This is an optimization exercise on Yosys and OpenROAD, whose aim is small area, not a production implementation. Function was checked by simulation only, so behaviour that the tests miss may differ from the original. The series may have gaps, and a smaller design here may also do less where the tests do not look. No activity file was given, so power comes from the tool's default toggle rates.

`flow/design.v`:
```
`default_nettype none
module tt_um_htfab_caterpillar(ui_in, uo_out, uio_in, uio_out, uio_oe, ena, clk, rst_n);
  input [7:0] ui_in;
  wire [7:0] ui_in;
  output [7:0] uo_out;
  wire [7:0] uo_out;
  input [7:0] uio_in;
  wire [7:0] uio_in;
  output [7:0] uio_out;
  wire [7:0] uio_out;
  output [7:0] uio_oe;
  wire [7:0] uio_oe;
  input ena;
  wire ena;
  input clk;
  wire clk;
  input rst_n;
  wire rst_n;
  wire [6:0] n0000;
  wire n0001;
  wire n0002;
  wire n0003;
  wire n0004;
  wire n0005;
  wire n0006;
  wire n0007;
  wire n0008;
  wire n0009;
  wire n0010;
  wire n0011;
  wire n0012;
  wire n0013;
  wire n0014;
  wire n0015;
  wire n0016;
  wire n0017;
  wire n0018;
  wire n0019;
  wire n0020;
  wire n0021;
  wire n0022;
  wire n0023;
  wire n0024;
  wire n0025;
  wire n0026;
  wire n0027;
  wire n0028;
  wire n0029;
  wire n0030;
  wire n0031;
  wire n0032;
  wire n0033;
  reg n0034;
  reg n0035;
  reg n0036;
  reg n0037;
  reg n0038;
  reg n0039;
  reg n0040;
  wire n0041;
  wire n0042;
  wire n0043;
  wire n0044;
  wire n0045;
  wire n0046;
  wire n0047;
  wire n0048;
  wire n0049;
  wire n0050;
  wire n0051;
  wire n0052;
  wire n0053;
  wire n0054;
  wire n0055;
  wire n0056;
  wire n0057;
  wire n0058;
  wire n0059;
  wire n0060;
  wire n0061;
  wire n0062;
  wire n0063;
  wire n0064;
  wire n0065;
  wire n0066;
  wire n0067;
  wire n0068;
  wire n0069;
  wire n0070;
  wire n0071;
  wire n0072;
  wire n0073;
  wire n0074;
  wire n0075;
  wire n0076;
  wire n0077;
  wire n0078;
  wire n0079;
  wire n0080;
  wire n0081;
  wire n0082;
  wire n0083;
  wire n0084;
  wire n0085;
  wire n0086;
  wire n0087;
  wire n0088;
  wire n0089;
  wire n0090;
  wire n0091;
  wire n0092;
  wire n0093;
  wire n0094;
  wire n0095;
  wire n0096;
  wire n0097;
  wire n0098;
  wire n0099;
  wire n0100;
  wire n0101;
  wire n0102;
  wire n0103;
  wire n0104;
  wire n0105;
  wire n0106;
  wire n0107;
  wire n0108;
  wire n0109;
  wire n0110;
  wire n0111;
  wire n0112;
  wire n0113;
  wire n0114;
  wire n0115;
  wire n0116;
  wire n0117;
  wire n0118;
  wire n0119;
  wire n0120;
  wire n0121;
  wire n0122;
  wire n0123;
  wire n0124;
  wire n0125;
  wire n0126;
  wire n0127;
  wire n0128;
  wire n0129;
  wire n0130;
  wire n0131;
  wire n0132;
  wire n0133;
  wire n0134;
  wire n0135;
  wire n0136;
  wire n0137;
  wire n0138;
  wire n0139;
  wire n0140;
  wire n0141;
  wire n0142;
  wire n0143;
  wire n0144;
  wire n0145;
  wire n0146;
  wire n0147;
  wire n0148;
  wire n0149;
  wire n0150;
  wire n0151;
  wire n0152;
  wire n0153;
  wire n0154;
  wire n0155;
  wire n0156;
  wire n0157;
  wire n0158;
  wire n0159;
  wire n0160;
  wire n0161;
  wire n0162;
  wire n0163;
  wire n0164;
  wire n0165;
  wire n0166;
  wire n0167;
  wire n0168;
  wire n0169;
  wire n0170;
  wire n0171;
  wire n0172;
  wire n0173;
  wire n0174;
  wire n0175;
  wire n0176;
  wire n0177;
  wire n0178;
  wire n0179;
  wire n0180;
  wire n0181;
  wire n0182;
  wire n0183;
  wire n0184;
  wire n0185;
  wire n0186;
  wire n0187;
  wire n0188;
  wire n0189;
  wire n0190;
  wire n0191;
  wire n0192;
  wire n0193;
  wire n0194;
  wire n0195;
  wire n0196;
  wire n0197;
  wire n0198;
  wire n0199;
  wire n0200;
  wire n0201;
  wire n0202;
  wire n0203;
  wire n0204;
  wire n0205;
  wire n0206;
  wire n0207;
  wire n0208;
  wire n0209;
  wire n0210;
  wire n0211;
  wire n0212;
  wire n0213;
  wire n0214;
  wire n0215;
  wire n0216;
  wire n0217;
  wire n0218;
  wire n0219;
  wire n0220;
  wire n0221;
  wire n0222;
  wire n0223;
  wire n0224;
  wire n0225;
  wire n0226;
  wire n0227;
  wire n0228;
  wire n0229;
  wire n0230;
  wire n0231;
  wire n0232;
  wire n0233;
  wire n0234;
  wire n0235;
  wire n0236;
  wire n0237;
  wire n0238;
  wire n0239;
  wire n0240;
  wire n0241;
  wire n0242;
  wire n0243;
  wire n0244;
  wire n0245;
  wire n0246;
  wire n0247;
  wire n0248;
  wire n0249;
  wire n0250;
  wire n0251;
  wire n0252;
  wire n0253;
  wire n0254;
  wire n0255;
  wire n0256;
  wire n0257;
  wire n0258;
  wire n0259;
  wire n0260;
  wire n0261;
  wire n0262;
  wire n0263;
  wire n0264;
  wire n0265;
  wire n0266;
  wire n0267;
  wire n0268;
  wire n0269;
  wire n0270;
  wire n0271;
  wire n0272;
  wire n0273;
  wire n0274;
  wire n0275;
  wire n0276;
  wire n0277;
  wire n0278;
  wire n0279;
  wire n0280;
  wire n0281;
  wire n0282;
  wire n0283;
  wire n0284;
  wire n0285;
  wire n0286;
  wire n0287;
  wire n0288;
  wire n0289;
  wire n0290;
  wire n0291;
  wire n0292;
  wire n0293;
  wire n0294;
  wire n0295;
  wire n0296;
  wire n0297;
  wire n0298;
  wire n0299;
  wire n0300;
  wire n0301;
  wire n0302;
  wire n0303;
  wire n0304;
  wire n0305;
  wire n0306;
  wire n0307;
  wire n0308;
  wire n0309;
  wire n0310;
  wire n0311;
  wire n0312;
  wire n0313;
  wire n0314;
  wire n0315;
  wire n0316;
  wire n0317;
  wire n0318;
  wire n0319;
  wire n0320;
  wire n0321;
  wire n0322;
  wire n0323;
  wire n0324;
  wire n0325;
  wire n0326;
  wire n0327;
  wire n0328;
  wire n0329;
  wire n0330;
  wire n0331;
  wire n0332;
  wire n0333;
  wire n0334;
  wire n0335;
  wire n0336;
  wire n0337;
  wire n0338;
  wire n0339;
  wire n0340;
  wire n0341;
  wire n0342;
  wire n0343;
  wire n0344;
  wire n0345;
  wire n0346;
  wire n0347;
  wire n0348;
  wire n0349;
  wire n0350;
  wire n0351;
  wire n0352;
  wire n0353;
  wire n0354;
  wire n0355;
  wire n0356;
  wire n0357;
  wire n0358;
  wire n0359;
  wire n0360;
  wire n0361;
  wire n0362;
  wire n0363;
  wire n0364;
  wire n0365;
  wire n0366;
  wire n0367;
  wire n0368;
  wire n0369;
  wire n0370;
  wire n0371;
  wire n0372;
  wire n0373;
  wire n0374;
  wire n0375;
  wire n0376;
  wire n0377;
  wire n0378;
  wire n0379;
  wire n0380;
  wire n0381;
  wire n0382;
  wire n0383;
  wire n0384;
  wire n0385;
  wire n0386;
  wire n0387;
  wire n0388;
  wire n0389;
  wire n0390;
  wire n0391;
  wire n0392;
  wire n0393;
  wire n0394;
  wire n0395;
  wire n0396;
  wire n0397;
  wire n0398;
  wire n0399;
  wire n0400;
  wire n0401;
  wire n0402;
  wire n0403;
  wire n0404;
  wire n0405;
  wire n0406;
  wire n0407;
  wire n0408;
  wire n0409;
  wire n0410;
  wire n0411;
  wire n0412;
  wire n0413;
  wire n0414;
  wire n0415;
  wire n0416;
  wire n0417;
  wire n0418;
  wire n0419;
  wire n0420;
  wire n0421;
  wire n0422;
  wire n0423;
  wire n0424;
  wire n0425;
  wire n0426;
  wire n0427;
  wire n0428;
  wire n0429;
  wire n0430;
  wire n0431;
  wire n0432;
  wire n0433;
  wire n0434;
  wire n0435;
  wire n0436;
  wire n0437;
  wire n0438;
  wire n0439;
  wire n0440;
  wire n0441;
  wire n0442;
  wire n0443;
  wire n0444;
  wire n0445;
  wire n0446;
  wire n0447;
  wire n0448;
  wire n0449;
  wire n0450;
  wire n0451;
  wire n0452;
  wire n0453;
  wire n0454;
  wire n0455;
  wire n0456;
  wire n0457;
  wire n0458;
  wire n0459;
  wire n0460;
  wire n0461;
  wire n0462;
  wire n0463;
  wire n0464;
  wire n0465;
  wire n0466;
  wire n0467;
  wire n0468;
  wire n0469;
  wire n0470;
  wire n0471;
  wire n0472;
  wire n0473;
  wire n0474;
  wire n0475;
  wire n0476;
  wire n0477;
  wire n0478;
  wire n0479;
  wire n0480;
  wire n0481;
  wire n0482;
  wire n0483;
  wire n0484;
  wire n0485;
  wire n0486;
  wire n0487;
  wire n0488;
  wire n0489;
  wire n0490;
  wire n0491;
  wire n0492;
  wire n0493;
  wire n0494;
  wire n0495;
  wire n0496;
  wire n0497;
  wire n0498;
  wire n0499;
  wire n0500;
  wire n0501;
  wire n0502;
  wire n0503;
  wire n0504;
  wire n0505;
  wire n0506;
  wire n0507;
  wire n0508;
  wire n0509;
  wire n0510;
  wire n0511;
  wire n0512;
  wire n0513;
  wire n0514;
  wire n0515;
  wire n0516;
  wire n0517;
  wire n0518;
  wire n0519;
  wire n0520;
  wire n0521;
  wire n0522;
  wire n0523;
  wire n0524;
  wire n0525;
  wire n0526;
  wire n0527;
  wire n0528;
  wire n0529;
  wire n0530;
  wire n0531;
  wire n0532;
  wire n0533;
  wire n0534;
  wire n0535;
  wire n0536;
  wire n0537;
  wire n0538;
  wire n0539;
  wire n0540;
  wire n0541;
  wire n0542;
  wire n0543;
  wire n0544;
  wire n0545;
  wire n0546;
  wire n0547;
  wire n0548;
  wire n0549;
  wire n0550;
  wire n0551;
  wire n0552;
  wire n0553;
  wire n0554;
  wire n0555;
  wire n0556;
  wire n0557;
  wire n0558;
  wire n0559;
  wire n0560;
  wire n0561;
  wire n0562;
  wire n0563;
  wire n0564;
  wire n0565;
  wire n0566;
  wire n0567;
  wire n0568;
  wire n0569;
  wire n0570;
  wire n0571;
  wire n0572;
  wire n0573;
  wire n0574;
  wire n0575;
  wire n0576;
  wire n0577;
  wire n0578;
  wire n0579;
  wire n0580;
  wire n0581;
  wire n0582;
  wire n0583;
  wire n0584;
  wire n0585;
  wire n0586;
  wire n0587;
  wire n0588;
  wire n0589;
  wire n0590;
  wire n0591;
  wire n0592;
  wire n0593;
  wire n0594;
  wire n0595;
  wire n0596;
  wire n0597;
  wire n0598;
  wire n0599;
  wire n0600;
  wire n0601;
  wire n0602;
  wire n0603;
  wire n0604;
  wire n0605;
  wire n0606;
  wire n0607;
  wire n0608;
  wire n0609;
  wire n0610;
  wire n0611;
  wire n0612;
  wire n0613;
  wire n0614;
  wire n0615;
  wire n0616;
  wire n0617;
  wire n0618;
  wire n0619;
  wire n0620;
  wire n0621;
  wire n0622;
  wire n0623;
  wire n0624;
  wire n0625;
  wire n0626;
  wire n0627;
  wire n0628;
  wire n0629;
  wire n0630;
  wire n0631;
  wire n0632;
  wire n0633;
  wire n0634;
  wire n0635;
  wire n0636;
  wire n0637;
  wire n0638;
  wire n0639;
  wire n0640;
  wire n0641;
  wire n0642;
  wire n0643;
  wire n0644;
  wire n0645;
  wire n0646;
  wire n0647;
  wire n0648;
  wire n0649;
  wire n0650;
  wire n0651;
  wire n0652;
  wire n0653;
  wire n0654;
  wire n0655;
  wire n0656;
  wire n0657;
  wire n0658;
  wire n0659;
  wire n0660;
  wire n0661;
  wire n0662;
  wire n0663;
  wire n0664;
  wire n0665;
  wire n0666;
  wire n0667;
  wire n0668;
  wire n0669;
  wire n0670;
  wire n0671;
  wire n0672;
  wire n0673;
  wire n0674;
  wire n0675;
  wire n0676;
  wire n0677;
  wire n0678;
  wire n0679;
  wire n0680;
  wire n0681;
  wire n0682;
  wire n0683;
  wire n0684;
  wire n0685;
  wire n0686;
  wire n0687;
  wire n0688;
  wire n0689;
  wire n0690;
  wire n0691;
  wire n0692;
  wire n0693;
  wire n0694;
  wire n0695;
  wire n0696;
  wire n0697;
  wire n0698;
  wire n0699;
  wire n0700;
  wire n0701;
  wire n0702;
  wire n0703;
  wire n0704;
  wire n0705;
  wire n0706;
  wire n0707;
  wire n0708;
  wire n0709;
  wire n0710;
  wire n0711;
  wire n0712;
  wire n0713;
  wire n0714;
  wire n0715;
  wire n0716;
  wire n0717;
  wire n0718;
  wire n0719;
  wire n0720;
  wire n0721;
  wire n0722;
  wire n0723;
  wire n0724;
  wire n0725;
  wire n0726;
  wire n0727;
  wire n0728;
  wire n0729;
  wire n0730;
  wire n0731;
  wire n0732;
  wire n0733;
  wire n0734;
  wire n0735;
  wire n0736;
  wire n0737;
  wire n0738;
  wire n0739;
  wire n0740;
  wire n0741;
  wire n0742;
  wire n0743;
  wire n0744;
  wire n0745;
  wire n0746;
  wire n0747;
  wire n0748;
  wire n0749;
  wire n0750;
  wire n0751;
  wire n0752;
  wire n0753;
  wire n0754;
  wire n0755;
  wire n0756;
  wire n0757;
  wire n0758;
  wire n0759;
  wire n0760;
  wire n0761;
  wire n0762;
  wire n0763;
  wire n0764;
  wire n0765;
  wire n0766;
  wire n0767;
  wire n0768;
  wire n0769;
  wire n0770;
  wire n0771;
  wire n0772;
  wire n0773;
  wire n0774;
  wire n0775;
  wire n0776;
  wire n0777;
  wire n0778;
  wire n0779;
  wire n0780;
  wire n0781;
  wire n0782;
  wire n0783;
  wire n0784;
  wire n0785;
  wire n0786;
  wire n0787;
  wire n0788;
  wire n0789;
  wire n0790;
  wire n0791;
  wire n0792;
  wire n0793;
  wire n0794;
  wire n0795;
  wire n0796;
  wire n0797;
  wire n0798;
  wire n0799;
  wire n0800;
  wire n0801;
  wire n0802;
  wire n0803;
  wire n0804;
  wire n0805;
  wire n0806;
  wire n0807;
  wire n0808;
  wire n0809;
  wire n0810;
  wire n0811;
  wire n0812;
  wire n0813;
  wire n0814;
  wire n0815;
  wire n0816;
  wire n0817;
  wire n0818;
  wire n0819;
  wire n0820;
  wire n0821;
  wire n0822;
  wire n0823;
  wire n0824;
  wire n0825;
  wire n0826;
  wire n0827;
  wire n0828;
  wire n0829;
  wire n0830;
  wire n0831;
  wire n0832;
  wire n0833;
  wire n0834;
  wire n0835;
  wire n0836;
  wire n0837;
  wire n0838;
  wire n0839;
  wire n0840;
  wire n0841;
  wire n0842;
  wire n0843;
  wire n0844;
  wire n0845;
  wire n0846;
  wire n0847;
  wire n0848;
  wire n0849;
  wire n0850;
  wire n0851;
  wire n0852;
  wire n0853;
  wire n0854;
  wire n0855;
  wire n0856;
  wire n0857;
  wire n0858;
  wire n0859;
  wire n0860;
  wire n0861;
  wire n0862;
  wire n0863;
  wire n0864;
  wire n0865;
  wire n0866;
  wire n0867;
  wire n0868;
  wire n0869;
  wire n0870;
  wire n0871;
  wire n0872;
  wire n0873;
  wire n0874;
  wire n0875;
  wire n0876;
  wire n0877;
  wire n0878;
  wire n0879;
  wire n0880;
  wire n0881;
  wire n0882;
  wire n0883;
  wire n0884;
  wire n0885;
  wire n0886;
  wire n0887;
  wire n0888;
  wire n0889;
  wire n0890;
  wire n0891;
  wire n0892;
  wire n0893;
  wire n0894;
  wire n0895;
  wire n0896;
  wire n0897;
  wire n0898;
  wire n0899;
  wire n0900;
  wire n0901;
  wire n0902;
  wire n0903;
  wire n0904;
  wire n0905;
  wire n0906;
  wire n0907;
  wire n0908;
  wire n0909;
  wire n0910;
  wire n0911;
  wire n0912;
  wire n0913;
  wire n0914;
  wire n0915;
  wire n0916;
  wire n0917;
  wire n0918;
  wire n0919;
  wire n0920;
  wire n0921;
  wire n0922;
  wire n0923;
  wire n0924;
  wire n0925;
  wire n0926;
  wire n0927;
  wire n0928;
  wire n0929;
  wire n0930;
  wire n0931;
  wire n0932;
  wire n0933;
  wire n0934;
  wire n0935;
  wire n0936;
  wire n0937;
  wire n0938;
  wire n0939;
  wire n0940;
  wire n0941;
  wire n0942;
  wire n0943;
  wire n0944;
  wire n0945;
  wire n0946;
  wire n0947;
  wire n0948;
  wire n0949;
  wire n0950;
  wire n0951;
  wire n0952;
  wire n0953;
  wire n0954;
  wire n0955;
  wire n0956;
  wire n0957;
  wire n0958;
  wire n0959;
  wire n0960;
  wire n0961;
  wire n0962;
  wire n0963;
  wire n0964;
  wire n0965;
  wire n0966;
  wire n0967;
  wire n0968;
  wire n0969;
  wire n0970;
  wire n0971;
  wire n0972;
  wire n0973;
  wire n0974;
  wire n0975;
  wire n0976;
  wire n0977;
  wire n0978;
  wire n0979;
  wire n0980;
  wire n0981;
  wire n0982;
  wire n0983;
  wire n0984;
  wire n0985;
  wire n0986;
  wire n0987;
  wire n0988;
  wire n0989;
  wire n0990;
  wire n0991;
  wire n0992;
  wire n0993;
  wire n0994;
  wire n0995;
  wire n0996;
  wire n0997;
  wire n0998;
  wire n0999;
  wire n1000;
  wire n1001;
  wire n1002;
  wire n1003;
  wire n1004;
  wire n1005;
  wire n1006;
  wire n1007;
  wire n1008;
  wire n1009;
  wire n1010;
  wire n1011;
  wire n1012;
  wire n1013;
  wire n1014;
  wire n1015;
  wire n1016;
  wire n1017;
  wire n1018;
  wire n1019;
  wire n1020;
  wire n1021;
  wire n1022;
  wire n1023;
  wire n1024;
  wire n1025;
  wire n1026;
  wire n1027;
  wire n1028;
  wire n1029;
  wire n1030;
  wire n1031;
  wire n1032;
  wire n1033;
  wire n1034;
  wire n1035;
  wire n1036;
  wire n1037;
  wire n1038;
  wire n1039;
  wire n1040;
  wire n1041;
  wire n1042;
  wire n1043;
  wire n1044;
  wire n1045;
  wire n1046;
  wire n1047;
  wire n1048;
  wire n1049;
  wire n1050;
  wire n1051;
  wire n1052;
  wire n1053;
  wire n1054;
  wire n1055;
  wire n1056;
  wire n1057;
  wire n1058;
  wire n1059;
  wire n1060;
  wire n1061;
  wire n1062;
  wire n1063;
  wire n1064;
  wire n1065;
  wire n1066;
  wire n1067;
  wire n1068;
  wire n1069;
  wire n1070;
  wire n1071;
  wire n1072;
  wire n1073;
  wire n1074;
  wire n1075;
  wire n1076;
  wire n1077;
  wire n1078;
  wire n1079;
  wire n1080;
  wire n1081;
  wire n1082;
  wire n1083;
  wire n1084;
  wire n1085;
  wire n1086;
  wire n1087;
  wire n1088;
  wire n1089;
  wire n1090;
  wire n1091;
  wire n1092;
  wire n1093;
  wire n1094;
  wire n1095;
  wire n1096;
  wire n1097;
  wire n1098;
  wire n1099;
  wire n1100;
  wire n1101;
  wire n1102;
  wire n1103;
  wire n1104;
  wire n1105;
  wire n1106;
  wire n1107;
  wire n1108;
  wire n1109;
  wire n1110;
  wire n1111;
  wire n1112;
  wire n1113;
  wire n1114;
  wire n1115;
  wire n1116;
  wire n1117;
  wire n1118;
  wire n1119;
  wire n1120;
  wire n1121;
  wire n1122;
  wire n1123;
  wire n1124;
  wire n1125;
  wire n1126;
  wire n1127;
  wire n1128;
  wire n1129;
  wire n1130;
  wire n1131;
  wire n1132;
  wire n1133;
  wire n1134;
  wire n1135;
  wire n1136;
  wire n1137;
  wire n1138;
  wire n1139;
  wire n1140;
  wire n1141;
  wire n1142;
  wire n1143;
  wire n1144;
  wire n1145;
  wire n1146;
  wire n1147;
  wire n1148;
  wire n1149;
  wire n1150;
  wire n1151;
  wire n1152;
  wire n1153;
  wire n1154;
  wire n1155;
  wire n1156;
  wire n1157;
  wire n1158;
  wire n1159;
  wire n1160;
  wire n1161;
  wire n1162;
  wire n1163;
  wire n1164;
  wire n1165;
  wire n1166;
  wire n1167;
  wire n1168;
  wire n1169;
  wire n1170;
  wire n1171;
  wire n1172;
  wire n1173;
  wire n1174;
  wire n1175;
  wire n1176;
  wire n1177;
  wire n1178;
  wire n1179;
  wire n1180;
  wire n1181;
  wire n1182;
  wire n1183;
  wire n1184;
  wire n1185;
  wire n1186;
  wire n1187;
  wire n1188;
  wire n1189;
  wire n1190;
  wire n1191;
  wire n1192;
  wire n1193;
  wire n1194;
  wire n1195;
  wire n1196;
  wire n1197;
  wire n1198;
  wire n1199;
  wire n1200;
  wire n1201;
  wire n1202;
  wire n1203;
  wire n1204;
  wire n1205;
  wire n1206;
  wire n1207;
  wire n1208;
  wire n1209;
  wire n1210;
  wire n1211;
  wire n1212;
  wire n1213;
  wire n1214;
  wire n1215;
  wire n1216;
  wire n1217;
  wire n1218;
  wire n1219;
  wire n1220;
  wire n1221;
  wire n1222;
  wire n1223;
  wire n1224;
  wire n1225;
  wire n1226;
  wire n1227;
  wire n1228;
  wire n1229;
  wire n1230;
  wire n1231;
  wire n1232;
  wire n1233;
  wire n1234;
  wire n1235;
  wire n1236;
  wire n1237;
  wire n1238;
  wire n1239;
  wire n1240;
  wire n1241;
  wire n1242;
  wire n1243;
  wire n1244;
  wire n1245;
  wire n1246;
  wire n1247;
  wire n1248;
  wire n1249;
  wire n1250;
  wire n1251;
  wire n1252;
  wire n1253;
  wire n1254;
  wire n1255;
  wire n1256;
  wire n1257;
  wire n1258;
  wire n1259;
  wire n1260;
  wire n1261;
  wire n1262;
  wire n1263;
  wire n1264;
  wire n1265;
  wire n1266;
  wire n1267;
  wire n1268;
  wire n1269;
  wire n1270;
  wire n1271;
  wire n1272;
  wire n1273;
  wire n1274;
  wire n1275;
  wire n1276;
  wire n1277;
  wire n1278;
  wire n1279;
  wire n1280;
  wire n1281;
  wire n1282;
  wire n1283;
  wire n1284;
  wire n1285;
  wire n1286;
  wire n1287;
  wire n1288;
  wire n1289;
  wire n1290;
  wire n1291;
  wire n1292;
  wire n1293;
  wire n1294;
  wire n1295;
  wire n1296;
  wire n1297;
  wire n1298;
  wire n1299;
  wire n1300;
  wire n1301;
  wire n1302;
  wire n1303;
  wire n1304;
  wire n1305;
  wire n1306;
  wire n1307;
  wire n1308;
  wire n1309;
  wire n1310;
  wire n1311;
  wire n1312;
  wire n1313;
  wire n1314;
  wire n1315;
  wire n1316;
  wire n1317;
  wire n1318;
  wire n1319;
  wire n1320;
  wire n1321;
  wire n1322;
  wire n1323;
  wire n1324;
  wire n1325;
  wire n1326;
  wire n1327;
  wire n1328;
  wire n1329;
  wire n1330;
  wire n1331;
  wire n1332;
  wire n1333;
  wire n1334;
  wire n1335;
  wire n1336;
  wire n1337;
  wire n1338;
  wire n1339;
  wire n1340;
  wire n1341;
  wire n1342;
  wire n1343;
  wire n1344;
  wire n1345;
  wire n1346;
  wire n1347;
  wire n1348;
  wire n1349;
  wire n1350;
  wire n1351;
  wire n1352;
  wire n1353;
  wire n1354;
  wire n1355;
  wire n1356;
  wire n1357;
  wire n1358;
  wire n1359;
  wire n1360;
  wire n1361;
  wire n1362;
  wire n1363;
  wire n1364;
  wire n1365;
  wire n1366;
  wire n1367;
  wire n1368;
  wire n1369;
  wire n1370;
  wire n1371;
  wire n1372;
  wire n1373;
  wire n1374;
  wire n1375;
  wire n1376;
  wire n1377;
  wire n1378;
  wire n1379;
  wire n1380;
  wire n1381;
  wire n1382;
  wire n1383;
  wire n1384;
  wire n1385;
  wire n1386;
  wire n1387;
  wire n1388;
  wire n1389;
  wire n1390;
  wire n1391;
  wire n1392;
  wire n1393;
  wire n1394;
  wire n1395;
  wire n1396;
  wire n1397;
  wire n1398;
  wire n1399;
  wire n1400;
  wire n1401;
  wire n1402;
  wire n1403;
  wire n1404;
  wire n1405;
  wire n1406;
  wire n1407;
  wire n1408;
  wire n1409;
  wire n1410;
  wire n1411;
  wire n1412;
  wire n1413;
  wire n1414;
  wire n1415;
  wire n1416;
  wire n1417;
  wire n1418;
  wire n1419;
  wire n1420;
  wire n1421;
  wire n1422;
  wire n1423;
  wire n1424;
  wire n1425;
  wire n1426;
  wire n1427;
  wire n1428;
  wire n1429;
  wire n1430;
  wire n1431;
  wire n1432;
  wire n1433;
  wire n1434;
  wire n1435;
  wire n1436;
  wire n1437;
  wire n1438;
  wire n1439;
  wire n1440;
  wire n1441;
  wire n1442;
  wire n1443;
  wire n1444;
  wire n1445;
  wire n1446;
  wire n1447;
  wire n1448;
  wire n1449;
  wire n1450;
  wire n1451;
  wire n1452;
  wire n1453;
  wire n1454;
  wire n1455;
  wire n1456;
  wire n1457;
  wire n1458;
  wire n1459;
  wire n1460;
  wire n1461;
  wire n1462;
  wire n1463;
  wire n1464;
  wire n1465;
  wire n1466;
  wire n1467;
  wire n1468;
  wire n1469;
  wire n1470;
  wire n1471;
  wire n1472;
  wire n1473;
  wire n1474;
  wire n1475;
  wire n1476;
  wire n1477;
  wire n1478;
  wire n1479;
  wire n1480;
  wire n1481;
  wire n1482;
  wire n1483;
  wire n1484;
  wire n1485;
  wire n1486;
  wire n1487;
  wire n1488;
  wire n1489;
  wire n1490;
  wire n1491;
  wire n1492;
  wire n1493;
  wire n1494;
  wire n1495;
  wire n1496;
  wire n1497;
  wire n1498;
  wire n1499;
  wire n1500;
  wire n1501;
  wire n1502;
  wire n1503;
  wire n1504;
  wire n1505;
  wire n1506;
  wire n1507;
  wire n1508;
  wire n1509;
  wire n1510;
  wire n1511;
  wire n1512;
  wire n1513;
  wire n1514;
  wire n1515;
  wire n1516;
  wire n1517;
  wire n1518;
  wire n1519;
  wire n1520;
  wire n1521;
  wire n1522;
  wire n1523;
  wire n1524;
  wire n1525;
  wire n1526;
  wire n1527;
  wire n1528;
  wire n1529;
  wire n1530;
  wire n1531;
  wire n1532;
  wire n1533;
  wire n1534;
  wire n1535;
  wire n1536;
  wire n1537;
  wire n1538;
  wire n1539;
  wire n1540;
  wire n1541;
  wire n1542;
  wire n1543;
  wire n1544;
  wire n1545;
  wire n1546;
  wire n1547;
  wire n1548;
  wire n1549;
  wire n1550;
  wire n1551;
  wire n1552;
  wire n1553;
  wire n1554;
  wire n1555;
  wire n1556;
  wire n1557;
  wire n1558;
  wire n1559;
  wire n1560;
  wire n1561;
  wire n1562;
  wire n1563;
  wire n1564;
  wire n1565;
  wire n1566;
  wire n1567;
  wire n1568;
  wire n1569;
  wire n1570;
  wire n1571;
  wire n1572;
  wire n1573;
  wire n1574;
  wire n1575;
  wire n1576;
  wire n1577;
  wire n1578;
  wire n1579;
  wire n1580;
  wire n1581;
  wire n1582;
  wire n1583;
  wire n1584;
  wire n1585;
  wire n1586;
  wire n1587;
  wire n1588;
  wire n1589;
  wire n1590;
  wire n1591;
  wire n1592;
  wire n1593;
  wire n1594;
  wire n1595;
  wire n1596;
  wire n1597;
  wire n1598;
  wire n1599;
  wire n1600;
  wire n1601;
  wire n1602;
  wire n1603;
  wire n1604;
  wire n1605;
  wire n1606;
  wire n1607;
  wire n1608;
  wire n1609;
  wire n1610;
  wire n1611;
  wire n1612;
  wire n1613;
  wire n1614;
  wire n1615;
  wire n1616;
  wire n1617;
  wire n1618;
  wire n1619;
  wire n1620;
  wire n1621;
  wire n1622;
  wire n1623;
  wire n1624;
  wire n1625;
  wire n1626;
  wire n1627;
  wire n1628;
  wire n1629;
  wire n1630;
  wire n1631;
  wire n1632;
  wire n1633;
  wire n1634;
  wire n1635;
  wire n1636;
  wire n1637;
  wire n1638;
  wire n1639;
  wire n1640;
  wire n1641;
  wire n1642;
  wire n1643;
  wire n1644;
  wire n1645;
  wire n1646;
  wire n1647;
  wire n1648;
  wire n1649;
  wire n1650;
  wire n1651;
  wire n1652;
  wire n1653;
  wire n1654;
  wire n1655;
  wire n1656;
  wire n1657;
  wire n1658;
  wire n1659;
  wire n1660;
  wire n1661;
  wire n1662;
  wire n1663;
  wire n1664;
  wire n1665;
  wire n1666;
  wire n1667;
  wire n1668;
  wire n1669;
  wire n1670;
  wire n1671;
  wire [7:0] n1672;
  wire [7:0] n1673;
  wire [8:0] n1674;
  wire [0:0] n1675;
  wire [0:0] n1676;
  wire [3:0] n1677;
  wire [1:0] n1678;
  wire [2:0] n1679;
  wire [4:0] n1680;
  wire [2:0] n1681;
  wire [6:0] n1682;
  wire [3:0] n1683;
  wire [1:0] n1684;
  wire [3:0] n1685;
  reg [1:0] active_tune;
  reg [3:0] button_state;
  reg challenge_mode;
  reg [3:0] challenge_num;
  reg [5:0] change_timer;
  reg [7:0] clk_div_counter;
  reg [1:0] cmd_color;
  reg cmd_erase;
  reg cmd_reset;
  reg cmd_update;
  reg [6:0] counter;
  reg [3:0] current_event;
  reg [4:0] current_level;
  reg digit;
  reg digit_started;
  reg display_graphical;
  reg [4:0] display_value;
  reg event_pending;
  reg [3:0] fb;
  reg [2:0] fsm_len ;
  reg [2:0] fsm_read_pos ;
  reg [1:0] fsm_seq_0 ;
  reg [1:0] fsm_seq_1 ;
  reg [1:0] fsm_seq_2 ;
  reg [1:0] fsm_seq_3 ;
  reg [1:0] fsm_seq_4 ;
  reg [1:0] fsm_seq_5 ;
  reg [1:0] fsm_seq_6 ;
  reg gate_200hz;
  reg [20:0] lfsr;
  reg long_press;
  wire [3:0] new_button_state;
  reg [3:0] next_note_id;
  reg [1:0] next_note_sel;
  reg [3:0] note_id;
  reg [1:0] note_sel;
  wire [3:0] pre_next_note_id;
  wire [1:0] pre_next_note_sel;
  reg random_target;
  reg [1:0] run0;
  reg [1:0] run1;
  reg [1:0] run2;
  reg [1:0] run3;
  reg saved_target;
  reg [6:0] segments_raw;
  reg [1:0] sequencer_state;
  reg [8:0] snd_counter;
  reg sound;
  reg [2:0] sound_mode;
  reg sound_on;
  reg [13:0] state;
  reg [1:0] tune;
  reg tune_on;
  assign n1034 = 4'h8 >> { challenge_num[0], challenge_num[1] };
  assign n1035 = 4'h1 >> { challenge_num[0], challenge_num[1] };
  assign n1036 = 4'h1 >> { n1035, n1034 };
  assign n1037 = 4'h1 >> { current_event[3], current_event[0] };
  assign n1038 = 4'h2 >> { n1037, event_pending };
  assign n1039 = 4'h1 >> current_event[3:2];
  assign n1040 = 4'h1 >> { current_event[0], current_event[1] };
  assign n1041 = 4'h1 >> { n1040, n1039 };
  assign n1042 = 4'h1 >> { current_event[0], current_event[2] };
  assign n1043 = 4'h4 >> { n1042, current_event[1] };
  assign n1044 = 4'h1 >> { n1043, n1041 };
  assign n1045 = 4'h1 >> { n1044, n1037 };
  assign n1046 = 4'h4 >> { current_event[0], current_event[1] };
  assign n1047 = 4'h1 >> { n1046, n1037 };
  assign n1048 = 4'h2 >> { n1047, n1044 };
  assign n1049 = 4'h1 >> { n1048, long_press };
  assign n1050 = 4'h4 >> { n1049, n1045 };
  assign n1051 = 4'h8 >> { n1050, n1038 };
  assign n1052 = 4'h8 >> { n1051, current_event[2] };
  assign n1053 = 4'h1 >> { n1052, state[6] };
  assign n1054 = 4'h2 >> { current_event[0], current_event[1] };
  assign n1055 = 4'h8 >> { n1054, event_pending };
  assign n1056 = 4'h8 >> { n1039, long_press };
  assign n1057 = 4'h8 >> { n1056, n1055 };
  assign n0075 = 4'he >> { n1057, state[2] };
  assign n1058 = 4'h1 >> { n0075, state[6] };
  assign n1059 = 4'h8 >> { challenge_num[3], challenge_num[1] };
  assign n1060 = 4'h8 >> { n1059, challenge_num[2] };
  assign n1061 = 4'h4 >> { n1060, state[6] };
  assign n1062 = 4'h1 >> { n1061, n1058 };
  assign n1063 = 4'h4 >> { n1062, n1053 };
  assign n1064 = 4'h8 >> { n1063, n1036 };
  assign n1065 = 4'h2 >> { n1052, state[2] };
  assign n1066 = 4'h4 >> { n1065, n1036 };
  assign n1683[1] = 4'he >> { n1066, n1064 };
  assign n1067 = 4'h8 >> { run2[0], run2[1] };
  assign n1068 = 4'h2 >> { button_state[2], ui_in[2] };
  assign n1069 = 4'h4 >> { button_state[2], ui_in[2] };
  assign n1070 = 4'h1 >> { n1069, n1068 };
  assign n1071 = 4'h2 >> { n1070, n1067 };
  assign n1072 = 4'h8 >> run0;
  assign n1073 = 4'h2 >> { button_state[0], ui_in[0] };
  assign n1074 = 4'h4 >> { button_state[0], ui_in[0] };
  assign n1075 = 4'h1 >> { n1074, n1073 };
  assign n1076 = 4'h2 >> { n1075, n1072 };
  assign n1077 = 4'h1 >> { n1076, n1071 };
  assign n1078 = 4'h8 >> run3;
  assign n1079 = 4'h2 >> { button_state[3], ui_in[3] };
  assign n1080 = 4'h4 >> { button_state[3], ui_in[3] };
  assign n1081 = 4'h1 >> { n1080, n1079 };
  assign n1082 = 4'h2 >> { n1081, n1078 };
  assign n1083 = 4'h8 >> run1;
  assign n1084 = 4'h2 >> { button_state[1], ui_in[1] };
  assign n1085 = 4'h4 >> { button_state[1], ui_in[1] };
  assign n1086 = 4'h1 >> { n1085, n1084 };
  assign n1087 = 4'h2 >> { n1086, n1083 };
  assign n1088 = 4'h1 >> { n1087, n1082 };
  assign n1089 = 4'h8 >> { n1088, n1077 };
  assign n1090 = 4'h8 >> change_timer[1:0];
  assign n1091 = 4'h8 >> { n1090, change_timer[2] };
  assign n1092 = 4'h8 >> { n1091, change_timer[3] };
  assign n1093 = 4'h1 >> { n1092, change_timer[4] };
  assign n1094 = 4'h8 >> { n1092, change_timer[4] };
  assign n1095 = 4'h1 >> { n1094, n1093 };
  assign n0091 = 4'h8 >> { n1095, n1089 };
  assign n1096 = 4'h1 >> { n1091, change_timer[3] };
  assign n1097 = 4'h1 >> { n1096, n1092 };
  assign n0090 = 4'h8 >> { n1097, n1089 };
  assign n1098 = 4'h1 >> { n1090, change_timer[2] };
  assign n1099 = 4'h1 >> { n1098, n1091 };
  assign n0089 = 4'h8 >> { n1099, n1089 };
  assign n1100 = 4'h1 >> change_timer[1:0];
  assign n1101 = 4'h1 >> { n1100, n1090 };
  assign n0088 = 4'h8 >> { n1101, n1089 };
  assign n0087 = 4'h4 >> { n1089, change_timer[0] };
  assign n1102 = 4'h1 >> { n1072, button_state[0] };
  assign n1103 = 4'h4 >> { n1072, ui_in[0] };
  assign new_button_state[0] = 4'h1 >> { n1103, n1102 };
  assign n1104 = 4'h1 >> { n1083, button_state[1] };
  assign n1105 = 4'h4 >> { n1083, ui_in[1] };
  assign new_button_state[1] = 4'h1 >> { n1105, n1104 };
  assign n1106 = 4'h1 >> { n1067, button_state[2] };
  assign n1107 = 4'h4 >> { n1067, ui_in[2] };
  assign new_button_state[2] = 4'h1 >> { n1107, n1106 };
  assign n1108 = 4'h1 >> { n1078, button_state[3] };
  assign n1109 = 4'h4 >> { n1078, ui_in[3] };
  assign new_button_state[3] = 4'h1 >> { n1109, n1108 };
  assign n1110 = 4'h1 >> new_button_state[3:2];
  assign n1111 = 4'h1 >> new_button_state[1:0];
  assign n0046 = 4'h8 >> { n1111, n1110 };
  assign n1112 = 4'h1 >> button_state[3:2];
  assign n1113 = 4'h1 >> button_state[1:0];
  assign n1114 = 4'h8 >> { n1113, n1112 };
  assign n1115 = 4'h2 >> { change_timer[1], change_timer[3] };
  assign n1116 = 4'h8 >> change_timer[5:4];
  assign n1117 = 4'h8 >> { n1116, change_timer[2] };
  assign n1118 = 4'h8 >> { n1117, n1115 };
  assign n1119 = 4'h4 >> { n1118, n1114 };
  assign n1120 = 4'h8 >> { n1119, n0087 };
  assign n1121 = 4'h8 >> { n1120, long_press };
  assign n1122 = 4'h1 >> { n0046, n1089 };
  assign n1123 = 4'h1 >> { n1122, n1121 };
  assign n1124 = 4'h2 >> { n1123, gate_200hz };
  assign n1125 = 4'h1 >> { n1121, new_button_state[2] };
  assign n1126 = 4'h2 >> { n1125, n1124 };
  assign n1127 = 4'h2 >> { n1124, event_pending };
  assign n1128 = 4'h2 >> { n1127, current_event[2] };
  assign n0085 = 4'he >> { n1128, n1126 };
  assign n1129 = 4'h1 >> { n1121, new_button_state[1] };
  assign n1130 = 4'h2 >> { n1129, n1124 };
  assign n1131 = 4'h2 >> { n1127, current_event[1] };
  assign n0084 = 4'he >> { n1131, n1130 };
  assign n1132 = 4'h1 >> { n1121, new_button_state[0] };
  assign n1133 = 4'h2 >> { n1132, n1124 };
  assign n1134 = 4'h2 >> { n1127, current_event[0] };
  assign n0083 = 4'he >> { n1134, n1133 };
  assign n1135 = 4'h4 >> { fsm_len [2], fsm_read_pos [2] };
  assign n1136 = 4'h2 >> { fsm_len [2], fsm_read_pos [2] };
  assign n1137 = 4'h4 >> { fsm_len [1], fsm_read_pos [1] };
  assign n1138 = 4'h2 >> { fsm_len [1], fsm_read_pos [1] };
  assign n1139 = 4'h4 >> { fsm_len [0], fsm_read_pos [0] };
  assign n1140 = 4'h4 >> { n1139, n1138 };
  assign n1141 = 4'h1 >> { n1140, n1137 };
  assign n1142 = 4'h1 >> { n1141, n1136 };
  assign n1143 = 4'h1 >> { n1142, n1135 };
  assign n1144 = 4'h2 >> { n1143, state[4] };
  assign n1145 = 4'h8 >> counter[4:3];
  assign n1146 = 4'h8 >> { n1145, counter[2] };
  assign n1147 = 4'h1 >> { counter[0], counter[1] };
  assign n1148 = 4'h2 >> { n1147, n1145 };
  assign n1149 = 4'h1 >> { counter[5], counter[6] };
  assign n1150 = 4'h4 >> { n1149, n1148 };
  assign n1151 = 4'h4 >> { n1150, n1146 };
  assign n1152 = 4'h2 >> { n1151, n1144 };
  assign n1153 = 4'h1 >> { fsm_read_pos [0], fsm_read_pos [1] };
  assign n1154 = 4'h4 >> { n1153, fsm_seq_0 [0] };
  assign n1155 = 4'h2 >> { fsm_read_pos [0], fsm_read_pos [1] };
  assign n1156 = 4'h4 >> { n1155, fsm_seq_2 [0] };
  assign n1157 = 4'h1 >> { n1156, n1154 };
  assign n1158 = 4'h8 >> { fsm_read_pos [0], fsm_read_pos [1] };
  assign n1159 = 4'h4 >> { n1158, fsm_seq_3 [0] };
  assign n1160 = 4'h4 >> { fsm_read_pos [0], fsm_read_pos [1] };
  assign n1161 = 4'h4 >> { n1160, fsm_seq_1 [0] };
  assign n1162 = 4'h1 >> { n1161, n1159 };
  assign n1163 = 4'h8 >> { n1162, n1157 };
  assign n1164 = 4'h1 >> { n1163, fsm_read_pos [2] };
  assign n1165 = 4'h8 >> { n1153, fsm_seq_4 [0] };
  assign n1166 = 4'h8 >> { fsm_seq_5 [0], fsm_read_pos [0] };
  assign n1167 = 4'h8 >> { fsm_seq_6 [0], fsm_read_pos [1] };
  assign n1168 = 4'h1 >> { n1167, n1166 };
  assign n1169 = 4'h8 >> { n1168, fsm_read_pos [2] };
  assign n1170 = 4'h4 >> { n1169, n1165 };
  assign n1171 = 4'h1 >> { n1170, n1164 };
  assign n1172 = 4'h8 >> { n1171, n1152 };
  assign n1173 = 4'h4 >> { n1153, fsm_seq_0 [1] };
  assign n1174 = 4'h4 >> { n1158, fsm_seq_3 [1] };
  assign n1175 = 4'h1 >> { n1174, n1173 };
  assign n1176 = 4'h4 >> { n1160, fsm_seq_1 [1] };
  assign n1177 = 4'h4 >> { n1155, fsm_seq_2 [1] };
  assign n1178 = 4'h1 >> { n1177, n1176 };
  assign n1179 = 4'h8 >> { n1178, n1175 };
  assign n1180 = 4'h1 >> { n1179, fsm_read_pos [2] };
  assign n1181 = 4'h8 >> { n1153, fsm_seq_4 [1] };
  assign n1182 = 4'h8 >> { fsm_seq_5 [1], fsm_read_pos [0] };
  assign n1183 = 4'h8 >> { fsm_seq_6 [1], fsm_read_pos [1] };
  assign n1184 = 4'h1 >> { n1183, n1182 };
  assign n1185 = 4'h8 >> { n1184, fsm_read_pos [2] };
  assign n1186 = 4'h4 >> { n1185, n1181 };
  assign n1187 = 4'h1 >> { n1186, n1180 };
  assign n1188 = 4'h8 >> { n1187, n1172 };
  assign n1189 = 4'h8 >> { fsm_len [1], fsm_len [2] };
  assign n1190 = 4'h8 >> { n1189, fsm_len [0] };
  assign n1191 = 4'h8 >> { n1190, state[0] };
  assign n1685[3] = 4'he >> { n1191, n1188 };
  assign n1192 = 4'h2 >> { challenge_num[0], state[6] };
  assign n1193 = 4'h8 >> { n1192, n1060 };
  assign n1684[1] = 4'he >> { n1193, state[2] };
  assign n1194 = 4'h1 >> { current_level[0], current_level[1] };
  assign n1195 = 4'h8 >> { n1194, n1053 };
  assign n1196 = 4'h8 >> { current_level[0], current_level[1] };
  assign n1197 = 4'h4 >> { n1196, n1053 };
  assign n1198 = 4'h1 >> { n1197, n1195 };
  assign n1199 = 4'h8 >> { n1198, current_level[3] };
  assign n1200 = 4'h1 >> current_level[3:2];
  assign n1201 = 4'h8 >> { n1200, current_level[4] };
  assign n1202 = 4'h8 >> { n1201, n1195 };
  assign n1203 = 4'h8 >> current_level[3:2];
  assign n1204 = 4'h8 >> { n1203, n1053 };
  assign n1205 = 4'h2 >> current_level[3:2];
  assign n1206 = 4'h8 >> { n1205, n1196 };
  assign n1207 = 4'h4 >> current_level[3:2];
  assign n1208 = 4'h1 >> { n1207, n1206 };
  assign n1209 = 4'h1 >> { n1208, n1053 };
  assign n1210 = 4'h1 >> { n1209, n1204 };
  assign n1211 = 4'h4 >> { n1210, n1202 };
  assign n0080 = 4'hb >> { n1211, n1199 };
  assign n1212 = 4'h2 >> { n1197, current_level[4] };
  assign n1213 = 4'h1 >> { n1195, current_level[4] };
  assign n1214 = 4'h1 >> { n1213, current_level[3] };
  assign n1215 = 4'h4 >> { n1214, n1212 };
  assign n1216 = 4'h4 >> { n1198, current_level[2] };
  assign n1217 = 4'h2 >> { n1198, current_level[2] };
  assign n1218 = 4'h1 >> { n1217, n1216 };
  assign n0079 = 4'h4 >> { n1218, n1215 };
  assign n1219 = 4'h1 >> { n1196, n1194 };
  assign n1220 = 4'h1 >> { n1219, n1053 };
  assign n1221 = 4'h8 >> { n1219, n1053 };
  assign n0078 = 4'h1 >> { n1221, n1220 };
  assign n1222 = 4'h8 >> { n1034, challenge_num[2] };
  assign n1223 = 4'h2 >> { n1222, challenge_num[3] };
  assign n1224 = 4'h4 >> { n1222, challenge_num[3] };
  assign n1225 = 4'h1 >> { n1224, n1223 };
  assign n1226 = 4'h2 >> { n1225, n1063 };
  assign n1227 = 4'h4 >> { n1035, challenge_num[2] };
  assign n1228 = 4'h8 >> { n1227, challenge_num[3] };
  assign n1229 = 4'h1 >> { n1227, challenge_num[3] };
  assign n1230 = 4'h1 >> { n1229, n1228 };
  assign n1231 = 4'h8 >> { n1230, n1065 };
  assign n1683[3] = 4'he >> { n1231, n1226 };
  assign n0060 = 4'h1 >> { sequencer_state[0], sequencer_state[1] };
  assign n1232 = 4'h1 >> { fsm_len [1], fsm_len [2] };
  assign n0042 = 4'hb >> { n1232, fsm_len [0] };
  assign n1233 = 4'h8 >> { counter[0], counter[1] };
  assign n1234 = 4'h8 >> { n1233, counter[2] };
  assign n1235 = 4'h4 >> { n0060, sound_mode[2] };
  assign n1236 = 4'h2 >> { sequencer_state[0], sequencer_state[1] };
  assign n1237 = 4'h4 >> { sequencer_state[0], sequencer_state[1] };
  assign n1678[1] = 4'he >> { n1237, n1236 };
  assign n1238 = 4'h4 >> { n1678[1], gate_200hz };
  assign n1239 = 4'h1 >> { n1238, n1235 };
  assign n1240 = 4'h2 >> { current_level[0], current_level[1] };
  assign n1241 = 4'h2 >> { fsm_seq_6 [1], fsm_seq_5 [1] };
  assign n1242 = 4'h4 >> { fsm_seq_6 [1], fsm_seq_5 [1] };
  assign n1243 = 4'h1 >> { n1242, n1241 };
  assign n1244 = 4'h2 >> { fsm_seq_6 [0], fsm_seq_5 [0] };
  assign n1245 = 4'h4 >> { fsm_seq_6 [0], fsm_seq_5 [0] };
  assign n1246 = 4'h1 >> { n1245, n1244 };
  assign n1247 = 4'h8 >> { n1246, n1243 };
  assign n1248 = 4'h2 >> { n1247, n1190 };
  assign n1249 = 4'h8 >> { fsm_seq_3 [0], fsm_seq_2 [0] };
  assign n1250 = 4'h1 >> { fsm_seq_3 [0], fsm_seq_2 [0] };
  assign n1251 = 4'h1 >> { n1250, n1249 };
  assign n1252 = 4'h8 >> { fsm_seq_3 [1], fsm_seq_2 [1] };
  assign n1253 = 4'h1 >> { fsm_seq_3 [1], fsm_seq_2 [1] };
  assign n1254 = 4'h1 >> { n1253, n1252 };
  assign n1255 = 4'h1 >> { n1254, n1251 };
  assign n1256 = 4'h8 >> { n1255, fsm_len [2] };
  assign n1257 = 4'h1 >> { fsm_seq_1 [1], fsm_seq_0 [1] };
  assign n1258 = 4'h8 >> { fsm_seq_1 [1], fsm_seq_0 [1] };
  assign n1259 = 4'h1 >> { n1258, n1257 };
  assign n1260 = 4'h4 >> { fsm_seq_1 [0], fsm_seq_0 [0] };
  assign n1261 = 4'h2 >> { fsm_seq_1 [0], fsm_seq_0 [0] };
  assign n1262 = 4'h1 >> { n1261, n1260 };
  assign n1263 = 4'h4 >> { n1262, n1259 };
  assign n1264 = 4'h1 >> { n1263, n1256 };
  assign n1265 = 4'h1 >> { fsm_seq_2 [0], fsm_seq_1 [0] };
  assign n1266 = 4'h8 >> { fsm_seq_2 [0], fsm_seq_1 [0] };
  assign n1267 = 4'h1 >> { n1266, n1265 };
  assign n1268 = 4'h8 >> { fsm_seq_2 [1], fsm_seq_1 [1] };
  assign n1269 = 4'h1 >> { fsm_seq_2 [1], fsm_seq_1 [1] };
  assign n1270 = 4'h1 >> { n1269, n1268 };
  assign n1271 = 4'h1 >> { n1270, n1267 };
  assign n1272 = 4'h8 >> { fsm_len [0], fsm_len [1] };
  assign n1273 = 4'h1 >> { n1272, fsm_len [2] };
  assign n1274 = 4'h2 >> { n1273, n1271 };
  assign n1275 = 4'h4 >> { n1274, n1264 };
  assign n1276 = 4'h2 >> { fsm_seq_5 [1], fsm_seq_4 [1] };
  assign n1277 = 4'h4 >> { fsm_seq_5 [1], fsm_seq_4 [1] };
  assign n1278 = 4'h1 >> { n1277, n1276 };
  assign n1279 = 4'h2 >> { fsm_seq_5 [0], fsm_seq_4 [0] };
  assign n1280 = 4'h4 >> { fsm_seq_5 [0], fsm_seq_4 [0] };
  assign n1281 = 4'h1 >> { n1280, n1279 };
  assign n1282 = 4'h8 >> { n1281, n1278 };
  assign n1283 = 4'h8 >> { n1282, n1189 };
  assign n1284 = 4'h2 >> { n1255, fsm_len [2] };
  assign n1285 = 4'h4 >> { n1284, n1283 };
  assign n1286 = 4'h1 >> { fsm_len [0], fsm_len [1] };
  assign n1287 = 4'h1 >> { fsm_seq_4 [0], fsm_seq_3 [0] };
  assign n1288 = 4'h8 >> { fsm_seq_4 [0], fsm_seq_3 [0] };
  assign n1289 = 4'h1 >> { n1288, n1287 };
  assign n1290 = 4'h4 >> { fsm_seq_4 [1], fsm_seq_3 [1] };
  assign n1291 = 4'h2 >> { fsm_seq_4 [1], fsm_seq_3 [1] };
  assign n1292 = 4'h1 >> { n1291, n1290 };
  assign n1293 = 4'h4 >> { n1292, n1289 };
  assign n1294 = 4'h4 >> { n1293, n1286 };
  assign n1295 = 4'h8 >> { n1294, fsm_len [2] };
  assign n1296 = 4'h4 >> { n1295, n1285 };
  assign n1297 = 4'h1 >> { n1296, n1275 };
  assign n1298 = 4'h2 >> { n1282, n1189 };
  assign n1299 = 4'h2 >> { n1294, n1284 };
  assign n1300 = 4'h1 >> { n1271, n1263 };
  assign n1301 = 4'h1 >> { n1300, n1299 };
  assign n1302 = 4'h2 >> { n1301, n1298 };
  assign n1303 = 4'h4 >> { n1302, n1297 };
  assign n1304 = 4'h1 >> { n1264, n1232 };
  assign n1305 = 4'h1 >> { n1304, n1274 };
  assign n1306 = 4'h1 >> { n1305, n1275 };
  assign n1307 = 4'h2 >> { n1286, fsm_len [2] };
  assign n1308 = 4'h1 >> { n1293, n1255 };
  assign n1309 = 4'h8 >> { n1308, n1307 };
  assign n1310 = 4'h4 >> { n1309, n1306 };
  assign n1311 = 4'h4 >> { n1307, n1293 };
  assign n1312 = 4'h1 >> { n1311, n1284 };
  assign n1313 = 4'h8 >> { n1271, n1263 };
  assign n1314 = 4'h1 >> { n1300, n1298 };
  assign n1315 = 4'h1 >> { n1314, n1313 };
  assign n1316 = 4'h1 >> { n1315, n1309 };
  assign n1317 = 4'h1 >> { n1316, n1312 };
  assign n1318 = 4'h4 >> { n1317, n1302 };
  assign n1319 = 4'h4 >> { n1318, n1310 };
  assign n1320 = 4'h1 >> { n1319, n1303 };
  assign n1321 = 4'h1 >> { n1320, n1248 };
  assign n1322 = 4'h2 >> { n1295, n1263 };
  assign n1323 = 4'h8 >> { n1322, n1256 };
  assign n1324 = 4'h2 >> { n1323, n1297 };
  assign n1325 = 4'h2 >> { n1324, n1248 };
  assign n1326 = 4'h8 >> { n1325, n1320 };
  assign n1327 = 4'h1 >> { n1326, n1321 };
  assign n1328 = 4'h8 >> { n1313, n1255 };
  assign n1329 = 4'h4 >> { n1328, n1298 };
  assign n1330 = 4'h1 >> { fsm_seq_5 [1], fsm_seq_2 [1] };
  assign n1331 = 4'h8 >> { fsm_seq_5 [1], fsm_seq_2 [1] };
  assign n1332 = 4'h1 >> { n1331, n1330 };
  assign n1333 = 4'h4 >> { fsm_seq_5 [0], fsm_seq_2 [0] };
  assign n1334 = 4'h2 >> { fsm_seq_5 [0], fsm_seq_2 [0] };
  assign n1335 = 4'h1 >> { n1334, n1333 };
  assign n1336 = 4'h4 >> { n1335, n1332 };
  assign n1337 = 4'h1 >> { fsm_seq_5 [1], fsm_seq_3 [1] };
  assign n1338 = 4'h8 >> { fsm_seq_5 [1], fsm_seq_3 [1] };
  assign n1339 = 4'h1 >> { n1338, n1337 };
  assign n1340 = 4'h4 >> { fsm_seq_5 [0], fsm_seq_3 [0] };
  assign n1341 = 4'h2 >> { fsm_seq_5 [0], fsm_seq_3 [0] };
  assign n1342 = 4'h1 >> { n1341, n1340 };
  assign n1343 = 4'h4 >> { n1342, n1339 };
  assign n1344 = 4'h1 >> { fsm_seq_5 [1], fsm_seq_0 [1] };
  assign n1345 = 4'h8 >> { fsm_seq_5 [1], fsm_seq_0 [1] };
  assign n1346 = 4'h1 >> { n1345, n1344 };
  assign n1347 = 4'h4 >> { fsm_seq_5 [0], fsm_seq_0 [0] };
  assign n1348 = 4'h2 >> { fsm_seq_5 [0], fsm_seq_0 [0] };
  assign n1349 = 4'h1 >> { n1348, n1347 };
  assign n1350 = 4'h4 >> { n1349, n1346 };
  assign n1351 = 4'h1 >> { fsm_seq_5 [1], fsm_seq_1 [1] };
  assign n1352 = 4'h8 >> { fsm_seq_5 [1], fsm_seq_1 [1] };
  assign n1353 = 4'h1 >> { n1352, n1351 };
  assign n1354 = 4'h4 >> { fsm_seq_5 [0], fsm_seq_1 [0] };
  assign n1355 = 4'h2 >> { fsm_seq_5 [0], fsm_seq_1 [0] };
  assign n1356 = 4'h1 >> { n1355, n1354 };
  assign n1357 = 4'h4 >> { n1356, n1353 };
  assign n1358 = 4'h4 >> { n1357, n1350 };
  assign n1359 = 4'h1 >> { n1358, n1343 };
  assign n1360 = 4'h1 >> { n1359, n1336 };
  assign n1361 = 4'h8 >> { n1359, n1336 };
  assign n1362 = 4'h1 >> { n1361, n1350 };
  assign n1363 = 4'h1 >> { n1362, n1357 };
  assign n1364 = 4'h1 >> { n1363, n1360 };
  assign n1365 = 4'h1 >> { fsm_seq_3 [1], fsm_seq_1 [1] };
  assign n1366 = 4'h8 >> { fsm_seq_3 [1], fsm_seq_1 [1] };
  assign n1367 = 4'h1 >> { n1366, n1365 };
  assign n1368 = 4'h4 >> { fsm_seq_3 [0], fsm_seq_1 [0] };
  assign n1369 = 4'h2 >> { fsm_seq_3 [0], fsm_seq_1 [0] };
  assign n1370 = 4'h1 >> { n1369, n1368 };
  assign n1371 = 4'h4 >> { n1370, n1367 };
  assign n1372 = 4'h1 >> { fsm_seq_2 [1], fsm_seq_0 [1] };
  assign n1373 = 4'h8 >> { fsm_seq_2 [1], fsm_seq_0 [1] };
  assign n1374 = 4'h1 >> { n1373, n1372 };
  assign n1375 = 4'h4 >> { fsm_seq_2 [0], fsm_seq_0 [0] };
  assign n1376 = 4'h2 >> { fsm_seq_2 [0], fsm_seq_0 [0] };
  assign n1377 = 4'h1 >> { n1376, n1375 };
  assign n1378 = 4'h4 >> { n1377, n1374 };
  assign n1379 = 4'h1 >> { n1378, n1371 };
  assign n1380 = 4'h2 >> { n1264, fsm_len [2] };
  assign n1381 = 4'h4 >> { n1380, n1379 };
  assign n1382 = 4'h8 >> { n1357, n1336 };
  assign n1383 = 4'h8 >> { n1357, n1350 };
  assign n1384 = 4'h8 >> { n1336, n1255 };
  assign n1385 = 4'h1 >> { n1384, n1383 };
  assign n1386 = 4'h8 >> { n1385, n1382 };
  assign n1387 = 4'h1 >> { n1385, n1382 };
  assign n1388 = 4'h1 >> { n1387, n1386 };
  assign n1389 = 4'h8 >> { n1388, n1283 };
  assign n1390 = 4'h8 >> { n1389, n1381 };
  assign n1391 = 4'h4 >> { n1390, n1364 };
  assign n1392 = 4'h1 >> { n1391, n1255 };
  assign n1393 = 4'h2 >> { n1315, n1293 };
  assign n1394 = 4'h4 >> { n1393, n1392 };
  assign n1395 = 4'h1 >> { n1394, n1329 };
  assign n1396 = 4'h8 >> { n1395, n1207 };
  assign n1397 = 4'h4 >> { n1396, n1327 };
  assign n1398 = 4'h4 >> fsm_seq_3 ;
  assign n1399 = 4'h8 >> { n1398, fsm_len [2] };
  assign n1400 = 4'h4 >> fsm_seq_4 ;
  assign n1401 = 4'h8 >> { n1400, n1307 };
  assign n1402 = 4'h1 >> { n1401, n1399 };
  assign n1403 = 4'h4 >> fsm_seq_0 ;
  assign n1404 = 4'h4 >> fsm_seq_1 ;
  assign n1405 = 4'h4 >> { n1404, n1232 };
  assign n1406 = 4'h1 >> { n1405, n1403 };
  assign n1407 = 4'h4 >> fsm_seq_2 ;
  assign n1408 = 4'h1 >> { n1407, n1263 };
  assign n1409 = 4'h1 >> { n1408, n1406 };
  assign n1410 = 4'h2 >> { n1407, n1406 };
  assign n1411 = 4'h4 >> { n1189, fsm_seq_5 [0] };
  assign n1412 = 4'h8 >> { n1411, fsm_seq_5 [1] };
  assign n1413 = 4'h4 >> { n1412, n1410 };
  assign n1414 = 4'h1 >> { n1413, n1409 };
  assign n1415 = 4'h8 >> { n1414, n1402 };
  assign n1416 = 4'h4 >> { n1407, n1273 };
  assign n1417 = 4'h2 >> { n1416, n1406 };
  assign n1418 = 4'h4 >> { n1417, n1412 };
  assign n1419 = 4'h4 >> { n1418, n1294 };
  assign n1420 = 4'h1 >> { n1419, n1415 };
  assign n1421 = 4'h4 >> { fsm_len [0], fsm_seq_6 [0] };
  assign n1422 = 4'h8 >> { n1421, fsm_seq_6 [1] };
  assign n1423 = 4'h8 >> { n1422, n1189 };
  assign n1424 = 4'h1 >> { n1412, n1313 };
  assign n1425 = 4'h2 >> { n1424, n1409 };
  assign n1426 = 4'h2 >> { n1425, n1402 };
  assign n1427 = 4'h4 >> { n1414, n1293 };
  assign n1428 = 4'h1 >> { n1427, n1426 };
  assign n1429 = 4'h4 >> { n1428, n1418 };
  assign n1430 = 4'h1 >> { n1429, n1423 };
  assign n1431 = 4'h4 >> { n1430, n1420 };
  assign n1432 = 4'h8 >> fsm_seq_5 ;
  assign n1433 = 4'h8 >> { n1432, n1189 };
  assign n1434 = 4'h8 >> fsm_seq_4 ;
  assign n1435 = 4'h8 >> { n1434, n1433 };
  assign n1436 = 4'h2 >> { n1232, fsm_seq_1 [0] };
  assign n1437 = 4'h8 >> { n1436, fsm_seq_1 [1] };
  assign n1438 = 4'h8 >> fsm_seq_0 ;
  assign n1439 = 4'h1 >> { n1438, n1437 };
  assign n1440 = 4'h2 >> { n1439, n1263 };
  assign n1441 = 4'h8 >> fsm_seq_3 ;
  assign n1442 = 4'h8 >> { n1441, fsm_len [2] };
  assign n1443 = 4'h8 >> fsm_seq_2 ;
  assign n1444 = 4'h4 >> { n1443, n1273 };
  assign n1445 = 4'h1 >> { n1444, n1442 };
  assign n1446 = 4'h4 >> { n1439, n1256 };
  assign n1447 = 4'h1 >> { n1446, n1445 };
  assign n1448 = 4'h1 >> { n1447, n1440 };
  assign n1449 = 4'h4 >> { n1448, n1435 };
  assign n1450 = 4'h2 >> { n1439, n0042 };
  assign n1451 = 4'h2 >> { n1450, n1445 };
  assign n1452 = 4'h8 >> { n1434, n1307 };
  assign n1453 = 4'h1 >> { n1452, n1433 };
  assign n1454 = 4'h1 >> { n1453, n1451 };
  assign n1455 = 4'h2 >> { n1454, n1449 };
  assign n1456 = 4'h4 >> { n1455, n1431 };
  assign n1457 = 4'h2 >> { n1430, n1420 };
  assign n1458 = 4'h8 >> { n1453, n1451 };
  assign n1459 = 4'h1 >> { n1458, n1457 };
  assign n1460 = 4'h4 >> { n1459, n1456 };
  assign n1461 = 4'h2 >> { n1455, n1431 };
  assign n1462 = 4'h8 >> { n1418, n1402 };
  assign n1463 = 4'h4 >> { n1450, n1264 };
  assign n1464 = 4'h4 >> { n1463, n1445 };
  assign n1465 = 4'h1 >> { n1464, n1454 };
  assign n1466 = 4'h1 >> { n1465, n1449 };
  assign n1467 = 4'h1 >> { n1466, n1462 };
  assign n1468 = 4'h4 >> { n1467, n1461 };
  assign n1469 = 4'h2 >> { n1468, n1460 };
  assign n1470 = 4'h8 >> { fsm_len [0], fsm_seq_6 [1] };
  assign n1471 = 4'h8 >> { n1470, fsm_seq_6 [0] };
  assign n1472 = 4'h8 >> { n1471, n1189 };
  assign n1473 = 4'h8 >> { n1453, n1395 };
  assign n1474 = 4'h1 >> { n1381, n1283 };
  assign n1475 = 4'h1 >> { n1474, n1391 };
  assign n1476 = 4'h4 >> { n1475, n1448 };
  assign n1477 = 4'h4 >> { n1476, n1473 };
  assign n1478 = 4'h1 >> { n1477, n1472 };
  assign n1479 = 4'h4 >> { n1478, n1469 };
  assign n1480 = 4'h4 >> { n1467, n1460 };
  assign n1481 = 4'h2 >> { n1480, n1205 };
  assign n1482 = 4'h4 >> { n1481, n1479 };
  assign n1483 = 4'h2 >> { n1263, fsm_len [2] };
  assign n1484 = 4'h1 >> { n1483, n1299 };
  assign n1485 = 4'h4 >> { fsm_len [0], fsm_len [2] };
  assign n1486 = 4'h1 >> { n1273, n1271 };
  assign n1487 = 4'h4 >> { n1486, n1256 };
  assign n1488 = 4'h1 >> { n1487, n1485 };
  assign n1489 = 4'h8 >> { n1488, n1484 };
  assign n1490 = 4'h4 >> { n1311, n1283 };
  assign n1491 = 4'h1 >> { n1490, n1248 };
  assign n1492 = 4'h8 >> { n1491, n1489 };
  assign n1493 = 4'h8 >> { n1247, n1190 };
  assign n1494 = 4'h8 >> { n1493, n1282 };
  assign n1495 = 4'h2 >> { n1494, n1297 };
  assign n1496 = 4'h8 >> { n1283, n1271 };
  assign n1497 = 4'h1 >> { n1496, n1495 };
  assign n1498 = 4'h1 >> { n1493, n1475 };
  assign n1499 = 4'h1 >> { n1498, n1395 };
  assign n1500 = 4'h2 >> { n1493, n1311 };
  assign n1501 = 4'h8 >> { n1500, n1283 };
  assign n1502 = 4'h4 >> { n1493, n1282 };
  assign n1503 = 4'h8 >> { n1294, n1285 };
  assign n1504 = 4'h1 >> { n1503, n1502 };
  assign n1505 = 4'h4 >> { n1504, n1501 };
  assign n1506 = 4'h4 >> { n1505, n1306 };
  assign n1507 = 4'h2 >> { n1505, n1306 };
  assign n1508 = 4'h8 >> { n1503, n1493 };
  assign n1509 = 4'h4 >> { n1323, n1271 };
  assign n1510 = 4'h1 >> { n1509, n1508 };
  assign n1511 = 4'h4 >> { n1510, n1507 };
  assign n1512 = 4'h4 >> { n1511, n1506 };
  assign n1513 = 4'h1 >> { n1512, n1499 };
  assign n1514 = 4'h4 >> { n1513, n1497 };
  assign n1515 = 4'h4 >> { n1510, n1303 };
  assign n1516 = 4'h2 >> { n1515, n1507 };
  assign n1517 = 4'h1 >> { n1516, n1511 };
  assign n1518 = 4'h1 >> { n1517, n1514 };
  assign n1519 = 4'h2 >> { n1518, n1492 };
  assign n1520 = 4'h4 >> { n1486, n1263 };
  assign n1521 = 4'h1 >> { n1520, n1248 };
  assign n1522 = 4'h2 >> { n1313, n1299 };
  assign n1523 = 4'h2 >> { n1522, n1521 };
  assign n1524 = 4'h1 >> { n1523, n1489 };
  assign n1525 = 4'h2 >> { n1493, n1298 };
  assign n1526 = 4'h4 >> { n1490, n1323 };
  assign n1527 = 4'h1 >> { n1526, n1525 };
  assign n1528 = 4'h1 >> { n1527, n1492 };
  assign n1529 = 4'h1 >> { n1528, n1524 };
  assign n1530 = 4'h8 >> { n1529, current_level[4] };
  assign n1531 = 4'h4 >> { n1530, n1519 };
  assign n1532 = 4'h1 >> { n1531, n1482 };
  assign n1533 = 4'h4 >> { n1532, n1397 };
  assign n1534 = 4'h2 >> { n1533, n1240 };
  assign n1535 = 4'h2 >> { n1472, n1458 };
  assign n1536 = 4'h4 >> { n1421, fsm_seq_6 [1] };
  assign n1537 = 4'h8 >> { n1536, n1189 };
  assign n1538 = 4'h1 >> fsm_seq_4 ;
  assign n1539 = 4'h8 >> { n1538, n1307 };
  assign n1540 = 4'h1 >> fsm_seq_3 ;
  assign n1541 = 4'h8 >> { n1540, fsm_len [2] };
  assign n1542 = 4'h8 >> { n1541, n1328 };
  assign n1543 = 4'h1 >> { n1542, n1539 };
  assign n1544 = 4'h4 >> { n1543, n1537 };
  assign n1545 = 4'h1 >> fsm_seq_1 ;
  assign n1546 = 4'h4 >> { n1545, n1232 };
  assign n1547 = 4'h1 >> fsm_seq_0 ;
  assign n1548 = 4'h1 >> { n1547, n1546 };
  assign n1549 = 4'h1 >> fsm_seq_2 ;
  assign n1550 = 4'h1 >> { n1549, n1541 };
  assign n1551 = 4'h1 >> { n1550, n1273 };
  assign n1552 = 4'h2 >> { n1551, n1548 };
  assign n1553 = 4'h4 >> { n1411, fsm_seq_5 [1] };
  assign n1554 = 4'h2 >> { n1553, n1552 };
  assign n1555 = 4'h8 >> { n1554, n1544 };
  assign n1556 = 4'h1 >> { n1555, n1535 };
  assign n1557 = 4'h8 >> { n1556, n1196 };
  assign n1558 = 4'h2 >> fsm_seq_3 ;
  assign n1559 = 4'h8 >> { n1558, n1284 };
  assign n1560 = 4'h2 >> fsm_seq_2 ;
  assign n1561 = 4'h8 >> { n1560, n1486 };
  assign n1562 = 4'h1 >> { n1561, n1559 };
  assign n1563 = 4'h2 >> fsm_seq_6 ;
  assign n1564 = 4'h8 >> { n1563, n1248 };
  assign n1565 = 4'h8 >> { n1298, fsm_seq_5 [0] };
  assign n1566 = 4'h4 >> { n1565, fsm_seq_5 [1] };
  assign n1567 = 4'h1 >> { n1566, n1564 };
  assign n1568 = 4'h8 >> { n1567, n1562 };
  assign n1569 = 4'h4 >> { n1436, fsm_seq_1 [1] };
  assign n1570 = 4'h2 >> fsm_seq_0 ;
  assign n1571 = 4'h8 >> { n1570, n0042 };
  assign n1572 = 4'h1 >> { n1571, n1569 };
  assign n1573 = 4'h8 >> { n1311, fsm_seq_4 [0] };
  assign n1574 = 4'h4 >> { n1573, fsm_seq_4 [1] };
  assign n1575 = 4'h2 >> { n1574, n1572 };
  assign n1576 = 4'h8 >> { n1575, n1568 };
  assign n1577 = 4'h8 >> { n1576, n1240 };
  assign n1578 = 4'h1 >> { n1577, n1557 };
  assign n1579 = 4'h8 >> { n1485, fsm_seq_2 [0] };
  assign n1580 = 4'h1 >> { fsm_len [0], fsm_len [2] };
  assign n1581 = 4'h8 >> { n1580, fsm_seq_1 [0] };
  assign n1582 = 4'h1 >> { n1581, n1579 };
  assign n1583 = 4'h4 >> { n1272, fsm_seq_6 [0] };
  assign n1584 = 4'h4 >> { fsm_len [0], fsm_len [1] };
  assign n1585 = 4'h4 >> { n1584, fsm_seq_4 [0] };
  assign n1586 = 4'h1 >> { n1585, n1583 };
  assign n1587 = 4'h2 >> { fsm_len [0], fsm_len [1] };
  assign n1588 = 4'h4 >> { n1587, fsm_seq_5 [0] };
  assign n1589 = 4'h4 >> { n1286, fsm_seq_3 [0] };
  assign n1590 = 4'h1 >> { n1589, n1588 };
  assign n1591 = 4'h8 >> { n1590, fsm_len [2] };
  assign n1592 = 4'h8 >> { n1591, n1586 };
  assign n1593 = 4'h2 >> { n1592, n1582 };
  assign n1594 = 4'h8 >> { n1593, fsm_seq_0 [0] };
  assign n1595 = 4'h1 >> { n1593, fsm_seq_0 [0] };
  assign n1596 = 4'h1 >> { n1595, n1594 };
  assign n1597 = 4'h4 >> { n1286, fsm_seq_3 [1] };
  assign n1598 = 4'h2 >> { fsm_len [0], fsm_seq_5 [1] };
  assign n1599 = 4'h2 >> { n1598, n1189 };
  assign n1600 = 4'h4 >> { n1599, n1470 };
  assign n1601 = 4'h4 >> { n1584, fsm_seq_4 [1] };
  assign n1602 = 4'h4 >> { n1580, fsm_seq_1 [1] };
  assign n1603 = 4'h1 >> { n1602, n1601 };
  assign n1604 = 4'h4 >> { n1485, fsm_seq_2 [1] };
  assign n1605 = 4'h2 >> { n1604, n1603 };
  assign n1606 = 4'h4 >> { n1605, n1600 };
  assign n1607 = 4'h4 >> { n1606, n1597 };
  assign n1608 = 4'h4 >> { n1607, fsm_seq_0 [1] };
  assign n1609 = 4'h2 >> { n1607, fsm_seq_0 [1] };
  assign n1610 = 4'h1 >> { n1609, n1608 };
  assign n1611 = 4'h8 >> { n1610, n1596 };
  assign n1612 = 4'h1 >> { n1611, n1232 };
  assign n1613 = 4'h4 >> { current_level[0], current_level[1] };
  assign n1614 = 4'h4 >> { n1613, n1612 };
  assign n1615 = 4'h1 >> { n1614, current_level[4] };
  assign n1616 = 4'h8 >> { n1615, n1578 };
  assign n1617 = 4'h4 >> { n1584, fsm_len [2] };
  assign n1618 = 4'h2 >> { n1617, n1514 };
  assign n1619 = 4'h2 >> { n1618, n1194 };
  assign n1620 = 4'h2 >> { n1619, n1200 };
  assign n1621 = 4'h4 >> { n1620, n1616 };
  assign n1622 = 4'h1 >> { n1549, n1540 };
  assign n1623 = 4'h8 >> { n1622, n1548 };
  assign n1624 = 4'h2 >> { n1623, n1553 };
  assign n1625 = 4'h2 >> { n1543, n1537 };
  assign n1626 = 4'h1 >> { n1625, n1624 };
  assign n1627 = 4'h1 >> { n1622, n1548 };
  assign n1628 = 4'h8 >> { n1547, n1545 };
  assign n1629 = 4'h8 >> { n1541, n1255 };
  assign n1630 = 4'h1 >> { n1629, n1628 };
  assign n1631 = 4'h4 >> { n1630, n1627 };
  assign n1632 = 4'h8 >> { n1631, n1525 };
  assign n1633 = 4'h1 >> { n1632, n1626 };
  assign n1634 = 4'h1 >> { n1631, n1544 };
  assign n1635 = 4'h4 >> { n1625, n1623 };
  assign n1636 = 4'h1 >> { n1635, n1634 };
  assign n1637 = 4'h4 >> { n1636, n1633 };
  assign n1638 = 4'h1 >> { n1550, n1548 };
  assign n1639 = 4'h4 >> { n1638, n1630 };
  assign n1640 = 4'h8 >> { n1639, n1637 };
  assign n1641 = 4'h1 >> { n1639, n1637 };
  assign n1642 = 4'h1 >> { n1641, n1640 };
  assign n1643 = 4'h2 >> { n1636, n1633 };
  assign n1644 = 4'h4 >> { n1613, n1273 };
  assign n1645 = 4'h4 >> { n1644, n1643 };
  assign n1646 = 4'h4 >> { n1645, n1642 };
  assign n1647 = 4'h8 >> { n1555, n1535 };
  assign n1648 = 4'h1 >> { n1647, n1556 };
  assign n1649 = 4'h4 >> { n1648, n1576 };
  assign n1650 = 4'h2 >> { n1648, n1576 };
  assign n1651 = 4'h1 >> { n1650, n1649 };
  assign n1652 = 4'h4 >> { n1462, n1423 };
  assign n1653 = 4'h2 >> { n1652, n1651 };
  assign n1654 = 4'h4 >> { n1652, n1651 };
  assign n1655 = 4'h1 >> { n1654, n1653 };
  assign n1656 = 4'h1 >> { n1649, n1556 };
  assign n1657 = 4'h2 >> { n1656, n1194 };
  assign n1658 = 4'h8 >> { n1657, n1655 };
  assign n1659 = 4'h1 >> { n1658, n1646 };
  assign n1660 = 4'h1 >> { n1659, current_level[3] };
  assign n1661 = 4'h1 >> { n1660, n1200 };
  assign n1662 = 4'h4 >> { n1661, current_level[4] };
  assign n1663 = 4'h1 >> { n1662, n1621 };
  assign n1664 = 4'h8 >> { n1517, n1194 };
  assign n1665 = 4'h4 >> { n1613, n1506 };
  assign n1666 = 4'h8 >> { n1665, n1495 };
  assign n1667 = 4'h4 >> { n1283, n1255 };
  assign n1668 = 4'h2 >> { n1667, n1322 };
  assign n1669 = 4'h4 >> { n1668, n1493 };
  assign n1670 = 4'h8 >> { n1313, n1294 };
  assign n1671 = 4'h4 >> { n1263, n1255 };
  assign n0104 = 4'h1 >> { n1493, n1490 };
  assign n0105 = 4'h1 >> { n0104, n1255 };
  assign n0106 = 4'h4 >> { n1491, n1298 };
  assign n0107 = 4'h1 >> { n0106, n0105 };
  assign n0108 = 4'h1 >> { n1500, n1299 };
  assign n0109 = 4'h2 >> { n0108, n1271 };
  assign n0110 = 4'h1 >> { n0109, n0107 };
  assign n0111 = 4'h4 >> { n0110, n1671 };
  assign n0112 = 4'h1 >> { n0111, n1670 };
  assign n0113 = 4'h4 >> { n0112, n1669 };
  assign n0114 = 4'h2 >> { n0113, n1240 };
  assign n0115 = 4'h1 >> { n0114, n1666 };
  assign n0116 = 4'h4 >> { n0115, n1664 };
  assign n0117 = 4'h8 >> { n0116, current_level[2] };
  assign n0118 = 4'h2 >> { n1525, n1492 };
  assign n0119 = 4'h8 >> { n0118, n1665 };
  assign n0120 = 4'h1 >> { n1536, n1471 };
  assign n0121 = 4'h1 >> fsm_seq_5 ;
  assign n0122 = 4'h1 >> { n0121, n1432 };
  assign n0123 = 4'h1 >> { n0122, n0120 };
  assign n0124 = 4'h1 >> { n1538, n1434 };
  assign n0125 = 4'h2 >> { n0124, n0123 };
  assign n0126 = 4'h1 >> { n1560, n1407 };
  assign n0127 = 4'h8 >> { n1572, n1406 };
  assign n0128 = 4'h8 >> { n0127, n0126 };
  assign n0129 = 4'h1 >> { n1558, n1398 };
  assign n0130 = 4'h4 >> { n1548, n1450 };
  assign n0131 = 4'h1 >> { n0127, n0126 };
  assign n0132 = 4'h1 >> { n0131, n0130 };
  assign n0133 = 4'h8 >> { n0132, n0129 };
  assign n0134 = 4'h1 >> { n0133, n0128 };
  assign n0135 = 4'h4 >> { n0134, n0125 };
  assign n0136 = 4'h8 >> { n0122, n0120 };
  assign n0137 = 4'h2 >> { n0136, n1189 };
  assign n0138 = 4'h8 >> { n0129, n0128 };
  assign n0139 = 4'h1 >> { n0138, n0125 };
  assign n0140 = 4'h4 >> { n0124, n0123 };
  assign n0141 = 4'h2 >> { n0140, n0139 };
  assign n0142 = 4'h1 >> { n0141, n0134 };
  assign n0143 = 4'h2 >> { n0142, n0137 };
  assign n0144 = 4'h4 >> { n0143, n0135 };
  assign n0145 = 4'h2 >> { n0124, n1307 };
  assign n0146 = 4'h1 >> { n0145, n0137 };
  assign n0147 = 4'h2 >> { n0140, n0137 };
  assign n0148 = 4'h1 >> { n0147, n0146 };
  assign n0149 = 4'h8 >> { n0148, n0138 };
  assign n0150 = 4'h1 >> { n0149, n0144 };
  assign n0151 = 4'h4 >> { n0130, n0126 };
  assign n0152 = 4'h1 >> { n0132, n0129 };
  assign n0153 = 4'h1 >> { n0152, n0151 };
  assign n0154 = 4'h8 >> { n0153, n1194 };
  assign n0155 = 4'h4 >> { n0154, n0150 };
  assign n0156 = 4'h1 >> { n0155, n0119 };
  assign n0157 = 4'h4 >> { n1574, n1572 };
  assign n0158 = 4'h1 >> { n1567, n1562 };
  assign n0159 = 4'h1 >> { n0158, n0157 };
  assign n0160 = 4'h1 >> { n1575, n1568 };
  assign n0161 = 4'h2 >> { n0160, n0159 };
  assign n0162 = 4'h4 >> { n0160, n0159 };
  assign n0163 = 4'h2 >> { n0162, n1196 };
  assign n0164 = 4'h4 >> { n0163, n0161 };
  assign n0165 = 4'h1 >> { n0164, current_level[2] };
  assign n0166 = 4'h8 >> { n0165, n0156 };
  assign n0167 = 4'h2 >> { n0166, current_level[3] };
  assign n0168 = 4'h4 >> { n0167, n0117 };
  assign n0169 = 4'h1 >> { n0168, n1663 };
  assign n0170 = 4'h8 >> { n1613, current_level[4] };
  assign n0171 = 4'h1 >> { fsm_seq_6 [1], fsm_seq_1 [1] };
  assign n0172 = 4'h8 >> { fsm_seq_6 [1], fsm_seq_1 [1] };
  assign n0173 = 4'h1 >> { n0172, n0171 };
  assign n0174 = 4'h4 >> { fsm_seq_6 [0], fsm_seq_1 [0] };
  assign n0175 = 4'h2 >> { fsm_seq_6 [0], fsm_seq_1 [0] };
  assign n0176 = 4'h1 >> { n0175, n0174 };
  assign n0177 = 4'h4 >> { n0176, n0173 };
  assign n0178 = 4'h1 >> { n0177, n1612 };
  assign n0179 = 4'h1 >> { fsm_seq_6 [1], fsm_seq_3 [1] };
  assign n0180 = 4'h8 >> { fsm_seq_6 [1], fsm_seq_3 [1] };
  assign n0181 = 4'h1 >> { n0180, n0179 };
  assign n0182 = 4'h4 >> { fsm_seq_6 [0], fsm_seq_3 [0] };
  assign n0183 = 4'h2 >> { fsm_seq_6 [0], fsm_seq_3 [0] };
  assign n0184 = 4'h1 >> { n0183, n0182 };
  assign n0185 = 4'h4 >> { n0184, n0181 };
  assign n0186 = 4'h8 >> { n0185, n1299 };
  assign n0187 = 4'h4 >> { fsm_seq_6 [1], fsm_seq_2 [1] };
  assign n0188 = 4'h4 >> { fsm_seq_6 [0], fsm_seq_2 [0] };
  assign n0189 = 4'h2 >> { fsm_seq_6 [0], fsm_seq_2 [0] };
  assign n0190 = 4'h2 >> { fsm_seq_6 [1], fsm_seq_2 [1] };
  assign n0191 = 4'h1 >> { n0190, n0189 };
  assign n0192 = 4'h4 >> { n0191, n0188 };
  assign n0193 = 4'h4 >> { n0192, n0187 };
  assign n0194 = 4'h8 >> { n0193, n1487 };
  assign n0195 = 4'h1 >> { fsm_seq_6 [1], fsm_seq_4 [1] };
  assign n0196 = 4'h8 >> { fsm_seq_6 [1], fsm_seq_4 [1] };
  assign n0197 = 4'h1 >> { n0196, n0195 };
  assign n0198 = 4'h8 >> { fsm_seq_6 [0], fsm_seq_4 [0] };
  assign n0199 = 4'h1 >> { fsm_seq_6 [0], fsm_seq_4 [0] };
  assign n0200 = 4'h1 >> { n0199, n0198 };
  assign n0201 = 4'h1 >> { n0200, n0197 };
  assign n0202 = 4'h4 >> { n0201, n0185 };
  assign n0203 = 4'h1 >> { n0202, n0194 };
  assign n0204 = 4'h4 >> { n0203, n0186 };
  assign n0205 = 4'h4 >> { n0177, n1271 };
  assign n0206 = 4'h8 >> { n0205, n1612 };
  assign n0207 = 4'h2 >> { n0206, n0204 };
  assign n0208 = 4'h4 >> { n0207, n0178 };
  assign n0209 = 4'h2 >> { n0208, n1248 };
  assign n0210 = 4'h1 >> { fsm_seq_4 [1], fsm_seq_1 [1] };
  assign n0211 = 4'h8 >> { fsm_seq_4 [1], fsm_seq_1 [1] };
  assign n0212 = 4'h1 >> { n0211, n0210 };
  assign n0213 = 4'h4 >> { fsm_seq_4 [0], fsm_seq_1 [0] };
  assign n0214 = 4'h2 >> { fsm_seq_4 [0], fsm_seq_1 [0] };
  assign n0215 = 4'h1 >> { n0214, n0213 };
  assign n0216 = 4'h4 >> { n0215, n0212 };
  assign n0217 = 4'h1 >> { fsm_seq_4 [1], fsm_seq_0 [1] };
  assign n0218 = 4'h8 >> { fsm_seq_4 [1], fsm_seq_0 [1] };
  assign n0219 = 4'h1 >> { n0218, n0217 };
  assign n0220 = 4'h4 >> { fsm_seq_4 [0], fsm_seq_0 [0] };
  assign n0221 = 4'h2 >> { fsm_seq_4 [0], fsm_seq_0 [0] };
  assign n0222 = 4'h1 >> { n0221, n0220 };
  assign n0223 = 4'h4 >> { n0222, n0219 };
  assign n0224 = 4'h1 >> { fsm_seq_4 [1], fsm_seq_2 [1] };
  assign n0225 = 4'h8 >> { fsm_seq_4 [1], fsm_seq_2 [1] };
  assign n0226 = 4'h1 >> { n0225, n0224 };
  assign n0227 = 4'h4 >> { fsm_seq_4 [0], fsm_seq_2 [0] };
  assign n0228 = 4'h2 >> { fsm_seq_4 [0], fsm_seq_2 [0] };
  assign n0229 = 4'h1 >> { n0228, n0227 };
  assign n0230 = 4'h4 >> { n0229, n0226 };
  assign n0231 = 4'h1 >> { n0230, n0223 };
  assign n0232 = 4'h4 >> { n0231, n0216 };
  assign n0233 = 4'h2 >> { n0231, n0216 };
  assign n0234 = 4'h1 >> { n0233, n1283 };
  assign n0235 = 4'h4 >> { n0234, n0232 };
  assign n0236 = 4'h8 >> { n0233, n1283 };
  assign n0237 = 4'h8 >> { n0236, n1514 };
  assign n0238 = 4'h1 >> { n0237, n0235 };
  assign n0239 = 4'h8 >> { n0238, n1311 };
  assign n0240 = 4'h8 >> { n0239, n1328 };
  assign n0241 = 4'h8 >> { n1487, n1378 };
  assign n0242 = 4'h2 >> { n0241, n1520 };
  assign n0243 = 4'h1 >> { fsm_seq_3 [1], fsm_seq_0 [1] };
  assign n0244 = 4'h8 >> { fsm_seq_3 [1], fsm_seq_0 [1] };
  assign n0245 = 4'h1 >> { n0244, n0243 };
  assign n0246 = 4'h4 >> { fsm_seq_3 [0], fsm_seq_0 [0] };
  assign n0247 = 4'h2 >> { fsm_seq_3 [0], fsm_seq_0 [0] };
  assign n0248 = 4'h1 >> { n0247, n0246 };
  assign n0249 = 4'h4 >> { n0248, n0245 };
  assign n0250 = 4'h8 >> { n0249, n1371 };
  assign n0251 = 4'h8 >> { n0250, n1503 };
  assign n0252 = 4'h1 >> { n0249, n1371 };
  assign n0253 = 4'h2 >> { n0252, n1299 };
  assign n0254 = 4'h4 >> { n0253, n0250 };
  assign n0255 = 4'h1 >> { n0254, n0251 };
  assign n0256 = 4'h8 >> { n0255, n1284 };
  assign n0257 = 4'h4 >> { n0256, n1313 };
  assign n0258 = 4'h1 >> { n0257, n0242 };
  assign n0259 = 4'h4 >> { n0258, n1329 };
  assign n0260 = 4'h4 >> { n0259, n0239 };
  assign n0261 = 4'h1 >> { n0260, n0240 };
  assign n0262 = 4'h1 >> { n1328, n1248 };
  assign n0263 = 4'h2 >> { n0262, n0261 };
  assign n0264 = 4'h4 >> { n0263, n0209 };
  assign n0265 = 4'h2 >> { n0264, n0170 };
  assign n0266 = 4'h8 >> { n0208, n1248 };
  assign n0267 = 4'h1 >> { n0266, n0261 };
  assign n0268 = 4'h4 >> { n1502, n1388 };
  assign n0269 = 4'h4 >> { n1525, n1364 };
  assign n0270 = 4'h1 >> { n0269, n0268 };
  assign n0271 = 4'h8 >> { n0270, n1298 };
  assign n0272 = 4'h8 >> { n0257, n0242 };
  assign n0273 = 4'h1 >> { n0272, n0239 };
  assign n0274 = 4'h1 >> { n0273, n0258 };
  assign n0275 = 4'h1 >> { n0274, n0271 };
  assign n0276 = 4'h2 >> { n0275, n1395 };
  assign n0277 = 4'h8 >> { n0276, n0267 };
  assign n0278 = 4'h1 >> { n0276, n0267 };
  assign n0279 = 4'h1 >> { n0278, n0277 };
  assign n0280 = 4'h2 >> { n0279, n0265 };
  assign n0281 = 4'h2 >> { n0280, n0169 };
  assign n0282 = 4'h4 >> { n0281, n1534 };
  assign n0283 = 4'h2 >> { n0238, n1311 };
  assign n0284 = 4'h8 >> { n1196, current_level[4] };
  assign n0285 = 4'h4 >> { n0284, n0241 };
  assign n0286 = 4'h8 >> { n0285, n0270 };
  assign n0287 = 4'h4 >> { n0255, n0209 };
  assign n0288 = 4'h8 >> { n0287, n0286 };
  assign n0289 = 4'h4 >> { n0288, n0283 };
  assign n0290 = 4'h8 >> { n1311, n1287 };
  assign n0291 = 4'h1 >> { n1548, n1406 };
  assign n0292 = 4'h2 >> { n0291, n1206 };
  assign n0293 = 4'h4 >> { n0292, n0290 };
  assign n0294 = 4'h4 >> { n1421, n1243 };
  assign n0295 = 4'h1 >> { n1278, fsm_seq_4 [0] };
  assign n0296 = 4'h1 >> { n0295, n0294 };
  assign n0297 = 4'h2 >> { n0296, n1411 };
  assign n0298 = 4'h8 >> { n1284, n1250 };
  assign n0299 = 4'h8 >> { n1486, n1265 };
  assign n0300 = 4'h1 >> { n0299, n0298 };
  assign n0301 = 4'h4 >> { n0300, n0297 };
  assign n0302 = 4'h8 >> { n0301, n0293 };
  assign n0303 = 4'h1 >> { n1475, fsm_len [0] };
  assign n0304 = 4'h1 >> { n0303, n1655 };
  assign n0305 = 4'h8 >> { n1203, n1196 };
  assign n0306 = 4'h2 >> { n0216, n1300 };
  assign n0307 = 4'h4 >> { n0306, n1357 };
  assign n0308 = 4'h4 >> { n0307, n1371 };
  assign n0309 = 4'h1 >> { n0239, n1364 };
  assign n0310 = 4'h1 >> { n0309, n1282 };
  assign n0311 = 4'h1 >> { n1350, n1263 };
  assign n0312 = 4'h1 >> { n0249, n0223 };
  assign n0313 = 4'h8 >> { n0312, n0311 };
  assign n0314 = 4'h1 >> { n0230, n1336 };
  assign n0315 = 4'h4 >> { n0314, n1255 };
  assign n0316 = 4'h4 >> { n0315, n1271 };
  assign n0317 = 4'h1 >> { n0316, n0313 };
  assign n0318 = 4'h1 >> { n0317, n1378 };
  assign n0319 = 4'h2 >> { n1343, n1308 };
  assign n0320 = 4'h8 >> { n0319, n0252 };
  assign n0321 = 4'h2 >> { n0320, n1587 };
  assign n0322 = 4'h4 >> { n0321, n0318 };
  assign n0323 = 4'h4 >> { n0322, n0310 };
  assign n0324 = 4'h4 >> { n0323, n0308 };
  assign n0325 = 4'h2 >> { n1462, fsm_len [1] };
  assign n0326 = 4'h1 >> { n0325, n1655 };
  assign n0327 = 4'h2 >> { n1656, fsm_len [2] };
  assign n0328 = 4'h4 >> { n0327, n0326 };
  assign n0329 = 4'h4 >> { n0328, n0324 };
  assign n0330 = 4'h2 >> { n0329, n0305 };
  assign n0331 = 4'h4 >> { n0330, n0304 };
  assign n0332 = 4'h1 >> { n0331, n0302 };
  assign n0333 = 4'h4 >> { n0332, n0289 };
  assign n0334 = 4'h8 >> { n0333, n0282 };
  assign n0335 = 4'h8 >> { n1584, n1371 };
  assign n0336 = 4'h8 >> { n0335, n0223 };
  assign n0337 = 4'h8 >> { n0230, n1357 };
  assign n0338 = 4'h8 >> { n0337, n1272 };
  assign n0339 = 4'h2 >> { n0338, fsm_len [2] };
  assign n0340 = 4'h1 >> { n0339, n1612 };
  assign n0341 = 4'h8 >> { n0249, n1271 };
  assign n0342 = 4'h8 >> { n0341, n1286 };
  assign n0343 = 4'h8 >> { n1200, n1194 };
  assign n0344 = 4'h1 >> { n0343, current_level[4] };
  assign n0345 = 4'h1 >> { n0344, n1201 };
  assign n0346 = 4'h8 >> { n0216, n1587 };
  assign n0347 = 4'h8 >> { n0346, n1350 };
  assign n0348 = 4'h8 >> { n0347, n1256 };
  assign n0349 = 4'h2 >> { n0348, n0345 };
  assign n0350 = 4'h4 >> { n0349, n0342 };
  assign n0351 = 4'h4 >> { n0350, n0340 };
  assign n0352 = 4'h4 >> { n0351, n0336 };
  assign n0353 = 4'h1 >> { n0352, n0334 };
  assign n0354 = 4'h4 >> { n0353, saved_target };
  assign n0355 = 4'h2 >> { n0353, saved_target };
  assign n0356 = 4'h1 >> { n0355, n0354 };
  assign n0357 = 4'h2 >> { n0356, state[3] };
  assign n0358 = 4'h4 >> { n0357, n1239 };
  assign n0359 = 4'h4 >> { n1147, counter[4] };
  assign n0360 = 4'h4 >> { n0359, counter[3] };
  assign n0361 = 4'h8 >> { counter[5], counter[6] };
  assign n0362 = 4'h8 >> { n0361, counter[2] };
  assign n0363 = 4'h8 >> { n0362, n0360 };
  assign n0070 = 4'h2 >> { n0363, n1236 };
  assign n0364 = 4'h4 >> { counter[4], counter[6] };
  assign n0365 = 4'h8 >> { counter[5], counter[1] };
  assign n0366 = 4'h1 >> { counter[2], counter[3] };
  assign n0367 = 4'h4 >> { n0366, counter[0] };
  assign n0368 = 4'h8 >> { n0367, n0365 };
  assign n0369 = 4'h8 >> { n0368, n0364 };
  assign n0370 = 4'h2 >> { n0369, n1237 };
  assign n0371 = 4'h8 >> { n1143, state[4] };
  assign n0372 = 4'h1 >> { state[7], state[4] };
  assign n0373 = 4'h8 >> { n0361, gate_200hz };
  assign n0374 = 4'h4 >> { n0366, counter[4] };
  assign n0375 = 4'h2 >> { n0374, n0373 };
  assign n0376 = 4'h1 >> { n0375, n0372 };
  assign n0377 = 4'h1 >> { n0376, n0371 };
  assign n0378 = 4'h2 >> { n0377, n1235 };
  assign n0379 = 4'h1 >> { n0378, n0370 };
  assign n0380 = 4'h4 >> { n0379, n0070 };
  assign n0381 = 4'h2 >> { n0380, gate_200hz };
  assign n0382 = 4'h1 >> { n0381, n0358 };
  assign n0383 = 4'h1 >> { n0382, n1234 };
  assign n0384 = 4'h8 >> { n0356, state[3] };
  assign n0385 = 4'h8 >> lfsr[1:0];
  assign n0386 = 4'h2 >> { n0385, lfsr[2] };
  assign n0387 = 4'h1 >> lfsr[1:0];
  assign n0388 = 4'h1 >> { n0387, lfsr[2] };
  assign n0389 = 4'h1 >> { n0388, n0386 };
  assign n0390 = 4'h8 >> { n0389, state[5] };
  assign n0391 = 4'h1 >> { n0390, n0384 };
  assign n0059 = 4'h1 >> { state[0], state[2] };
  assign n0392 = 4'h2 >> { current_event[1], current_event[2] };
  assign n0393 = 4'h8 >> { n0392, event_pending };
  assign n0394 = 4'h8 >> { n0393, n1037 };
  assign n0395 = 4'h1 >> { n0394, n0059 };
  assign n0396 = 4'h1 >> { state[11], state[8] };
  assign n0397 = 4'h4 >> { n0396, n0395 };
  assign n0398 = 4'h1 >> { state[12], state[5] };
  assign n0399 = 4'h4 >> { n0398, state[3] };
  assign n0400 = 4'h8 >> { n0399, n0396 };
  assign n0401 = 4'h4 >> { n0400, state[10] };
  assign n0402 = 4'h8 >> { n0401, n0059 };
  assign n0403 = 4'h8 >> { n0402, n0372 };
  assign n0016 = 4'he >> { n0372, gate_200hz };
  assign n0404 = 4'h4 >> { state[0], long_press };
  assign n0405 = 4'h1 >> { n0404, state[12] };
  assign n0406 = 4'h8 >> { n0405, n0016 };
  assign n0407 = 4'h4 >> { n0406, n0403 };
  assign n0408 = 4'h8 >> { n0407, n0397 };
  assign n0409 = 4'h8 >> { n0408, n0391 };
  assign n0410 = 4'h1 >> { n0409, n1239 };
  assign n0411 = 4'h1 >> { n0410, n0383 };
  assign n0412 = 4'h4 >> { n0381, n1145 };
  assign n0413 = 4'h2 >> { n0412, n0411 };
  assign n0414 = 4'h2 >> { n0413, counter[6] };
  assign n0415 = 4'h2 >> { n0364, counter[5] };
  assign n0416 = 4'h8 >> { n0381, n1234 };
  assign n0417 = 4'h8 >> { n0416, counter[3] };
  assign n0418 = 4'h4 >> { n0417, n1149 };
  assign n0419 = 4'h4 >> { n0418, n0415 };
  assign n1682[6] = 4'he >> { n0419, n0414 };
  assign n0027 = 4'h1 >> { n1678[1], n1235 };
  assign n0420 = 4'h8 >> { n0360, sequencer_state[1] };
  assign n0421 = 4'h8 >> { n0420, n0375 };
  assign n0422 = 4'h1 >> { n0421, n0027 };
  assign n0423 = 4'h4 >> { n1234, n1189 };
  assign n0424 = 4'h8 >> { n0423, fsm_len [0] };
  assign n0425 = 4'h8 >> { n0424, fsm_len [1] };
  assign n0426 = 4'h1 >> { n0425, fsm_len [2] };
  assign n0427 = 4'h2 >> { n0426, n0357 };
  assign n0428 = 4'h4 >> { n0401, n0372 };
  assign n0429 = 4'h2 >> { n0399, n0391 };
  assign n0430 = 4'h1 >> { n0429, n0428 };
  assign n0431 = 4'h2 >> { n0430, n0377 };
  assign n0432 = 4'h2 >> { n0431, fsm_read_pos [2] };
  assign n0433 = 4'h2 >> { n1153, fsm_read_pos [2] };
  assign n0434 = 4'h8 >> { n0433, state[12] };
  assign n0435 = 4'h8 >> { n0386, state[5] };
  assign n0436 = 4'h1 >> { n0435, n0434 };
  assign n0437 = 4'h4 >> { n0436, n0432 };
  assign n0438 = 4'h4 >> { n0437, n0427 };
  assign n0439 = 4'h2 >> { n0438, n0422 };
  assign n0440 = 4'h1 >> { n0420, n1144 };
  assign n0441 = 4'h2 >> { n0440, n0375 };
  assign n0442 = 4'h4 >> { n0441, n0027 };
  assign n0443 = 4'h4 >> { n1158, fsm_read_pos [2] };
  assign n0444 = 4'h2 >> { n1158, fsm_read_pos [2] };
  assign n0445 = 4'h1 >> { n0444, n0443 };
  assign n0446 = 4'h2 >> { n0445, n0442 };
  assign n1681[2] = 4'he >> { n0446, n0439 };
  assign n0447 = 4'h8 >> { n0305, current_level[4] };
  assign n0448 = 4'h1 >> { n0305, current_level[4] };
  assign n0449 = 4'h1 >> { n0448, n0447 };
  assign n1680[4] = 4'h8 >> { n0449, n1058 };
  assign n0450 = 4'h8 >> { n0394, long_press };
  assign n0451 = 4'h8 >> { current_event[3], event_pending };
  assign n0452 = 4'h4 >> { n0451, current_event[2] };
  assign n0453 = 4'h8 >> { n0452, n1054 };
  assign n0454 = 4'h4 >> { n0453, long_press };
  assign n0455 = 4'h8 >> { current_event[0], current_event[2] };
  assign n0456 = 4'h2 >> { n0392, long_press };
  assign n0457 = 4'h1 >> { n0456, n0455 };
  assign n0458 = 4'h2 >> { n0457, event_pending };
  assign n0459 = 4'h1 >> { n1042, long_press };
  assign n0460 = 4'h4 >> { n0459, current_event[1] };
  assign n0461 = 4'h4 >> { n0460, current_event[3] };
  assign n0462 = 4'h8 >> { n0461, n0458 };
  assign n0463 = 4'h1 >> { n0462, n0454 };
  assign n0464 = 4'h2 >> { n1057, state[0] };
  assign n0465 = 4'h8 >> { n0464, n0463 };
  assign n0466 = 4'h4 >> { n0465, n0450 };
  assign n0467 = 4'h8 >> { state[0], long_press };
  assign n0468 = 4'h8 >> { n0467, current_event[3] };
  assign n0469 = 4'h8 >> { n0468, n1043 };
  assign n0470 = 4'h8 >> { n0469, n0042 };
  assign n0471 = 4'h2 >> { n1050, event_pending };
  assign n0472 = 4'h8 >> { n1056, n1046 };
  assign n0473 = 4'h2 >> { n0472, n0471 };
  assign n0474 = 4'h2 >> { n0473, state[0] };
  assign n0475 = 4'h4 >> { n0404, n1190 };
  assign n0476 = 4'h4 >> { n0475, n1041 };
  assign n0477 = 4'h8 >> { n0476, n0471 };
  assign n0478 = 4'h1 >> { n0477, n0474 };
  assign n0479 = 4'h4 >> { n0478, n0470 };
  assign n0480 = 4'h8 >> { n0479, n0466 };
  assign n0481 = 4'h8 >> { state[13], sound_on };
  assign n0482 = 4'h8 >> { n0481, n0060 };
  assign n0483 = 4'h1 >> { n0482, n0480 };
  assign n1679[2] = 4'h2 >> { n0483, sound_on };
  assign n0071 = 4'h8 >> { n0060, sound_mode[0] };
  assign n0484 = 4'h4 >> { sound_mode[1], sound_mode[2] };
  assign n0485 = 4'h8 >> { n0484, uo_out[3] };
  assign n0486 = 4'h4 >> { sound_mode[0], sound_mode[2] };
  assign n0487 = 4'h8 >> { n0486, button_state[3] };
  assign n1677[3] = 4'he >> { n0487, n0485 };
  assign n0488 = 4'h2 >> { n0389, state[5] };
  assign n0489 = 4'h1 >> { n0488, n0357 };
  assign n0490 = 4'h2 >> { n0460, n0451 };
  assign n0491 = 4'h1 >> { n0490, n0458 };
  assign n0492 = 4'h8 >> { n0491, state[2] };
  assign n0493 = 4'h8 >> { n0492, n0452 };
  assign n0494 = 4'h1 >> { n1193, state[9] };
  assign n0495 = 4'h4 >> { n0494, n0493 };
  assign n0496 = 4'h8 >> { n0474, n1038 };
  assign n0497 = 4'h2 >> { n0496, n0495 };
  assign n1676 = 4'h7 >> { n0497, n0489 };
  assign n0498 = 4'h4 >> { n1153, fsm_read_pos [2] };
  assign n0499 = 4'h2 >> { n0498, state[12] };
  assign n1675 = 4'he >> { n0499, n0477 };
  assign n0500 = 4'h8 >> { n0477, n1042 };
  assign n0501 = 4'h2 >> { n0477, lfsr[0] };
  assign n0068 = 4'he >> { n0501, n0500 };
  assign n0502 = 4'h1 >> { fb[0], tune_on };
  assign n0503 = 4'h4 >> { n0502, fb[1] };
  assign n0504 = 4'h2 >> { note_sel[0], fb[3] };
  assign n0505 = 4'h2 >> { n0504, note_sel[1] };
  assign n0506 = 4'h4 >> { n0505, n0503 };
  assign n0507 = 4'h8 >> { tune_on, active_tune[0] };
  assign n0508 = 4'h8 >> { n0507, active_tune[1] };
  assign n0509 = 4'h1 >> { n0508, fb[1] };
  assign n0510 = 4'h1 >> { n0509, note_sel[1] };
  assign n0511 = 4'h4 >> { n0510, note_sel[0] };
  assign n0512 = 4'h1 >> fb[3:2];
  assign n0513 = 4'h1 >> { n0512, n0511 };
  assign pre_next_note_sel[1] = 4'h4 >> { n0513, n0506 };
  assign n0514 = 4'h2 >> { note_sel[1], fb[3] };
  assign n0515 = 4'h1 >> { n0514, n0502 };
  assign n0516 = 4'h4 >> fb[3:2];
  assign n0517 = 4'h1 >> { n0516, fb[1] };
  assign n0518 = 4'h1 >> { n0517, n0515 };
  assign n0519 = 4'h1 >> { n0518, n0504 };
  assign n0520 = 4'h2 >> { note_sel[1], fb[2] };
  assign n0521 = 4'h1 >> { n0520, n0519 };
  assign pre_next_note_sel[0] = 4'he >> { n0521, n0511 };
  assign n0522 = 4'h4 >> { active_tune[0], fsm_read_pos [0] };
  assign n0523 = 4'h1 >> { n0522, active_tune[1] };
  assign n0524 = 4'h1 >> { n1160, n1155 };
  assign n0525 = 4'h4 >> { n0524, fsm_read_pos [2] };
  assign n0526 = 4'h1 >> { n0525, active_tune[0] };
  assign n0527 = 4'h4 >> { n0526, n0433 };
  assign n0528 = 4'h1 >> { n0527, n0523 };
  assign n0529 = 4'h2 >> { pre_next_note_sel[0], tune_on };
  assign n0530 = 4'h4 >> { n0529, n0528 };
  assign pre_next_note_id[1] = 4'he >> { n0530, pre_next_note_sel[1] };
  assign n0531 = 4'h2 >> { pre_next_note_sel[1], fb[1] };
  assign n0532 = 4'h2 >> { n0531, pre_next_note_sel[0] };
  assign n0533 = 4'h2 >> { active_tune[0], fsm_read_pos [2] };
  assign n0534 = 4'h2 >> { n0523, tune_on };
  assign n0535 = 4'h4 >> { n0534, n0533 };
  assign n0536 = 4'h1 >> { pre_next_note_sel[0], pre_next_note_sel[1] };
  assign n0537 = 4'h4 >> { n0536, n0535 };
  assign pre_next_note_id[2] = 4'h1 >> { n0537, n0532 };
  assign n0538 = 4'h2 >> { pre_next_note_id[2], tune_on };
  assign pre_next_note_id[3] = 4'h4 >> { n0538, pre_next_note_id[1] };
  assign n0539 = 4'h1 >> { display_value[3], display_value[4] };
  assign n0540 = 4'h8 >> { display_value[0], display_value[1] };
  assign n0541 = 4'h8 >> { n0540, digit };
  assign n0542 = 4'h2 >> { n0541, n0539 };
  assign n0543 = 4'h1 >> { display_value[0], display_value[1] };
  assign n0544 = 4'h4 >> { n0543, digit };
  assign n0545 = 4'h2 >> { n0544, display_value[2] };
  assign n0546 = 4'h2 >> { n0545, n0542 };
  assign n0547 = 4'h2 >> { n0546, display_graphical };
  assign n0548 = 4'h1 >> { display_graphical, digit };
  assign n0549 = 4'h8 >> { n0548, n0039 };
  assign n0066 = 4'he >> { n0549, n0547 };
  assign n0550 = 4'h8 >> { n0548, n0038 };
  assign n0551 = 4'h1 >> { display_value[2], display_value[4] };
  assign n0552 = 4'h2 >> { n0551, display_graphical };
  assign n0553 = 4'h4 >> { n0552, n0539 };
  assign n0554 = 4'h2 >> display_value[3:2];
  assign n0555 = 4'h2 >> { n0539, digit };
  assign n0556 = 4'h8 >> { n0555, n0554 };
  assign n0557 = 4'h8 >> { n0556, n0543 };
  assign n0558 = 4'h1 >> { n0557, n0553 };
  assign n0559 = 4'h1 >> { display_value[0], digit };
  assign n0560 = 4'h1 >> { display_value[1], digit };
  assign n0561 = 4'h1 >> { n0560, n0543 };
  assign n0562 = 4'h8 >> { n0561, display_graphical };
  assign n0563 = 4'h8 >> { n0562, display_value[3] };
  assign n0564 = 4'h4 >> { n0563, n0559 };
  assign n0565 = 4'h2 >> { n0564, n0558 };
  assign n0065 = 4'hb >> { n0565, n0550 };
  assign n0566 = 4'h1 >> { n0561, display_value[4] };
  assign n0567 = 4'h1 >> { n0566, n0558 };
  assign n0568 = 4'h8 >> { n0548, n0037 };
  assign n0064 = 4'he >> { n0568, n0567 };
  assign n0569 = 4'h8 >> { n0548, n0036 };
  assign n0570 = 4'h1 >> display_value[3:2];
  assign n0571 = 4'h1 >> { display_value[1], display_value[2] };
  assign n0572 = 4'h1 >> { n0571, display_value[4] };
  assign n0573 = 4'h1 >> { n0572, n0570 };
  assign n0574 = 4'h2 >> { n0573, n0555 };
  assign n0575 = 4'h1 >> { n0574, n0553 };
  assign n0063 = 4'hb >> { n0575, n0569 };
  assign n0576 = 4'h8 >> { n0548, n0035 };
  assign n0577 = 4'h2 >> { n0570, display_graphical };
  assign n0578 = 4'h2 >> { n0577, n0558 };
  assign n0579 = 4'h4 >> { n0578, n0574 };
  assign n0580 = 4'h8 >> { n0560, n0539 };
  assign n0581 = 4'h1 >> { n0580, n0579 };
  assign n0062 = 4'he >> { n0581, n0576 };
  assign n0582 = 4'h8 >> { n0548, n0034 };
  assign n0583 = 4'h1 >> { n0582, n0562 };
  assign n0061 = 4'h7 >> { n0583, n0578 };
  assign n0584 = 4'h8 >> clk_div_counter[1:0];
  assign n0585 = 4'h8 >> { n0584, clk_div_counter[2] };
  assign n0586 = 4'h8 >> { n0585, clk_div_counter[3] };
  assign n0587 = 4'h8 >> { n0586, clk_div_counter[4] };
  assign n0588 = 4'h1 >> { n0586, clk_div_counter[4] };
  assign n1673[4] = 4'h1 >> { n0588, n0587 };
  assign n0589 = 4'h1 >> { n0587, clk_div_counter[5] };
  assign n0590 = 4'h8 >> { clk_div_counter[5], clk_div_counter[3] };
  assign n0591 = 4'h8 >> { n0590, clk_div_counter[4] };
  assign n0592 = 4'h8 >> { n0591, n0585 };
  assign n1673[5] = 4'h1 >> { n0592, n0589 };
  assign n0593 = 4'h1 >> clk_div_counter[1:0];
  assign n1673[1] = 4'h1 >> { n0593, n0584 };
  assign n0594 = 4'h1 >> { n0584, clk_div_counter[2] };
  assign n1673[2] = 4'h1 >> { n0594, n0585 };
  assign n0595 = 4'h8 >> { n0484, uo_out[2] };
  assign n0596 = 4'h8 >> { n0486, button_state[2] };
  assign n1677[2] = 4'he >> { n0596, n0595 };
  assign n0597 = 4'h1 >> { n0416, counter[3] };
  assign n0598 = 4'h8 >> { n0411, counter[3] };
  assign n1682[3] = 4'h1 >> { n0598, n0597 };
  assign n0599 = 4'h1 >> { n0417, counter[4] };
  assign n1682[4] = 4'h1 >> { n0599, n0413 };
  assign n0600 = 4'h8 >> snd_counter[1:0];
  assign n0601 = 4'h8 >> { n0600, snd_counter[2] };
  assign n0602 = 4'h8 >> { n0601, snd_counter[3] };
  assign n0603 = 4'h8 >> { n0602, snd_counter[4] };
  assign n0604 = 4'h8 >> { n0603, snd_counter[5] };
  assign n0605 = 4'h8 >> { n0604, snd_counter[6] };
  assign n0606 = 4'h8 >> { n0605, snd_counter[7] };
  assign n0607 = 4'h2 >> { n0606, snd_counter[8] };
  assign n0608 = 4'h4 >> { n0606, snd_counter[8] };
  assign n1674[8] = 4'he >> { n0608, n0607 };
  assign n0609 = 4'h2 >> { n0413, counter[5] };
  assign n0610 = 4'h8 >> { n0416, n1145 };
  assign n0611 = 4'h4 >> { n0610, counter[5] };
  assign n1682[5] = 4'he >> { n0611, n0609 };
  assign n0612 = 4'h1 >> { n0585, clk_div_counter[3] };
  assign n1673[3] = 4'h1 >> { n0612, n0586 };
  assign n0613 = 4'h2 >> { ui_in[4], digit };
  assign n0614 = 4'h4 >> { ui_in[4], digit };
  assign uo_out[5] = 4'he >> { n0614, n0613 };
  assign n0615 = 4'h2 >> { segments_raw[5], ui_in[4] };
  assign n0616 = 4'h4 >> { segments_raw[5], ui_in[4] };
  assign uio_out[5] = 4'he >> { n0616, n0615 };
  assign n0617 = 4'h2 >> { segments_raw[4], ui_in[4] };
  assign n0618 = 4'h4 >> { segments_raw[4], ui_in[4] };
  assign uio_out[4] = 4'he >> { n0618, n0617 };
  assign n0619 = 4'h2 >> { segments_raw[3], ui_in[4] };
  assign n0620 = 4'h4 >> { segments_raw[3], ui_in[4] };
  assign uio_out[3] = 4'he >> { n0620, n0619 };
  assign n0621 = 4'h2 >> { segments_raw[2], ui_in[4] };
  assign n0622 = 4'h4 >> { segments_raw[2], ui_in[4] };
  assign uio_out[2] = 4'he >> { n0622, n0621 };
  assign n0623 = 4'h2 >> { segments_raw[1], ui_in[4] };
  assign n0624 = 4'h4 >> { segments_raw[1], ui_in[4] };
  assign uio_out[1] = 4'he >> { n0624, n0623 };
  assign n0625 = 4'h2 >> { segments_raw[0], ui_in[4] };
  assign n0626 = 4'h4 >> { segments_raw[0], ui_in[4] };
  assign uio_out[0] = 4'he >> { n0626, n0625 };
  assign n0627 = 4'h2 >> { note_id[1], snd_counter[4] };
  assign n0628 = 4'h8 >> { note_id[0], note_id[1] };
  assign n0629 = 4'h8 >> note_id[3:2];
  assign n0630 = 4'h1 >> { n0629, n0628 };
  assign n0631 = 4'h8 >> { n0630, note_id[2] };
  assign n0632 = 4'h8 >> { n0630, note_id[0] };
  assign n0633 = 4'h1 >> { n0632, n0631 };
  assign n0634 = 4'h4 >> { n0633, n0627 };
  assign n0635 = 4'h1 >> { n0634, snd_counter[6] };
  assign n0636 = 4'h2 >> { n0631, snd_counter[2] };
  assign n0637 = 4'h4 >> { n0636, snd_counter[1] };
  assign n0638 = 4'h1 >> { n0637, snd_counter[8] };
  assign n0639 = 4'h4 >> { n0638, n0635 };
  assign n0640 = 4'h1 >> note_id[2:1];
  assign n0641 = 4'h8 >> { n0640, note_id[3] };
  assign n0642 = 4'h8 >> note_id[2:1];
  assign n0643 = 4'h2 >> { note_id[3], note_id[0] };
  assign n0644 = 4'h4 >> { n0643, n0642 };
  assign n0645 = 4'h1 >> { n0644, n0641 };
  assign n0646 = 4'h1 >> { note_id[3], note_id[0] };
  assign n0647 = 4'h4 >> { note_id[1], snd_counter[2] };
  assign n0648 = 4'h8 >> { n0647, n0646 };
  assign n0649 = 4'h2 >> { n0648, snd_counter[1] };
  assign n0650 = 4'h8 >> { n0649, n0645 };
  assign n0651 = 4'h2 >> { n0640, snd_counter[5] };
  assign n0652 = 4'h1 >> { note_id[1], snd_counter[4] };
  assign n0653 = 4'h1 >> { n0652, n0651 };
  assign n0654 = 4'h4 >> { n0640, snd_counter[5] };
  assign n0655 = 4'h2 >> { n0654, snd_counter[6] };
  assign n0656 = 4'h4 >> { n0655, n0653 };
  assign n0657 = 4'h1 >> { n0656, n0650 };
  assign n0658 = 4'h4 >> snd_counter[1:0];
  assign n0659 = 4'h2 >> { n0658, snd_counter[7] };
  assign n0660 = 4'h4 >> { snd_counter[0], snd_counter[2] };
  assign n0661 = 4'h8 >> { n0642, snd_counter[1] };
  assign n0662 = 4'h2 >> { n0661, n0660 };
  assign n0663 = 4'h1 >> { n0662, n0658 };
  assign n0664 = 4'h1 >> { n0663, snd_counter[7] };
  assign n0665 = 4'h1 >> { n0664, n0659 };
  assign n0666 = 4'h8 >> { n0665, n0657 };
  assign n0667 = 4'h8 >> { n0666, n0639 };
  assign n0668 = 4'h4 >> { n0643, note_id[2] };
  assign n0669 = 4'h1 >> { n0668, n0641 };
  assign n0670 = 4'h4 >> { n0669, snd_counter[6] };
  assign n0671 = 4'h1 >> { n0670, snd_counter[0] };
  assign n0672 = 4'h4 >> { n0646, note_id[1] };
  assign n0673 = 4'h1 >> { note_id[3], snd_counter[1] };
  assign n0674 = 4'h4 >> { n0673, n0628 };
  assign n0675 = 4'h8 >> { n0643, snd_counter[4] };
  assign n0676 = 4'h1 >> { n0643, snd_counter[4] };
  assign n0677 = 4'h1 >> { n0676, n0675 };
  assign n0678 = 4'h1 >> { n0677, n0674 };
  assign n0679 = 4'h1 >> { n0678, n0672 };
  assign n0680 = 4'h1 >> { n0679, n0671 };
  assign n0681 = 4'h1 >> { n0631, snd_counter[5] };
  assign n0682 = 4'h4 >> { n0640, note_id[0] };
  assign n0683 = 4'h2 >> { n0682, note_id[3] };
  assign n0684 = 4'h1 >> { n0683, n0672 };
  assign n0685 = 4'h4 >> { n0684, n0681 };
  assign n0686 = 4'h8 >> { n0685, snd_counter[3] };
  assign n0687 = 4'h1 >> { n0684, snd_counter[5] };
  assign n0688 = 4'h4 >> { n0687, snd_counter[3] };
  assign n0689 = 4'h1 >> { n0688, n0686 };
  assign n0690 = 4'h2 >> { n0689, n0680 };
  assign n0043 = 4'h7 >> { n0690, n0667 };
  assign n0691 = 4'h2 >> { n0524, n0442 };
  assign n0692 = 4'h1 >> { n0424, fsm_len [1] };
  assign n0693 = 4'h2 >> { n0425, n0357 };
  assign n0694 = 4'h4 >> { n0693, n0692 };
  assign n0695 = 4'h1 >> { fsm_read_pos [1], fsm_read_pos [2] };
  assign n0696 = 4'h2 >> { n0695, state[12] };
  assign n0697 = 4'h8 >> { n0696, n0524 };
  assign n0698 = 4'h8 >> { n0488, lfsr[1] };
  assign n0699 = 4'h1 >> { n0698, n0697 };
  assign n0700 = 4'h2 >> { n0431, fsm_read_pos [1] };
  assign n0701 = 4'h2 >> { n0700, n0699 };
  assign n0702 = 4'h4 >> { n0701, n0694 };
  assign n0703 = 4'h2 >> { n0702, n0422 };
  assign n1681[1] = 4'he >> { n0703, n0691 };
  assign n0704 = 4'h8 >> { n1196, current_level[2] };
  assign n0705 = 4'h2 >> { n0704, current_level[3] };
  assign n0706 = 4'h1 >> { n0705, n1206 };
  assign n0707 = 4'h2 >> { n0706, n1058 };
  assign n0708 = 4'h2 >> { n1225, state[6] };
  assign n0709 = 4'h8 >> { challenge_num[3], state[2] };
  assign n0710 = 4'h1 >> { n0709, n0708 };
  assign n1680[3] = 4'hb >> { n0710, n0707 };
  assign n0711 = 4'h2 >> { n0382, n1233 };
  assign n0712 = 4'h1 >> { n0711, counter[2] };
  assign n1682[2] = 4'h1 >> { n0712, n0411 };
  assign n0713 = 4'h2 >> run3;
  assign n0099 = 4'h1 >> { n0713, n1081 };
  assign n0714 = 4'h4 >> { run2[0], run2[1] };
  assign n0097 = 4'h1 >> { n0714, n1070 };
  assign n0715 = 4'h2 >> run1;
  assign n0095 = 4'h1 >> { n0715, n1086 };
  assign n0716 = 4'h2 >> run0;
  assign n0093 = 4'h1 >> { n0716, n1075 };
  assign n0717 = 4'h2 >> { n1171, n1152 };
  assign n0718 = 4'h8 >> { n0717, n1187 };
  assign n0719 = 4'h2 >> { n0042, state[0] };
  assign n1685[2] = 4'he >> { n0719, n0718 };
  assign n0720 = 4'h8 >> { challenge_num[2], state[2] };
  assign n0721 = 4'h1 >> { n1034, challenge_num[2] };
  assign n0722 = 4'h1 >> { n0721, n1222 };
  assign n0723 = 4'h8 >> { n0722, state[6] };
  assign n0724 = 4'h1 >> { n0723, n0720 };
  assign n0725 = 4'h1 >> { n1196, current_level[2] };
  assign n0726 = 4'h1 >> { n0725, n0704 };
  assign n0727 = 4'h8 >> { n0726, n1058 };
  assign n1680[2] = 4'hd >> { n0727, n0724 };
  assign n0728 = 4'h2 >> { n1035, challenge_num[2] };
  assign n0729 = 4'h1 >> { n0728, n1227 };
  assign n0730 = 4'h2 >> { n0729, n1065 };
  assign n0731 = 4'h8 >> { n0722, n1063 };
  assign n1683[2] = 4'he >> { n0731, n0730 };
  assign n0732 = 4'h8 >> { challenge_num[0], state[2] };
  assign n0733 = 4'h4 >> { n1058, current_level[0] };
  assign n0734 = 4'h1 >> { n0733, n1192 };
  assign n1680[0] = 4'hb >> { n0734, n0732 };
  assign n0735 = 4'h1 >> { n0382, counter[0] };
  assign n0736 = 4'h8 >> { n0410, counter[0] };
  assign n1682[0] = 4'he >> { n0736, n0735 };
  assign n0737 = 4'h8 >> { n0482, tune[0] };
  assign n0738 = 4'h1 >> { n0492, state[0] };
  assign n0739 = 4'h2 >> { n0738, sound_on };
  assign n1679[0] = 4'he >> { n0739, n0737 };
  assign n0740 = 4'h1 >> { n1587, n1584 };
  assign n0741 = 4'h2 >> { n1189, cmd_update };
  assign n0742 = 4'h8 >> { n0741, n0740 };
  assign n0743 = 4'h1 >> { n0740, cmd_update };
  assign n0048 = 4'h1 >> { n0743, n0742 };
  assign n0744 = 4'h4 >> { n0059, state[6] };
  assign n0021 = 4'h1 >> { n0744, n1193 };
  assign n0745 = 4'h4 >> { n0021, n1680[3] };
  assign n0746 = 4'h1 >> { n0021, display_value[3] };
  assign n0747 = 4'h1 >> { n0746, n0745 };
  assign n0748 = 4'h4 >> { n0021, n1680[4] };
  assign n0749 = 4'h1 >> { n0021, display_value[4] };
  assign n0750 = 4'h1 >> { n0749, n0748 };
  assign n0751 = 4'h2 >> { n0750, rst_n };
  assign n0752 = 4'h8 >> { n0751, n0747 };
  assign n0753 = 4'h4 >> { n0021, n1680[2] };
  assign n0754 = 4'h1 >> { n0021, display_value[2] };
  assign n0755 = 4'h1 >> { n0754, n0753 };
  assign n0756 = 4'h2 >> { n0755, n0752 };
  assign n0757 = 4'h2 >> { n0747, rst_n };
  assign n0758 = 4'h4 >> { n0757, n0755 };
  assign n0759 = 4'h8 >> { n0758, n0750 };
  assign n0760 = 4'h8 >> { n1219, n1058 };
  assign n0761 = 4'h8 >> { challenge_num[1], state[2] };
  assign n0762 = 4'h8 >> { n1036, state[6] };
  assign n0763 = 4'h1 >> { n0762, n0761 };
  assign n1680[1] = 4'hb >> { n0763, n0760 };
  assign n0764 = 4'h2 >> { n1680[1], n0021 };
  assign n0765 = 4'h1 >> { n0021, display_value[1] };
  assign n0766 = 4'h1 >> { n0765, n0764 };
  assign n0767 = 4'h1 >> { n0766, n0747 };
  assign n0768 = 4'h8 >> { n0750, rst_n };
  assign n0769 = 4'h8 >> { n0768, n0767 };
  assign n0770 = 4'h1 >> { n0769, n0756 };
  assign n0771 = 4'h4 >> { n0021, n1680[0] };
  assign n0772 = 4'h1 >> { n0021, display_value[0] };
  assign n0773 = 4'h1 >> { n0772, n0771 };
  assign n0774 = 4'h1 >> { n0773, n0770 };
  assign n0775 = 4'h1 >> { n0774, n0759 };
  assign n0776 = 4'h1 >> { n0758, n0752 };
  assign n0777 = 4'h4 >> { n0766, n0747 };
  assign n0778 = 4'h2 >> { n0766, n0747 };
  assign n0779 = 4'h1 >> { n0778, n0777 };
  assign n0780 = 4'h1 >> { n0779, n0776 };
  assign n0781 = 4'h8 >> { n0755, rst_n };
  assign n0782 = 4'h1 >> { n0777, n0773 };
  assign n0783 = 4'h2 >> { n0782, n0781 };
  assign n0784 = 4'h1 >> { n0783, n0780 };
  assign n0785 = 4'h1 >> { n0784, n0750 };
  assign n0000[0] = 4'hd >> { n0785, n0775 };
  assign n0786 = 4'h8 >> { n0000[0], n0756 };
  assign n0787 = 4'h8 >> { n0766, n0759 };
  assign n0788 = 4'h8 >> { n0755, n0751 };
  assign n0789 = 4'h2 >> { n0788, n0775 };
  assign n0790 = 4'h8 >> { n0788, n0779 };
  assign n0791 = 4'h1 >> { n0773, n0747 };
  assign n0792 = 4'h1 >> { n0791, n0790 };
  assign n0793 = 4'h1 >> { n0792, n0789 };
  assign n0794 = 4'h1 >> { n0793, n0787 };
  assign n0000[5] = 4'hb >> { n0794, n0786 };
  assign n0000[4] = 4'h4 >> { n0000[0], n0773 };
  assign n0795 = 4'h8 >> { n0484, uo_out[0] };
  assign n0796 = 4'h8 >> { n0486, button_state[0] };
  assign n1677[0] = 4'he >> { n0796, n0795 };
  assign n0797 = 4'h2 >> { n0779, n0773 };
  assign n0798 = 4'h2 >> { n0797, n0788 };
  assign n0799 = 4'h1 >> { n0798, n0780 };
  assign n0800 = 4'h2 >> { n0799, n0773 };
  assign n0000[3] = 4'he >> { n0800, n0000[4] };
  assign n0801 = 4'h4 >> { n0768, n0767 };
  assign n0802 = 4'h4 >> { n0801, n0758 };
  assign n0803 = 4'h2 >> { n0797, n0783 };
  assign n0804 = 4'h8 >> { n0782, n0758 };
  assign n0805 = 4'h1 >> { n0804, n0803 };
  assign n0000[1] = 4'h4 >> { n0805, n0802 };
  assign n0806 = 4'h4 >> { n0000[1], n0000[4] };
  assign n0000[2] = 4'he >> { n0806, n0000[5] };
  assign n0807 = 4'h1 >> { n0602, snd_counter[4] };
  assign n1674[4] = 4'h1 >> { n0807, n0603 };
  assign n0808 = 4'h8 >> { n0410, counter[1] };
  assign n0809 = 4'h1 >> { n1233, n1147 };
  assign n0810 = 4'h4 >> { n0809, n0382 };
  assign n1682[1] = 4'he >> { n0810, n0808 };
  assign n0811 = 4'h1 >> { n0604, snd_counter[6] };
  assign n1674[6] = 4'h1 >> { n0811, n0605 };
  assign n0812 = 4'h1 >> { n0603, snd_counter[5] };
  assign n1674[5] = 4'h1 >> { n0812, n0604 };
  assign n0813 = 4'h2 >> { n0431, fsm_read_pos [0] };
  assign n0814 = 4'h8 >> { n0488, lfsr[0] };
  assign n0815 = 4'h1 >> { n0423, fsm_len [0] };
  assign n0816 = 4'h1 >> { n0815, n0424 };
  assign n0817 = 4'h8 >> { n0816, n0357 };
  assign n0818 = 4'h1 >> { n0817, n0814 };
  assign n0819 = 4'h4 >> { n0818, n0813 };
  assign n0820 = 4'h2 >> { n0819, n0422 };
  assign n0821 = 4'h1 >> { n0696, n0441 };
  assign n0822 = 4'h1 >> { n0821, n0027 };
  assign n0823 = 4'h4 >> { n0822, fsm_read_pos [0] };
  assign n1681[0] = 4'he >> { n0823, n0820 };
  assign n0824 = 4'h8 >> { n0592, clk_div_counter[6] };
  assign n0825 = 4'h2 >> { n0824, clk_div_counter[7] };
  assign n0826 = 4'h4 >> { n0824, clk_div_counter[7] };
  assign n1673[7] = 4'he >> { n0826, n0825 };
  assign n0827 = 4'h8 >> { n0482, tune[1] };
  assign n0828 = 4'h1 >> { n0480, state[7] };
  assign n0829 = 4'h2 >> { n0828, sound_on };
  assign n1679[1] = 4'he >> { n0829, n0827 };
  assign n0830 = 4'h2 >> { n1193, state[6] };
  assign n1684[0] = 4'he >> { n0830, state[2] };
  assign n0831 = 4'h4 >> { n0522, active_tune[1] };
  assign n0832 = 4'h2 >> { active_tune[0], fsm_read_pos [0] };
  assign n0833 = 4'h1 >> { n0832, n0831 };
  assign n0834 = 4'h2 >> { n0833, tune_on };
  assign n0835 = 4'h1 >> { n0520, n0502 };
  assign n0836 = 4'h4 >> { n0835, pre_next_note_id[3] };
  assign n0837 = 4'h4 >> { n0836, n0834 };
  assign pre_next_note_id[0] = 4'he >> { n0837, pre_next_note_sel[0] };
  assign n0838 = 4'h1 >> { n0600, snd_counter[2] };
  assign n1674[2] = 4'h1 >> { n0838, n0601 };
  assign n0839 = 4'h8 >> { n0484, uo_out[1] };
  assign n0840 = 4'h8 >> { n0486, button_state[1] };
  assign n1677[1] = 4'he >> { n0840, n0839 };
  assign n0841 = 4'h1 >> { n0601, snd_counter[3] };
  assign n1674[3] = 4'h1 >> { n0841, n0602 };
  assign n0842 = 4'h2 >> { cmd_reset, cmd_update };
  assign n0843 = 4'h4 >> { n0842, fsm_len [2] };
  assign n0054 = 4'h8 >> { n0843, n1587 };
  assign n0844 = 4'h8 >> { n0842, fsm_len [2] };
  assign n0056 = 4'h8 >> { n0844, n1286 };
  assign n0053 = 4'h8 >> { n0842, n1617 };
  assign n0845 = 4'h2 >> { n0773, n0759 };
  assign n0000[6] = 4'hd >> { n0845, n0799 };
  assign n0846 = 4'h2 >> { n0499, n0489 };
  assign n0006 = 4'h2 >> { n0846, rst_n };
  assign n0847 = 4'h4 >> { state[13], sound_on };
  assign n0848 = 4'h8 >> { n0060, state[1] };
  assign n0849 = 4'h1 >> { n0848, n0847 };
  assign n0850 = 4'h2 >> { n0849, tune[0] };
  assign n0851 = 4'h4 >> { n0850, tune[1] };
  assign n0852 = 4'h2 >> { n0465, state[0] };
  assign n0853 = 4'h1 >> { n0852, n0851 };
  assign n0005 = 4'h2 >> { n0853, rst_n };
  assign n0003 = 4'h8 >> { n0384, rst_n };
  assign n0854 = 4'h4 >> { n1039, long_press };
  assign n0855 = 4'h8 >> { rst_n, event_pending };
  assign n0856 = 4'h8 >> { n0855, state[2] };
  assign n0857 = 4'h8 >> { n0856, n0854 };
  assign n0858 = 4'h8 >> { n0857, n1046 };
  assign n0859 = 4'h2 >> { n0858, n0353 };
  assign n0860 = 4'h8 >> { n0857, n1054 };
  assign n0861 = 4'h1 >> { n0860, n0353 };
  assign n0014 = 4'h1 >> { n0861, n0859 };
  assign n0002 = 4'h8 >> { rst_n, state[11] };
  assign n0862 = 4'h2 >> { n0375, state[7] };
  assign n0863 = 4'h2 >> { n0492, n0466 };
  assign n0864 = 4'h1 >> { n0863, n0738 };
  assign n0865 = 4'h8 >> { n0864, n0394 };
  assign n0866 = 4'h1 >> { n0865, n0862 };
  assign n0867 = 4'h4 >> { n0866, state[10] };
  assign n0013 = 4'h2 >> { n0867, rst_n };
  assign n0868 = 4'h4 >> { n0858, n0353 };
  assign n0869 = 4'h8 >> { n0860, n0353 };
  assign n0012 = 4'he >> { n0869, n0868 };
  assign n0870 = 4'h1 >> { n0390, state[8] };
  assign n0011 = 4'h2 >> { n0870, rst_n };
  assign n0871 = 4'h8 >> { n0375, state[7] };
  assign n0872 = 4'h2 >> { n1147, n1146 };
  assign n0873 = 4'h8 >> { n0872, n0373 };
  assign n0874 = 4'h8 >> { n0873, n0371 };
  assign n0875 = 4'h2 >> { n0874, state[4] };
  assign n0876 = 4'h1 >> { n0875, n0871 };
  assign n0010 = 4'h2 >> { n0876, rst_n };
  assign n0877 = 4'h8 >> { n0498, state[12] };
  assign n0001 = 4'h8 >> { n0877, rst_n };
  assign n0878 = 4'h2 >> { n0471, state[2] };
  assign n0879 = 4'h8 >> { n0874, challenge_mode };
  assign n0880 = 4'h8 >> { n0850, tune[1] };
  assign n0881 = 4'h1 >> { n0880, n0879 };
  assign n0882 = 4'h4 >> { n0881, n0878 };
  assign n0009 = 4'h2 >> { n0882, rst_n };
  assign n0883 = 4'h1 >> { n0481, state[1] };
  assign n0884 = 4'h2 >> { n0883, rst_n };
  assign n0008 = 4'h4 >> { n0884, n0060 };
  assign n0885 = 4'h1 >> { n0849, tune[0] };
  assign n0886 = 4'h4 >> { n0874, challenge_mode };
  assign n0887 = 4'h1 >> { n0886, n0885 };
  assign n0888 = 4'h2 >> { n0493, rst_n };
  assign n0889 = 4'h8 >> { n0888, n0887 };
  assign n0004 = 4'h7 >> { n0889, n0479 };
  assign n0890 = 4'h1 >> snd_counter[1:0];
  assign n1674[1] = 4'h1 >> { n0890, n0600 };
  assign n0891 = 4'h1 >> { n0605, snd_counter[7] };
  assign n1674[7] = 4'h1 >> { n0891, n0606 };
  assign n0058 = 4'h8 >> { n0844, n1587 };
  assign n0055 = 4'h8 >> { n0843, n1272 };
  assign n0892 = 4'h1 >> { n0042, cmd_update };
  assign n0893 = 4'h2 >> { n1273, cmd_update };
  assign n0894 = 4'h1 >> { n0893, n1307 };
  assign n0049 = 4'hb >> { n0894, n0892 };
  assign n0895 = 4'h8 >> { n0042, state[0] };
  assign n0896 = 4'h8 >> { n0895, n0353 };
  assign n0897 = 4'h2 >> { n1187, n1172 };
  assign n1685[1] = 4'he >> { n0897, n0896 };
  assign n0898 = 4'h4 >> { n0744, state[9] };
  assign n0899 = 4'h1 >> { n0898, state[13] };
  assign n0900 = 4'h1 >> { n0899, n0847 };
  assign n0901 = 4'h1 >> { n0900, n0864 };
  assign n0017 = 4'h8 >> { n0901, n0479 };
  assign n0902 = 4'h2 >> { n1051, state[0] };
  assign n0903 = 4'h1 >> { state[0], state[6] };
  assign n0904 = 4'h1 >> { n0903, n0902 };
  assign n0018 = 4'h4 >> { n0904, n0830 };
  assign n0905 = 4'h8 >> { n1094, change_timer[5] };
  assign n0906 = 4'h1 >> { n1094, change_timer[5] };
  assign n0907 = 4'h2 >> { n0906, n1089 };
  assign n0092 = 4'h4 >> { n0907, n0905 };
  assign n0908 = 4'h1 >> { n1121, new_button_state[3] };
  assign n0909 = 4'h2 >> { n0908, n1124 };
  assign n0910 = 4'h2 >> { n1127, current_event[3] };
  assign n0086 = 4'he >> { n0910, n0909 };
  assign n0911 = 4'h8 >> { note_id[3], note_id[0] };
  assign n0912 = 4'h1 >> { n0911, snd_counter[4] };
  assign n0913 = 4'h2 >> { n0912, snd_counter[0] };
  assign n0914 = 4'h1 >> { n0684, n0640 };
  assign n0915 = 4'h1 >> { n0914, n0913 };
  assign n0916 = 4'h4 >> { n0633, snd_counter[7] };
  assign n0917 = 4'h2 >> { n0633, snd_counter[7] };
  assign n0918 = 4'h1 >> { n0917, n0916 };
  assign n0919 = 4'h1 >> note_id[3:2];
  assign n0920 = 4'h4 >> { n0919, snd_counter[3] };
  assign n0921 = 4'h2 >> { n0920, snd_counter[8] };
  assign n0922 = 4'h1 >> { n0642, note_id[3] };
  assign n0923 = 4'h2 >> { n0922, snd_counter[3] };
  assign n0924 = 4'h4 >> { n0923, n0654 };
  assign n0925 = 4'h1 >> { n0924, n0921 };
  assign n0926 = 4'h2 >> { n0672, snd_counter[1] };
  assign n0927 = 4'h2 >> { snd_counter[8], snd_counter[2] };
  assign n0928 = 4'h4 >> { n0927, n0926 };
  assign n0929 = 4'h8 >> { n0673, note_id[1] };
  assign n0930 = 4'h1 >> { n0929, n0668 };
  assign n0931 = 4'h2 >> { n0682, snd_counter[6] };
  assign n0932 = 4'h8 >> { n0931, n0930 };
  assign n0933 = 4'h1 >> { n0932, n0928 };
  assign n0934 = 4'h8 >> { n0933, n0925 };
  assign n0935 = 4'h4 >> { n0934, n0918 };
  assign n0936 = 4'h1 >> { n0672, n0643 };
  assign n0937 = 4'h1 >> { n0936, snd_counter[5] };
  assign n0938 = 4'h2 >> { note_id[1], snd_counter[0] };
  assign n0939 = 4'h1 >> { n0938, snd_counter[5] };
  assign n0940 = 4'h1 >> { n0939, snd_counter[3] };
  assign n0941 = 4'h1 >> { n0940, n0660 };
  assign n0942 = 4'h8 >> { n0643, n0642 };
  assign n0943 = 4'h1 >> { n0942, n0941 };
  assign n0944 = 4'h1 >> { n0943, n0937 };
  assign n0945 = 4'h8 >> { note_id[3], snd_counter[1] };
  assign n0946 = 4'h1 >> { n0945, n0673 };
  assign n0947 = 4'h1 >> { n0946, n0640 };
  assign n0948 = 4'h1 >> { n0947, snd_counter[4] };
  assign n0949 = 4'h2 >> { n0672, n0631 };
  assign n0950 = 4'h1 >> { n0949, n0948 };
  assign n0951 = 4'h4 >> { n0950, snd_counter[6] };
  assign n0952 = 4'h2 >> { n0951, n0944 };
  assign n0953 = 4'h8 >> { n0952, n0935 };
  assign n0954 = 4'h4 >> { n0953, n0915 };
  assign n0955 = 4'h4 >> { n0682, note_id[3] };
  assign n0051 = 4'he >> { n0955, n0954 };
  assign n0031 = 4'hd >> { n0051, rst_n };
  assign n0956 = 4'h8 >> { n1120, gate_200hz };
  assign n0957 = 4'h4 >> { long_press, event_pending };
  assign n0082 = 4'he >> { n0957, n0956 };
  assign n0958 = 4'h2 >> { n0493, state[2] };
  assign n0959 = 4'h1 >> { n0898, n0830 };
  assign n0960 = 4'h4 >> { n0959, n0464 };
  assign n0019 = 4'h4 >> { n0960, n0958 };
  assign n0961 = 4'h1 >> { n0592, clk_div_counter[6] };
  assign n1673[6] = 4'h1 >> { n0961, n0824 };
  assign n0962 = 4'h2 >> { n1051, state[2] };
  assign n0963 = 4'h2 >> { n0962, n0021 };
  assign n0020 = 4'h4 >> { n0963, n0464 };
  assign n0052 = 4'h4 >> { n0842, n0042 };
  assign n0964 = 4'h8 >> { n0042, cmd_erase };
  assign n0965 = 4'h2 >> { n1190, cmd_update };
  assign n0015 = 4'he >> { n0965, n0964 };
  assign n0966 = 4'h4 >> { n1203, n1053 };
  assign n0967 = 4'h1 >> { n0966, n1200 };
  assign n0968 = 4'h1 >> { n0967, n1198 };
  assign n0969 = 4'h2 >> { n0968, current_level[4] };
  assign n0970 = 4'h4 >> { n0305, current_level[4] };
  assign n0971 = 4'h4 >> { n0970, n1053 };
  assign n0972 = 4'h8 >> { n0448, n1195 };
  assign n0973 = 4'h4 >> { n0972, n0967 };
  assign n0974 = 4'h1 >> { n0973, n0971 };
  assign n0081 = 4'hb >> { n0974, n0969 };
  assign n0975 = 4'h8 >> { n0594, clk_div_counter[6] };
  assign n0976 = 4'h8 >> { clk_div_counter[7], clk_div_counter[0] };
  assign n0977 = 4'h8 >> { n0976, n0591 };
  assign n0045 = 4'h8 >> { n0977, n0975 };
  assign n0030 = 4'hd >> { n0045, rst_n };
  assign n0978 = 4'h1 >> { state[9], state[6] };
  assign n0076 = 4'h4 >> { n0978, state[2] };
  assign n0979 = 4'h4 >> { n0895, n0353 };
  assign n0980 = 4'h4 >> { n0717, n1187 };
  assign n1685[0] = 4'he >> { n0980, n0979 };
  assign n0981 = 4'h2 >> { n0059, n1055 };
  assign n0022 = 4'h8 >> { n0981, n1050 };
  assign n0023 = 4'h4 >> { n0016, state[4] };
  assign n0982 = 4'h2 >> { n0454, n0401 };
  assign n0983 = 4'h1 >> { n0401, lfsr[0] };
  assign n0074 = 4'h1 >> { n0983, n0982 };
  assign n0984 = 4'h8 >> { n0463, state[0] };
  assign n0985 = 4'h8 >> { random_target, state[8] };
  assign n0986 = 4'h8 >> { n0401, state[0] };
  assign n0987 = 4'h1 >> { n0986, n0985 };
  assign n0024 = 4'h1 >> { n0987, n0984 };
  assign n0073 = 4'he >> { n0463, state[6] };
  assign n0072 = 4'h8 >> { n0060, sound_mode[1] };
  assign n0988 = 4'h1 >> { n0465, n1193 };
  assign n0025 = 4'h4 >> { n0988, n0903 };
  assign n0032 = 4'h8 >> { n0855, n0469 };
  assign n0989 = 4'h8 >> { n0477, n1039 };
  assign n0990 = 4'h1 >> { n0477, lfsr[1] };
  assign n0069 = 4'h1 >> { n0990, n0989 };
  assign n0991 = 4'h8 >> { n0366, n1149 };
  assign n0992 = 4'h8 >> { n0991, n0359 };
  assign n0993 = 4'h8 >> { fsm_read_pos [1], fsm_read_pos [2] };
  assign n0994 = 4'h2 >> { active_tune[0], active_tune[1] };
  assign n0995 = 4'h4 >> { n0994, n0993 };
  assign n0996 = 4'h4 >> { n0695, active_tune[1] };
  assign n0997 = 4'h1 >> { n0996, n0995 };
  assign n0998 = 4'h4 >> { n0997, n0498 };
  assign n0999 = 4'h2 >> { n0998, n0992 };
  assign n1000 = 4'h2 >> { n0999, n0070 };
  assign n1001 = 4'h8 >> { n1000, n0992 };
  assign n1002 = 4'h1 >> { n1001, sequencer_state[0] };
  assign n1003 = 4'h2 >> { n0370, gate_200hz };
  assign n1004 = 4'h4 >> { n1003, n1002 };
  assign n0026 = 4'he >> { n1004, n0027 };
  assign n0044 = 4'hd >> { n0051, snd_counter[0] };
  assign n1005 = 4'h2 >> { n1000, sequencer_state[1] };
  assign n0028 = 4'h4 >> { n1005, n1238 };
  assign n1006 = 4'h8 >> { n1118, change_timer[0] };
  assign n1007 = 4'h1 >> { n1006, n1114 };
  assign n1008 = 4'h2 >> { n1007, n1089 };
  assign n0029 = 4'h2 >> { n1008, gate_200hz };
  assign n1009 = 4'h2 >> { n1089, gate_200hz };
  assign n0033 = 4'h8 >> { n1009, rst_n };
  assign n1010 = 4'h1 >> { n0578, n0542 };
  assign n1011 = 4'h8 >> { n0548, n0040 };
  assign n0067 = 4'he >> { n1011, n1010 };
  assign n1012 = 4'h1 >> { digit_started, ui_in[4] };
  assign n1013 = 4'h8 >> { uo_out[5], digit_started };
  assign uo_out[6] = 4'h1 >> { n1013, n1012 };
  assign n1014 = 4'h2 >> { segments_raw[6], ui_in[4] };
  assign n1015 = 4'h4 >> { segments_raw[6], ui_in[4] };
  assign uio_out[6] = 4'he >> { n1015, n1014 };
  assign n1016 = 4'h2 >> { n0978, n0401 };
  assign n1017 = 4'h2 >> { n0491, state[2] };
  assign n1018 = 4'h1 >> { n1017, n1016 };
  assign n1019 = 4'h8 >> { n1018, n0483 };
  assign n0007 = 4'h2 >> { n1019, rst_n };
  assign n0057 = 4'h8 >> { n0844, n1584 };
  assign n1020 = 4'h1 >> challenge_num[3:2];
  assign n1021 = 4'h4 >> { n1020, challenge_num[1] };
  assign n1022 = 4'h2 >> { n1021, n1065 };
  assign n1023 = 4'h1 >> { n1022, n1063 };
  assign n1683[0] = 4'h1 >> { n1023, challenge_num[0] };
  assign n1024 = 4'h2 >> { lfsr[20], lfsr[18] };
  assign n1025 = 4'h4 >> { lfsr[20], lfsr[18] };
  assign n0103 = 4'he >> { n1025, n1024 };
  assign n1026 = 4'h2 >> { lfsr[19], lfsr[17] };
  assign n1027 = 4'h4 >> { lfsr[19], lfsr[17] };
  assign n0102 = 4'he >> { n1027, n1026 };
  assign n1028 = 4'h2 >> { lfsr[16], lfsr[18] };
  assign n1029 = 4'h4 >> { lfsr[16], lfsr[18] };
  assign n0101 = 4'he >> { n1029, n1028 };
  assign n1030 = 4'h1 >> run3;
  assign n0100 = 4'h1 >> { n1030, n1081 };
  assign n1031 = 4'h1 >> { run2[0], run2[1] };
  assign n0098 = 4'h1 >> { n1031, n1070 };
  assign n1032 = 4'h1 >> run1;
  assign n0096 = 4'h1 >> { n1032, n1086 };
  assign n1033 = 4'h1 >> run0;
  assign n0094 = 4'h1 >> { n1033, n1075 };
  assign n0077 = 2'h1 >> current_level[0];
  assign n0041 = 2'h1 >> sound_on;
  assign n0050 = 2'h1 >> digit;
  assign n1672[0] = 2'h1 >> clk_div_counter[0];
  assign n1678[0] = 2'h1 >> sequencer_state[0];
  assign n0047 = 2'h1 >> fsm_len [0];
  always @(posedge clk)
    if (n0058) fsm_seq_6 [0] <= cmd_color[0];
  always @(posedge clk)
    if (n0058) fsm_seq_6 [1] <= cmd_color[1];
  always @(posedge clk)
    if (n0057) fsm_seq_5 [0] <= cmd_color[0];
  always @(posedge clk)
    if (n0057) fsm_seq_5 [1] <= cmd_color[1];
  always @(posedge clk)
    if (n0056) fsm_seq_4 [0] <= cmd_color[0];
  always @(posedge clk)
    if (n0056) fsm_seq_4 [1] <= cmd_color[1];
  always @(posedge clk)
    if (n0055) fsm_seq_3 [0] <= cmd_color[0];
  always @(posedge clk)
    if (n0055) fsm_seq_3 [1] <= cmd_color[1];
  always @(posedge clk)
    if (n0054) fsm_seq_2 [0] <= cmd_color[0];
  always @(posedge clk)
    if (n0054) fsm_seq_2 [1] <= cmd_color[1];
  always @(posedge clk)
    if (n0053) fsm_seq_1 [0] <= cmd_color[0];
  always @(posedge clk)
    if (n0053) fsm_seq_1 [1] <= cmd_color[1];
  always @(posedge clk)
    if (n0052) fsm_seq_0 [0] <= cmd_color[0];
  always @(posedge clk)
    if (n0052) fsm_seq_0 [1] <= cmd_color[1];
  always @(posedge clk)
    if (!rst_n) fsm_read_pos [0] <= 1'h0;
    else fsm_read_pos [0] <= n1681[0];
  always @(posedge clk)
    if (!rst_n) fsm_read_pos [1] <= 1'h0;
    else fsm_read_pos [1] <= n1681[1];
  always @(posedge clk)
    if (!rst_n) fsm_read_pos [2] <= 1'h0;
    else fsm_read_pos [2] <= n1681[2];
  always @(posedge clk)
    if (!n0033) event_pending <= 1'h0;
    else event_pending <= n0046;
  always @(posedge clk)
    if (!rst_n) long_press <= 1'h0;
    else long_press <= n0082;
  always @(posedge clk)
    if (!rst_n) current_event[0] <= 1'h0;
    else current_event[0] <= n0083;
  always @(posedge clk)
    if (!rst_n) current_event[1] <= 1'h0;
    else current_event[1] <= n0084;
  always @(posedge clk)
    if (!rst_n) current_event[2] <= 1'h0;
    else current_event[2] <= n0085;
  always @(posedge clk)
    if (!rst_n) current_event[3] <= 1'h0;
    else current_event[3] <= n0086;
  always @(posedge clk)
    if (!rst_n) change_timer[0] <= 1'h0;
    else if (n0029) change_timer[0] <= n0087;
  always @(posedge clk)
    if (!rst_n) change_timer[1] <= 1'h0;
    else if (n0029) change_timer[1] <= n0088;
  always @(posedge clk)
    if (!rst_n) change_timer[2] <= 1'h0;
    else if (n0029) change_timer[2] <= n0089;
  always @(posedge clk)
    if (!rst_n) change_timer[3] <= 1'h0;
    else if (n0029) change_timer[3] <= n0090;
  always @(posedge clk)
    if (!rst_n) change_timer[4] <= 1'h0;
    else if (n0029) change_timer[4] <= n0091;
  always @(posedge clk)
    if (!rst_n) change_timer[5] <= 1'h0;
    else if (n0029) change_timer[5] <= n0092;
  always @(posedge clk)
    if (!rst_n) run3[0] <= 1'h0;
    else if (gate_200hz) run3[0] <= n0099;
  always @(posedge clk)
    if (!rst_n) run3[1] <= 1'h0;
    else if (gate_200hz) run3[1] <= n0100;
  always @(posedge clk)
    if (!rst_n) run2[0] <= 1'h0;
    else if (gate_200hz) run2[0] <= n0097;
  always @(posedge clk)
    if (!rst_n) run2[1] <= 1'h0;
    else if (gate_200hz) run2[1] <= n0098;
  always @(posedge clk)
    if (!rst_n) run1[0] <= 1'h0;
    else if (gate_200hz) run1[0] <= n0095;
  always @(posedge clk)
    if (!rst_n) run1[1] <= 1'h0;
    else if (gate_200hz) run1[1] <= n0096;
  always @(posedge clk)
    if (!rst_n) run0[0] <= 1'h0;
    else if (gate_200hz) run0[0] <= n0093;
  always @(posedge clk)
    if (!rst_n) run0[1] <= 1'h0;
    else if (gate_200hz) run0[1] <= n0094;
  always @(posedge clk)
    if (!rst_n) button_state[0] <= 1'h0;
    else if (gate_200hz) button_state[0] <= new_button_state[0];
  always @(posedge clk)
    if (!rst_n) button_state[1] <= 1'h0;
    else if (gate_200hz) button_state[1] <= new_button_state[1];
  always @(posedge clk)
    if (!rst_n) button_state[2] <= 1'h0;
    else if (gate_200hz) button_state[2] <= new_button_state[2];
  always @(posedge clk)
    if (!rst_n) button_state[3] <= 1'h0;
    else if (gate_200hz) button_state[3] <= new_button_state[3];
  always @(posedge clk)
    if (!rst_n) lfsr[0] <= 1'h1;
    else lfsr[0] <= n0101;
  always @(posedge clk)
    if (!rst_n) lfsr[1] <= 1'h1;
    else lfsr[1] <= n0102;
  always @(posedge clk)
    if (!rst_n) lfsr[2] <= 1'h1;
    else lfsr[2] <= n0103;
  always @(posedge clk)
    if (!rst_n) lfsr[3] <= 1'h1;
    else lfsr[3] <= lfsr[0];
  always @(posedge clk)
    if (!rst_n) lfsr[4] <= 1'h1;
    else lfsr[4] <= lfsr[1];
  always @(posedge clk)
    if (!rst_n) lfsr[5] <= 1'h1;
    else lfsr[5] <= lfsr[2];
  always @(posedge clk)
    if (!rst_n) lfsr[6] <= 1'h1;
    else lfsr[6] <= lfsr[3];
  always @(posedge clk)
    if (!rst_n) lfsr[7] <= 1'h1;
    else lfsr[7] <= lfsr[4];
  always @(posedge clk)
    if (!rst_n) lfsr[8] <= 1'h1;
    else lfsr[8] <= lfsr[5];
  always @(posedge clk)
    if (!rst_n) lfsr[9] <= 1'h1;
    else lfsr[9] <= lfsr[6];
  always @(posedge clk)
    if (!rst_n) lfsr[10] <= 1'h1;
    else lfsr[10] <= lfsr[7];
  always @(posedge clk)
    if (!rst_n) lfsr[11] <= 1'h1;
    else lfsr[11] <= lfsr[8];
  always @(posedge clk)
    if (!rst_n) lfsr[12] <= 1'h1;
    else lfsr[12] <= lfsr[9];
  always @(posedge clk)
    if (!rst_n) lfsr[13] <= 1'h1;
    else lfsr[13] <= lfsr[10];
  always @(posedge clk)
    if (!rst_n) lfsr[14] <= 1'h1;
    else lfsr[14] <= lfsr[11];
  always @(posedge clk)
    if (!rst_n) lfsr[15] <= 1'h1;
    else lfsr[15] <= lfsr[12];
  always @(posedge clk)
    if (!rst_n) lfsr[16] <= 1'h1;
    else lfsr[16] <= lfsr[13];
  always @(posedge clk)
    if (!rst_n) lfsr[17] <= 1'h1;
    else lfsr[17] <= lfsr[14];
  always @(posedge clk)
    if (!rst_n) lfsr[18] <= 1'h1;
    else lfsr[18] <= lfsr[15];
  always @(posedge clk)
    if (!rst_n) lfsr[19] <= 1'h1;
    else lfsr[19] <= lfsr[16];
  always @(posedge clk)
    if (!rst_n) lfsr[20] <= 1'h1;
    else lfsr[20] <= lfsr[17];
  always @(posedge clk)
    if (!rst_n) fb[0] <= 1'h0;
    else if (n0060) fb[0] <= n1677[0];
  always @(posedge clk)
    if (!rst_n) fb[1] <= 1'h0;
    else if (n0060) fb[1] <= n1677[1];
  always @(posedge clk)
    if (!rst_n) fb[2] <= 1'h0;
    else if (n0060) fb[2] <= n1677[2];
  always @(posedge clk)
    if (!rst_n) fb[3] <= 1'h0;
    else if (n0060) fb[3] <= n1677[3];
  always @(posedge clk)
    if (!rst_n) tune_on <= 1'h0;
    else if (n0028) tune_on <= n0070;
  always @(posedge clk)
    if (!rst_n) active_tune[0] <= 1'h0;
    else if (n0027) active_tune[0] <= n0071;
  always @(posedge clk)
    if (!rst_n) active_tune[1] <= 1'h0;
    else if (n0027) active_tune[1] <= n0072;
  always @(posedge clk)
    if (!rst_n) sequencer_state[0] <= 1'h0;
    else if (n0026) sequencer_state[0] <= n1678[0];
  always @(posedge clk)
    if (!rst_n) sequencer_state[1] <= 1'h0;
    else if (n0026) sequencer_state[1] <= n1678[1];
  always @(posedge clk)
    if (!rst_n) cmd_color[0] <= 1'h0;
    else cmd_color[0] <= n0068;
  always @(posedge clk)
    if (!rst_n) cmd_color[1] <= 1'h0;
    else cmd_color[1] <= n0069;
  always @(posedge clk)
    if (!n0032) cmd_erase <= 1'h0;
    else cmd_erase <= n0042;
  always @(posedge clk)
    if (!rst_n) cmd_update <= 1'h0;
    else cmd_update <= n1675;
  always @(posedge clk)
    if (!rst_n) cmd_reset <= 1'h1;
    else cmd_reset <= n1676;
  always @(posedge clk)
    if (!rst_n) random_target <= 1'h0;
    else if (n0025) random_target <= n0073;
  always @(posedge clk)
    if (!rst_n) saved_target <= 1'h0;
    else if (n0024) saved_target <= n0074;
  always @(posedge clk)
    if (!rst_n) sound_mode[0] <= 1'h0;
    else if (n0023) sound_mode[0] <= n1679[0];
  always @(posedge clk)
    if (!rst_n) sound_mode[1] <= 1'h0;
    else if (n0023) sound_mode[1] <= n1679[1];
  always @(posedge clk)
    if (!rst_n) sound_mode[2] <= 1'h0;
    else if (n0023) sound_mode[2] <= n1679[2];
  always @(posedge clk)
    if (!rst_n) sound_on <= 1'h1;
    else if (n0022) sound_on <= n0041;
  always @(posedge clk)
    if (!rst_n) display_graphical <= 1'h0;
    else if (!n0059) display_graphical <= n0075;
  always @(posedge clk)
    if (!rst_n) display_value[0] <= 1'h1;
    else if (n0021) display_value[0] <= n1680[0];
  always @(posedge clk)
    if (!rst_n) display_value[1] <= 1'h0;
    else if (n0021) display_value[1] <= n1680[1];
  always @(posedge clk)
    if (!rst_n) display_value[2] <= 1'h0;
    else if (n0021) display_value[2] <= n1680[2];
  always @(posedge clk)
    if (!rst_n) display_value[3] <= 1'h0;
    else if (n0021) display_value[3] <= n1680[3];
  always @(posedge clk)
    if (!rst_n) display_value[4] <= 1'h0;
    else if (n0021) display_value[4] <= n1680[4];
  always @(posedge clk)
    if (!rst_n) counter[0] <= 1'h0;
    else counter[0] <= n1682[0];
  always @(posedge clk)
    if (!rst_n) counter[1] <= 1'h0;
    else counter[1] <= n1682[1];
  always @(posedge clk)
    if (!rst_n) counter[2] <= 1'h0;
    else counter[2] <= n1682[2];
  always @(posedge clk)
    if (!rst_n) counter[3] <= 1'h0;
    else counter[3] <= n1682[3];
  always @(posedge clk)
    if (!rst_n) counter[4] <= 1'h0;
    else counter[4] <= n1682[4];
  always @(posedge clk)
    if (!rst_n) counter[5] <= 1'h0;
    else counter[5] <= n1682[5];
  always @(posedge clk)
    if (!rst_n) counter[6] <= 1'h0;
    else counter[6] <= n1682[6];
  always @(posedge clk)
    if (!rst_n) challenge_num[0] <= 1'h0;
    else if (n0020) challenge_num[0] <= n1683[0];
  always @(posedge clk)
    if (!rst_n) challenge_num[1] <= 1'h0;
    else if (n0020) challenge_num[1] <= n1683[1];
  always @(posedge clk)
    if (!rst_n) challenge_num[2] <= 1'h0;
    else if (n0020) challenge_num[2] <= n1683[2];
  always @(posedge clk)
    if (!rst_n) challenge_num[3] <= 1'h0;
    else if (n0020) challenge_num[3] <= n1683[3];
  always @(posedge clk)
    if (!rst_n) challenge_mode <= 1'h0;
    else if (n0019) challenge_mode <= n0076;
  always @(posedge clk)
    if (!rst_n) current_level[0] <= 1'h0;
    else if (n0018) current_level[0] <= n0077;
  always @(posedge clk)
    if (!rst_n) current_level[1] <= 1'h0;
    else if (n0018) current_level[1] <= n0078;
  always @(posedge clk)
    if (!rst_n) current_level[2] <= 1'h0;
    else if (n0018) current_level[2] <= n0079;
  always @(posedge clk)
    if (!rst_n) current_level[3] <= 1'h0;
    else if (n0018) current_level[3] <= n0080;
  always @(posedge clk)
    if (!rst_n) current_level[4] <= 1'h0;
    else if (n0018) current_level[4] <= n0081;
  always @(posedge clk)
    if (!rst_n) tune[0] <= 1'h0;
    else if (n0017) tune[0] <= n1684[0];
  always @(posedge clk)
    if (!rst_n) tune[1] <= 1'h0;
    else if (n0017) tune[1] <= n1684[1];
  reg uo_out_reg_0 ;
  always @(posedge clk)
    if (!rst_n) uo_out_reg_0  <= 1'h0;
    else if (n0016) uo_out_reg_0  <= n1685[0];
  assign uo_out[0] = uo_out_reg_0 ;
  reg uo_out_reg_1 ;
  always @(posedge clk)
    if (!rst_n) uo_out_reg_1  <= 1'h0;
    else if (n0016) uo_out_reg_1  <= n1685[1];
  assign uo_out[1] = uo_out_reg_1 ;
  reg uo_out_reg_2 ;
  always @(posedge clk)
    if (!rst_n) uo_out_reg_2  <= 1'h1;
    else if (n0016) uo_out_reg_2  <= n1685[2];
  assign uo_out[2] = uo_out_reg_2 ;
  reg uo_out_reg_3 ;
  always @(posedge clk)
    if (!rst_n) uo_out_reg_3  <= 1'h0;
    else if (n0016) uo_out_reg_3  <= n1685[3];
  assign uo_out[3] = uo_out_reg_3 ;
  always @(posedge clk)
    if (n0031) snd_counter[1] <= 1'h0;
    else snd_counter[1] <= n1674[1];
  always @(posedge clk)
    if (n0031) snd_counter[2] <= 1'h0;
    else snd_counter[2] <= n1674[2];
  always @(posedge clk)
    if (n0031) snd_counter[3] <= 1'h0;
    else snd_counter[3] <= n1674[3];
  always @(posedge clk)
    if (n0031) snd_counter[4] <= 1'h0;
    else snd_counter[4] <= n1674[4];
  always @(posedge clk)
    if (n0031) snd_counter[5] <= 1'h0;
    else snd_counter[5] <= n1674[5];
  always @(posedge clk)
    if (n0031) snd_counter[6] <= 1'h0;
    else snd_counter[6] <= n1674[6];
  always @(posedge clk)
    if (n0031) snd_counter[7] <= 1'h0;
    else snd_counter[7] <= n1674[7];
  always @(posedge clk)
    if (n0031) snd_counter[8] <= 1'h0;
    else snd_counter[8] <= n1674[8];
  always @(posedge clk)
    if (!rst_n) snd_counter[0] <= 1'h0;
    else snd_counter[0] <= n0044;
  always @(posedge clk)
    if (!rst_n) note_id[0] <= 1'h0;
    else if (n0051) note_id[0] <= next_note_id[0];
  always @(posedge clk)
    if (!rst_n) note_id[1] <= 1'h0;
    else if (n0051) note_id[1] <= next_note_id[1];
  always @(posedge clk)
    if (!rst_n) note_id[2] <= 1'h0;
    else if (n0051) note_id[2] <= next_note_id[2];
  always @(posedge clk)
    if (!rst_n) note_id[3] <= 1'h0;
    else if (n0051) note_id[3] <= next_note_id[3];
  always @(posedge clk)
    if (!rst_n) note_sel[0] <= 1'h0;
    else if (n0051) note_sel[0] <= next_note_sel[0];
  always @(posedge clk)
    if (!rst_n) note_sel[1] <= 1'h0;
    else if (n0051) note_sel[1] <= next_note_sel[1];
  always @(posedge clk)
    if (n0031) sound <= 1'h0;
    else if (!n0043) sound <= 1'h1;
  always @(posedge clk)
    if (!rst_n) next_note_id[0] <= 1'h0;
    else if (gate_200hz) next_note_id[0] <= pre_next_note_id[0];
  always @(posedge clk)
    if (!rst_n) next_note_id[1] <= 1'h0;
    else if (gate_200hz) next_note_id[1] <= pre_next_note_id[1];
  always @(posedge clk)
    if (!rst_n) next_note_id[2] <= 1'h0;
    else if (gate_200hz) next_note_id[2] <= pre_next_note_id[2];
  always @(posedge clk)
    if (!rst_n) next_note_id[3] <= 1'h0;
    else if (gate_200hz) next_note_id[3] <= pre_next_note_id[3];
  always @(posedge clk)
    if (!rst_n) next_note_sel[0] <= 1'h0;
    else if (gate_200hz) next_note_sel[0] <= pre_next_note_sel[0];
  always @(posedge clk)
    if (!rst_n) next_note_sel[1] <= 1'h0;
    else if (gate_200hz) next_note_sel[1] <= pre_next_note_sel[1];
  always @(posedge clk)
    if (!rst_n) segments_raw[0] <= 1'h0;
    else segments_raw[0] <= n0061;
  always @(posedge clk)
    if (!rst_n) segments_raw[1] <= 1'h0;
    else segments_raw[1] <= n0062;
  always @(posedge clk)
    if (!rst_n) segments_raw[2] <= 1'h0;
    else segments_raw[2] <= n0063;
  always @(posedge clk)
    if (!rst_n) segments_raw[3] <= 1'h0;
    else segments_raw[3] <= n0064;
  always @(posedge clk)
    if (!rst_n) segments_raw[4] <= 1'h0;
    else segments_raw[4] <= n0065;
  always @(posedge clk)
    if (!rst_n) segments_raw[5] <= 1'h0;
    else segments_raw[5] <= n0066;
  always @(posedge clk)
    if (!rst_n) segments_raw[6] <= 1'h0;
    else segments_raw[6] <= n0067;
  always @(posedge clk)
    if (!rst_n) digit <= 1'h0;
    else digit <= n0050;
  always @(posedge clk)
    if (cmd_reset) fsm_len [0] <= 1'h0;
    else if (n0015) fsm_len [0] <= n0047;
  always @(posedge clk)
    if (cmd_reset) fsm_len [1] <= 1'h0;
    else if (n0015) fsm_len [1] <= n0048;
  always @(posedge clk)
    if (cmd_reset) fsm_len [2] <= 1'h0;
    else if (n0015) fsm_len [2] <= n0049;
  always @(posedge clk)
    if (n0030) clk_div_counter[0] <= 1'h0;
    else clk_div_counter[0] <= n1672[0];
  always @(posedge clk)
    if (n0030) clk_div_counter[1] <= 1'h0;
    else clk_div_counter[1] <= n1673[1];
  always @(posedge clk)
    if (n0030) clk_div_counter[2] <= 1'h0;
    else clk_div_counter[2] <= n1673[2];
  always @(posedge clk)
    if (n0030) clk_div_counter[3] <= 1'h0;
    else clk_div_counter[3] <= n1673[3];
  always @(posedge clk)
    if (n0030) clk_div_counter[4] <= 1'h0;
    else clk_div_counter[4] <= n1673[4];
  always @(posedge clk)
    if (n0030) clk_div_counter[5] <= 1'h0;
    else clk_div_counter[5] <= n1673[5];
  always @(posedge clk)
    if (n0030) clk_div_counter[6] <= 1'h0;
    else clk_div_counter[6] <= n1673[6];
  always @(posedge clk)
    if (n0030) clk_div_counter[7] <= 1'h0;
    else clk_div_counter[7] <= n1673[7];
  always @(posedge clk)
    if (!rst_n) gate_200hz <= 1'h0;
    else gate_200hz <= n0045;
  always @(posedge clk)
    state[0] <= n0004;
  always @(posedge clk)
    state[1] <= n0008;
  always @(posedge clk)
    state[2] <= n0009;
  always @(posedge clk)
    state[3] <= n0001;
  always @(posedge clk)
    state[4] <= n0010;
  always @(posedge clk)
    state[5] <= n0011;
  always @(posedge clk)
    state[6] <= n0012;
  always @(posedge clk)
    state[7] <= n0013;
  always @(posedge clk)
    state[8] <= n0002;
  always @(posedge clk)
    state[9] <= n0014;
  always @(posedge clk)
    state[10] <= n0003;
  always @(posedge clk)
    state[11] <= n0005;
  always @(posedge clk)
    state[12] <= n0006;
  always @(posedge clk)
    state[13] <= n0007;
  always @(posedge clk)
    digit_started <= rst_n;
  always @(posedge clk)
    n0034 <= n0000[0];
  always @(posedge clk)
    n0035 <= n0000[1];
  always @(posedge clk)
    n0036 <= n0000[2];
  always @(posedge clk)
    n0037 <= n0000[3];
  always @(posedge clk)
    n0038 <= n0000[4];
  always @(posedge clk)
    n0039 <= n0000[5];
  always @(posedge clk)
    n0040 <= n0000[6];
  assign n1673[0] = n1672[0];
  assign n1672[7:1] = clk_div_counter[7:1];
  assign uio_oe = 8'hff;
  assign uio_out[7] = 1'h0;
  assign { uo_out[7], uo_out[4] } = { 1'h0, sound };
endmodule
```
`flow/run.sh`:
```
#!/bin/bash
# synth_recipe.tcl (not shown) runs the flow's synth.tcl, then flattens the netlist and writes it again
# the make line also repeats each setting of config.mk as NAME=value (left out here)
make -C /OpenROAD-flow-scripts/flow DESIGN_CONFIG=/design/flow/config.mk WORK_HOME=/design/flow/orfs CLKGATE_MAP_FILE= SYNTH_SCRIPT=/design/flow/synth_recipe.tcl finish
```
`flow/config.mk`:
```
export PLATFORM = sky130hd
export DESIGN_NAME = tt_um_htfab_caterpillar
export DESIGN_NICKNAME = tt_um_htfab_caterpillar
export VERILOG_FILES = /design/flow/design.v
export SDC_FILE = /design/flow/constraint.sdc
export NUM_CORES = 4
export LEC_CHECK = 0
export ABC_AREA = 1
export CAP_MARGIN = 20
export CORE_MARGIN = 2
export CORE_UTILIZATION = 40
export SLEW_MARGIN = 20
```
`flow/constraint.sdc`:
```
create_clock -name core_clock -period 15.0 [get_ports {clk}]
set_input_delay 3.0000 -clock core_clock [delete_from_list [all_inputs] [get_ports {clk}]]
set_output_delay 3.0000 -clock core_clock [all_outputs]
set_load 0.01 [all_outputs]
```
### The metal 1 layer, run 1

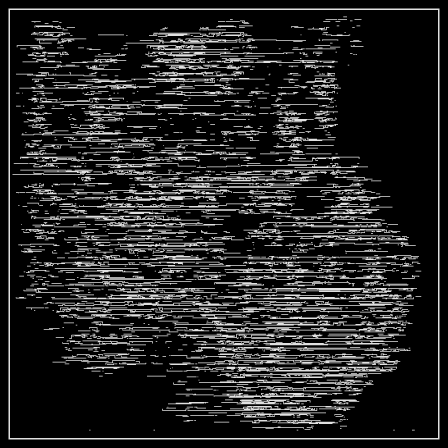
main direction: horizontal
wire length on this layer: 16100 µm
nets with wire on the layer: 1779

### Signal wires on met2, run 1

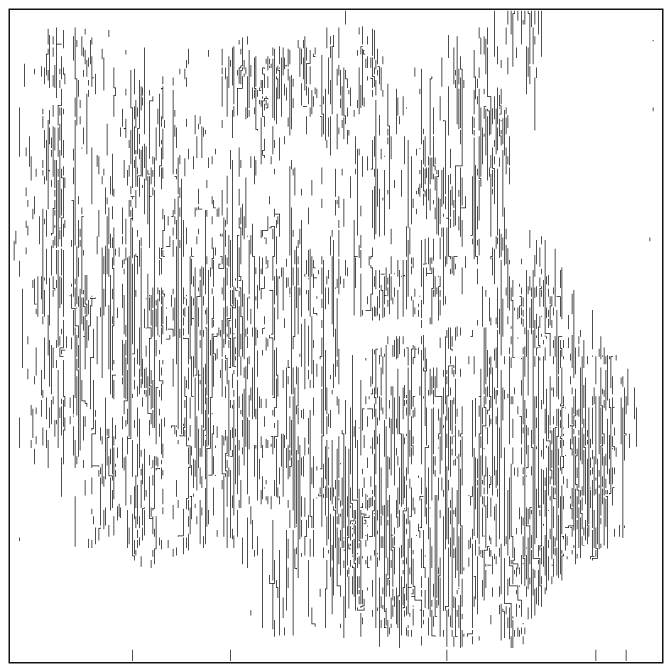
longest straight run: 69.4 µm
nets with wire on the layer: 1476
share of all routed wire: 46%

### Met3 routing, run 1

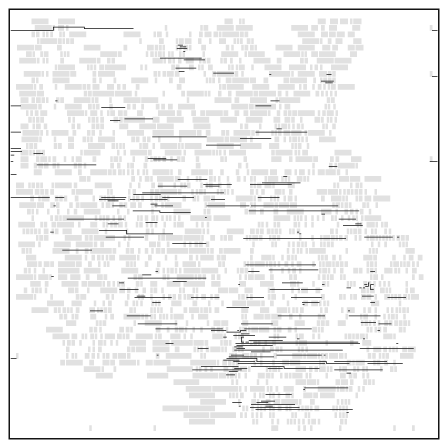
share of all routed wire: 5.3%
nets with wire on the layer: 129
longest straight run: 51.3 µm
main direction: horizontal
wire length on this layer: 1860 µm

### M4 wires, run 1

Bar = 50 µm.
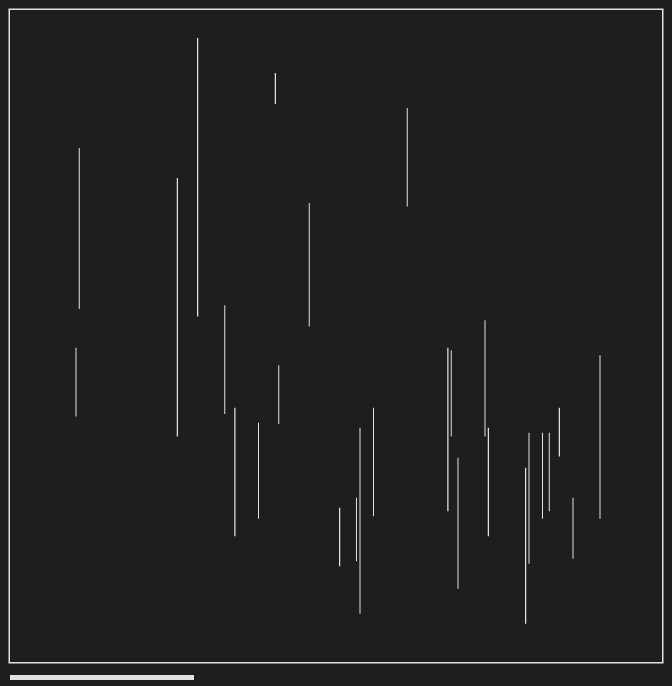
longest straight run: 75.5 µm
main direction: vertical

==> run 1: worst max-delay path by stage <==
stage	cells past startpoint	slack, ps	to
floorplan	3	8180	uo_out[6]
global placement	4	7400	uo_out[6]
detailed placement	4	7410	uo_out[6]
CTS	4	7400	uo_out[6]
global route	4	7290	uo_out[6]
finish	4	7400	uo_out[6]
==> run 1: cell type report <==
cell class	count	area, µm²
Fill cell	3194	16650
Multi-Input combinational cell	1343	7049
Sequential cell	175	3643
Inverter	265	1003
Tap cell	390	488.0
Clock buffer	18	429.2
Timing Repair Buffer	24	225.2
Clock inverter	14	145.1
==> run 1: state kept, by name, summed over array words and instances (netlist names), 4 cells and up <==
signal	cells
display_value	5
segments_raw	7
state	14
challenge_num	4
lfsr	21
next_note_id	4
note_id	4
current_event	4
snd_counter	9
button_state	4
fb	4
clk_div_counter	8
current_level	5
counter	7
change_timer	6
==> run 1: worst max-delay path: stages <==
cell             delay [ps]
clkdlybuf4s50_1         750
xor2_1                  150
a21oi_1                 150
clkdlybuf4s50_1         550
==> run 1: through the flow <==
stage	util, %	instances	cell area [µm²]	power [mW]	setup slack, ps
floorplan	-	1845	12060	0.6184	8175
global route	43.81	2229	12980	1.134	7291
CTS	43.81	2229	12980	1.090	7402
detailed placement	41.87	2197	12410	0.6595	7408
finish	43.81	2229	12980	1.080	7403
global placement	41.87	2197	12410	0.6578	7405
==> run 1: cells in the final DEF, fill, tap and decap left out, drive strengths merged, types with 3 or more instances in the layout <==
cell           netlist  final
a211oi               9      9
a21oi              145    145
a221oi               8      8
a22oi                7      7
a311oi               4      4
a31oi               25     25
buf                 41      5
clkbuf              21     18
clkdlybuf4s50        0     19
clkinv               4      8
conb                 2     10
dfxtp              161    161
edfxtp              14     14
ha                  48     48
inv                261    270
nand2              421    421
nand3              120    120
nand3b               3      3
nand4               24     24
nor2               213    213
nor3                43     43
nor3b                4      4
nor4                 9      9
o2111ai              4      4
o211ai               9      9
o21ai              144    144
o21bai               3      3
o22ai               13     13
o31ai                5      5
o32ai                3      3
or2                 21     21
xnor2                9      9
xor2                19     19
==> run 1: routing by layer <==
| metal | share of wire, % | routed length, µm | vias to the layer above |
|---|---|---|---|
| li1 | - | - | 6035 |
| met2 | 46 | 16100 | 321 |
| met1 | 46 | 16070 | 5494 |
| met3 | 5.3 | 1859 | 60 |
| met4 | 2.4 | 851 | 0 |
| met5 | 0 | 0 | - |
==> results.sh, run 1 <==
export IMPL_clk_pin_slew_ps=80
export IMPL_use_met3_pct=3.106
export IMPL_rr_endpoint="counter[6]"
export IMPL_synth_area_um2=12030
export IMPL_synth_area_leader_cell="dfxtp_1"
export IMPL_cts_hold_buffers=0
export IMPL_min_from="lfsr[3]"
export IMPL_seqPwrFrac_pct=46.6
export IMPL_synth_xor_area_share_pct=2.226
export IMPL_synth_compound_area_share_pct=18.82
export IMPL_root_buffer="clkbuf_16"
export IMPL_post_cts_resized=0
export IMPL_grt_use_total_pct=22.73
export IMPL_nNetsFinal=1894
export IMPL_p_seq_mw=0.503
export IMPL_die_w_um=177.4
export IMPL_max_cap_viol_count=0
export IMPL_outcome="complete, no violations"
export IMPL_drive_gt1_share_pct=7.287
export IMPL_powerComb_mw=0.147
export IMPL_grt_pass1_vias=11275
export IMPL_arrival_ps=4600
export IMPL_p_switching_mw=0.3244
export IMPL_p_int_mw=0.7560
export IMPL_cts_htree_levels=4
export IMPL_yosys_top_cells_area="dfxtp_1, nand2_1, inv_1"
export IMPL_end_kind="output port"
export IMPL_skew_ps=14.85
export IMPL_cts_path_max_buffers=2
export IMPL_grt_pass1_wl_um=57070
export IMPL_yosysWarnings=1
export IMPL_clock_sinks=175
export IMPL_hold_end="lfsr[6]"
export IMPL_critPathLaunchType="primary input"
export IMPL_ys_seq_elements=175
export IMPL_clock_latency_ps=440
export IMPL_first_iter_violations=1000
export IMPL_dp_hpwl_um=26700
export IMPL_vdd_drop_max_v=0.00005940
export IMPL_power_density_nw_per_um2=83.21
export IMPL_antenna_left=0
export IMPL_pwr_share_comb_pct=13.6
export IMPL_synth_commonest_cells="nand2_1, inv_1, nor2_1"
export IMPL_viasPerCell=5.343
export IMPL_fmax_mhz=131.6
export IMPL_synth_top_family_by_area="simple AND/OR/NAND/NOR gates"
export IMPL_cp_max_fo=9
export IMPL_syn_area_per_cell_um2=6.548
export IMPL_hold_class="reg -> reg"
export IMPL_finalCriticalPeriod_ps=7597
export IMPL_areaGrowthSynthToFinish_pct=7.936
export IMPL_r2r_start="fsm_seq_4[0]"
export IMPL_post_synth_top_count_cell="nand2_1"
export IMPL_netlist_instances=1837
export IMPL_synth_mux_area_share_pct=0.08321
export IMPL_drt_pass1_iterations=6
export IMPL_ios=43
export IMPL_switching_share_pct=30.03
export IMPL_synth_edf_count=14
export IMPL_coreArea_um2=29640
export IMPL_total_leakage_power_nw=5.772
export IMPL_power_leader="registers"
export IMPL_r2r_slack_ps=10010
export IMPL_cts_tree="done"
export IMPL_die_h_um=177.4
export IMPL_synthDistinctLibCells=67
export IMPL_rows=63
export IMPL_finalWeightedCongestion=0.9517
export IMPL_hold_worst_slack_ps=404.1
export IMPL_async_reset_ff_share_pct=0
export IMPL_powerClk_mw=0.430
## Run 2: large edit since run 1, in outline
flow/design.v: 4002 -> 3954 lines; modules unchanged: 0
  tt_um_htfab_caterpillar: edited, 4001 -> 3953 lines
--- a/flow/config.mk
+++ b/flow/config.mk
@@ -10,3 +10,4 @@
 export CORE_MARGIN = 2
 export CORE_UTILIZATION = 40
+export CTS_BUF_LIST = sky130_fd_sc_hd__clkbuf_4 sky130_fd_sc_hd__clkbuf_8
 export SLEW_MARGIN = 20
### Signal wires on met2, run 2

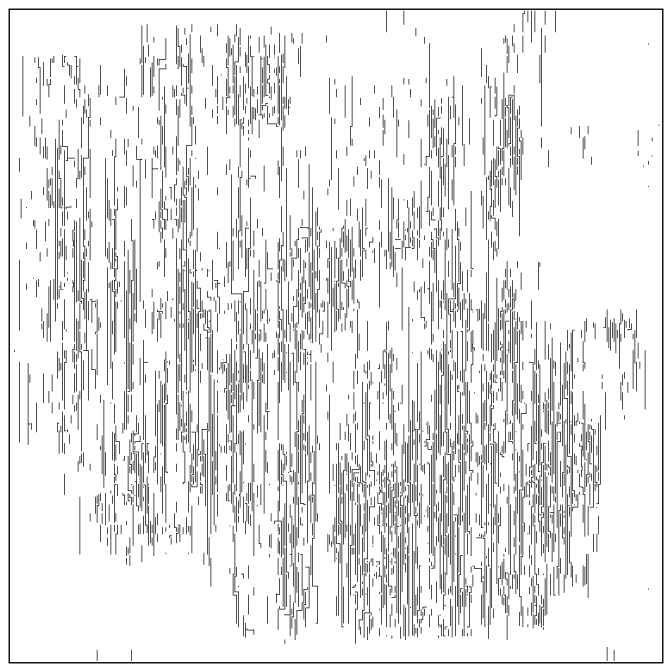
longest straight run: 48.6 µm
nets with wire on the layer: 1356
wire length on this layer: 14800 µm

### The metal 1 layer, run 2

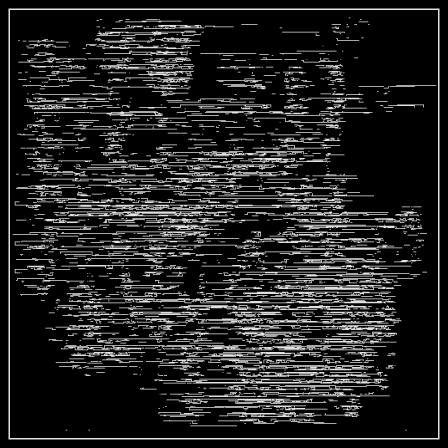
longest straight run: 45.1 µm
main direction: horizontal

==> results.sh, run 2 <==
export IMPL_outcome="complete, no violations"
export IMPL_p_int_mw=0.6972
export IMPL_cts_hold_buffers=0
export IMPL_synth_seq_area_share_pct=34.20
export IMPL_slew_headroom_pct=44.31
export IMPL_cts_setup_buffers=0
export IMPL_cp_required_ps=12000
export IMPL_pwr_share_comb_pct=12.8
export IMPL_final_setup_tns_ps=0
export IMPL_rows=62
export IMPL_synth_commonest_cells="nand2_1, inv_1, nor2_1"
export IMPL_synthAdderAreaFrac_pct=4.350
export IMPL_final_cell_area_um2=12430
export IMPL_vdd_drop_max_v=0.00005923
export IMPL_maxSlewViolCount=0
export IMPL_period_share_pct=50.66
export IMPL_clock_latency_ps=490
export IMPL_die_w_um=174.0
export IMPL_synth_mux_area_share_pct=0
export IMPL_yosysWarnings=1
export IMPL_syn_area_per_cell_um2=6.870
export IMPL_post_place_ws_ps=7366
export IMPL_drt_pass1_iterations=6
export IMPL_synth_xor_area_share_pct=2.640
export IMPL_synth_top_family_by_area="simple AND/OR/NAND/NOR gates"
export IMPL_areaGrowthSynthToFinish_pct=7.499
export IMPL_final_common_cell="nand2_1"
export IMPL_async_reset_ff_share_pct=0
export IMPL_total_leakage_power_nw=5.495
export IMPL_p_clk_share_pct=34.3
export IMPL_grt_max_degree=48
export IMPL_worst_slack_ps=7401
export IMPL_ios=43
export IMPL_via_count=11284
export IMPL_hold_class="reg -> reg"
export IMPL_root_buffer="clkbuf_8"
export IMPL_end_kind="output port"
export IMPL_setup_viol=0
export IMPL_cts_path_max_buffers=2
export IMPL_finalWirelength_um=33420
export IMPL_dp_hpwl_um=25560
export IMPL_synth_edf_count=41
export IMPL_critPathLaunchType="primary input"
export IMPL_synth_area_um2=11560
export IMPL_viasPerCell=5.428
export IMPL_top_register="lfsr"
export IMPL_drc=0
export IMPL_wire_per_inst_um=16.07
export IMPL_coreArea_um2=28550
export IMPL_cts_buffers_inserted=17
export IMPL_port_buffers=20
export IMPL_synth_compound_area_share_pct=17.30
export IMPL_nNetsFinal=1740
export IMPL_first_iter_violations=1111
export IMPL_yosys_top_cells_area="dfxtp_1, edfxtp_1, nand2_1"
export IMPL_cts_htree_levels=4
export IMPL_die_h_um=174.0
export IMPL_synth_ff_type="dfxtp_1"
export IMPL_largest_register_ffs=21
export IMPL_clock_sinks=177
export IMPL_synth_simple_area_share_pct=30.16
export IMPL_dieArea_um2=30280
export IMPL_n_antenna_cell=0
export IMPL_finalWeightedCongestion=0.9767
export IMPL_ys_seq_elements=177
export IMPL_path_class="in -> out"
export IMPL_finalCriticalPeriod_ps=7599
export IMPL_place_area_um2=12020
export IMPL_switching_share_pct=29.92
export IMPL_skew_ps=22.35
export IMPL_seqPwrFrac_pct=52.9
export IMPL_grt_use_total_pct=22.35
export IMPL_fmax_mhz=131.6
export IMPL_grt_pass1_vias=10527
export IMPL_hold_viol=0
export IMPL_grt_pass1_wl_um=54510
export IMPL_final_cell_mix="nand2_1, inv_1, nor2_1"
export IMPL_post_synth_top_count_cell="nand2_1"
export IMPL_worstMarginPinSlew_ps=824.9
export IMPL_antenna_left=0
export IMPL_antenna_found_initial=0
export IMPL_synthDistinctLibCells=63
export IMPL_start_util_pct=40.50
export IMPL_cts_tree="done"
export IMPL_reg_largest_list="lfsr x21, fsm_seqv x14, state x14"
export IMPL_arrival_ps=4600
export IMPL_post_cts_resized=0
export IMPL_drive_gt1_share_pct=7.198
export IMPL_yosysTopAreaCellShare_pct=23.55
export IMPL_p_switching_mw=0.2977
export IMPL_synth_area_leader_cell="dfxtp_1"
export IMPL_grt_setup_unrepaired="no"
export IMPL_clk_pin_slew_ps=100
export IMPL_power_density_nw_per_um2=80.05
export IMPL_netlist_instances=1683
export IMPL_max_cap_viol_count=0
export IMPL_cp_max_fo=9
export IMPL_grt_ovfl_total=0
### Met3 routing, run 2

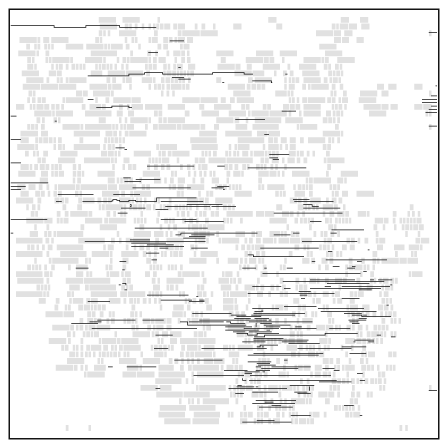
nets with wire on the layer: 162
wire length on this layer: 2440 µm
main direction: horizontal

[run 2: cell count changes after synthesis, moves of 13 or more]
cell	before	now
a21oi_1	144	97
o21ai_0	139	117
nor3_1	42	55
dfxtp_1	161	136
edfxtp_1	14	41
nand2_1	397	314
[run 2: cell families after synthesis]
family | Yosys count
flops | 177
other cells | 2
buf+inv | 320
fa+ha+maj | 39
simple gates | 775
compound gates | 336
xor+xnor | 34
[run 2: final cells by class]
cell class	count	area [µm²]
clock buffers	18	247.7
clock inverters	14	162.7
fillers	3002	16120
inverters	269	1028
multi-input cells	1194	6334
flip-flops and latches	177	3954
well taps	384	480.5
repair buffers	23	222.7
[run 2: worst paths after layout]
| kind | to | cells after the start | from | slack [ps] |
|---|---|---|---|---|
| worst max-delay path | uo_out[6] | 4 | ui_in[4] | 7400 |
| worst min-delay path | lfsr[8] | 1 | lfsr[5] | 400 |
| worst max register to register | counter[6] | 34 | fsm_seqv[6] | 8790 |
| worst min register to register | lfsr[8] | 1 | lfsr[5] | 400 |
[run 2: power by group through the flow]
| stage | clock network [mW] | registers, mW | logic [mW] |
|---|---|---|---|
| floorplan | 0 | 0.530 | 0.0990 |
| global placement | 0 | 0.538 | 0.128 |
| detailed placement | 0 | 0.537 | 0.127 |
| CTS | 0.354 | 0.527 | 0.128 |
| global route | 0.373 | 0.530 | 0.148 |
| finish | 0.341 | 0.527 | 0.127 |
[run 2: layer usage]
layer,up-vias,wire length [µm],track usage (%)
met2,450,14770,35.52
li1,5577,-,-
met5,-,0,0
met4,0,1058,8.228
met3,78,2437,3.740
met1,5179,15150,30.53
[run 2: worst max-delay path, cell delays in order]
cell	delay, ps
clkdlybuf4s50_1	750
xor2_1	150
a21oi_1	150
clkdlybuf4s50_1	540
[run 2: through the flow]
step / instances / power [mW] / util [%] / hold slack (ps)
floorplan: 1691 / 0.6291 / - / 392.5
global placement: 2047 / 0.6659 / 42.10 / 394.6
detailed placement: 2047 / 0.6644 / 42.10 / 396.7
CTS: 2079 / 1.008 / 43.54 / 406.9
global route: 2079 / 1.051 / 43.54 / 421.1
finish: 2079 / 0.9949 / 43.54 / 404.8
==> run 3, diff against run 2 <==
--- a/flow/config.mk
+++ b/flow/config.mk
@@ -9,5 +9,4 @@
 export CAP_MARGIN = 20
 export CORE_MARGIN = 2
 export CORE_UTILIZATION = 40
-export CTS_BUF_LIST = sky130_fd_sc_hd__clkbuf_4 sky130_fd_sc_hd__clkbuf_8
 export SLEW_MARGIN = 20
### Met3 routing, run 3

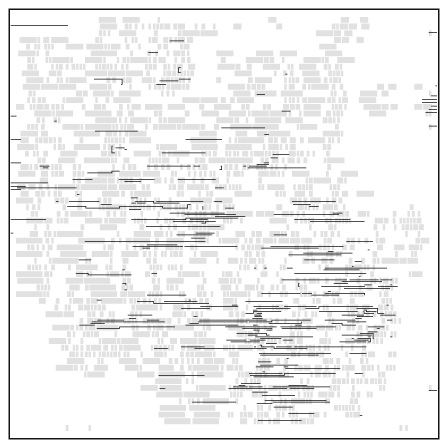
wire length on this layer: 2520 µm
nets with wire on the layer: 176
main direction: horizontal
share of all routed wire: 7.5%
met3 Use GR: 3.543%
total wire length: 33510 µm
routed via count: 11.28k

### M4 wires, run 3

Bar = 50 µm.
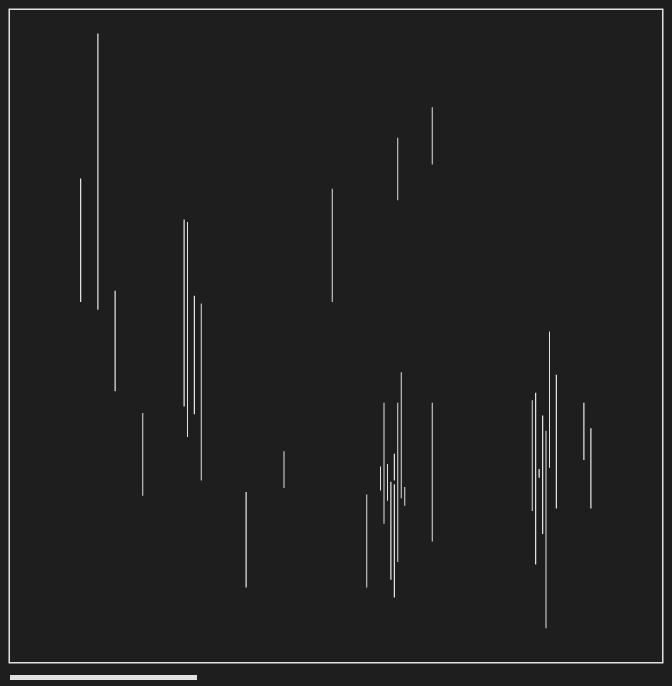
wire length on this layer: 955 µm
longest straight run: 73.4 µm
main direction: vertical
share of all routed wire: 2.9%
nets with wire on the layer: 28

==> results.sh, run 3 <==
export IMPL_port_buffers=20
export IMPL_cts_setup_buffers=0
export IMPL_largest_register_ffs=21
export IMPL_final_util_pct=44.21
export IMPL_reg_largest_list="lfsr x21, fsm_seqv x14, state x14"
export IMPL_areaGrowthSynthToFinish_pct=9.155
export IMPL_critical_path_endpoint="uo_out[6]"
export IMPL_pwr_share_comb_pct=11.5
export IMPL_fmax_mhz=131.6
export IMPL_cts_path_max_buffers=2
export IMPL_cp_max_fo=9
export IMPL_vdd_drop_max_v=0.00006582
export IMPL_coreArea_um2=28550
export IMPL_synthDistinctLibCells=63
export IMPL_crit_start="ui_in[4]"
export IMPL_finalCriticalPeriod_ps=7599
export IMPL_synth_edf_count=41
export IMPL_cts_htree_levels=4
export IMPL_p_clk_share_pct=40.9
export IMPL_rr_endpoint="counter[6]"
export IMPL_start_util_pct=40.50
export IMPL_place_area_um2=12020
export IMPL_antenna_left=0
export IMPL_nNetsFinal=1740
export IMPL_hold_viol=0
export IMPL_ys_seq_elements=177
export IMPL_maxSlewViolCount=0
export IMPL_r2r_cells=34
export IMPL_final_common_cell="nand2_1"
export IMPL_async_reset_ff_share_pct=0
export IMPL_r2r_slack_ps=8780
export IMPL_synth_ff_type="dfxtp_1"
export IMPL_grt_pass1_vias=10559
export IMPL_finalWeightedCongestion=0.9767
export IMPL_syn_area_per_cell_um2=6.870
export IMPL_p_switching_mw=0.3112
export IMPL_drive_gt1_share_pct=7.198
export IMPL_first_iter_violations=1119
export IMPL_grt_setup_unrepaired="no"
export IMPL_cts_tree="done"
export IMPL_end_kind="output port"
export IMPL_p_int_mw=0.7949
export IMPL_max_cap_viol_count=0
export IMPL_drt_pass1_iterations=6
export IMPL_antenna_found_initial=0
export IMPL_viasPerCell=5.428
export IMPL_synth_seq_area_share_pct=34.20
export IMPL_seqPwrFrac_pct=47.6
export IMPL_outcome="complete, no violations"
export IMPL_yosysWarnings=1
export IMPL_n_antenna_cell=0
export IMPL_setup_viol=0
export IMPL_netlist_instances=1683
export IMPL_grt_max_degree=48
export IMPL_dp_hpwl_um=25560
export IMPL_path_class="in -> out"
export IMPL_ios=43
export IMPL_synth_commonest_cells="nand2_1, inv_1, nor2_1"
export IMPL_synth_area_leader_cell="dfxtp_1"
export IMPL_slew_headroom_pct=39.00
export IMPL_grt_ovfl_total=0
export IMPL_final_cell_area_um2=12620
export IMPL_period_share_pct=50.66
export IMPL_root_buffer="clkbuf_16"
export IMPL_total_leakage_power_nw=5.582
export IMPL_cts_hold_buffers=0
export IMPL_clock_latency_ps=440
export IMPL_die_w_um=174.0
export IMPL_clk_pin_slew_ps=80
export IMPL_r2r_start="fsm_seqv[6]"
export IMPL_cp_required_ps=12000
export IMPL_final_cell_mix="nand2_1, inv_1, nor2_1"
export IMPL_yosysTopAreaCellShare_pct=23.55
export IMPL_clock_sinks=177
export IMPL_top_register="lfsr"
export IMPL_drc=0
export IMPL_final_setup_tns_ps=0
export IMPL_critPathLaunchType="primary input"
export IMPL_grt_pass1_wl_um=54740
export IMPL_post_synth_top_count_cell="nand2_1"
export IMPL_grt_use_total_pct=22.38
export IMPL_arrival_ps=4600
export IMPL_cts_buffers_inserted=17
export IMPL_hold_class="reg -> reg"
export IMPL_skew_ps=12.66
export IMPL_die_h_um=174.0
export IMPL_post_cts_resized=0
export IMPL_rows=62
export IMPL_wire_per_inst_um=16.12
export IMPL_yosys_top_cells_area="dfxtp_1, edfxtp_1, nand2_1"
export IMPL_dieArea_um2=30280
export IMPL_switching_share_pct=28.13
export IMPL_power_density_nw_per_um2=87.64
export IMPL_synth_area_um2=11560
export IMPL_worstMarginPinSlew_ps=903.6
### The metal 1 layer, run 3

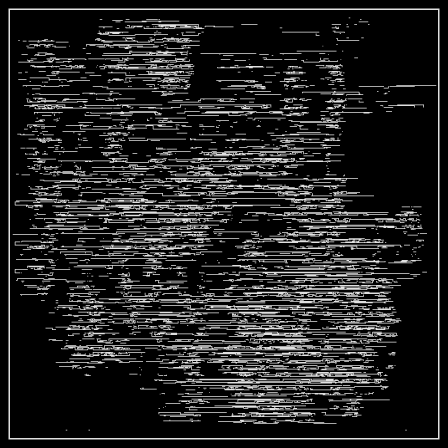
wire length on this layer: 15200 µm
main direction: horizontal
longest straight run: 37.3 µm
share of all routed wire: 45%
nets with wire on the layer: 1635

[run 3: power by group through the flow]
stage	clock, mW	sequential, mW	combinational (mW)
2_1_floorplan	0	0.530	0.0990
3_3_place_gp	0	0.538	0.128
3_5_place_dp	0	0.537	0.127
4_1_cts	0.464	0.527	0.128
5_1_grt	0.483	0.530	0.148
6_report	0.452	0.527	0.127
[run 3: logic make-up (layout without fill, tap and decap cells)]
logic type,Yosys count,in the layout,share of synthesized area (%)
AOI/OAI and AO/OA,336,336,17.30
xor gates and xnor gates,34,34,2.640
adders and majority gates,39,39,4.350
buffers and inverters,320,324,11.29
DFF,177,177,34.20
other,2,10,0.06495
and+or+nand+nor,775,775,30.16
[run 3: metal layers]
metal  vias up  GRT usage (%)  share of wire [%]
met2       463          35.64                 44
met3        73          3.543                7.5
met4         0          7.983                2.8
met5         -              0                  0
met1      5160          30.73                 45
li1       5588              -                  -
[run 3: worst min path at each step]
stage                    end  cells after the start  slack [ps]  startpoint
floorplan           lfsr[10]                      1         390     lfsr[7]
global placement    lfsr[14]                      1         390    lfsr[11]
detailed placement   lfsr[8]                      1         400     lfsr[5]
CTS                  lfsr[8]                      1         410     lfsr[5]
global route         lfsr[7]                      1         420     lfsr[4]
finish               lfsr[8]                      1         410     lfsr[5]
[run 3: final cells by class]
class                   instances  area [µm²]
flip-flops and latches        177        3954
clock buffers                  18       439.2
clock inverters                14       162.7
well taps                     384       480.5
multi-input cells            1194        6334
fillers                      2979       15930
repair buffers                 23       222.7
inverters                     269        1028
[run 3: critical path, cell delays in order]
cell and delay (ps):
clkdlybuf4s50_1 750, xor2_1 150, a21oi_1 150, clkdlybuf4s50_1 540
[run 3: metrics by stage]
stage                     worst slack [ps]  instances  power, mW  hold slack [ps]
after floorplan                       8175       1691     0.6291            392.5
after global placement                7365       2047     0.6659            394.6
after detailed placement              7366       2047     0.6644            396.7
after CTS                             7364       2079      1.118            405.9
after global routing                  7276       2079      1.161            418.8
final                                 7401       2079      1.106            409.5
==> run 4, diff against run 3 <==
--- a/flow/config.mk
+++ b/flow/config.mk
@@ -9,4 +9,5 @@
 export CAP_MARGIN = 20
 export CORE_MARGIN = 2
 export CORE_UTILIZATION = 40
+export CTS_BUF_LIST = sky130_fd_sc_hd__clkbuf_8
 export SLEW_MARGIN = 20
### M4 wires, run 4

Bar = 50 µm.
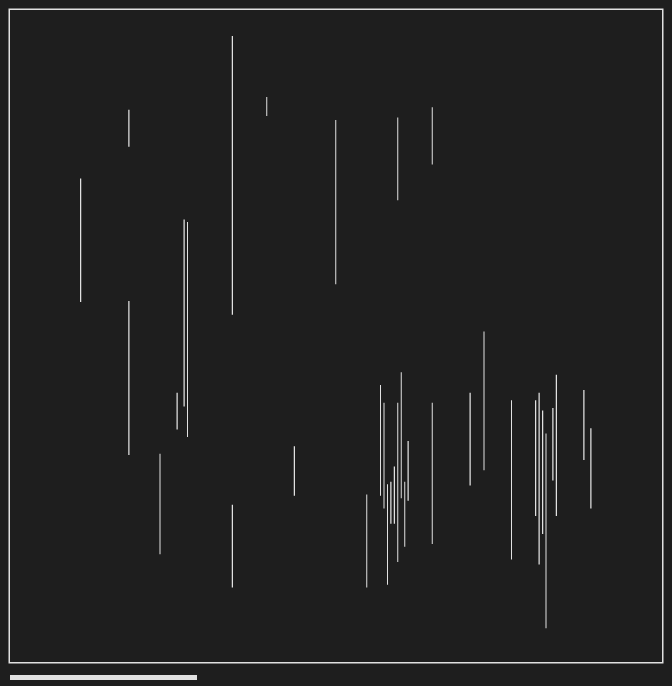
wire length on this layer: 1060 µm
nets with wire on the layer: 29
share of all routed wire: 3.2%
main direction: vertical
longest straight run: 74.1 µm
total wire length: 33420 µm

==> results.sh, run 4 <==
export IMPL_worst_slack_ps=7401
export IMPL_viasPerCell=5.428
export IMPL_cts_hold_buffers=0
export IMPL_critPathLaunchType="primary input"
export IMPL_post_place_ws_ps=7366
export IMPL_grt_max_degree=48
export IMPL_dp_hpwl_um=25560
export IMPL_drc=0
export IMPL_path_class="in -> out"
export IMPL_hold_depth=1
export IMPL_cts_buffers_inserted=17
export IMPL_synth_edf_count=41
export IMPL_r2r_start="fsm_seqv[6]"
export IMPL_synth_commonest_cells="nand2_1, inv_1, nor2_1"
export IMPL_vdd_drop_max_v=0.00005923
export IMPL_worstMarginPinSlew_ps=824.9
export IMPL_die_h_um=174.0
export IMPL_final_common_cell="nand2_1"
export IMPL_synth_seq_area_share_pct=34.20
export IMPL_post_cts_resized=0
export IMPL_grt_setup_unrepaired="no"
export IMPL_arrival_ps=4600
export IMPL_port_buffers=20
export IMPL_skew_ps=22.35
export IMPL_clk_pin_slew_ps=100
export IMPL_antenna_found_initial=0
export IMPL_fmax_mhz=131.6
export IMPL_ios=43
export IMPL_post_synth_top_count_cell="nand2_1"
export IMPL_total_leakage_power_nw=5.495
export IMPL_grt_use_total_pct=22.35
export IMPL_finalWeightedCongestion=0.9767
export IMPL_yosysWarnings=1
export IMPL_n_antenna_cell=0
export IMPL_grt_pass1_wl_um=54510
export IMPL_clock_latency_ps=490
export IMPL_placed_cells=2047
export IMPL_clock_sinks=177
export IMPL_final_setup_tns_ps=0
export IMPL_wire_per_inst_um=16.07
export IMPL_cts_htree_levels=4
export IMPL_end_kind="output port"
export IMPL_yosysTopAreaCellShare_pct=23.55
export IMPL_dieArea_um2=30280
export IMPL_period_share_pct=50.66
export IMPL_coreArea_um2=28550
export IMPL_synthDistinctLibCells=63
export IMPL_max_cap_viol_count=0
export IMPL_nNetsFinal=1740
export IMPL_yosys_top_cells_area="dfxtp_1, edfxtp_1, nand2_1"
export IMPL_cp_required_ps=12000
export IMPL_root_buffer="clkbuf_8"
export IMPL_grt_ovfl_total=0
export IMPL_hold_end="lfsr[8]"
export IMPL_final_cell_mix="nand2_1, inv_1, nor2_1"
export IMPL_r2r_slack_ps=8790
export IMPL_start_util_pct=40.50
export IMPL_antenna_left=0
export IMPL_grt_pass1_vias=10527
export IMPL_finalCriticalPeriod_ps=7599
export IMPL_cts_path_max_buffers=2
export IMPL_drive_gt1_share_pct=7.198
export IMPL_hold_viol=0
export IMPL_synth_ff_type="dfxtp_1"
export IMPL_synth_area_um2=11560
export IMPL_outcome="complete, no violations"
export IMPL_first_iter_violations=1111
export IMPL_cts_tree="done"
export IMPL_min_from="lfsr[5]"
export IMPL_cts_setup_buffers=0
export IMPL_ys_seq_elements=177
export IMPL_netlist_instances=1683
export IMPL_via_count=11284
export IMPL_cp_max_fo=9
export IMPL_slew_headroom_pct=44.31
export IMPL_die_w_um=174.0
export IMPL_areaGrowthSynthToFinish_pct=7.499
export IMPL_async_reset_ff_share_pct=0
export IMPL_rr_endpoint="counter[6]"
export IMPL_maxSlewViolCount=0
export IMPL_syn_area_per_cell_um2=6.870
export IMPL_largest_register_ffs=21
export IMPL_power_mw=0.9949
export IMPL_stdcell_count=2079
export IMPL_hold_worst_slack_ps=404.8
export IMPL_top_register="lfsr"
export IMPL_drt_pass1_iterations=6
export IMPL_power_density_nw_per_um2=80.05
export IMPL_reg_largest_list="lfsr x21, fsm_seqv x14, state x14"
export IMPL_rows=62
export IMPL_hold_class="reg -> reg"
export IMPL_r2r_cells=34
export IMPL_setup_viol=0
export IMPL_synth_area_leader_cell="dfxtp_1"
-- run 4: changes by cell type in the layout (fill, tap and decap cells not counted) --
cell | previous run | this run
clkbuf_16 | 17 | 0
clkbuf_8 | 1 | 18
-- run 4: report_power, final --
part           internal [mW]  switching (mW)
combinational         0.0460          0.0809
clock                  0.145           0.196
sequential             0.506          0.0208
total                  0.697           0.298
-- run 4: worst max-delay path, stage by stage --
cell             delay [ps]
clkdlybuf4s50_1         750
xor2_1                  150
a21oi_1                 150
clkdlybuf4s50_1         540
-- run 4: cell type report --
class,instances,area (µm²)
flip-flops and latches,177,3954
repair buffers,23,222.7
clock buffers,18,247.7
inverters,269,1028
clock inverters,14,162.7
multi-input cells,1194,6334
fillers,3002,16120
well taps,384,480.5
-- run 4: cells by family (layout without fill, tap and decap cells) --
group | Yosys count | in the layout | synth area share, %
AND/OR/NAND/NOR | 775 | 775 | 30.16
flip-flops | 177 | 177 | 34.20
XOR/XNOR | 34 | 34 | 2.640
other | 2 | 10 | 0.06495
buffers and inverters | 320 | 324 | 11.29
adder cells (fa/ha/maj) | 39 | 39 | 4.350
AO/OA/AOI/OAI | 336 | 336 | 17.30
-- run 4: worst max path at each step --
stage,slack (ps),start,end
after global placement,7370,ui_in[4],uo_out[6]
final,7400,ui_in[4],uo_out[6]
after detailed placement,7370,ui_in[4],uo_out[6]
after floorplan,8180,ui_in[4],uo_out[6]
after global routing,7280,ui_in[4],uo_out[6]
after CTS,7360,ui_in[4],uo_out[6]
-- run 4: metrics by stage --
stage / instance area (µm²) / util, %
3_5_place_dp: 12020 / 42.10
4_1_cts: 12430 / 43.54
6_report: 12430 / 43.54
3_3_place_gp: 12020 / 42.10
2_1_floorplan: 11590 / -
5_1_grt: 12430 / 43.54
-- run 4: metal layers --
layer,routed length [µm],vias to the layer above,global-route usage [%],share of wire (%)
met5,0,-,0,0
met4,1058,0,8.228,3.2
met3,2437,78,3.740,7.3
met2,14770,450,35.52,44
met1,15150,5179,30.53,45
li1,-,5577,-,-
==> run 5, diff against run 4 <==
--- a/flow/config.mk
+++ b/flow/config.mk
@@ -10,4 +10,6 @@
 export CORE_MARGIN = 2
 export CORE_UTILIZATION = 40
 export CTS_BUF_LIST = sky130_fd_sc_hd__clkbuf_8
+export CTS_CLUSTER_DIAMETER = 80
+export CTS_CLUSTER_SIZE = 24
 export SLEW_MARGIN = 20
==> results.sh, run 5 <==
export IMPL_outcome="complete, no violations"
export IMPL_synth_seq_area_share_pct=34.20
export IMPL_maxSlewViolCount=0
export IMPL_final_common_cell="nand2_1"
export IMPL_syn_area_per_cell_um2=6.870
export IMPL_power_mw=0.9949
export IMPL_final_setup_tns_ps=0
export IMPL_start_util_pct=40.50
export IMPL_setup_viol=0
export IMPL_cp_max_fo=9
export IMPL_first_iter_violations=1111
export IMPL_ios=43
export IMPL_finalCriticalPeriod_ps=7599
export IMPL_async_reset_ff_share_pct=0
export IMPL_coreArea_um2=28550
export IMPL_post_place_ws_ps=7366
export IMPL_dp_hpwl_um=25560
export IMPL_yosysTopAreaCellShare_pct=23.55
export IMPL_synth_edf_count=41
export IMPL_top_register="lfsr"
export IMPL_power_density_nw_per_um2=80.05
export IMPL_synth_simple_area_share_pct=30.16
export IMPL_vdd_drop_max_v=0.00005923
export IMPL_cts_buffers_inserted=17
export IMPL_final_cell_mix="nand2_1, inv_1, nor2_1"
export IMPL_grt_max_degree=48
export IMPL_grt_ovfl_total=0
export IMPL_cts_setup_buffers=0
export IMPL_grt_pass1_wl_um=54510
export IMPL_synthAdderAreaFrac_pct=4.350
export IMPL_clock_latency_ps=490
export IMPL_worst_slack_ps=7401
export IMPL_grt_use_total_pct=22.35
export IMPL_ys_seq_elements=177
export IMPL_cts_hold_buffers=0
export IMPL_synth_mux_area_share_pct=0
export IMPL_grt_pass1_vias=10527
export IMPL_max_cap_viol_count=0
export IMPL_rows=62
export IMPL_worstMarginPinSlew_ps=824.9
export IMPL_synthDistinctLibCells=63
export IMPL_yosysWarnings=1
export IMPL_cp_buffers_inverters=2
export IMPL_period_share_pct=50.66
export IMPL_die_h_um=174.0
export IMPL_synth_ff_type="dfxtp_1"
export IMPL_end_kind="output port"
export IMPL_path_class="in -> out"
export IMPL_areaGrowthSynthToFinish_pct=7.499
export IMPL_port_buffers=20
export IMPL_multi_input_area_um2=6334
export IMPL_hold_viol=0
export IMPL_drive_gt1_share_pct=7.198
export IMPL_r2r_slack_ps=8790
export IMPL_slowest_delay_ps=750
export IMPL_cp_required_ps=12000
export IMPL_cts_htree_levels=4
export IMPL_finalWeightedCongestion=0.9767
export IMPL_critPathLaunchType="primary input"
export IMPL_cts_path_max_buffers=2
export IMPL_synth_area_um2=11560
export IMPL_total_leakage_power_nw=5.495
export IMPL_post_cts_resized=0
export IMPL_die_w_um=174.0
export IMPL_drc=0
export IMPL_cp_slowest_cell="clkdlybuf4s50_1"
export IMPL_drt_pass1_iterations=6
export IMPL_via_count=11284
export IMPL_skew_ps=22.35
export IMPL_arrival_ps=4600
export IMPL_cts_tree="done"
export IMPL_clock_sinks=177
export IMPL_synth_area_leader_cell="dfxtp_1"
export IMPL_final_cell_area_um2=12430
export IMPL_post_synth_top_count_cell="nand2_1"
export IMPL_nFillCells=3002
export IMPL_regArea_um2=3954
export IMPL_dieArea_um2=30280
export IMPL_root_buffer="clkbuf_8"
export IMPL_clk_pin_slew_ps=100
export IMPL_hold_class="reg -> reg"
export IMPL_finalWirelength_um=33420
export IMPL_slew_headroom_pct=44.31
export IMPL_n_antenna_cell=0
export IMPL_antenna_left=0
export IMPL_nNetsFinal=1740
export IMPL_wire_per_inst_um=16.07
export IMPL_fmax_mhz=131.6
export IMPL_reg_largest_list="lfsr x21, fsm_seqv x14, state x14"
export IMPL_synth_top_family_by_area="simple AND/OR/NAND/NOR gates"
export IMPL_yosys_top_cells_area="dfxtp_1, edfxtp_1, nand2_1"
export IMPL_critPathTopFamily="buffers and inverters"
export IMPL_place_area_um2=12020
export IMPL_path_cells="clkdlybuf4s50_1 -> xor2_1 -> a21oi_1 -> clkdlybuf4s50_1"
export IMPL_path_common_cell="clkdlybuf4s50_1"
export IMPL_synth_xor_area_share_pct=2.640
export IMPL_synth_commonest_cells="nand2_1, inv_1, nor2_1"
export IMPL_grt_setup_unrepaired="no"
export IMPL_antenna_found_initial=0
export IMPL_synth_compound_area_share_pct=17.30
export IMPL_viasPerCell=5.428
export IMPL_largest_register_ffs=21
export IMPL_final_util_pct=43.54
export IMPL_netlist_instances=1683
run 5: power breakdown:
group          internal, mW  leakage [nW]  switching, mW
clock                 0.145         0.214          0.196
sequential            0.506          1.49         0.0208
combinational        0.0460          3.79         0.0809
total                 0.697          5.49          0.298
run 5: stage by stage:
step	hold WS [ps]	instances
after CTS	406.9	2079
after global routing	421.1	2079
after detailed placement	396.7	2047
after floorplan	392.5	1691
final	404.8	2079
after global placement	394.6	2047
run 5: kinds of logic after synthesis:
group,count (synthesis)
DFF,177
and+or+nand+nor,775
AOI/OAI and AO/OA,336
adders and majority gates,39
other,2
buffers and inverters,320
xor gates and xnor gates,34
run 5: worst paths after layout:
kind               startpoint    endpoint  cells after the start
setup / recovery     ui_in[4]   uo_out[6]                      4
hold / removal        lfsr[5]     lfsr[8]                      1
setup reg to reg  fsm_seqv[6]  counter[6]                     34
hold reg to reg       lfsr[5]     lfsr[8]                      1
run 5: layout make-up:
type	instances	area share, %
flip-flops and latches	177	31.81
well taps	384	3.866
inverters	269	8.275
clock buffers	18	1.993
repair buffers	23	1.792
clock inverters	14	1.309
multi-input cells	1194	50.96
run 5: metal layers:
| metal | routed length (µm) | vias to the layer above | share of wire, % | GRT usage [%] |
|---|---|---|---|---|
| met3 | 2437 | 78 | 7.3 | 3.740 |
| met4 | 1058 | 0 | 3.2 | 8.228 |
| met5 | 0 | - | 0 | 0 |
| met2 | 14770 | 450 | 44 | 35.52 |
| met1 | 15150 | 5179 | 45 | 30.53 |
| li1 | - | 5577 | - | - |

[re-timing with driven ports]
The results above use ideal ports. As a check the final layouts listed here were re-extracted and re-timed, cells and wires unchanged.
Step 1, drivers: a clkbuf_16 drives clk and a buf_2 each remaining input, both assumed.
Step 2 adds t to the input delays and takes it off the output delays; t is the mean of the earliest and latest rising clock arrival at the registers after step 1. Input paths then give back, and output paths get back, about the clock's delay inside the block.
a / b / c = no drivers / after step 1 / after step 2; a / b = the first two.
run | shift t [ns] | setup WS [ns] | latest minus earliest clock arrival (ns)
run 1 | 0.478 | 7.403 / 7.374 / 7.374 | 0.016 / 0.016
run 2 | 0.520 | 7.401 / 7.379 / 7.379 | 0.023 / 0.022
run 3 | 0.485 | 7.401 / 7.379 / 7.379 | 0.014 / 0.014
run 4 | 0.520 | 7.401 / 7.379 / 7.379 | 0.023 / 0.022
run 5 | 0.520 | 7.401 / 7.379 / 7.379 | 0.023 / 0.022
After both steps setup and hold are still met in every run listed. The setup slack of run 1, which loses most, moves by -0.029 ns with the drivers and by -0.029 ns with both steps.
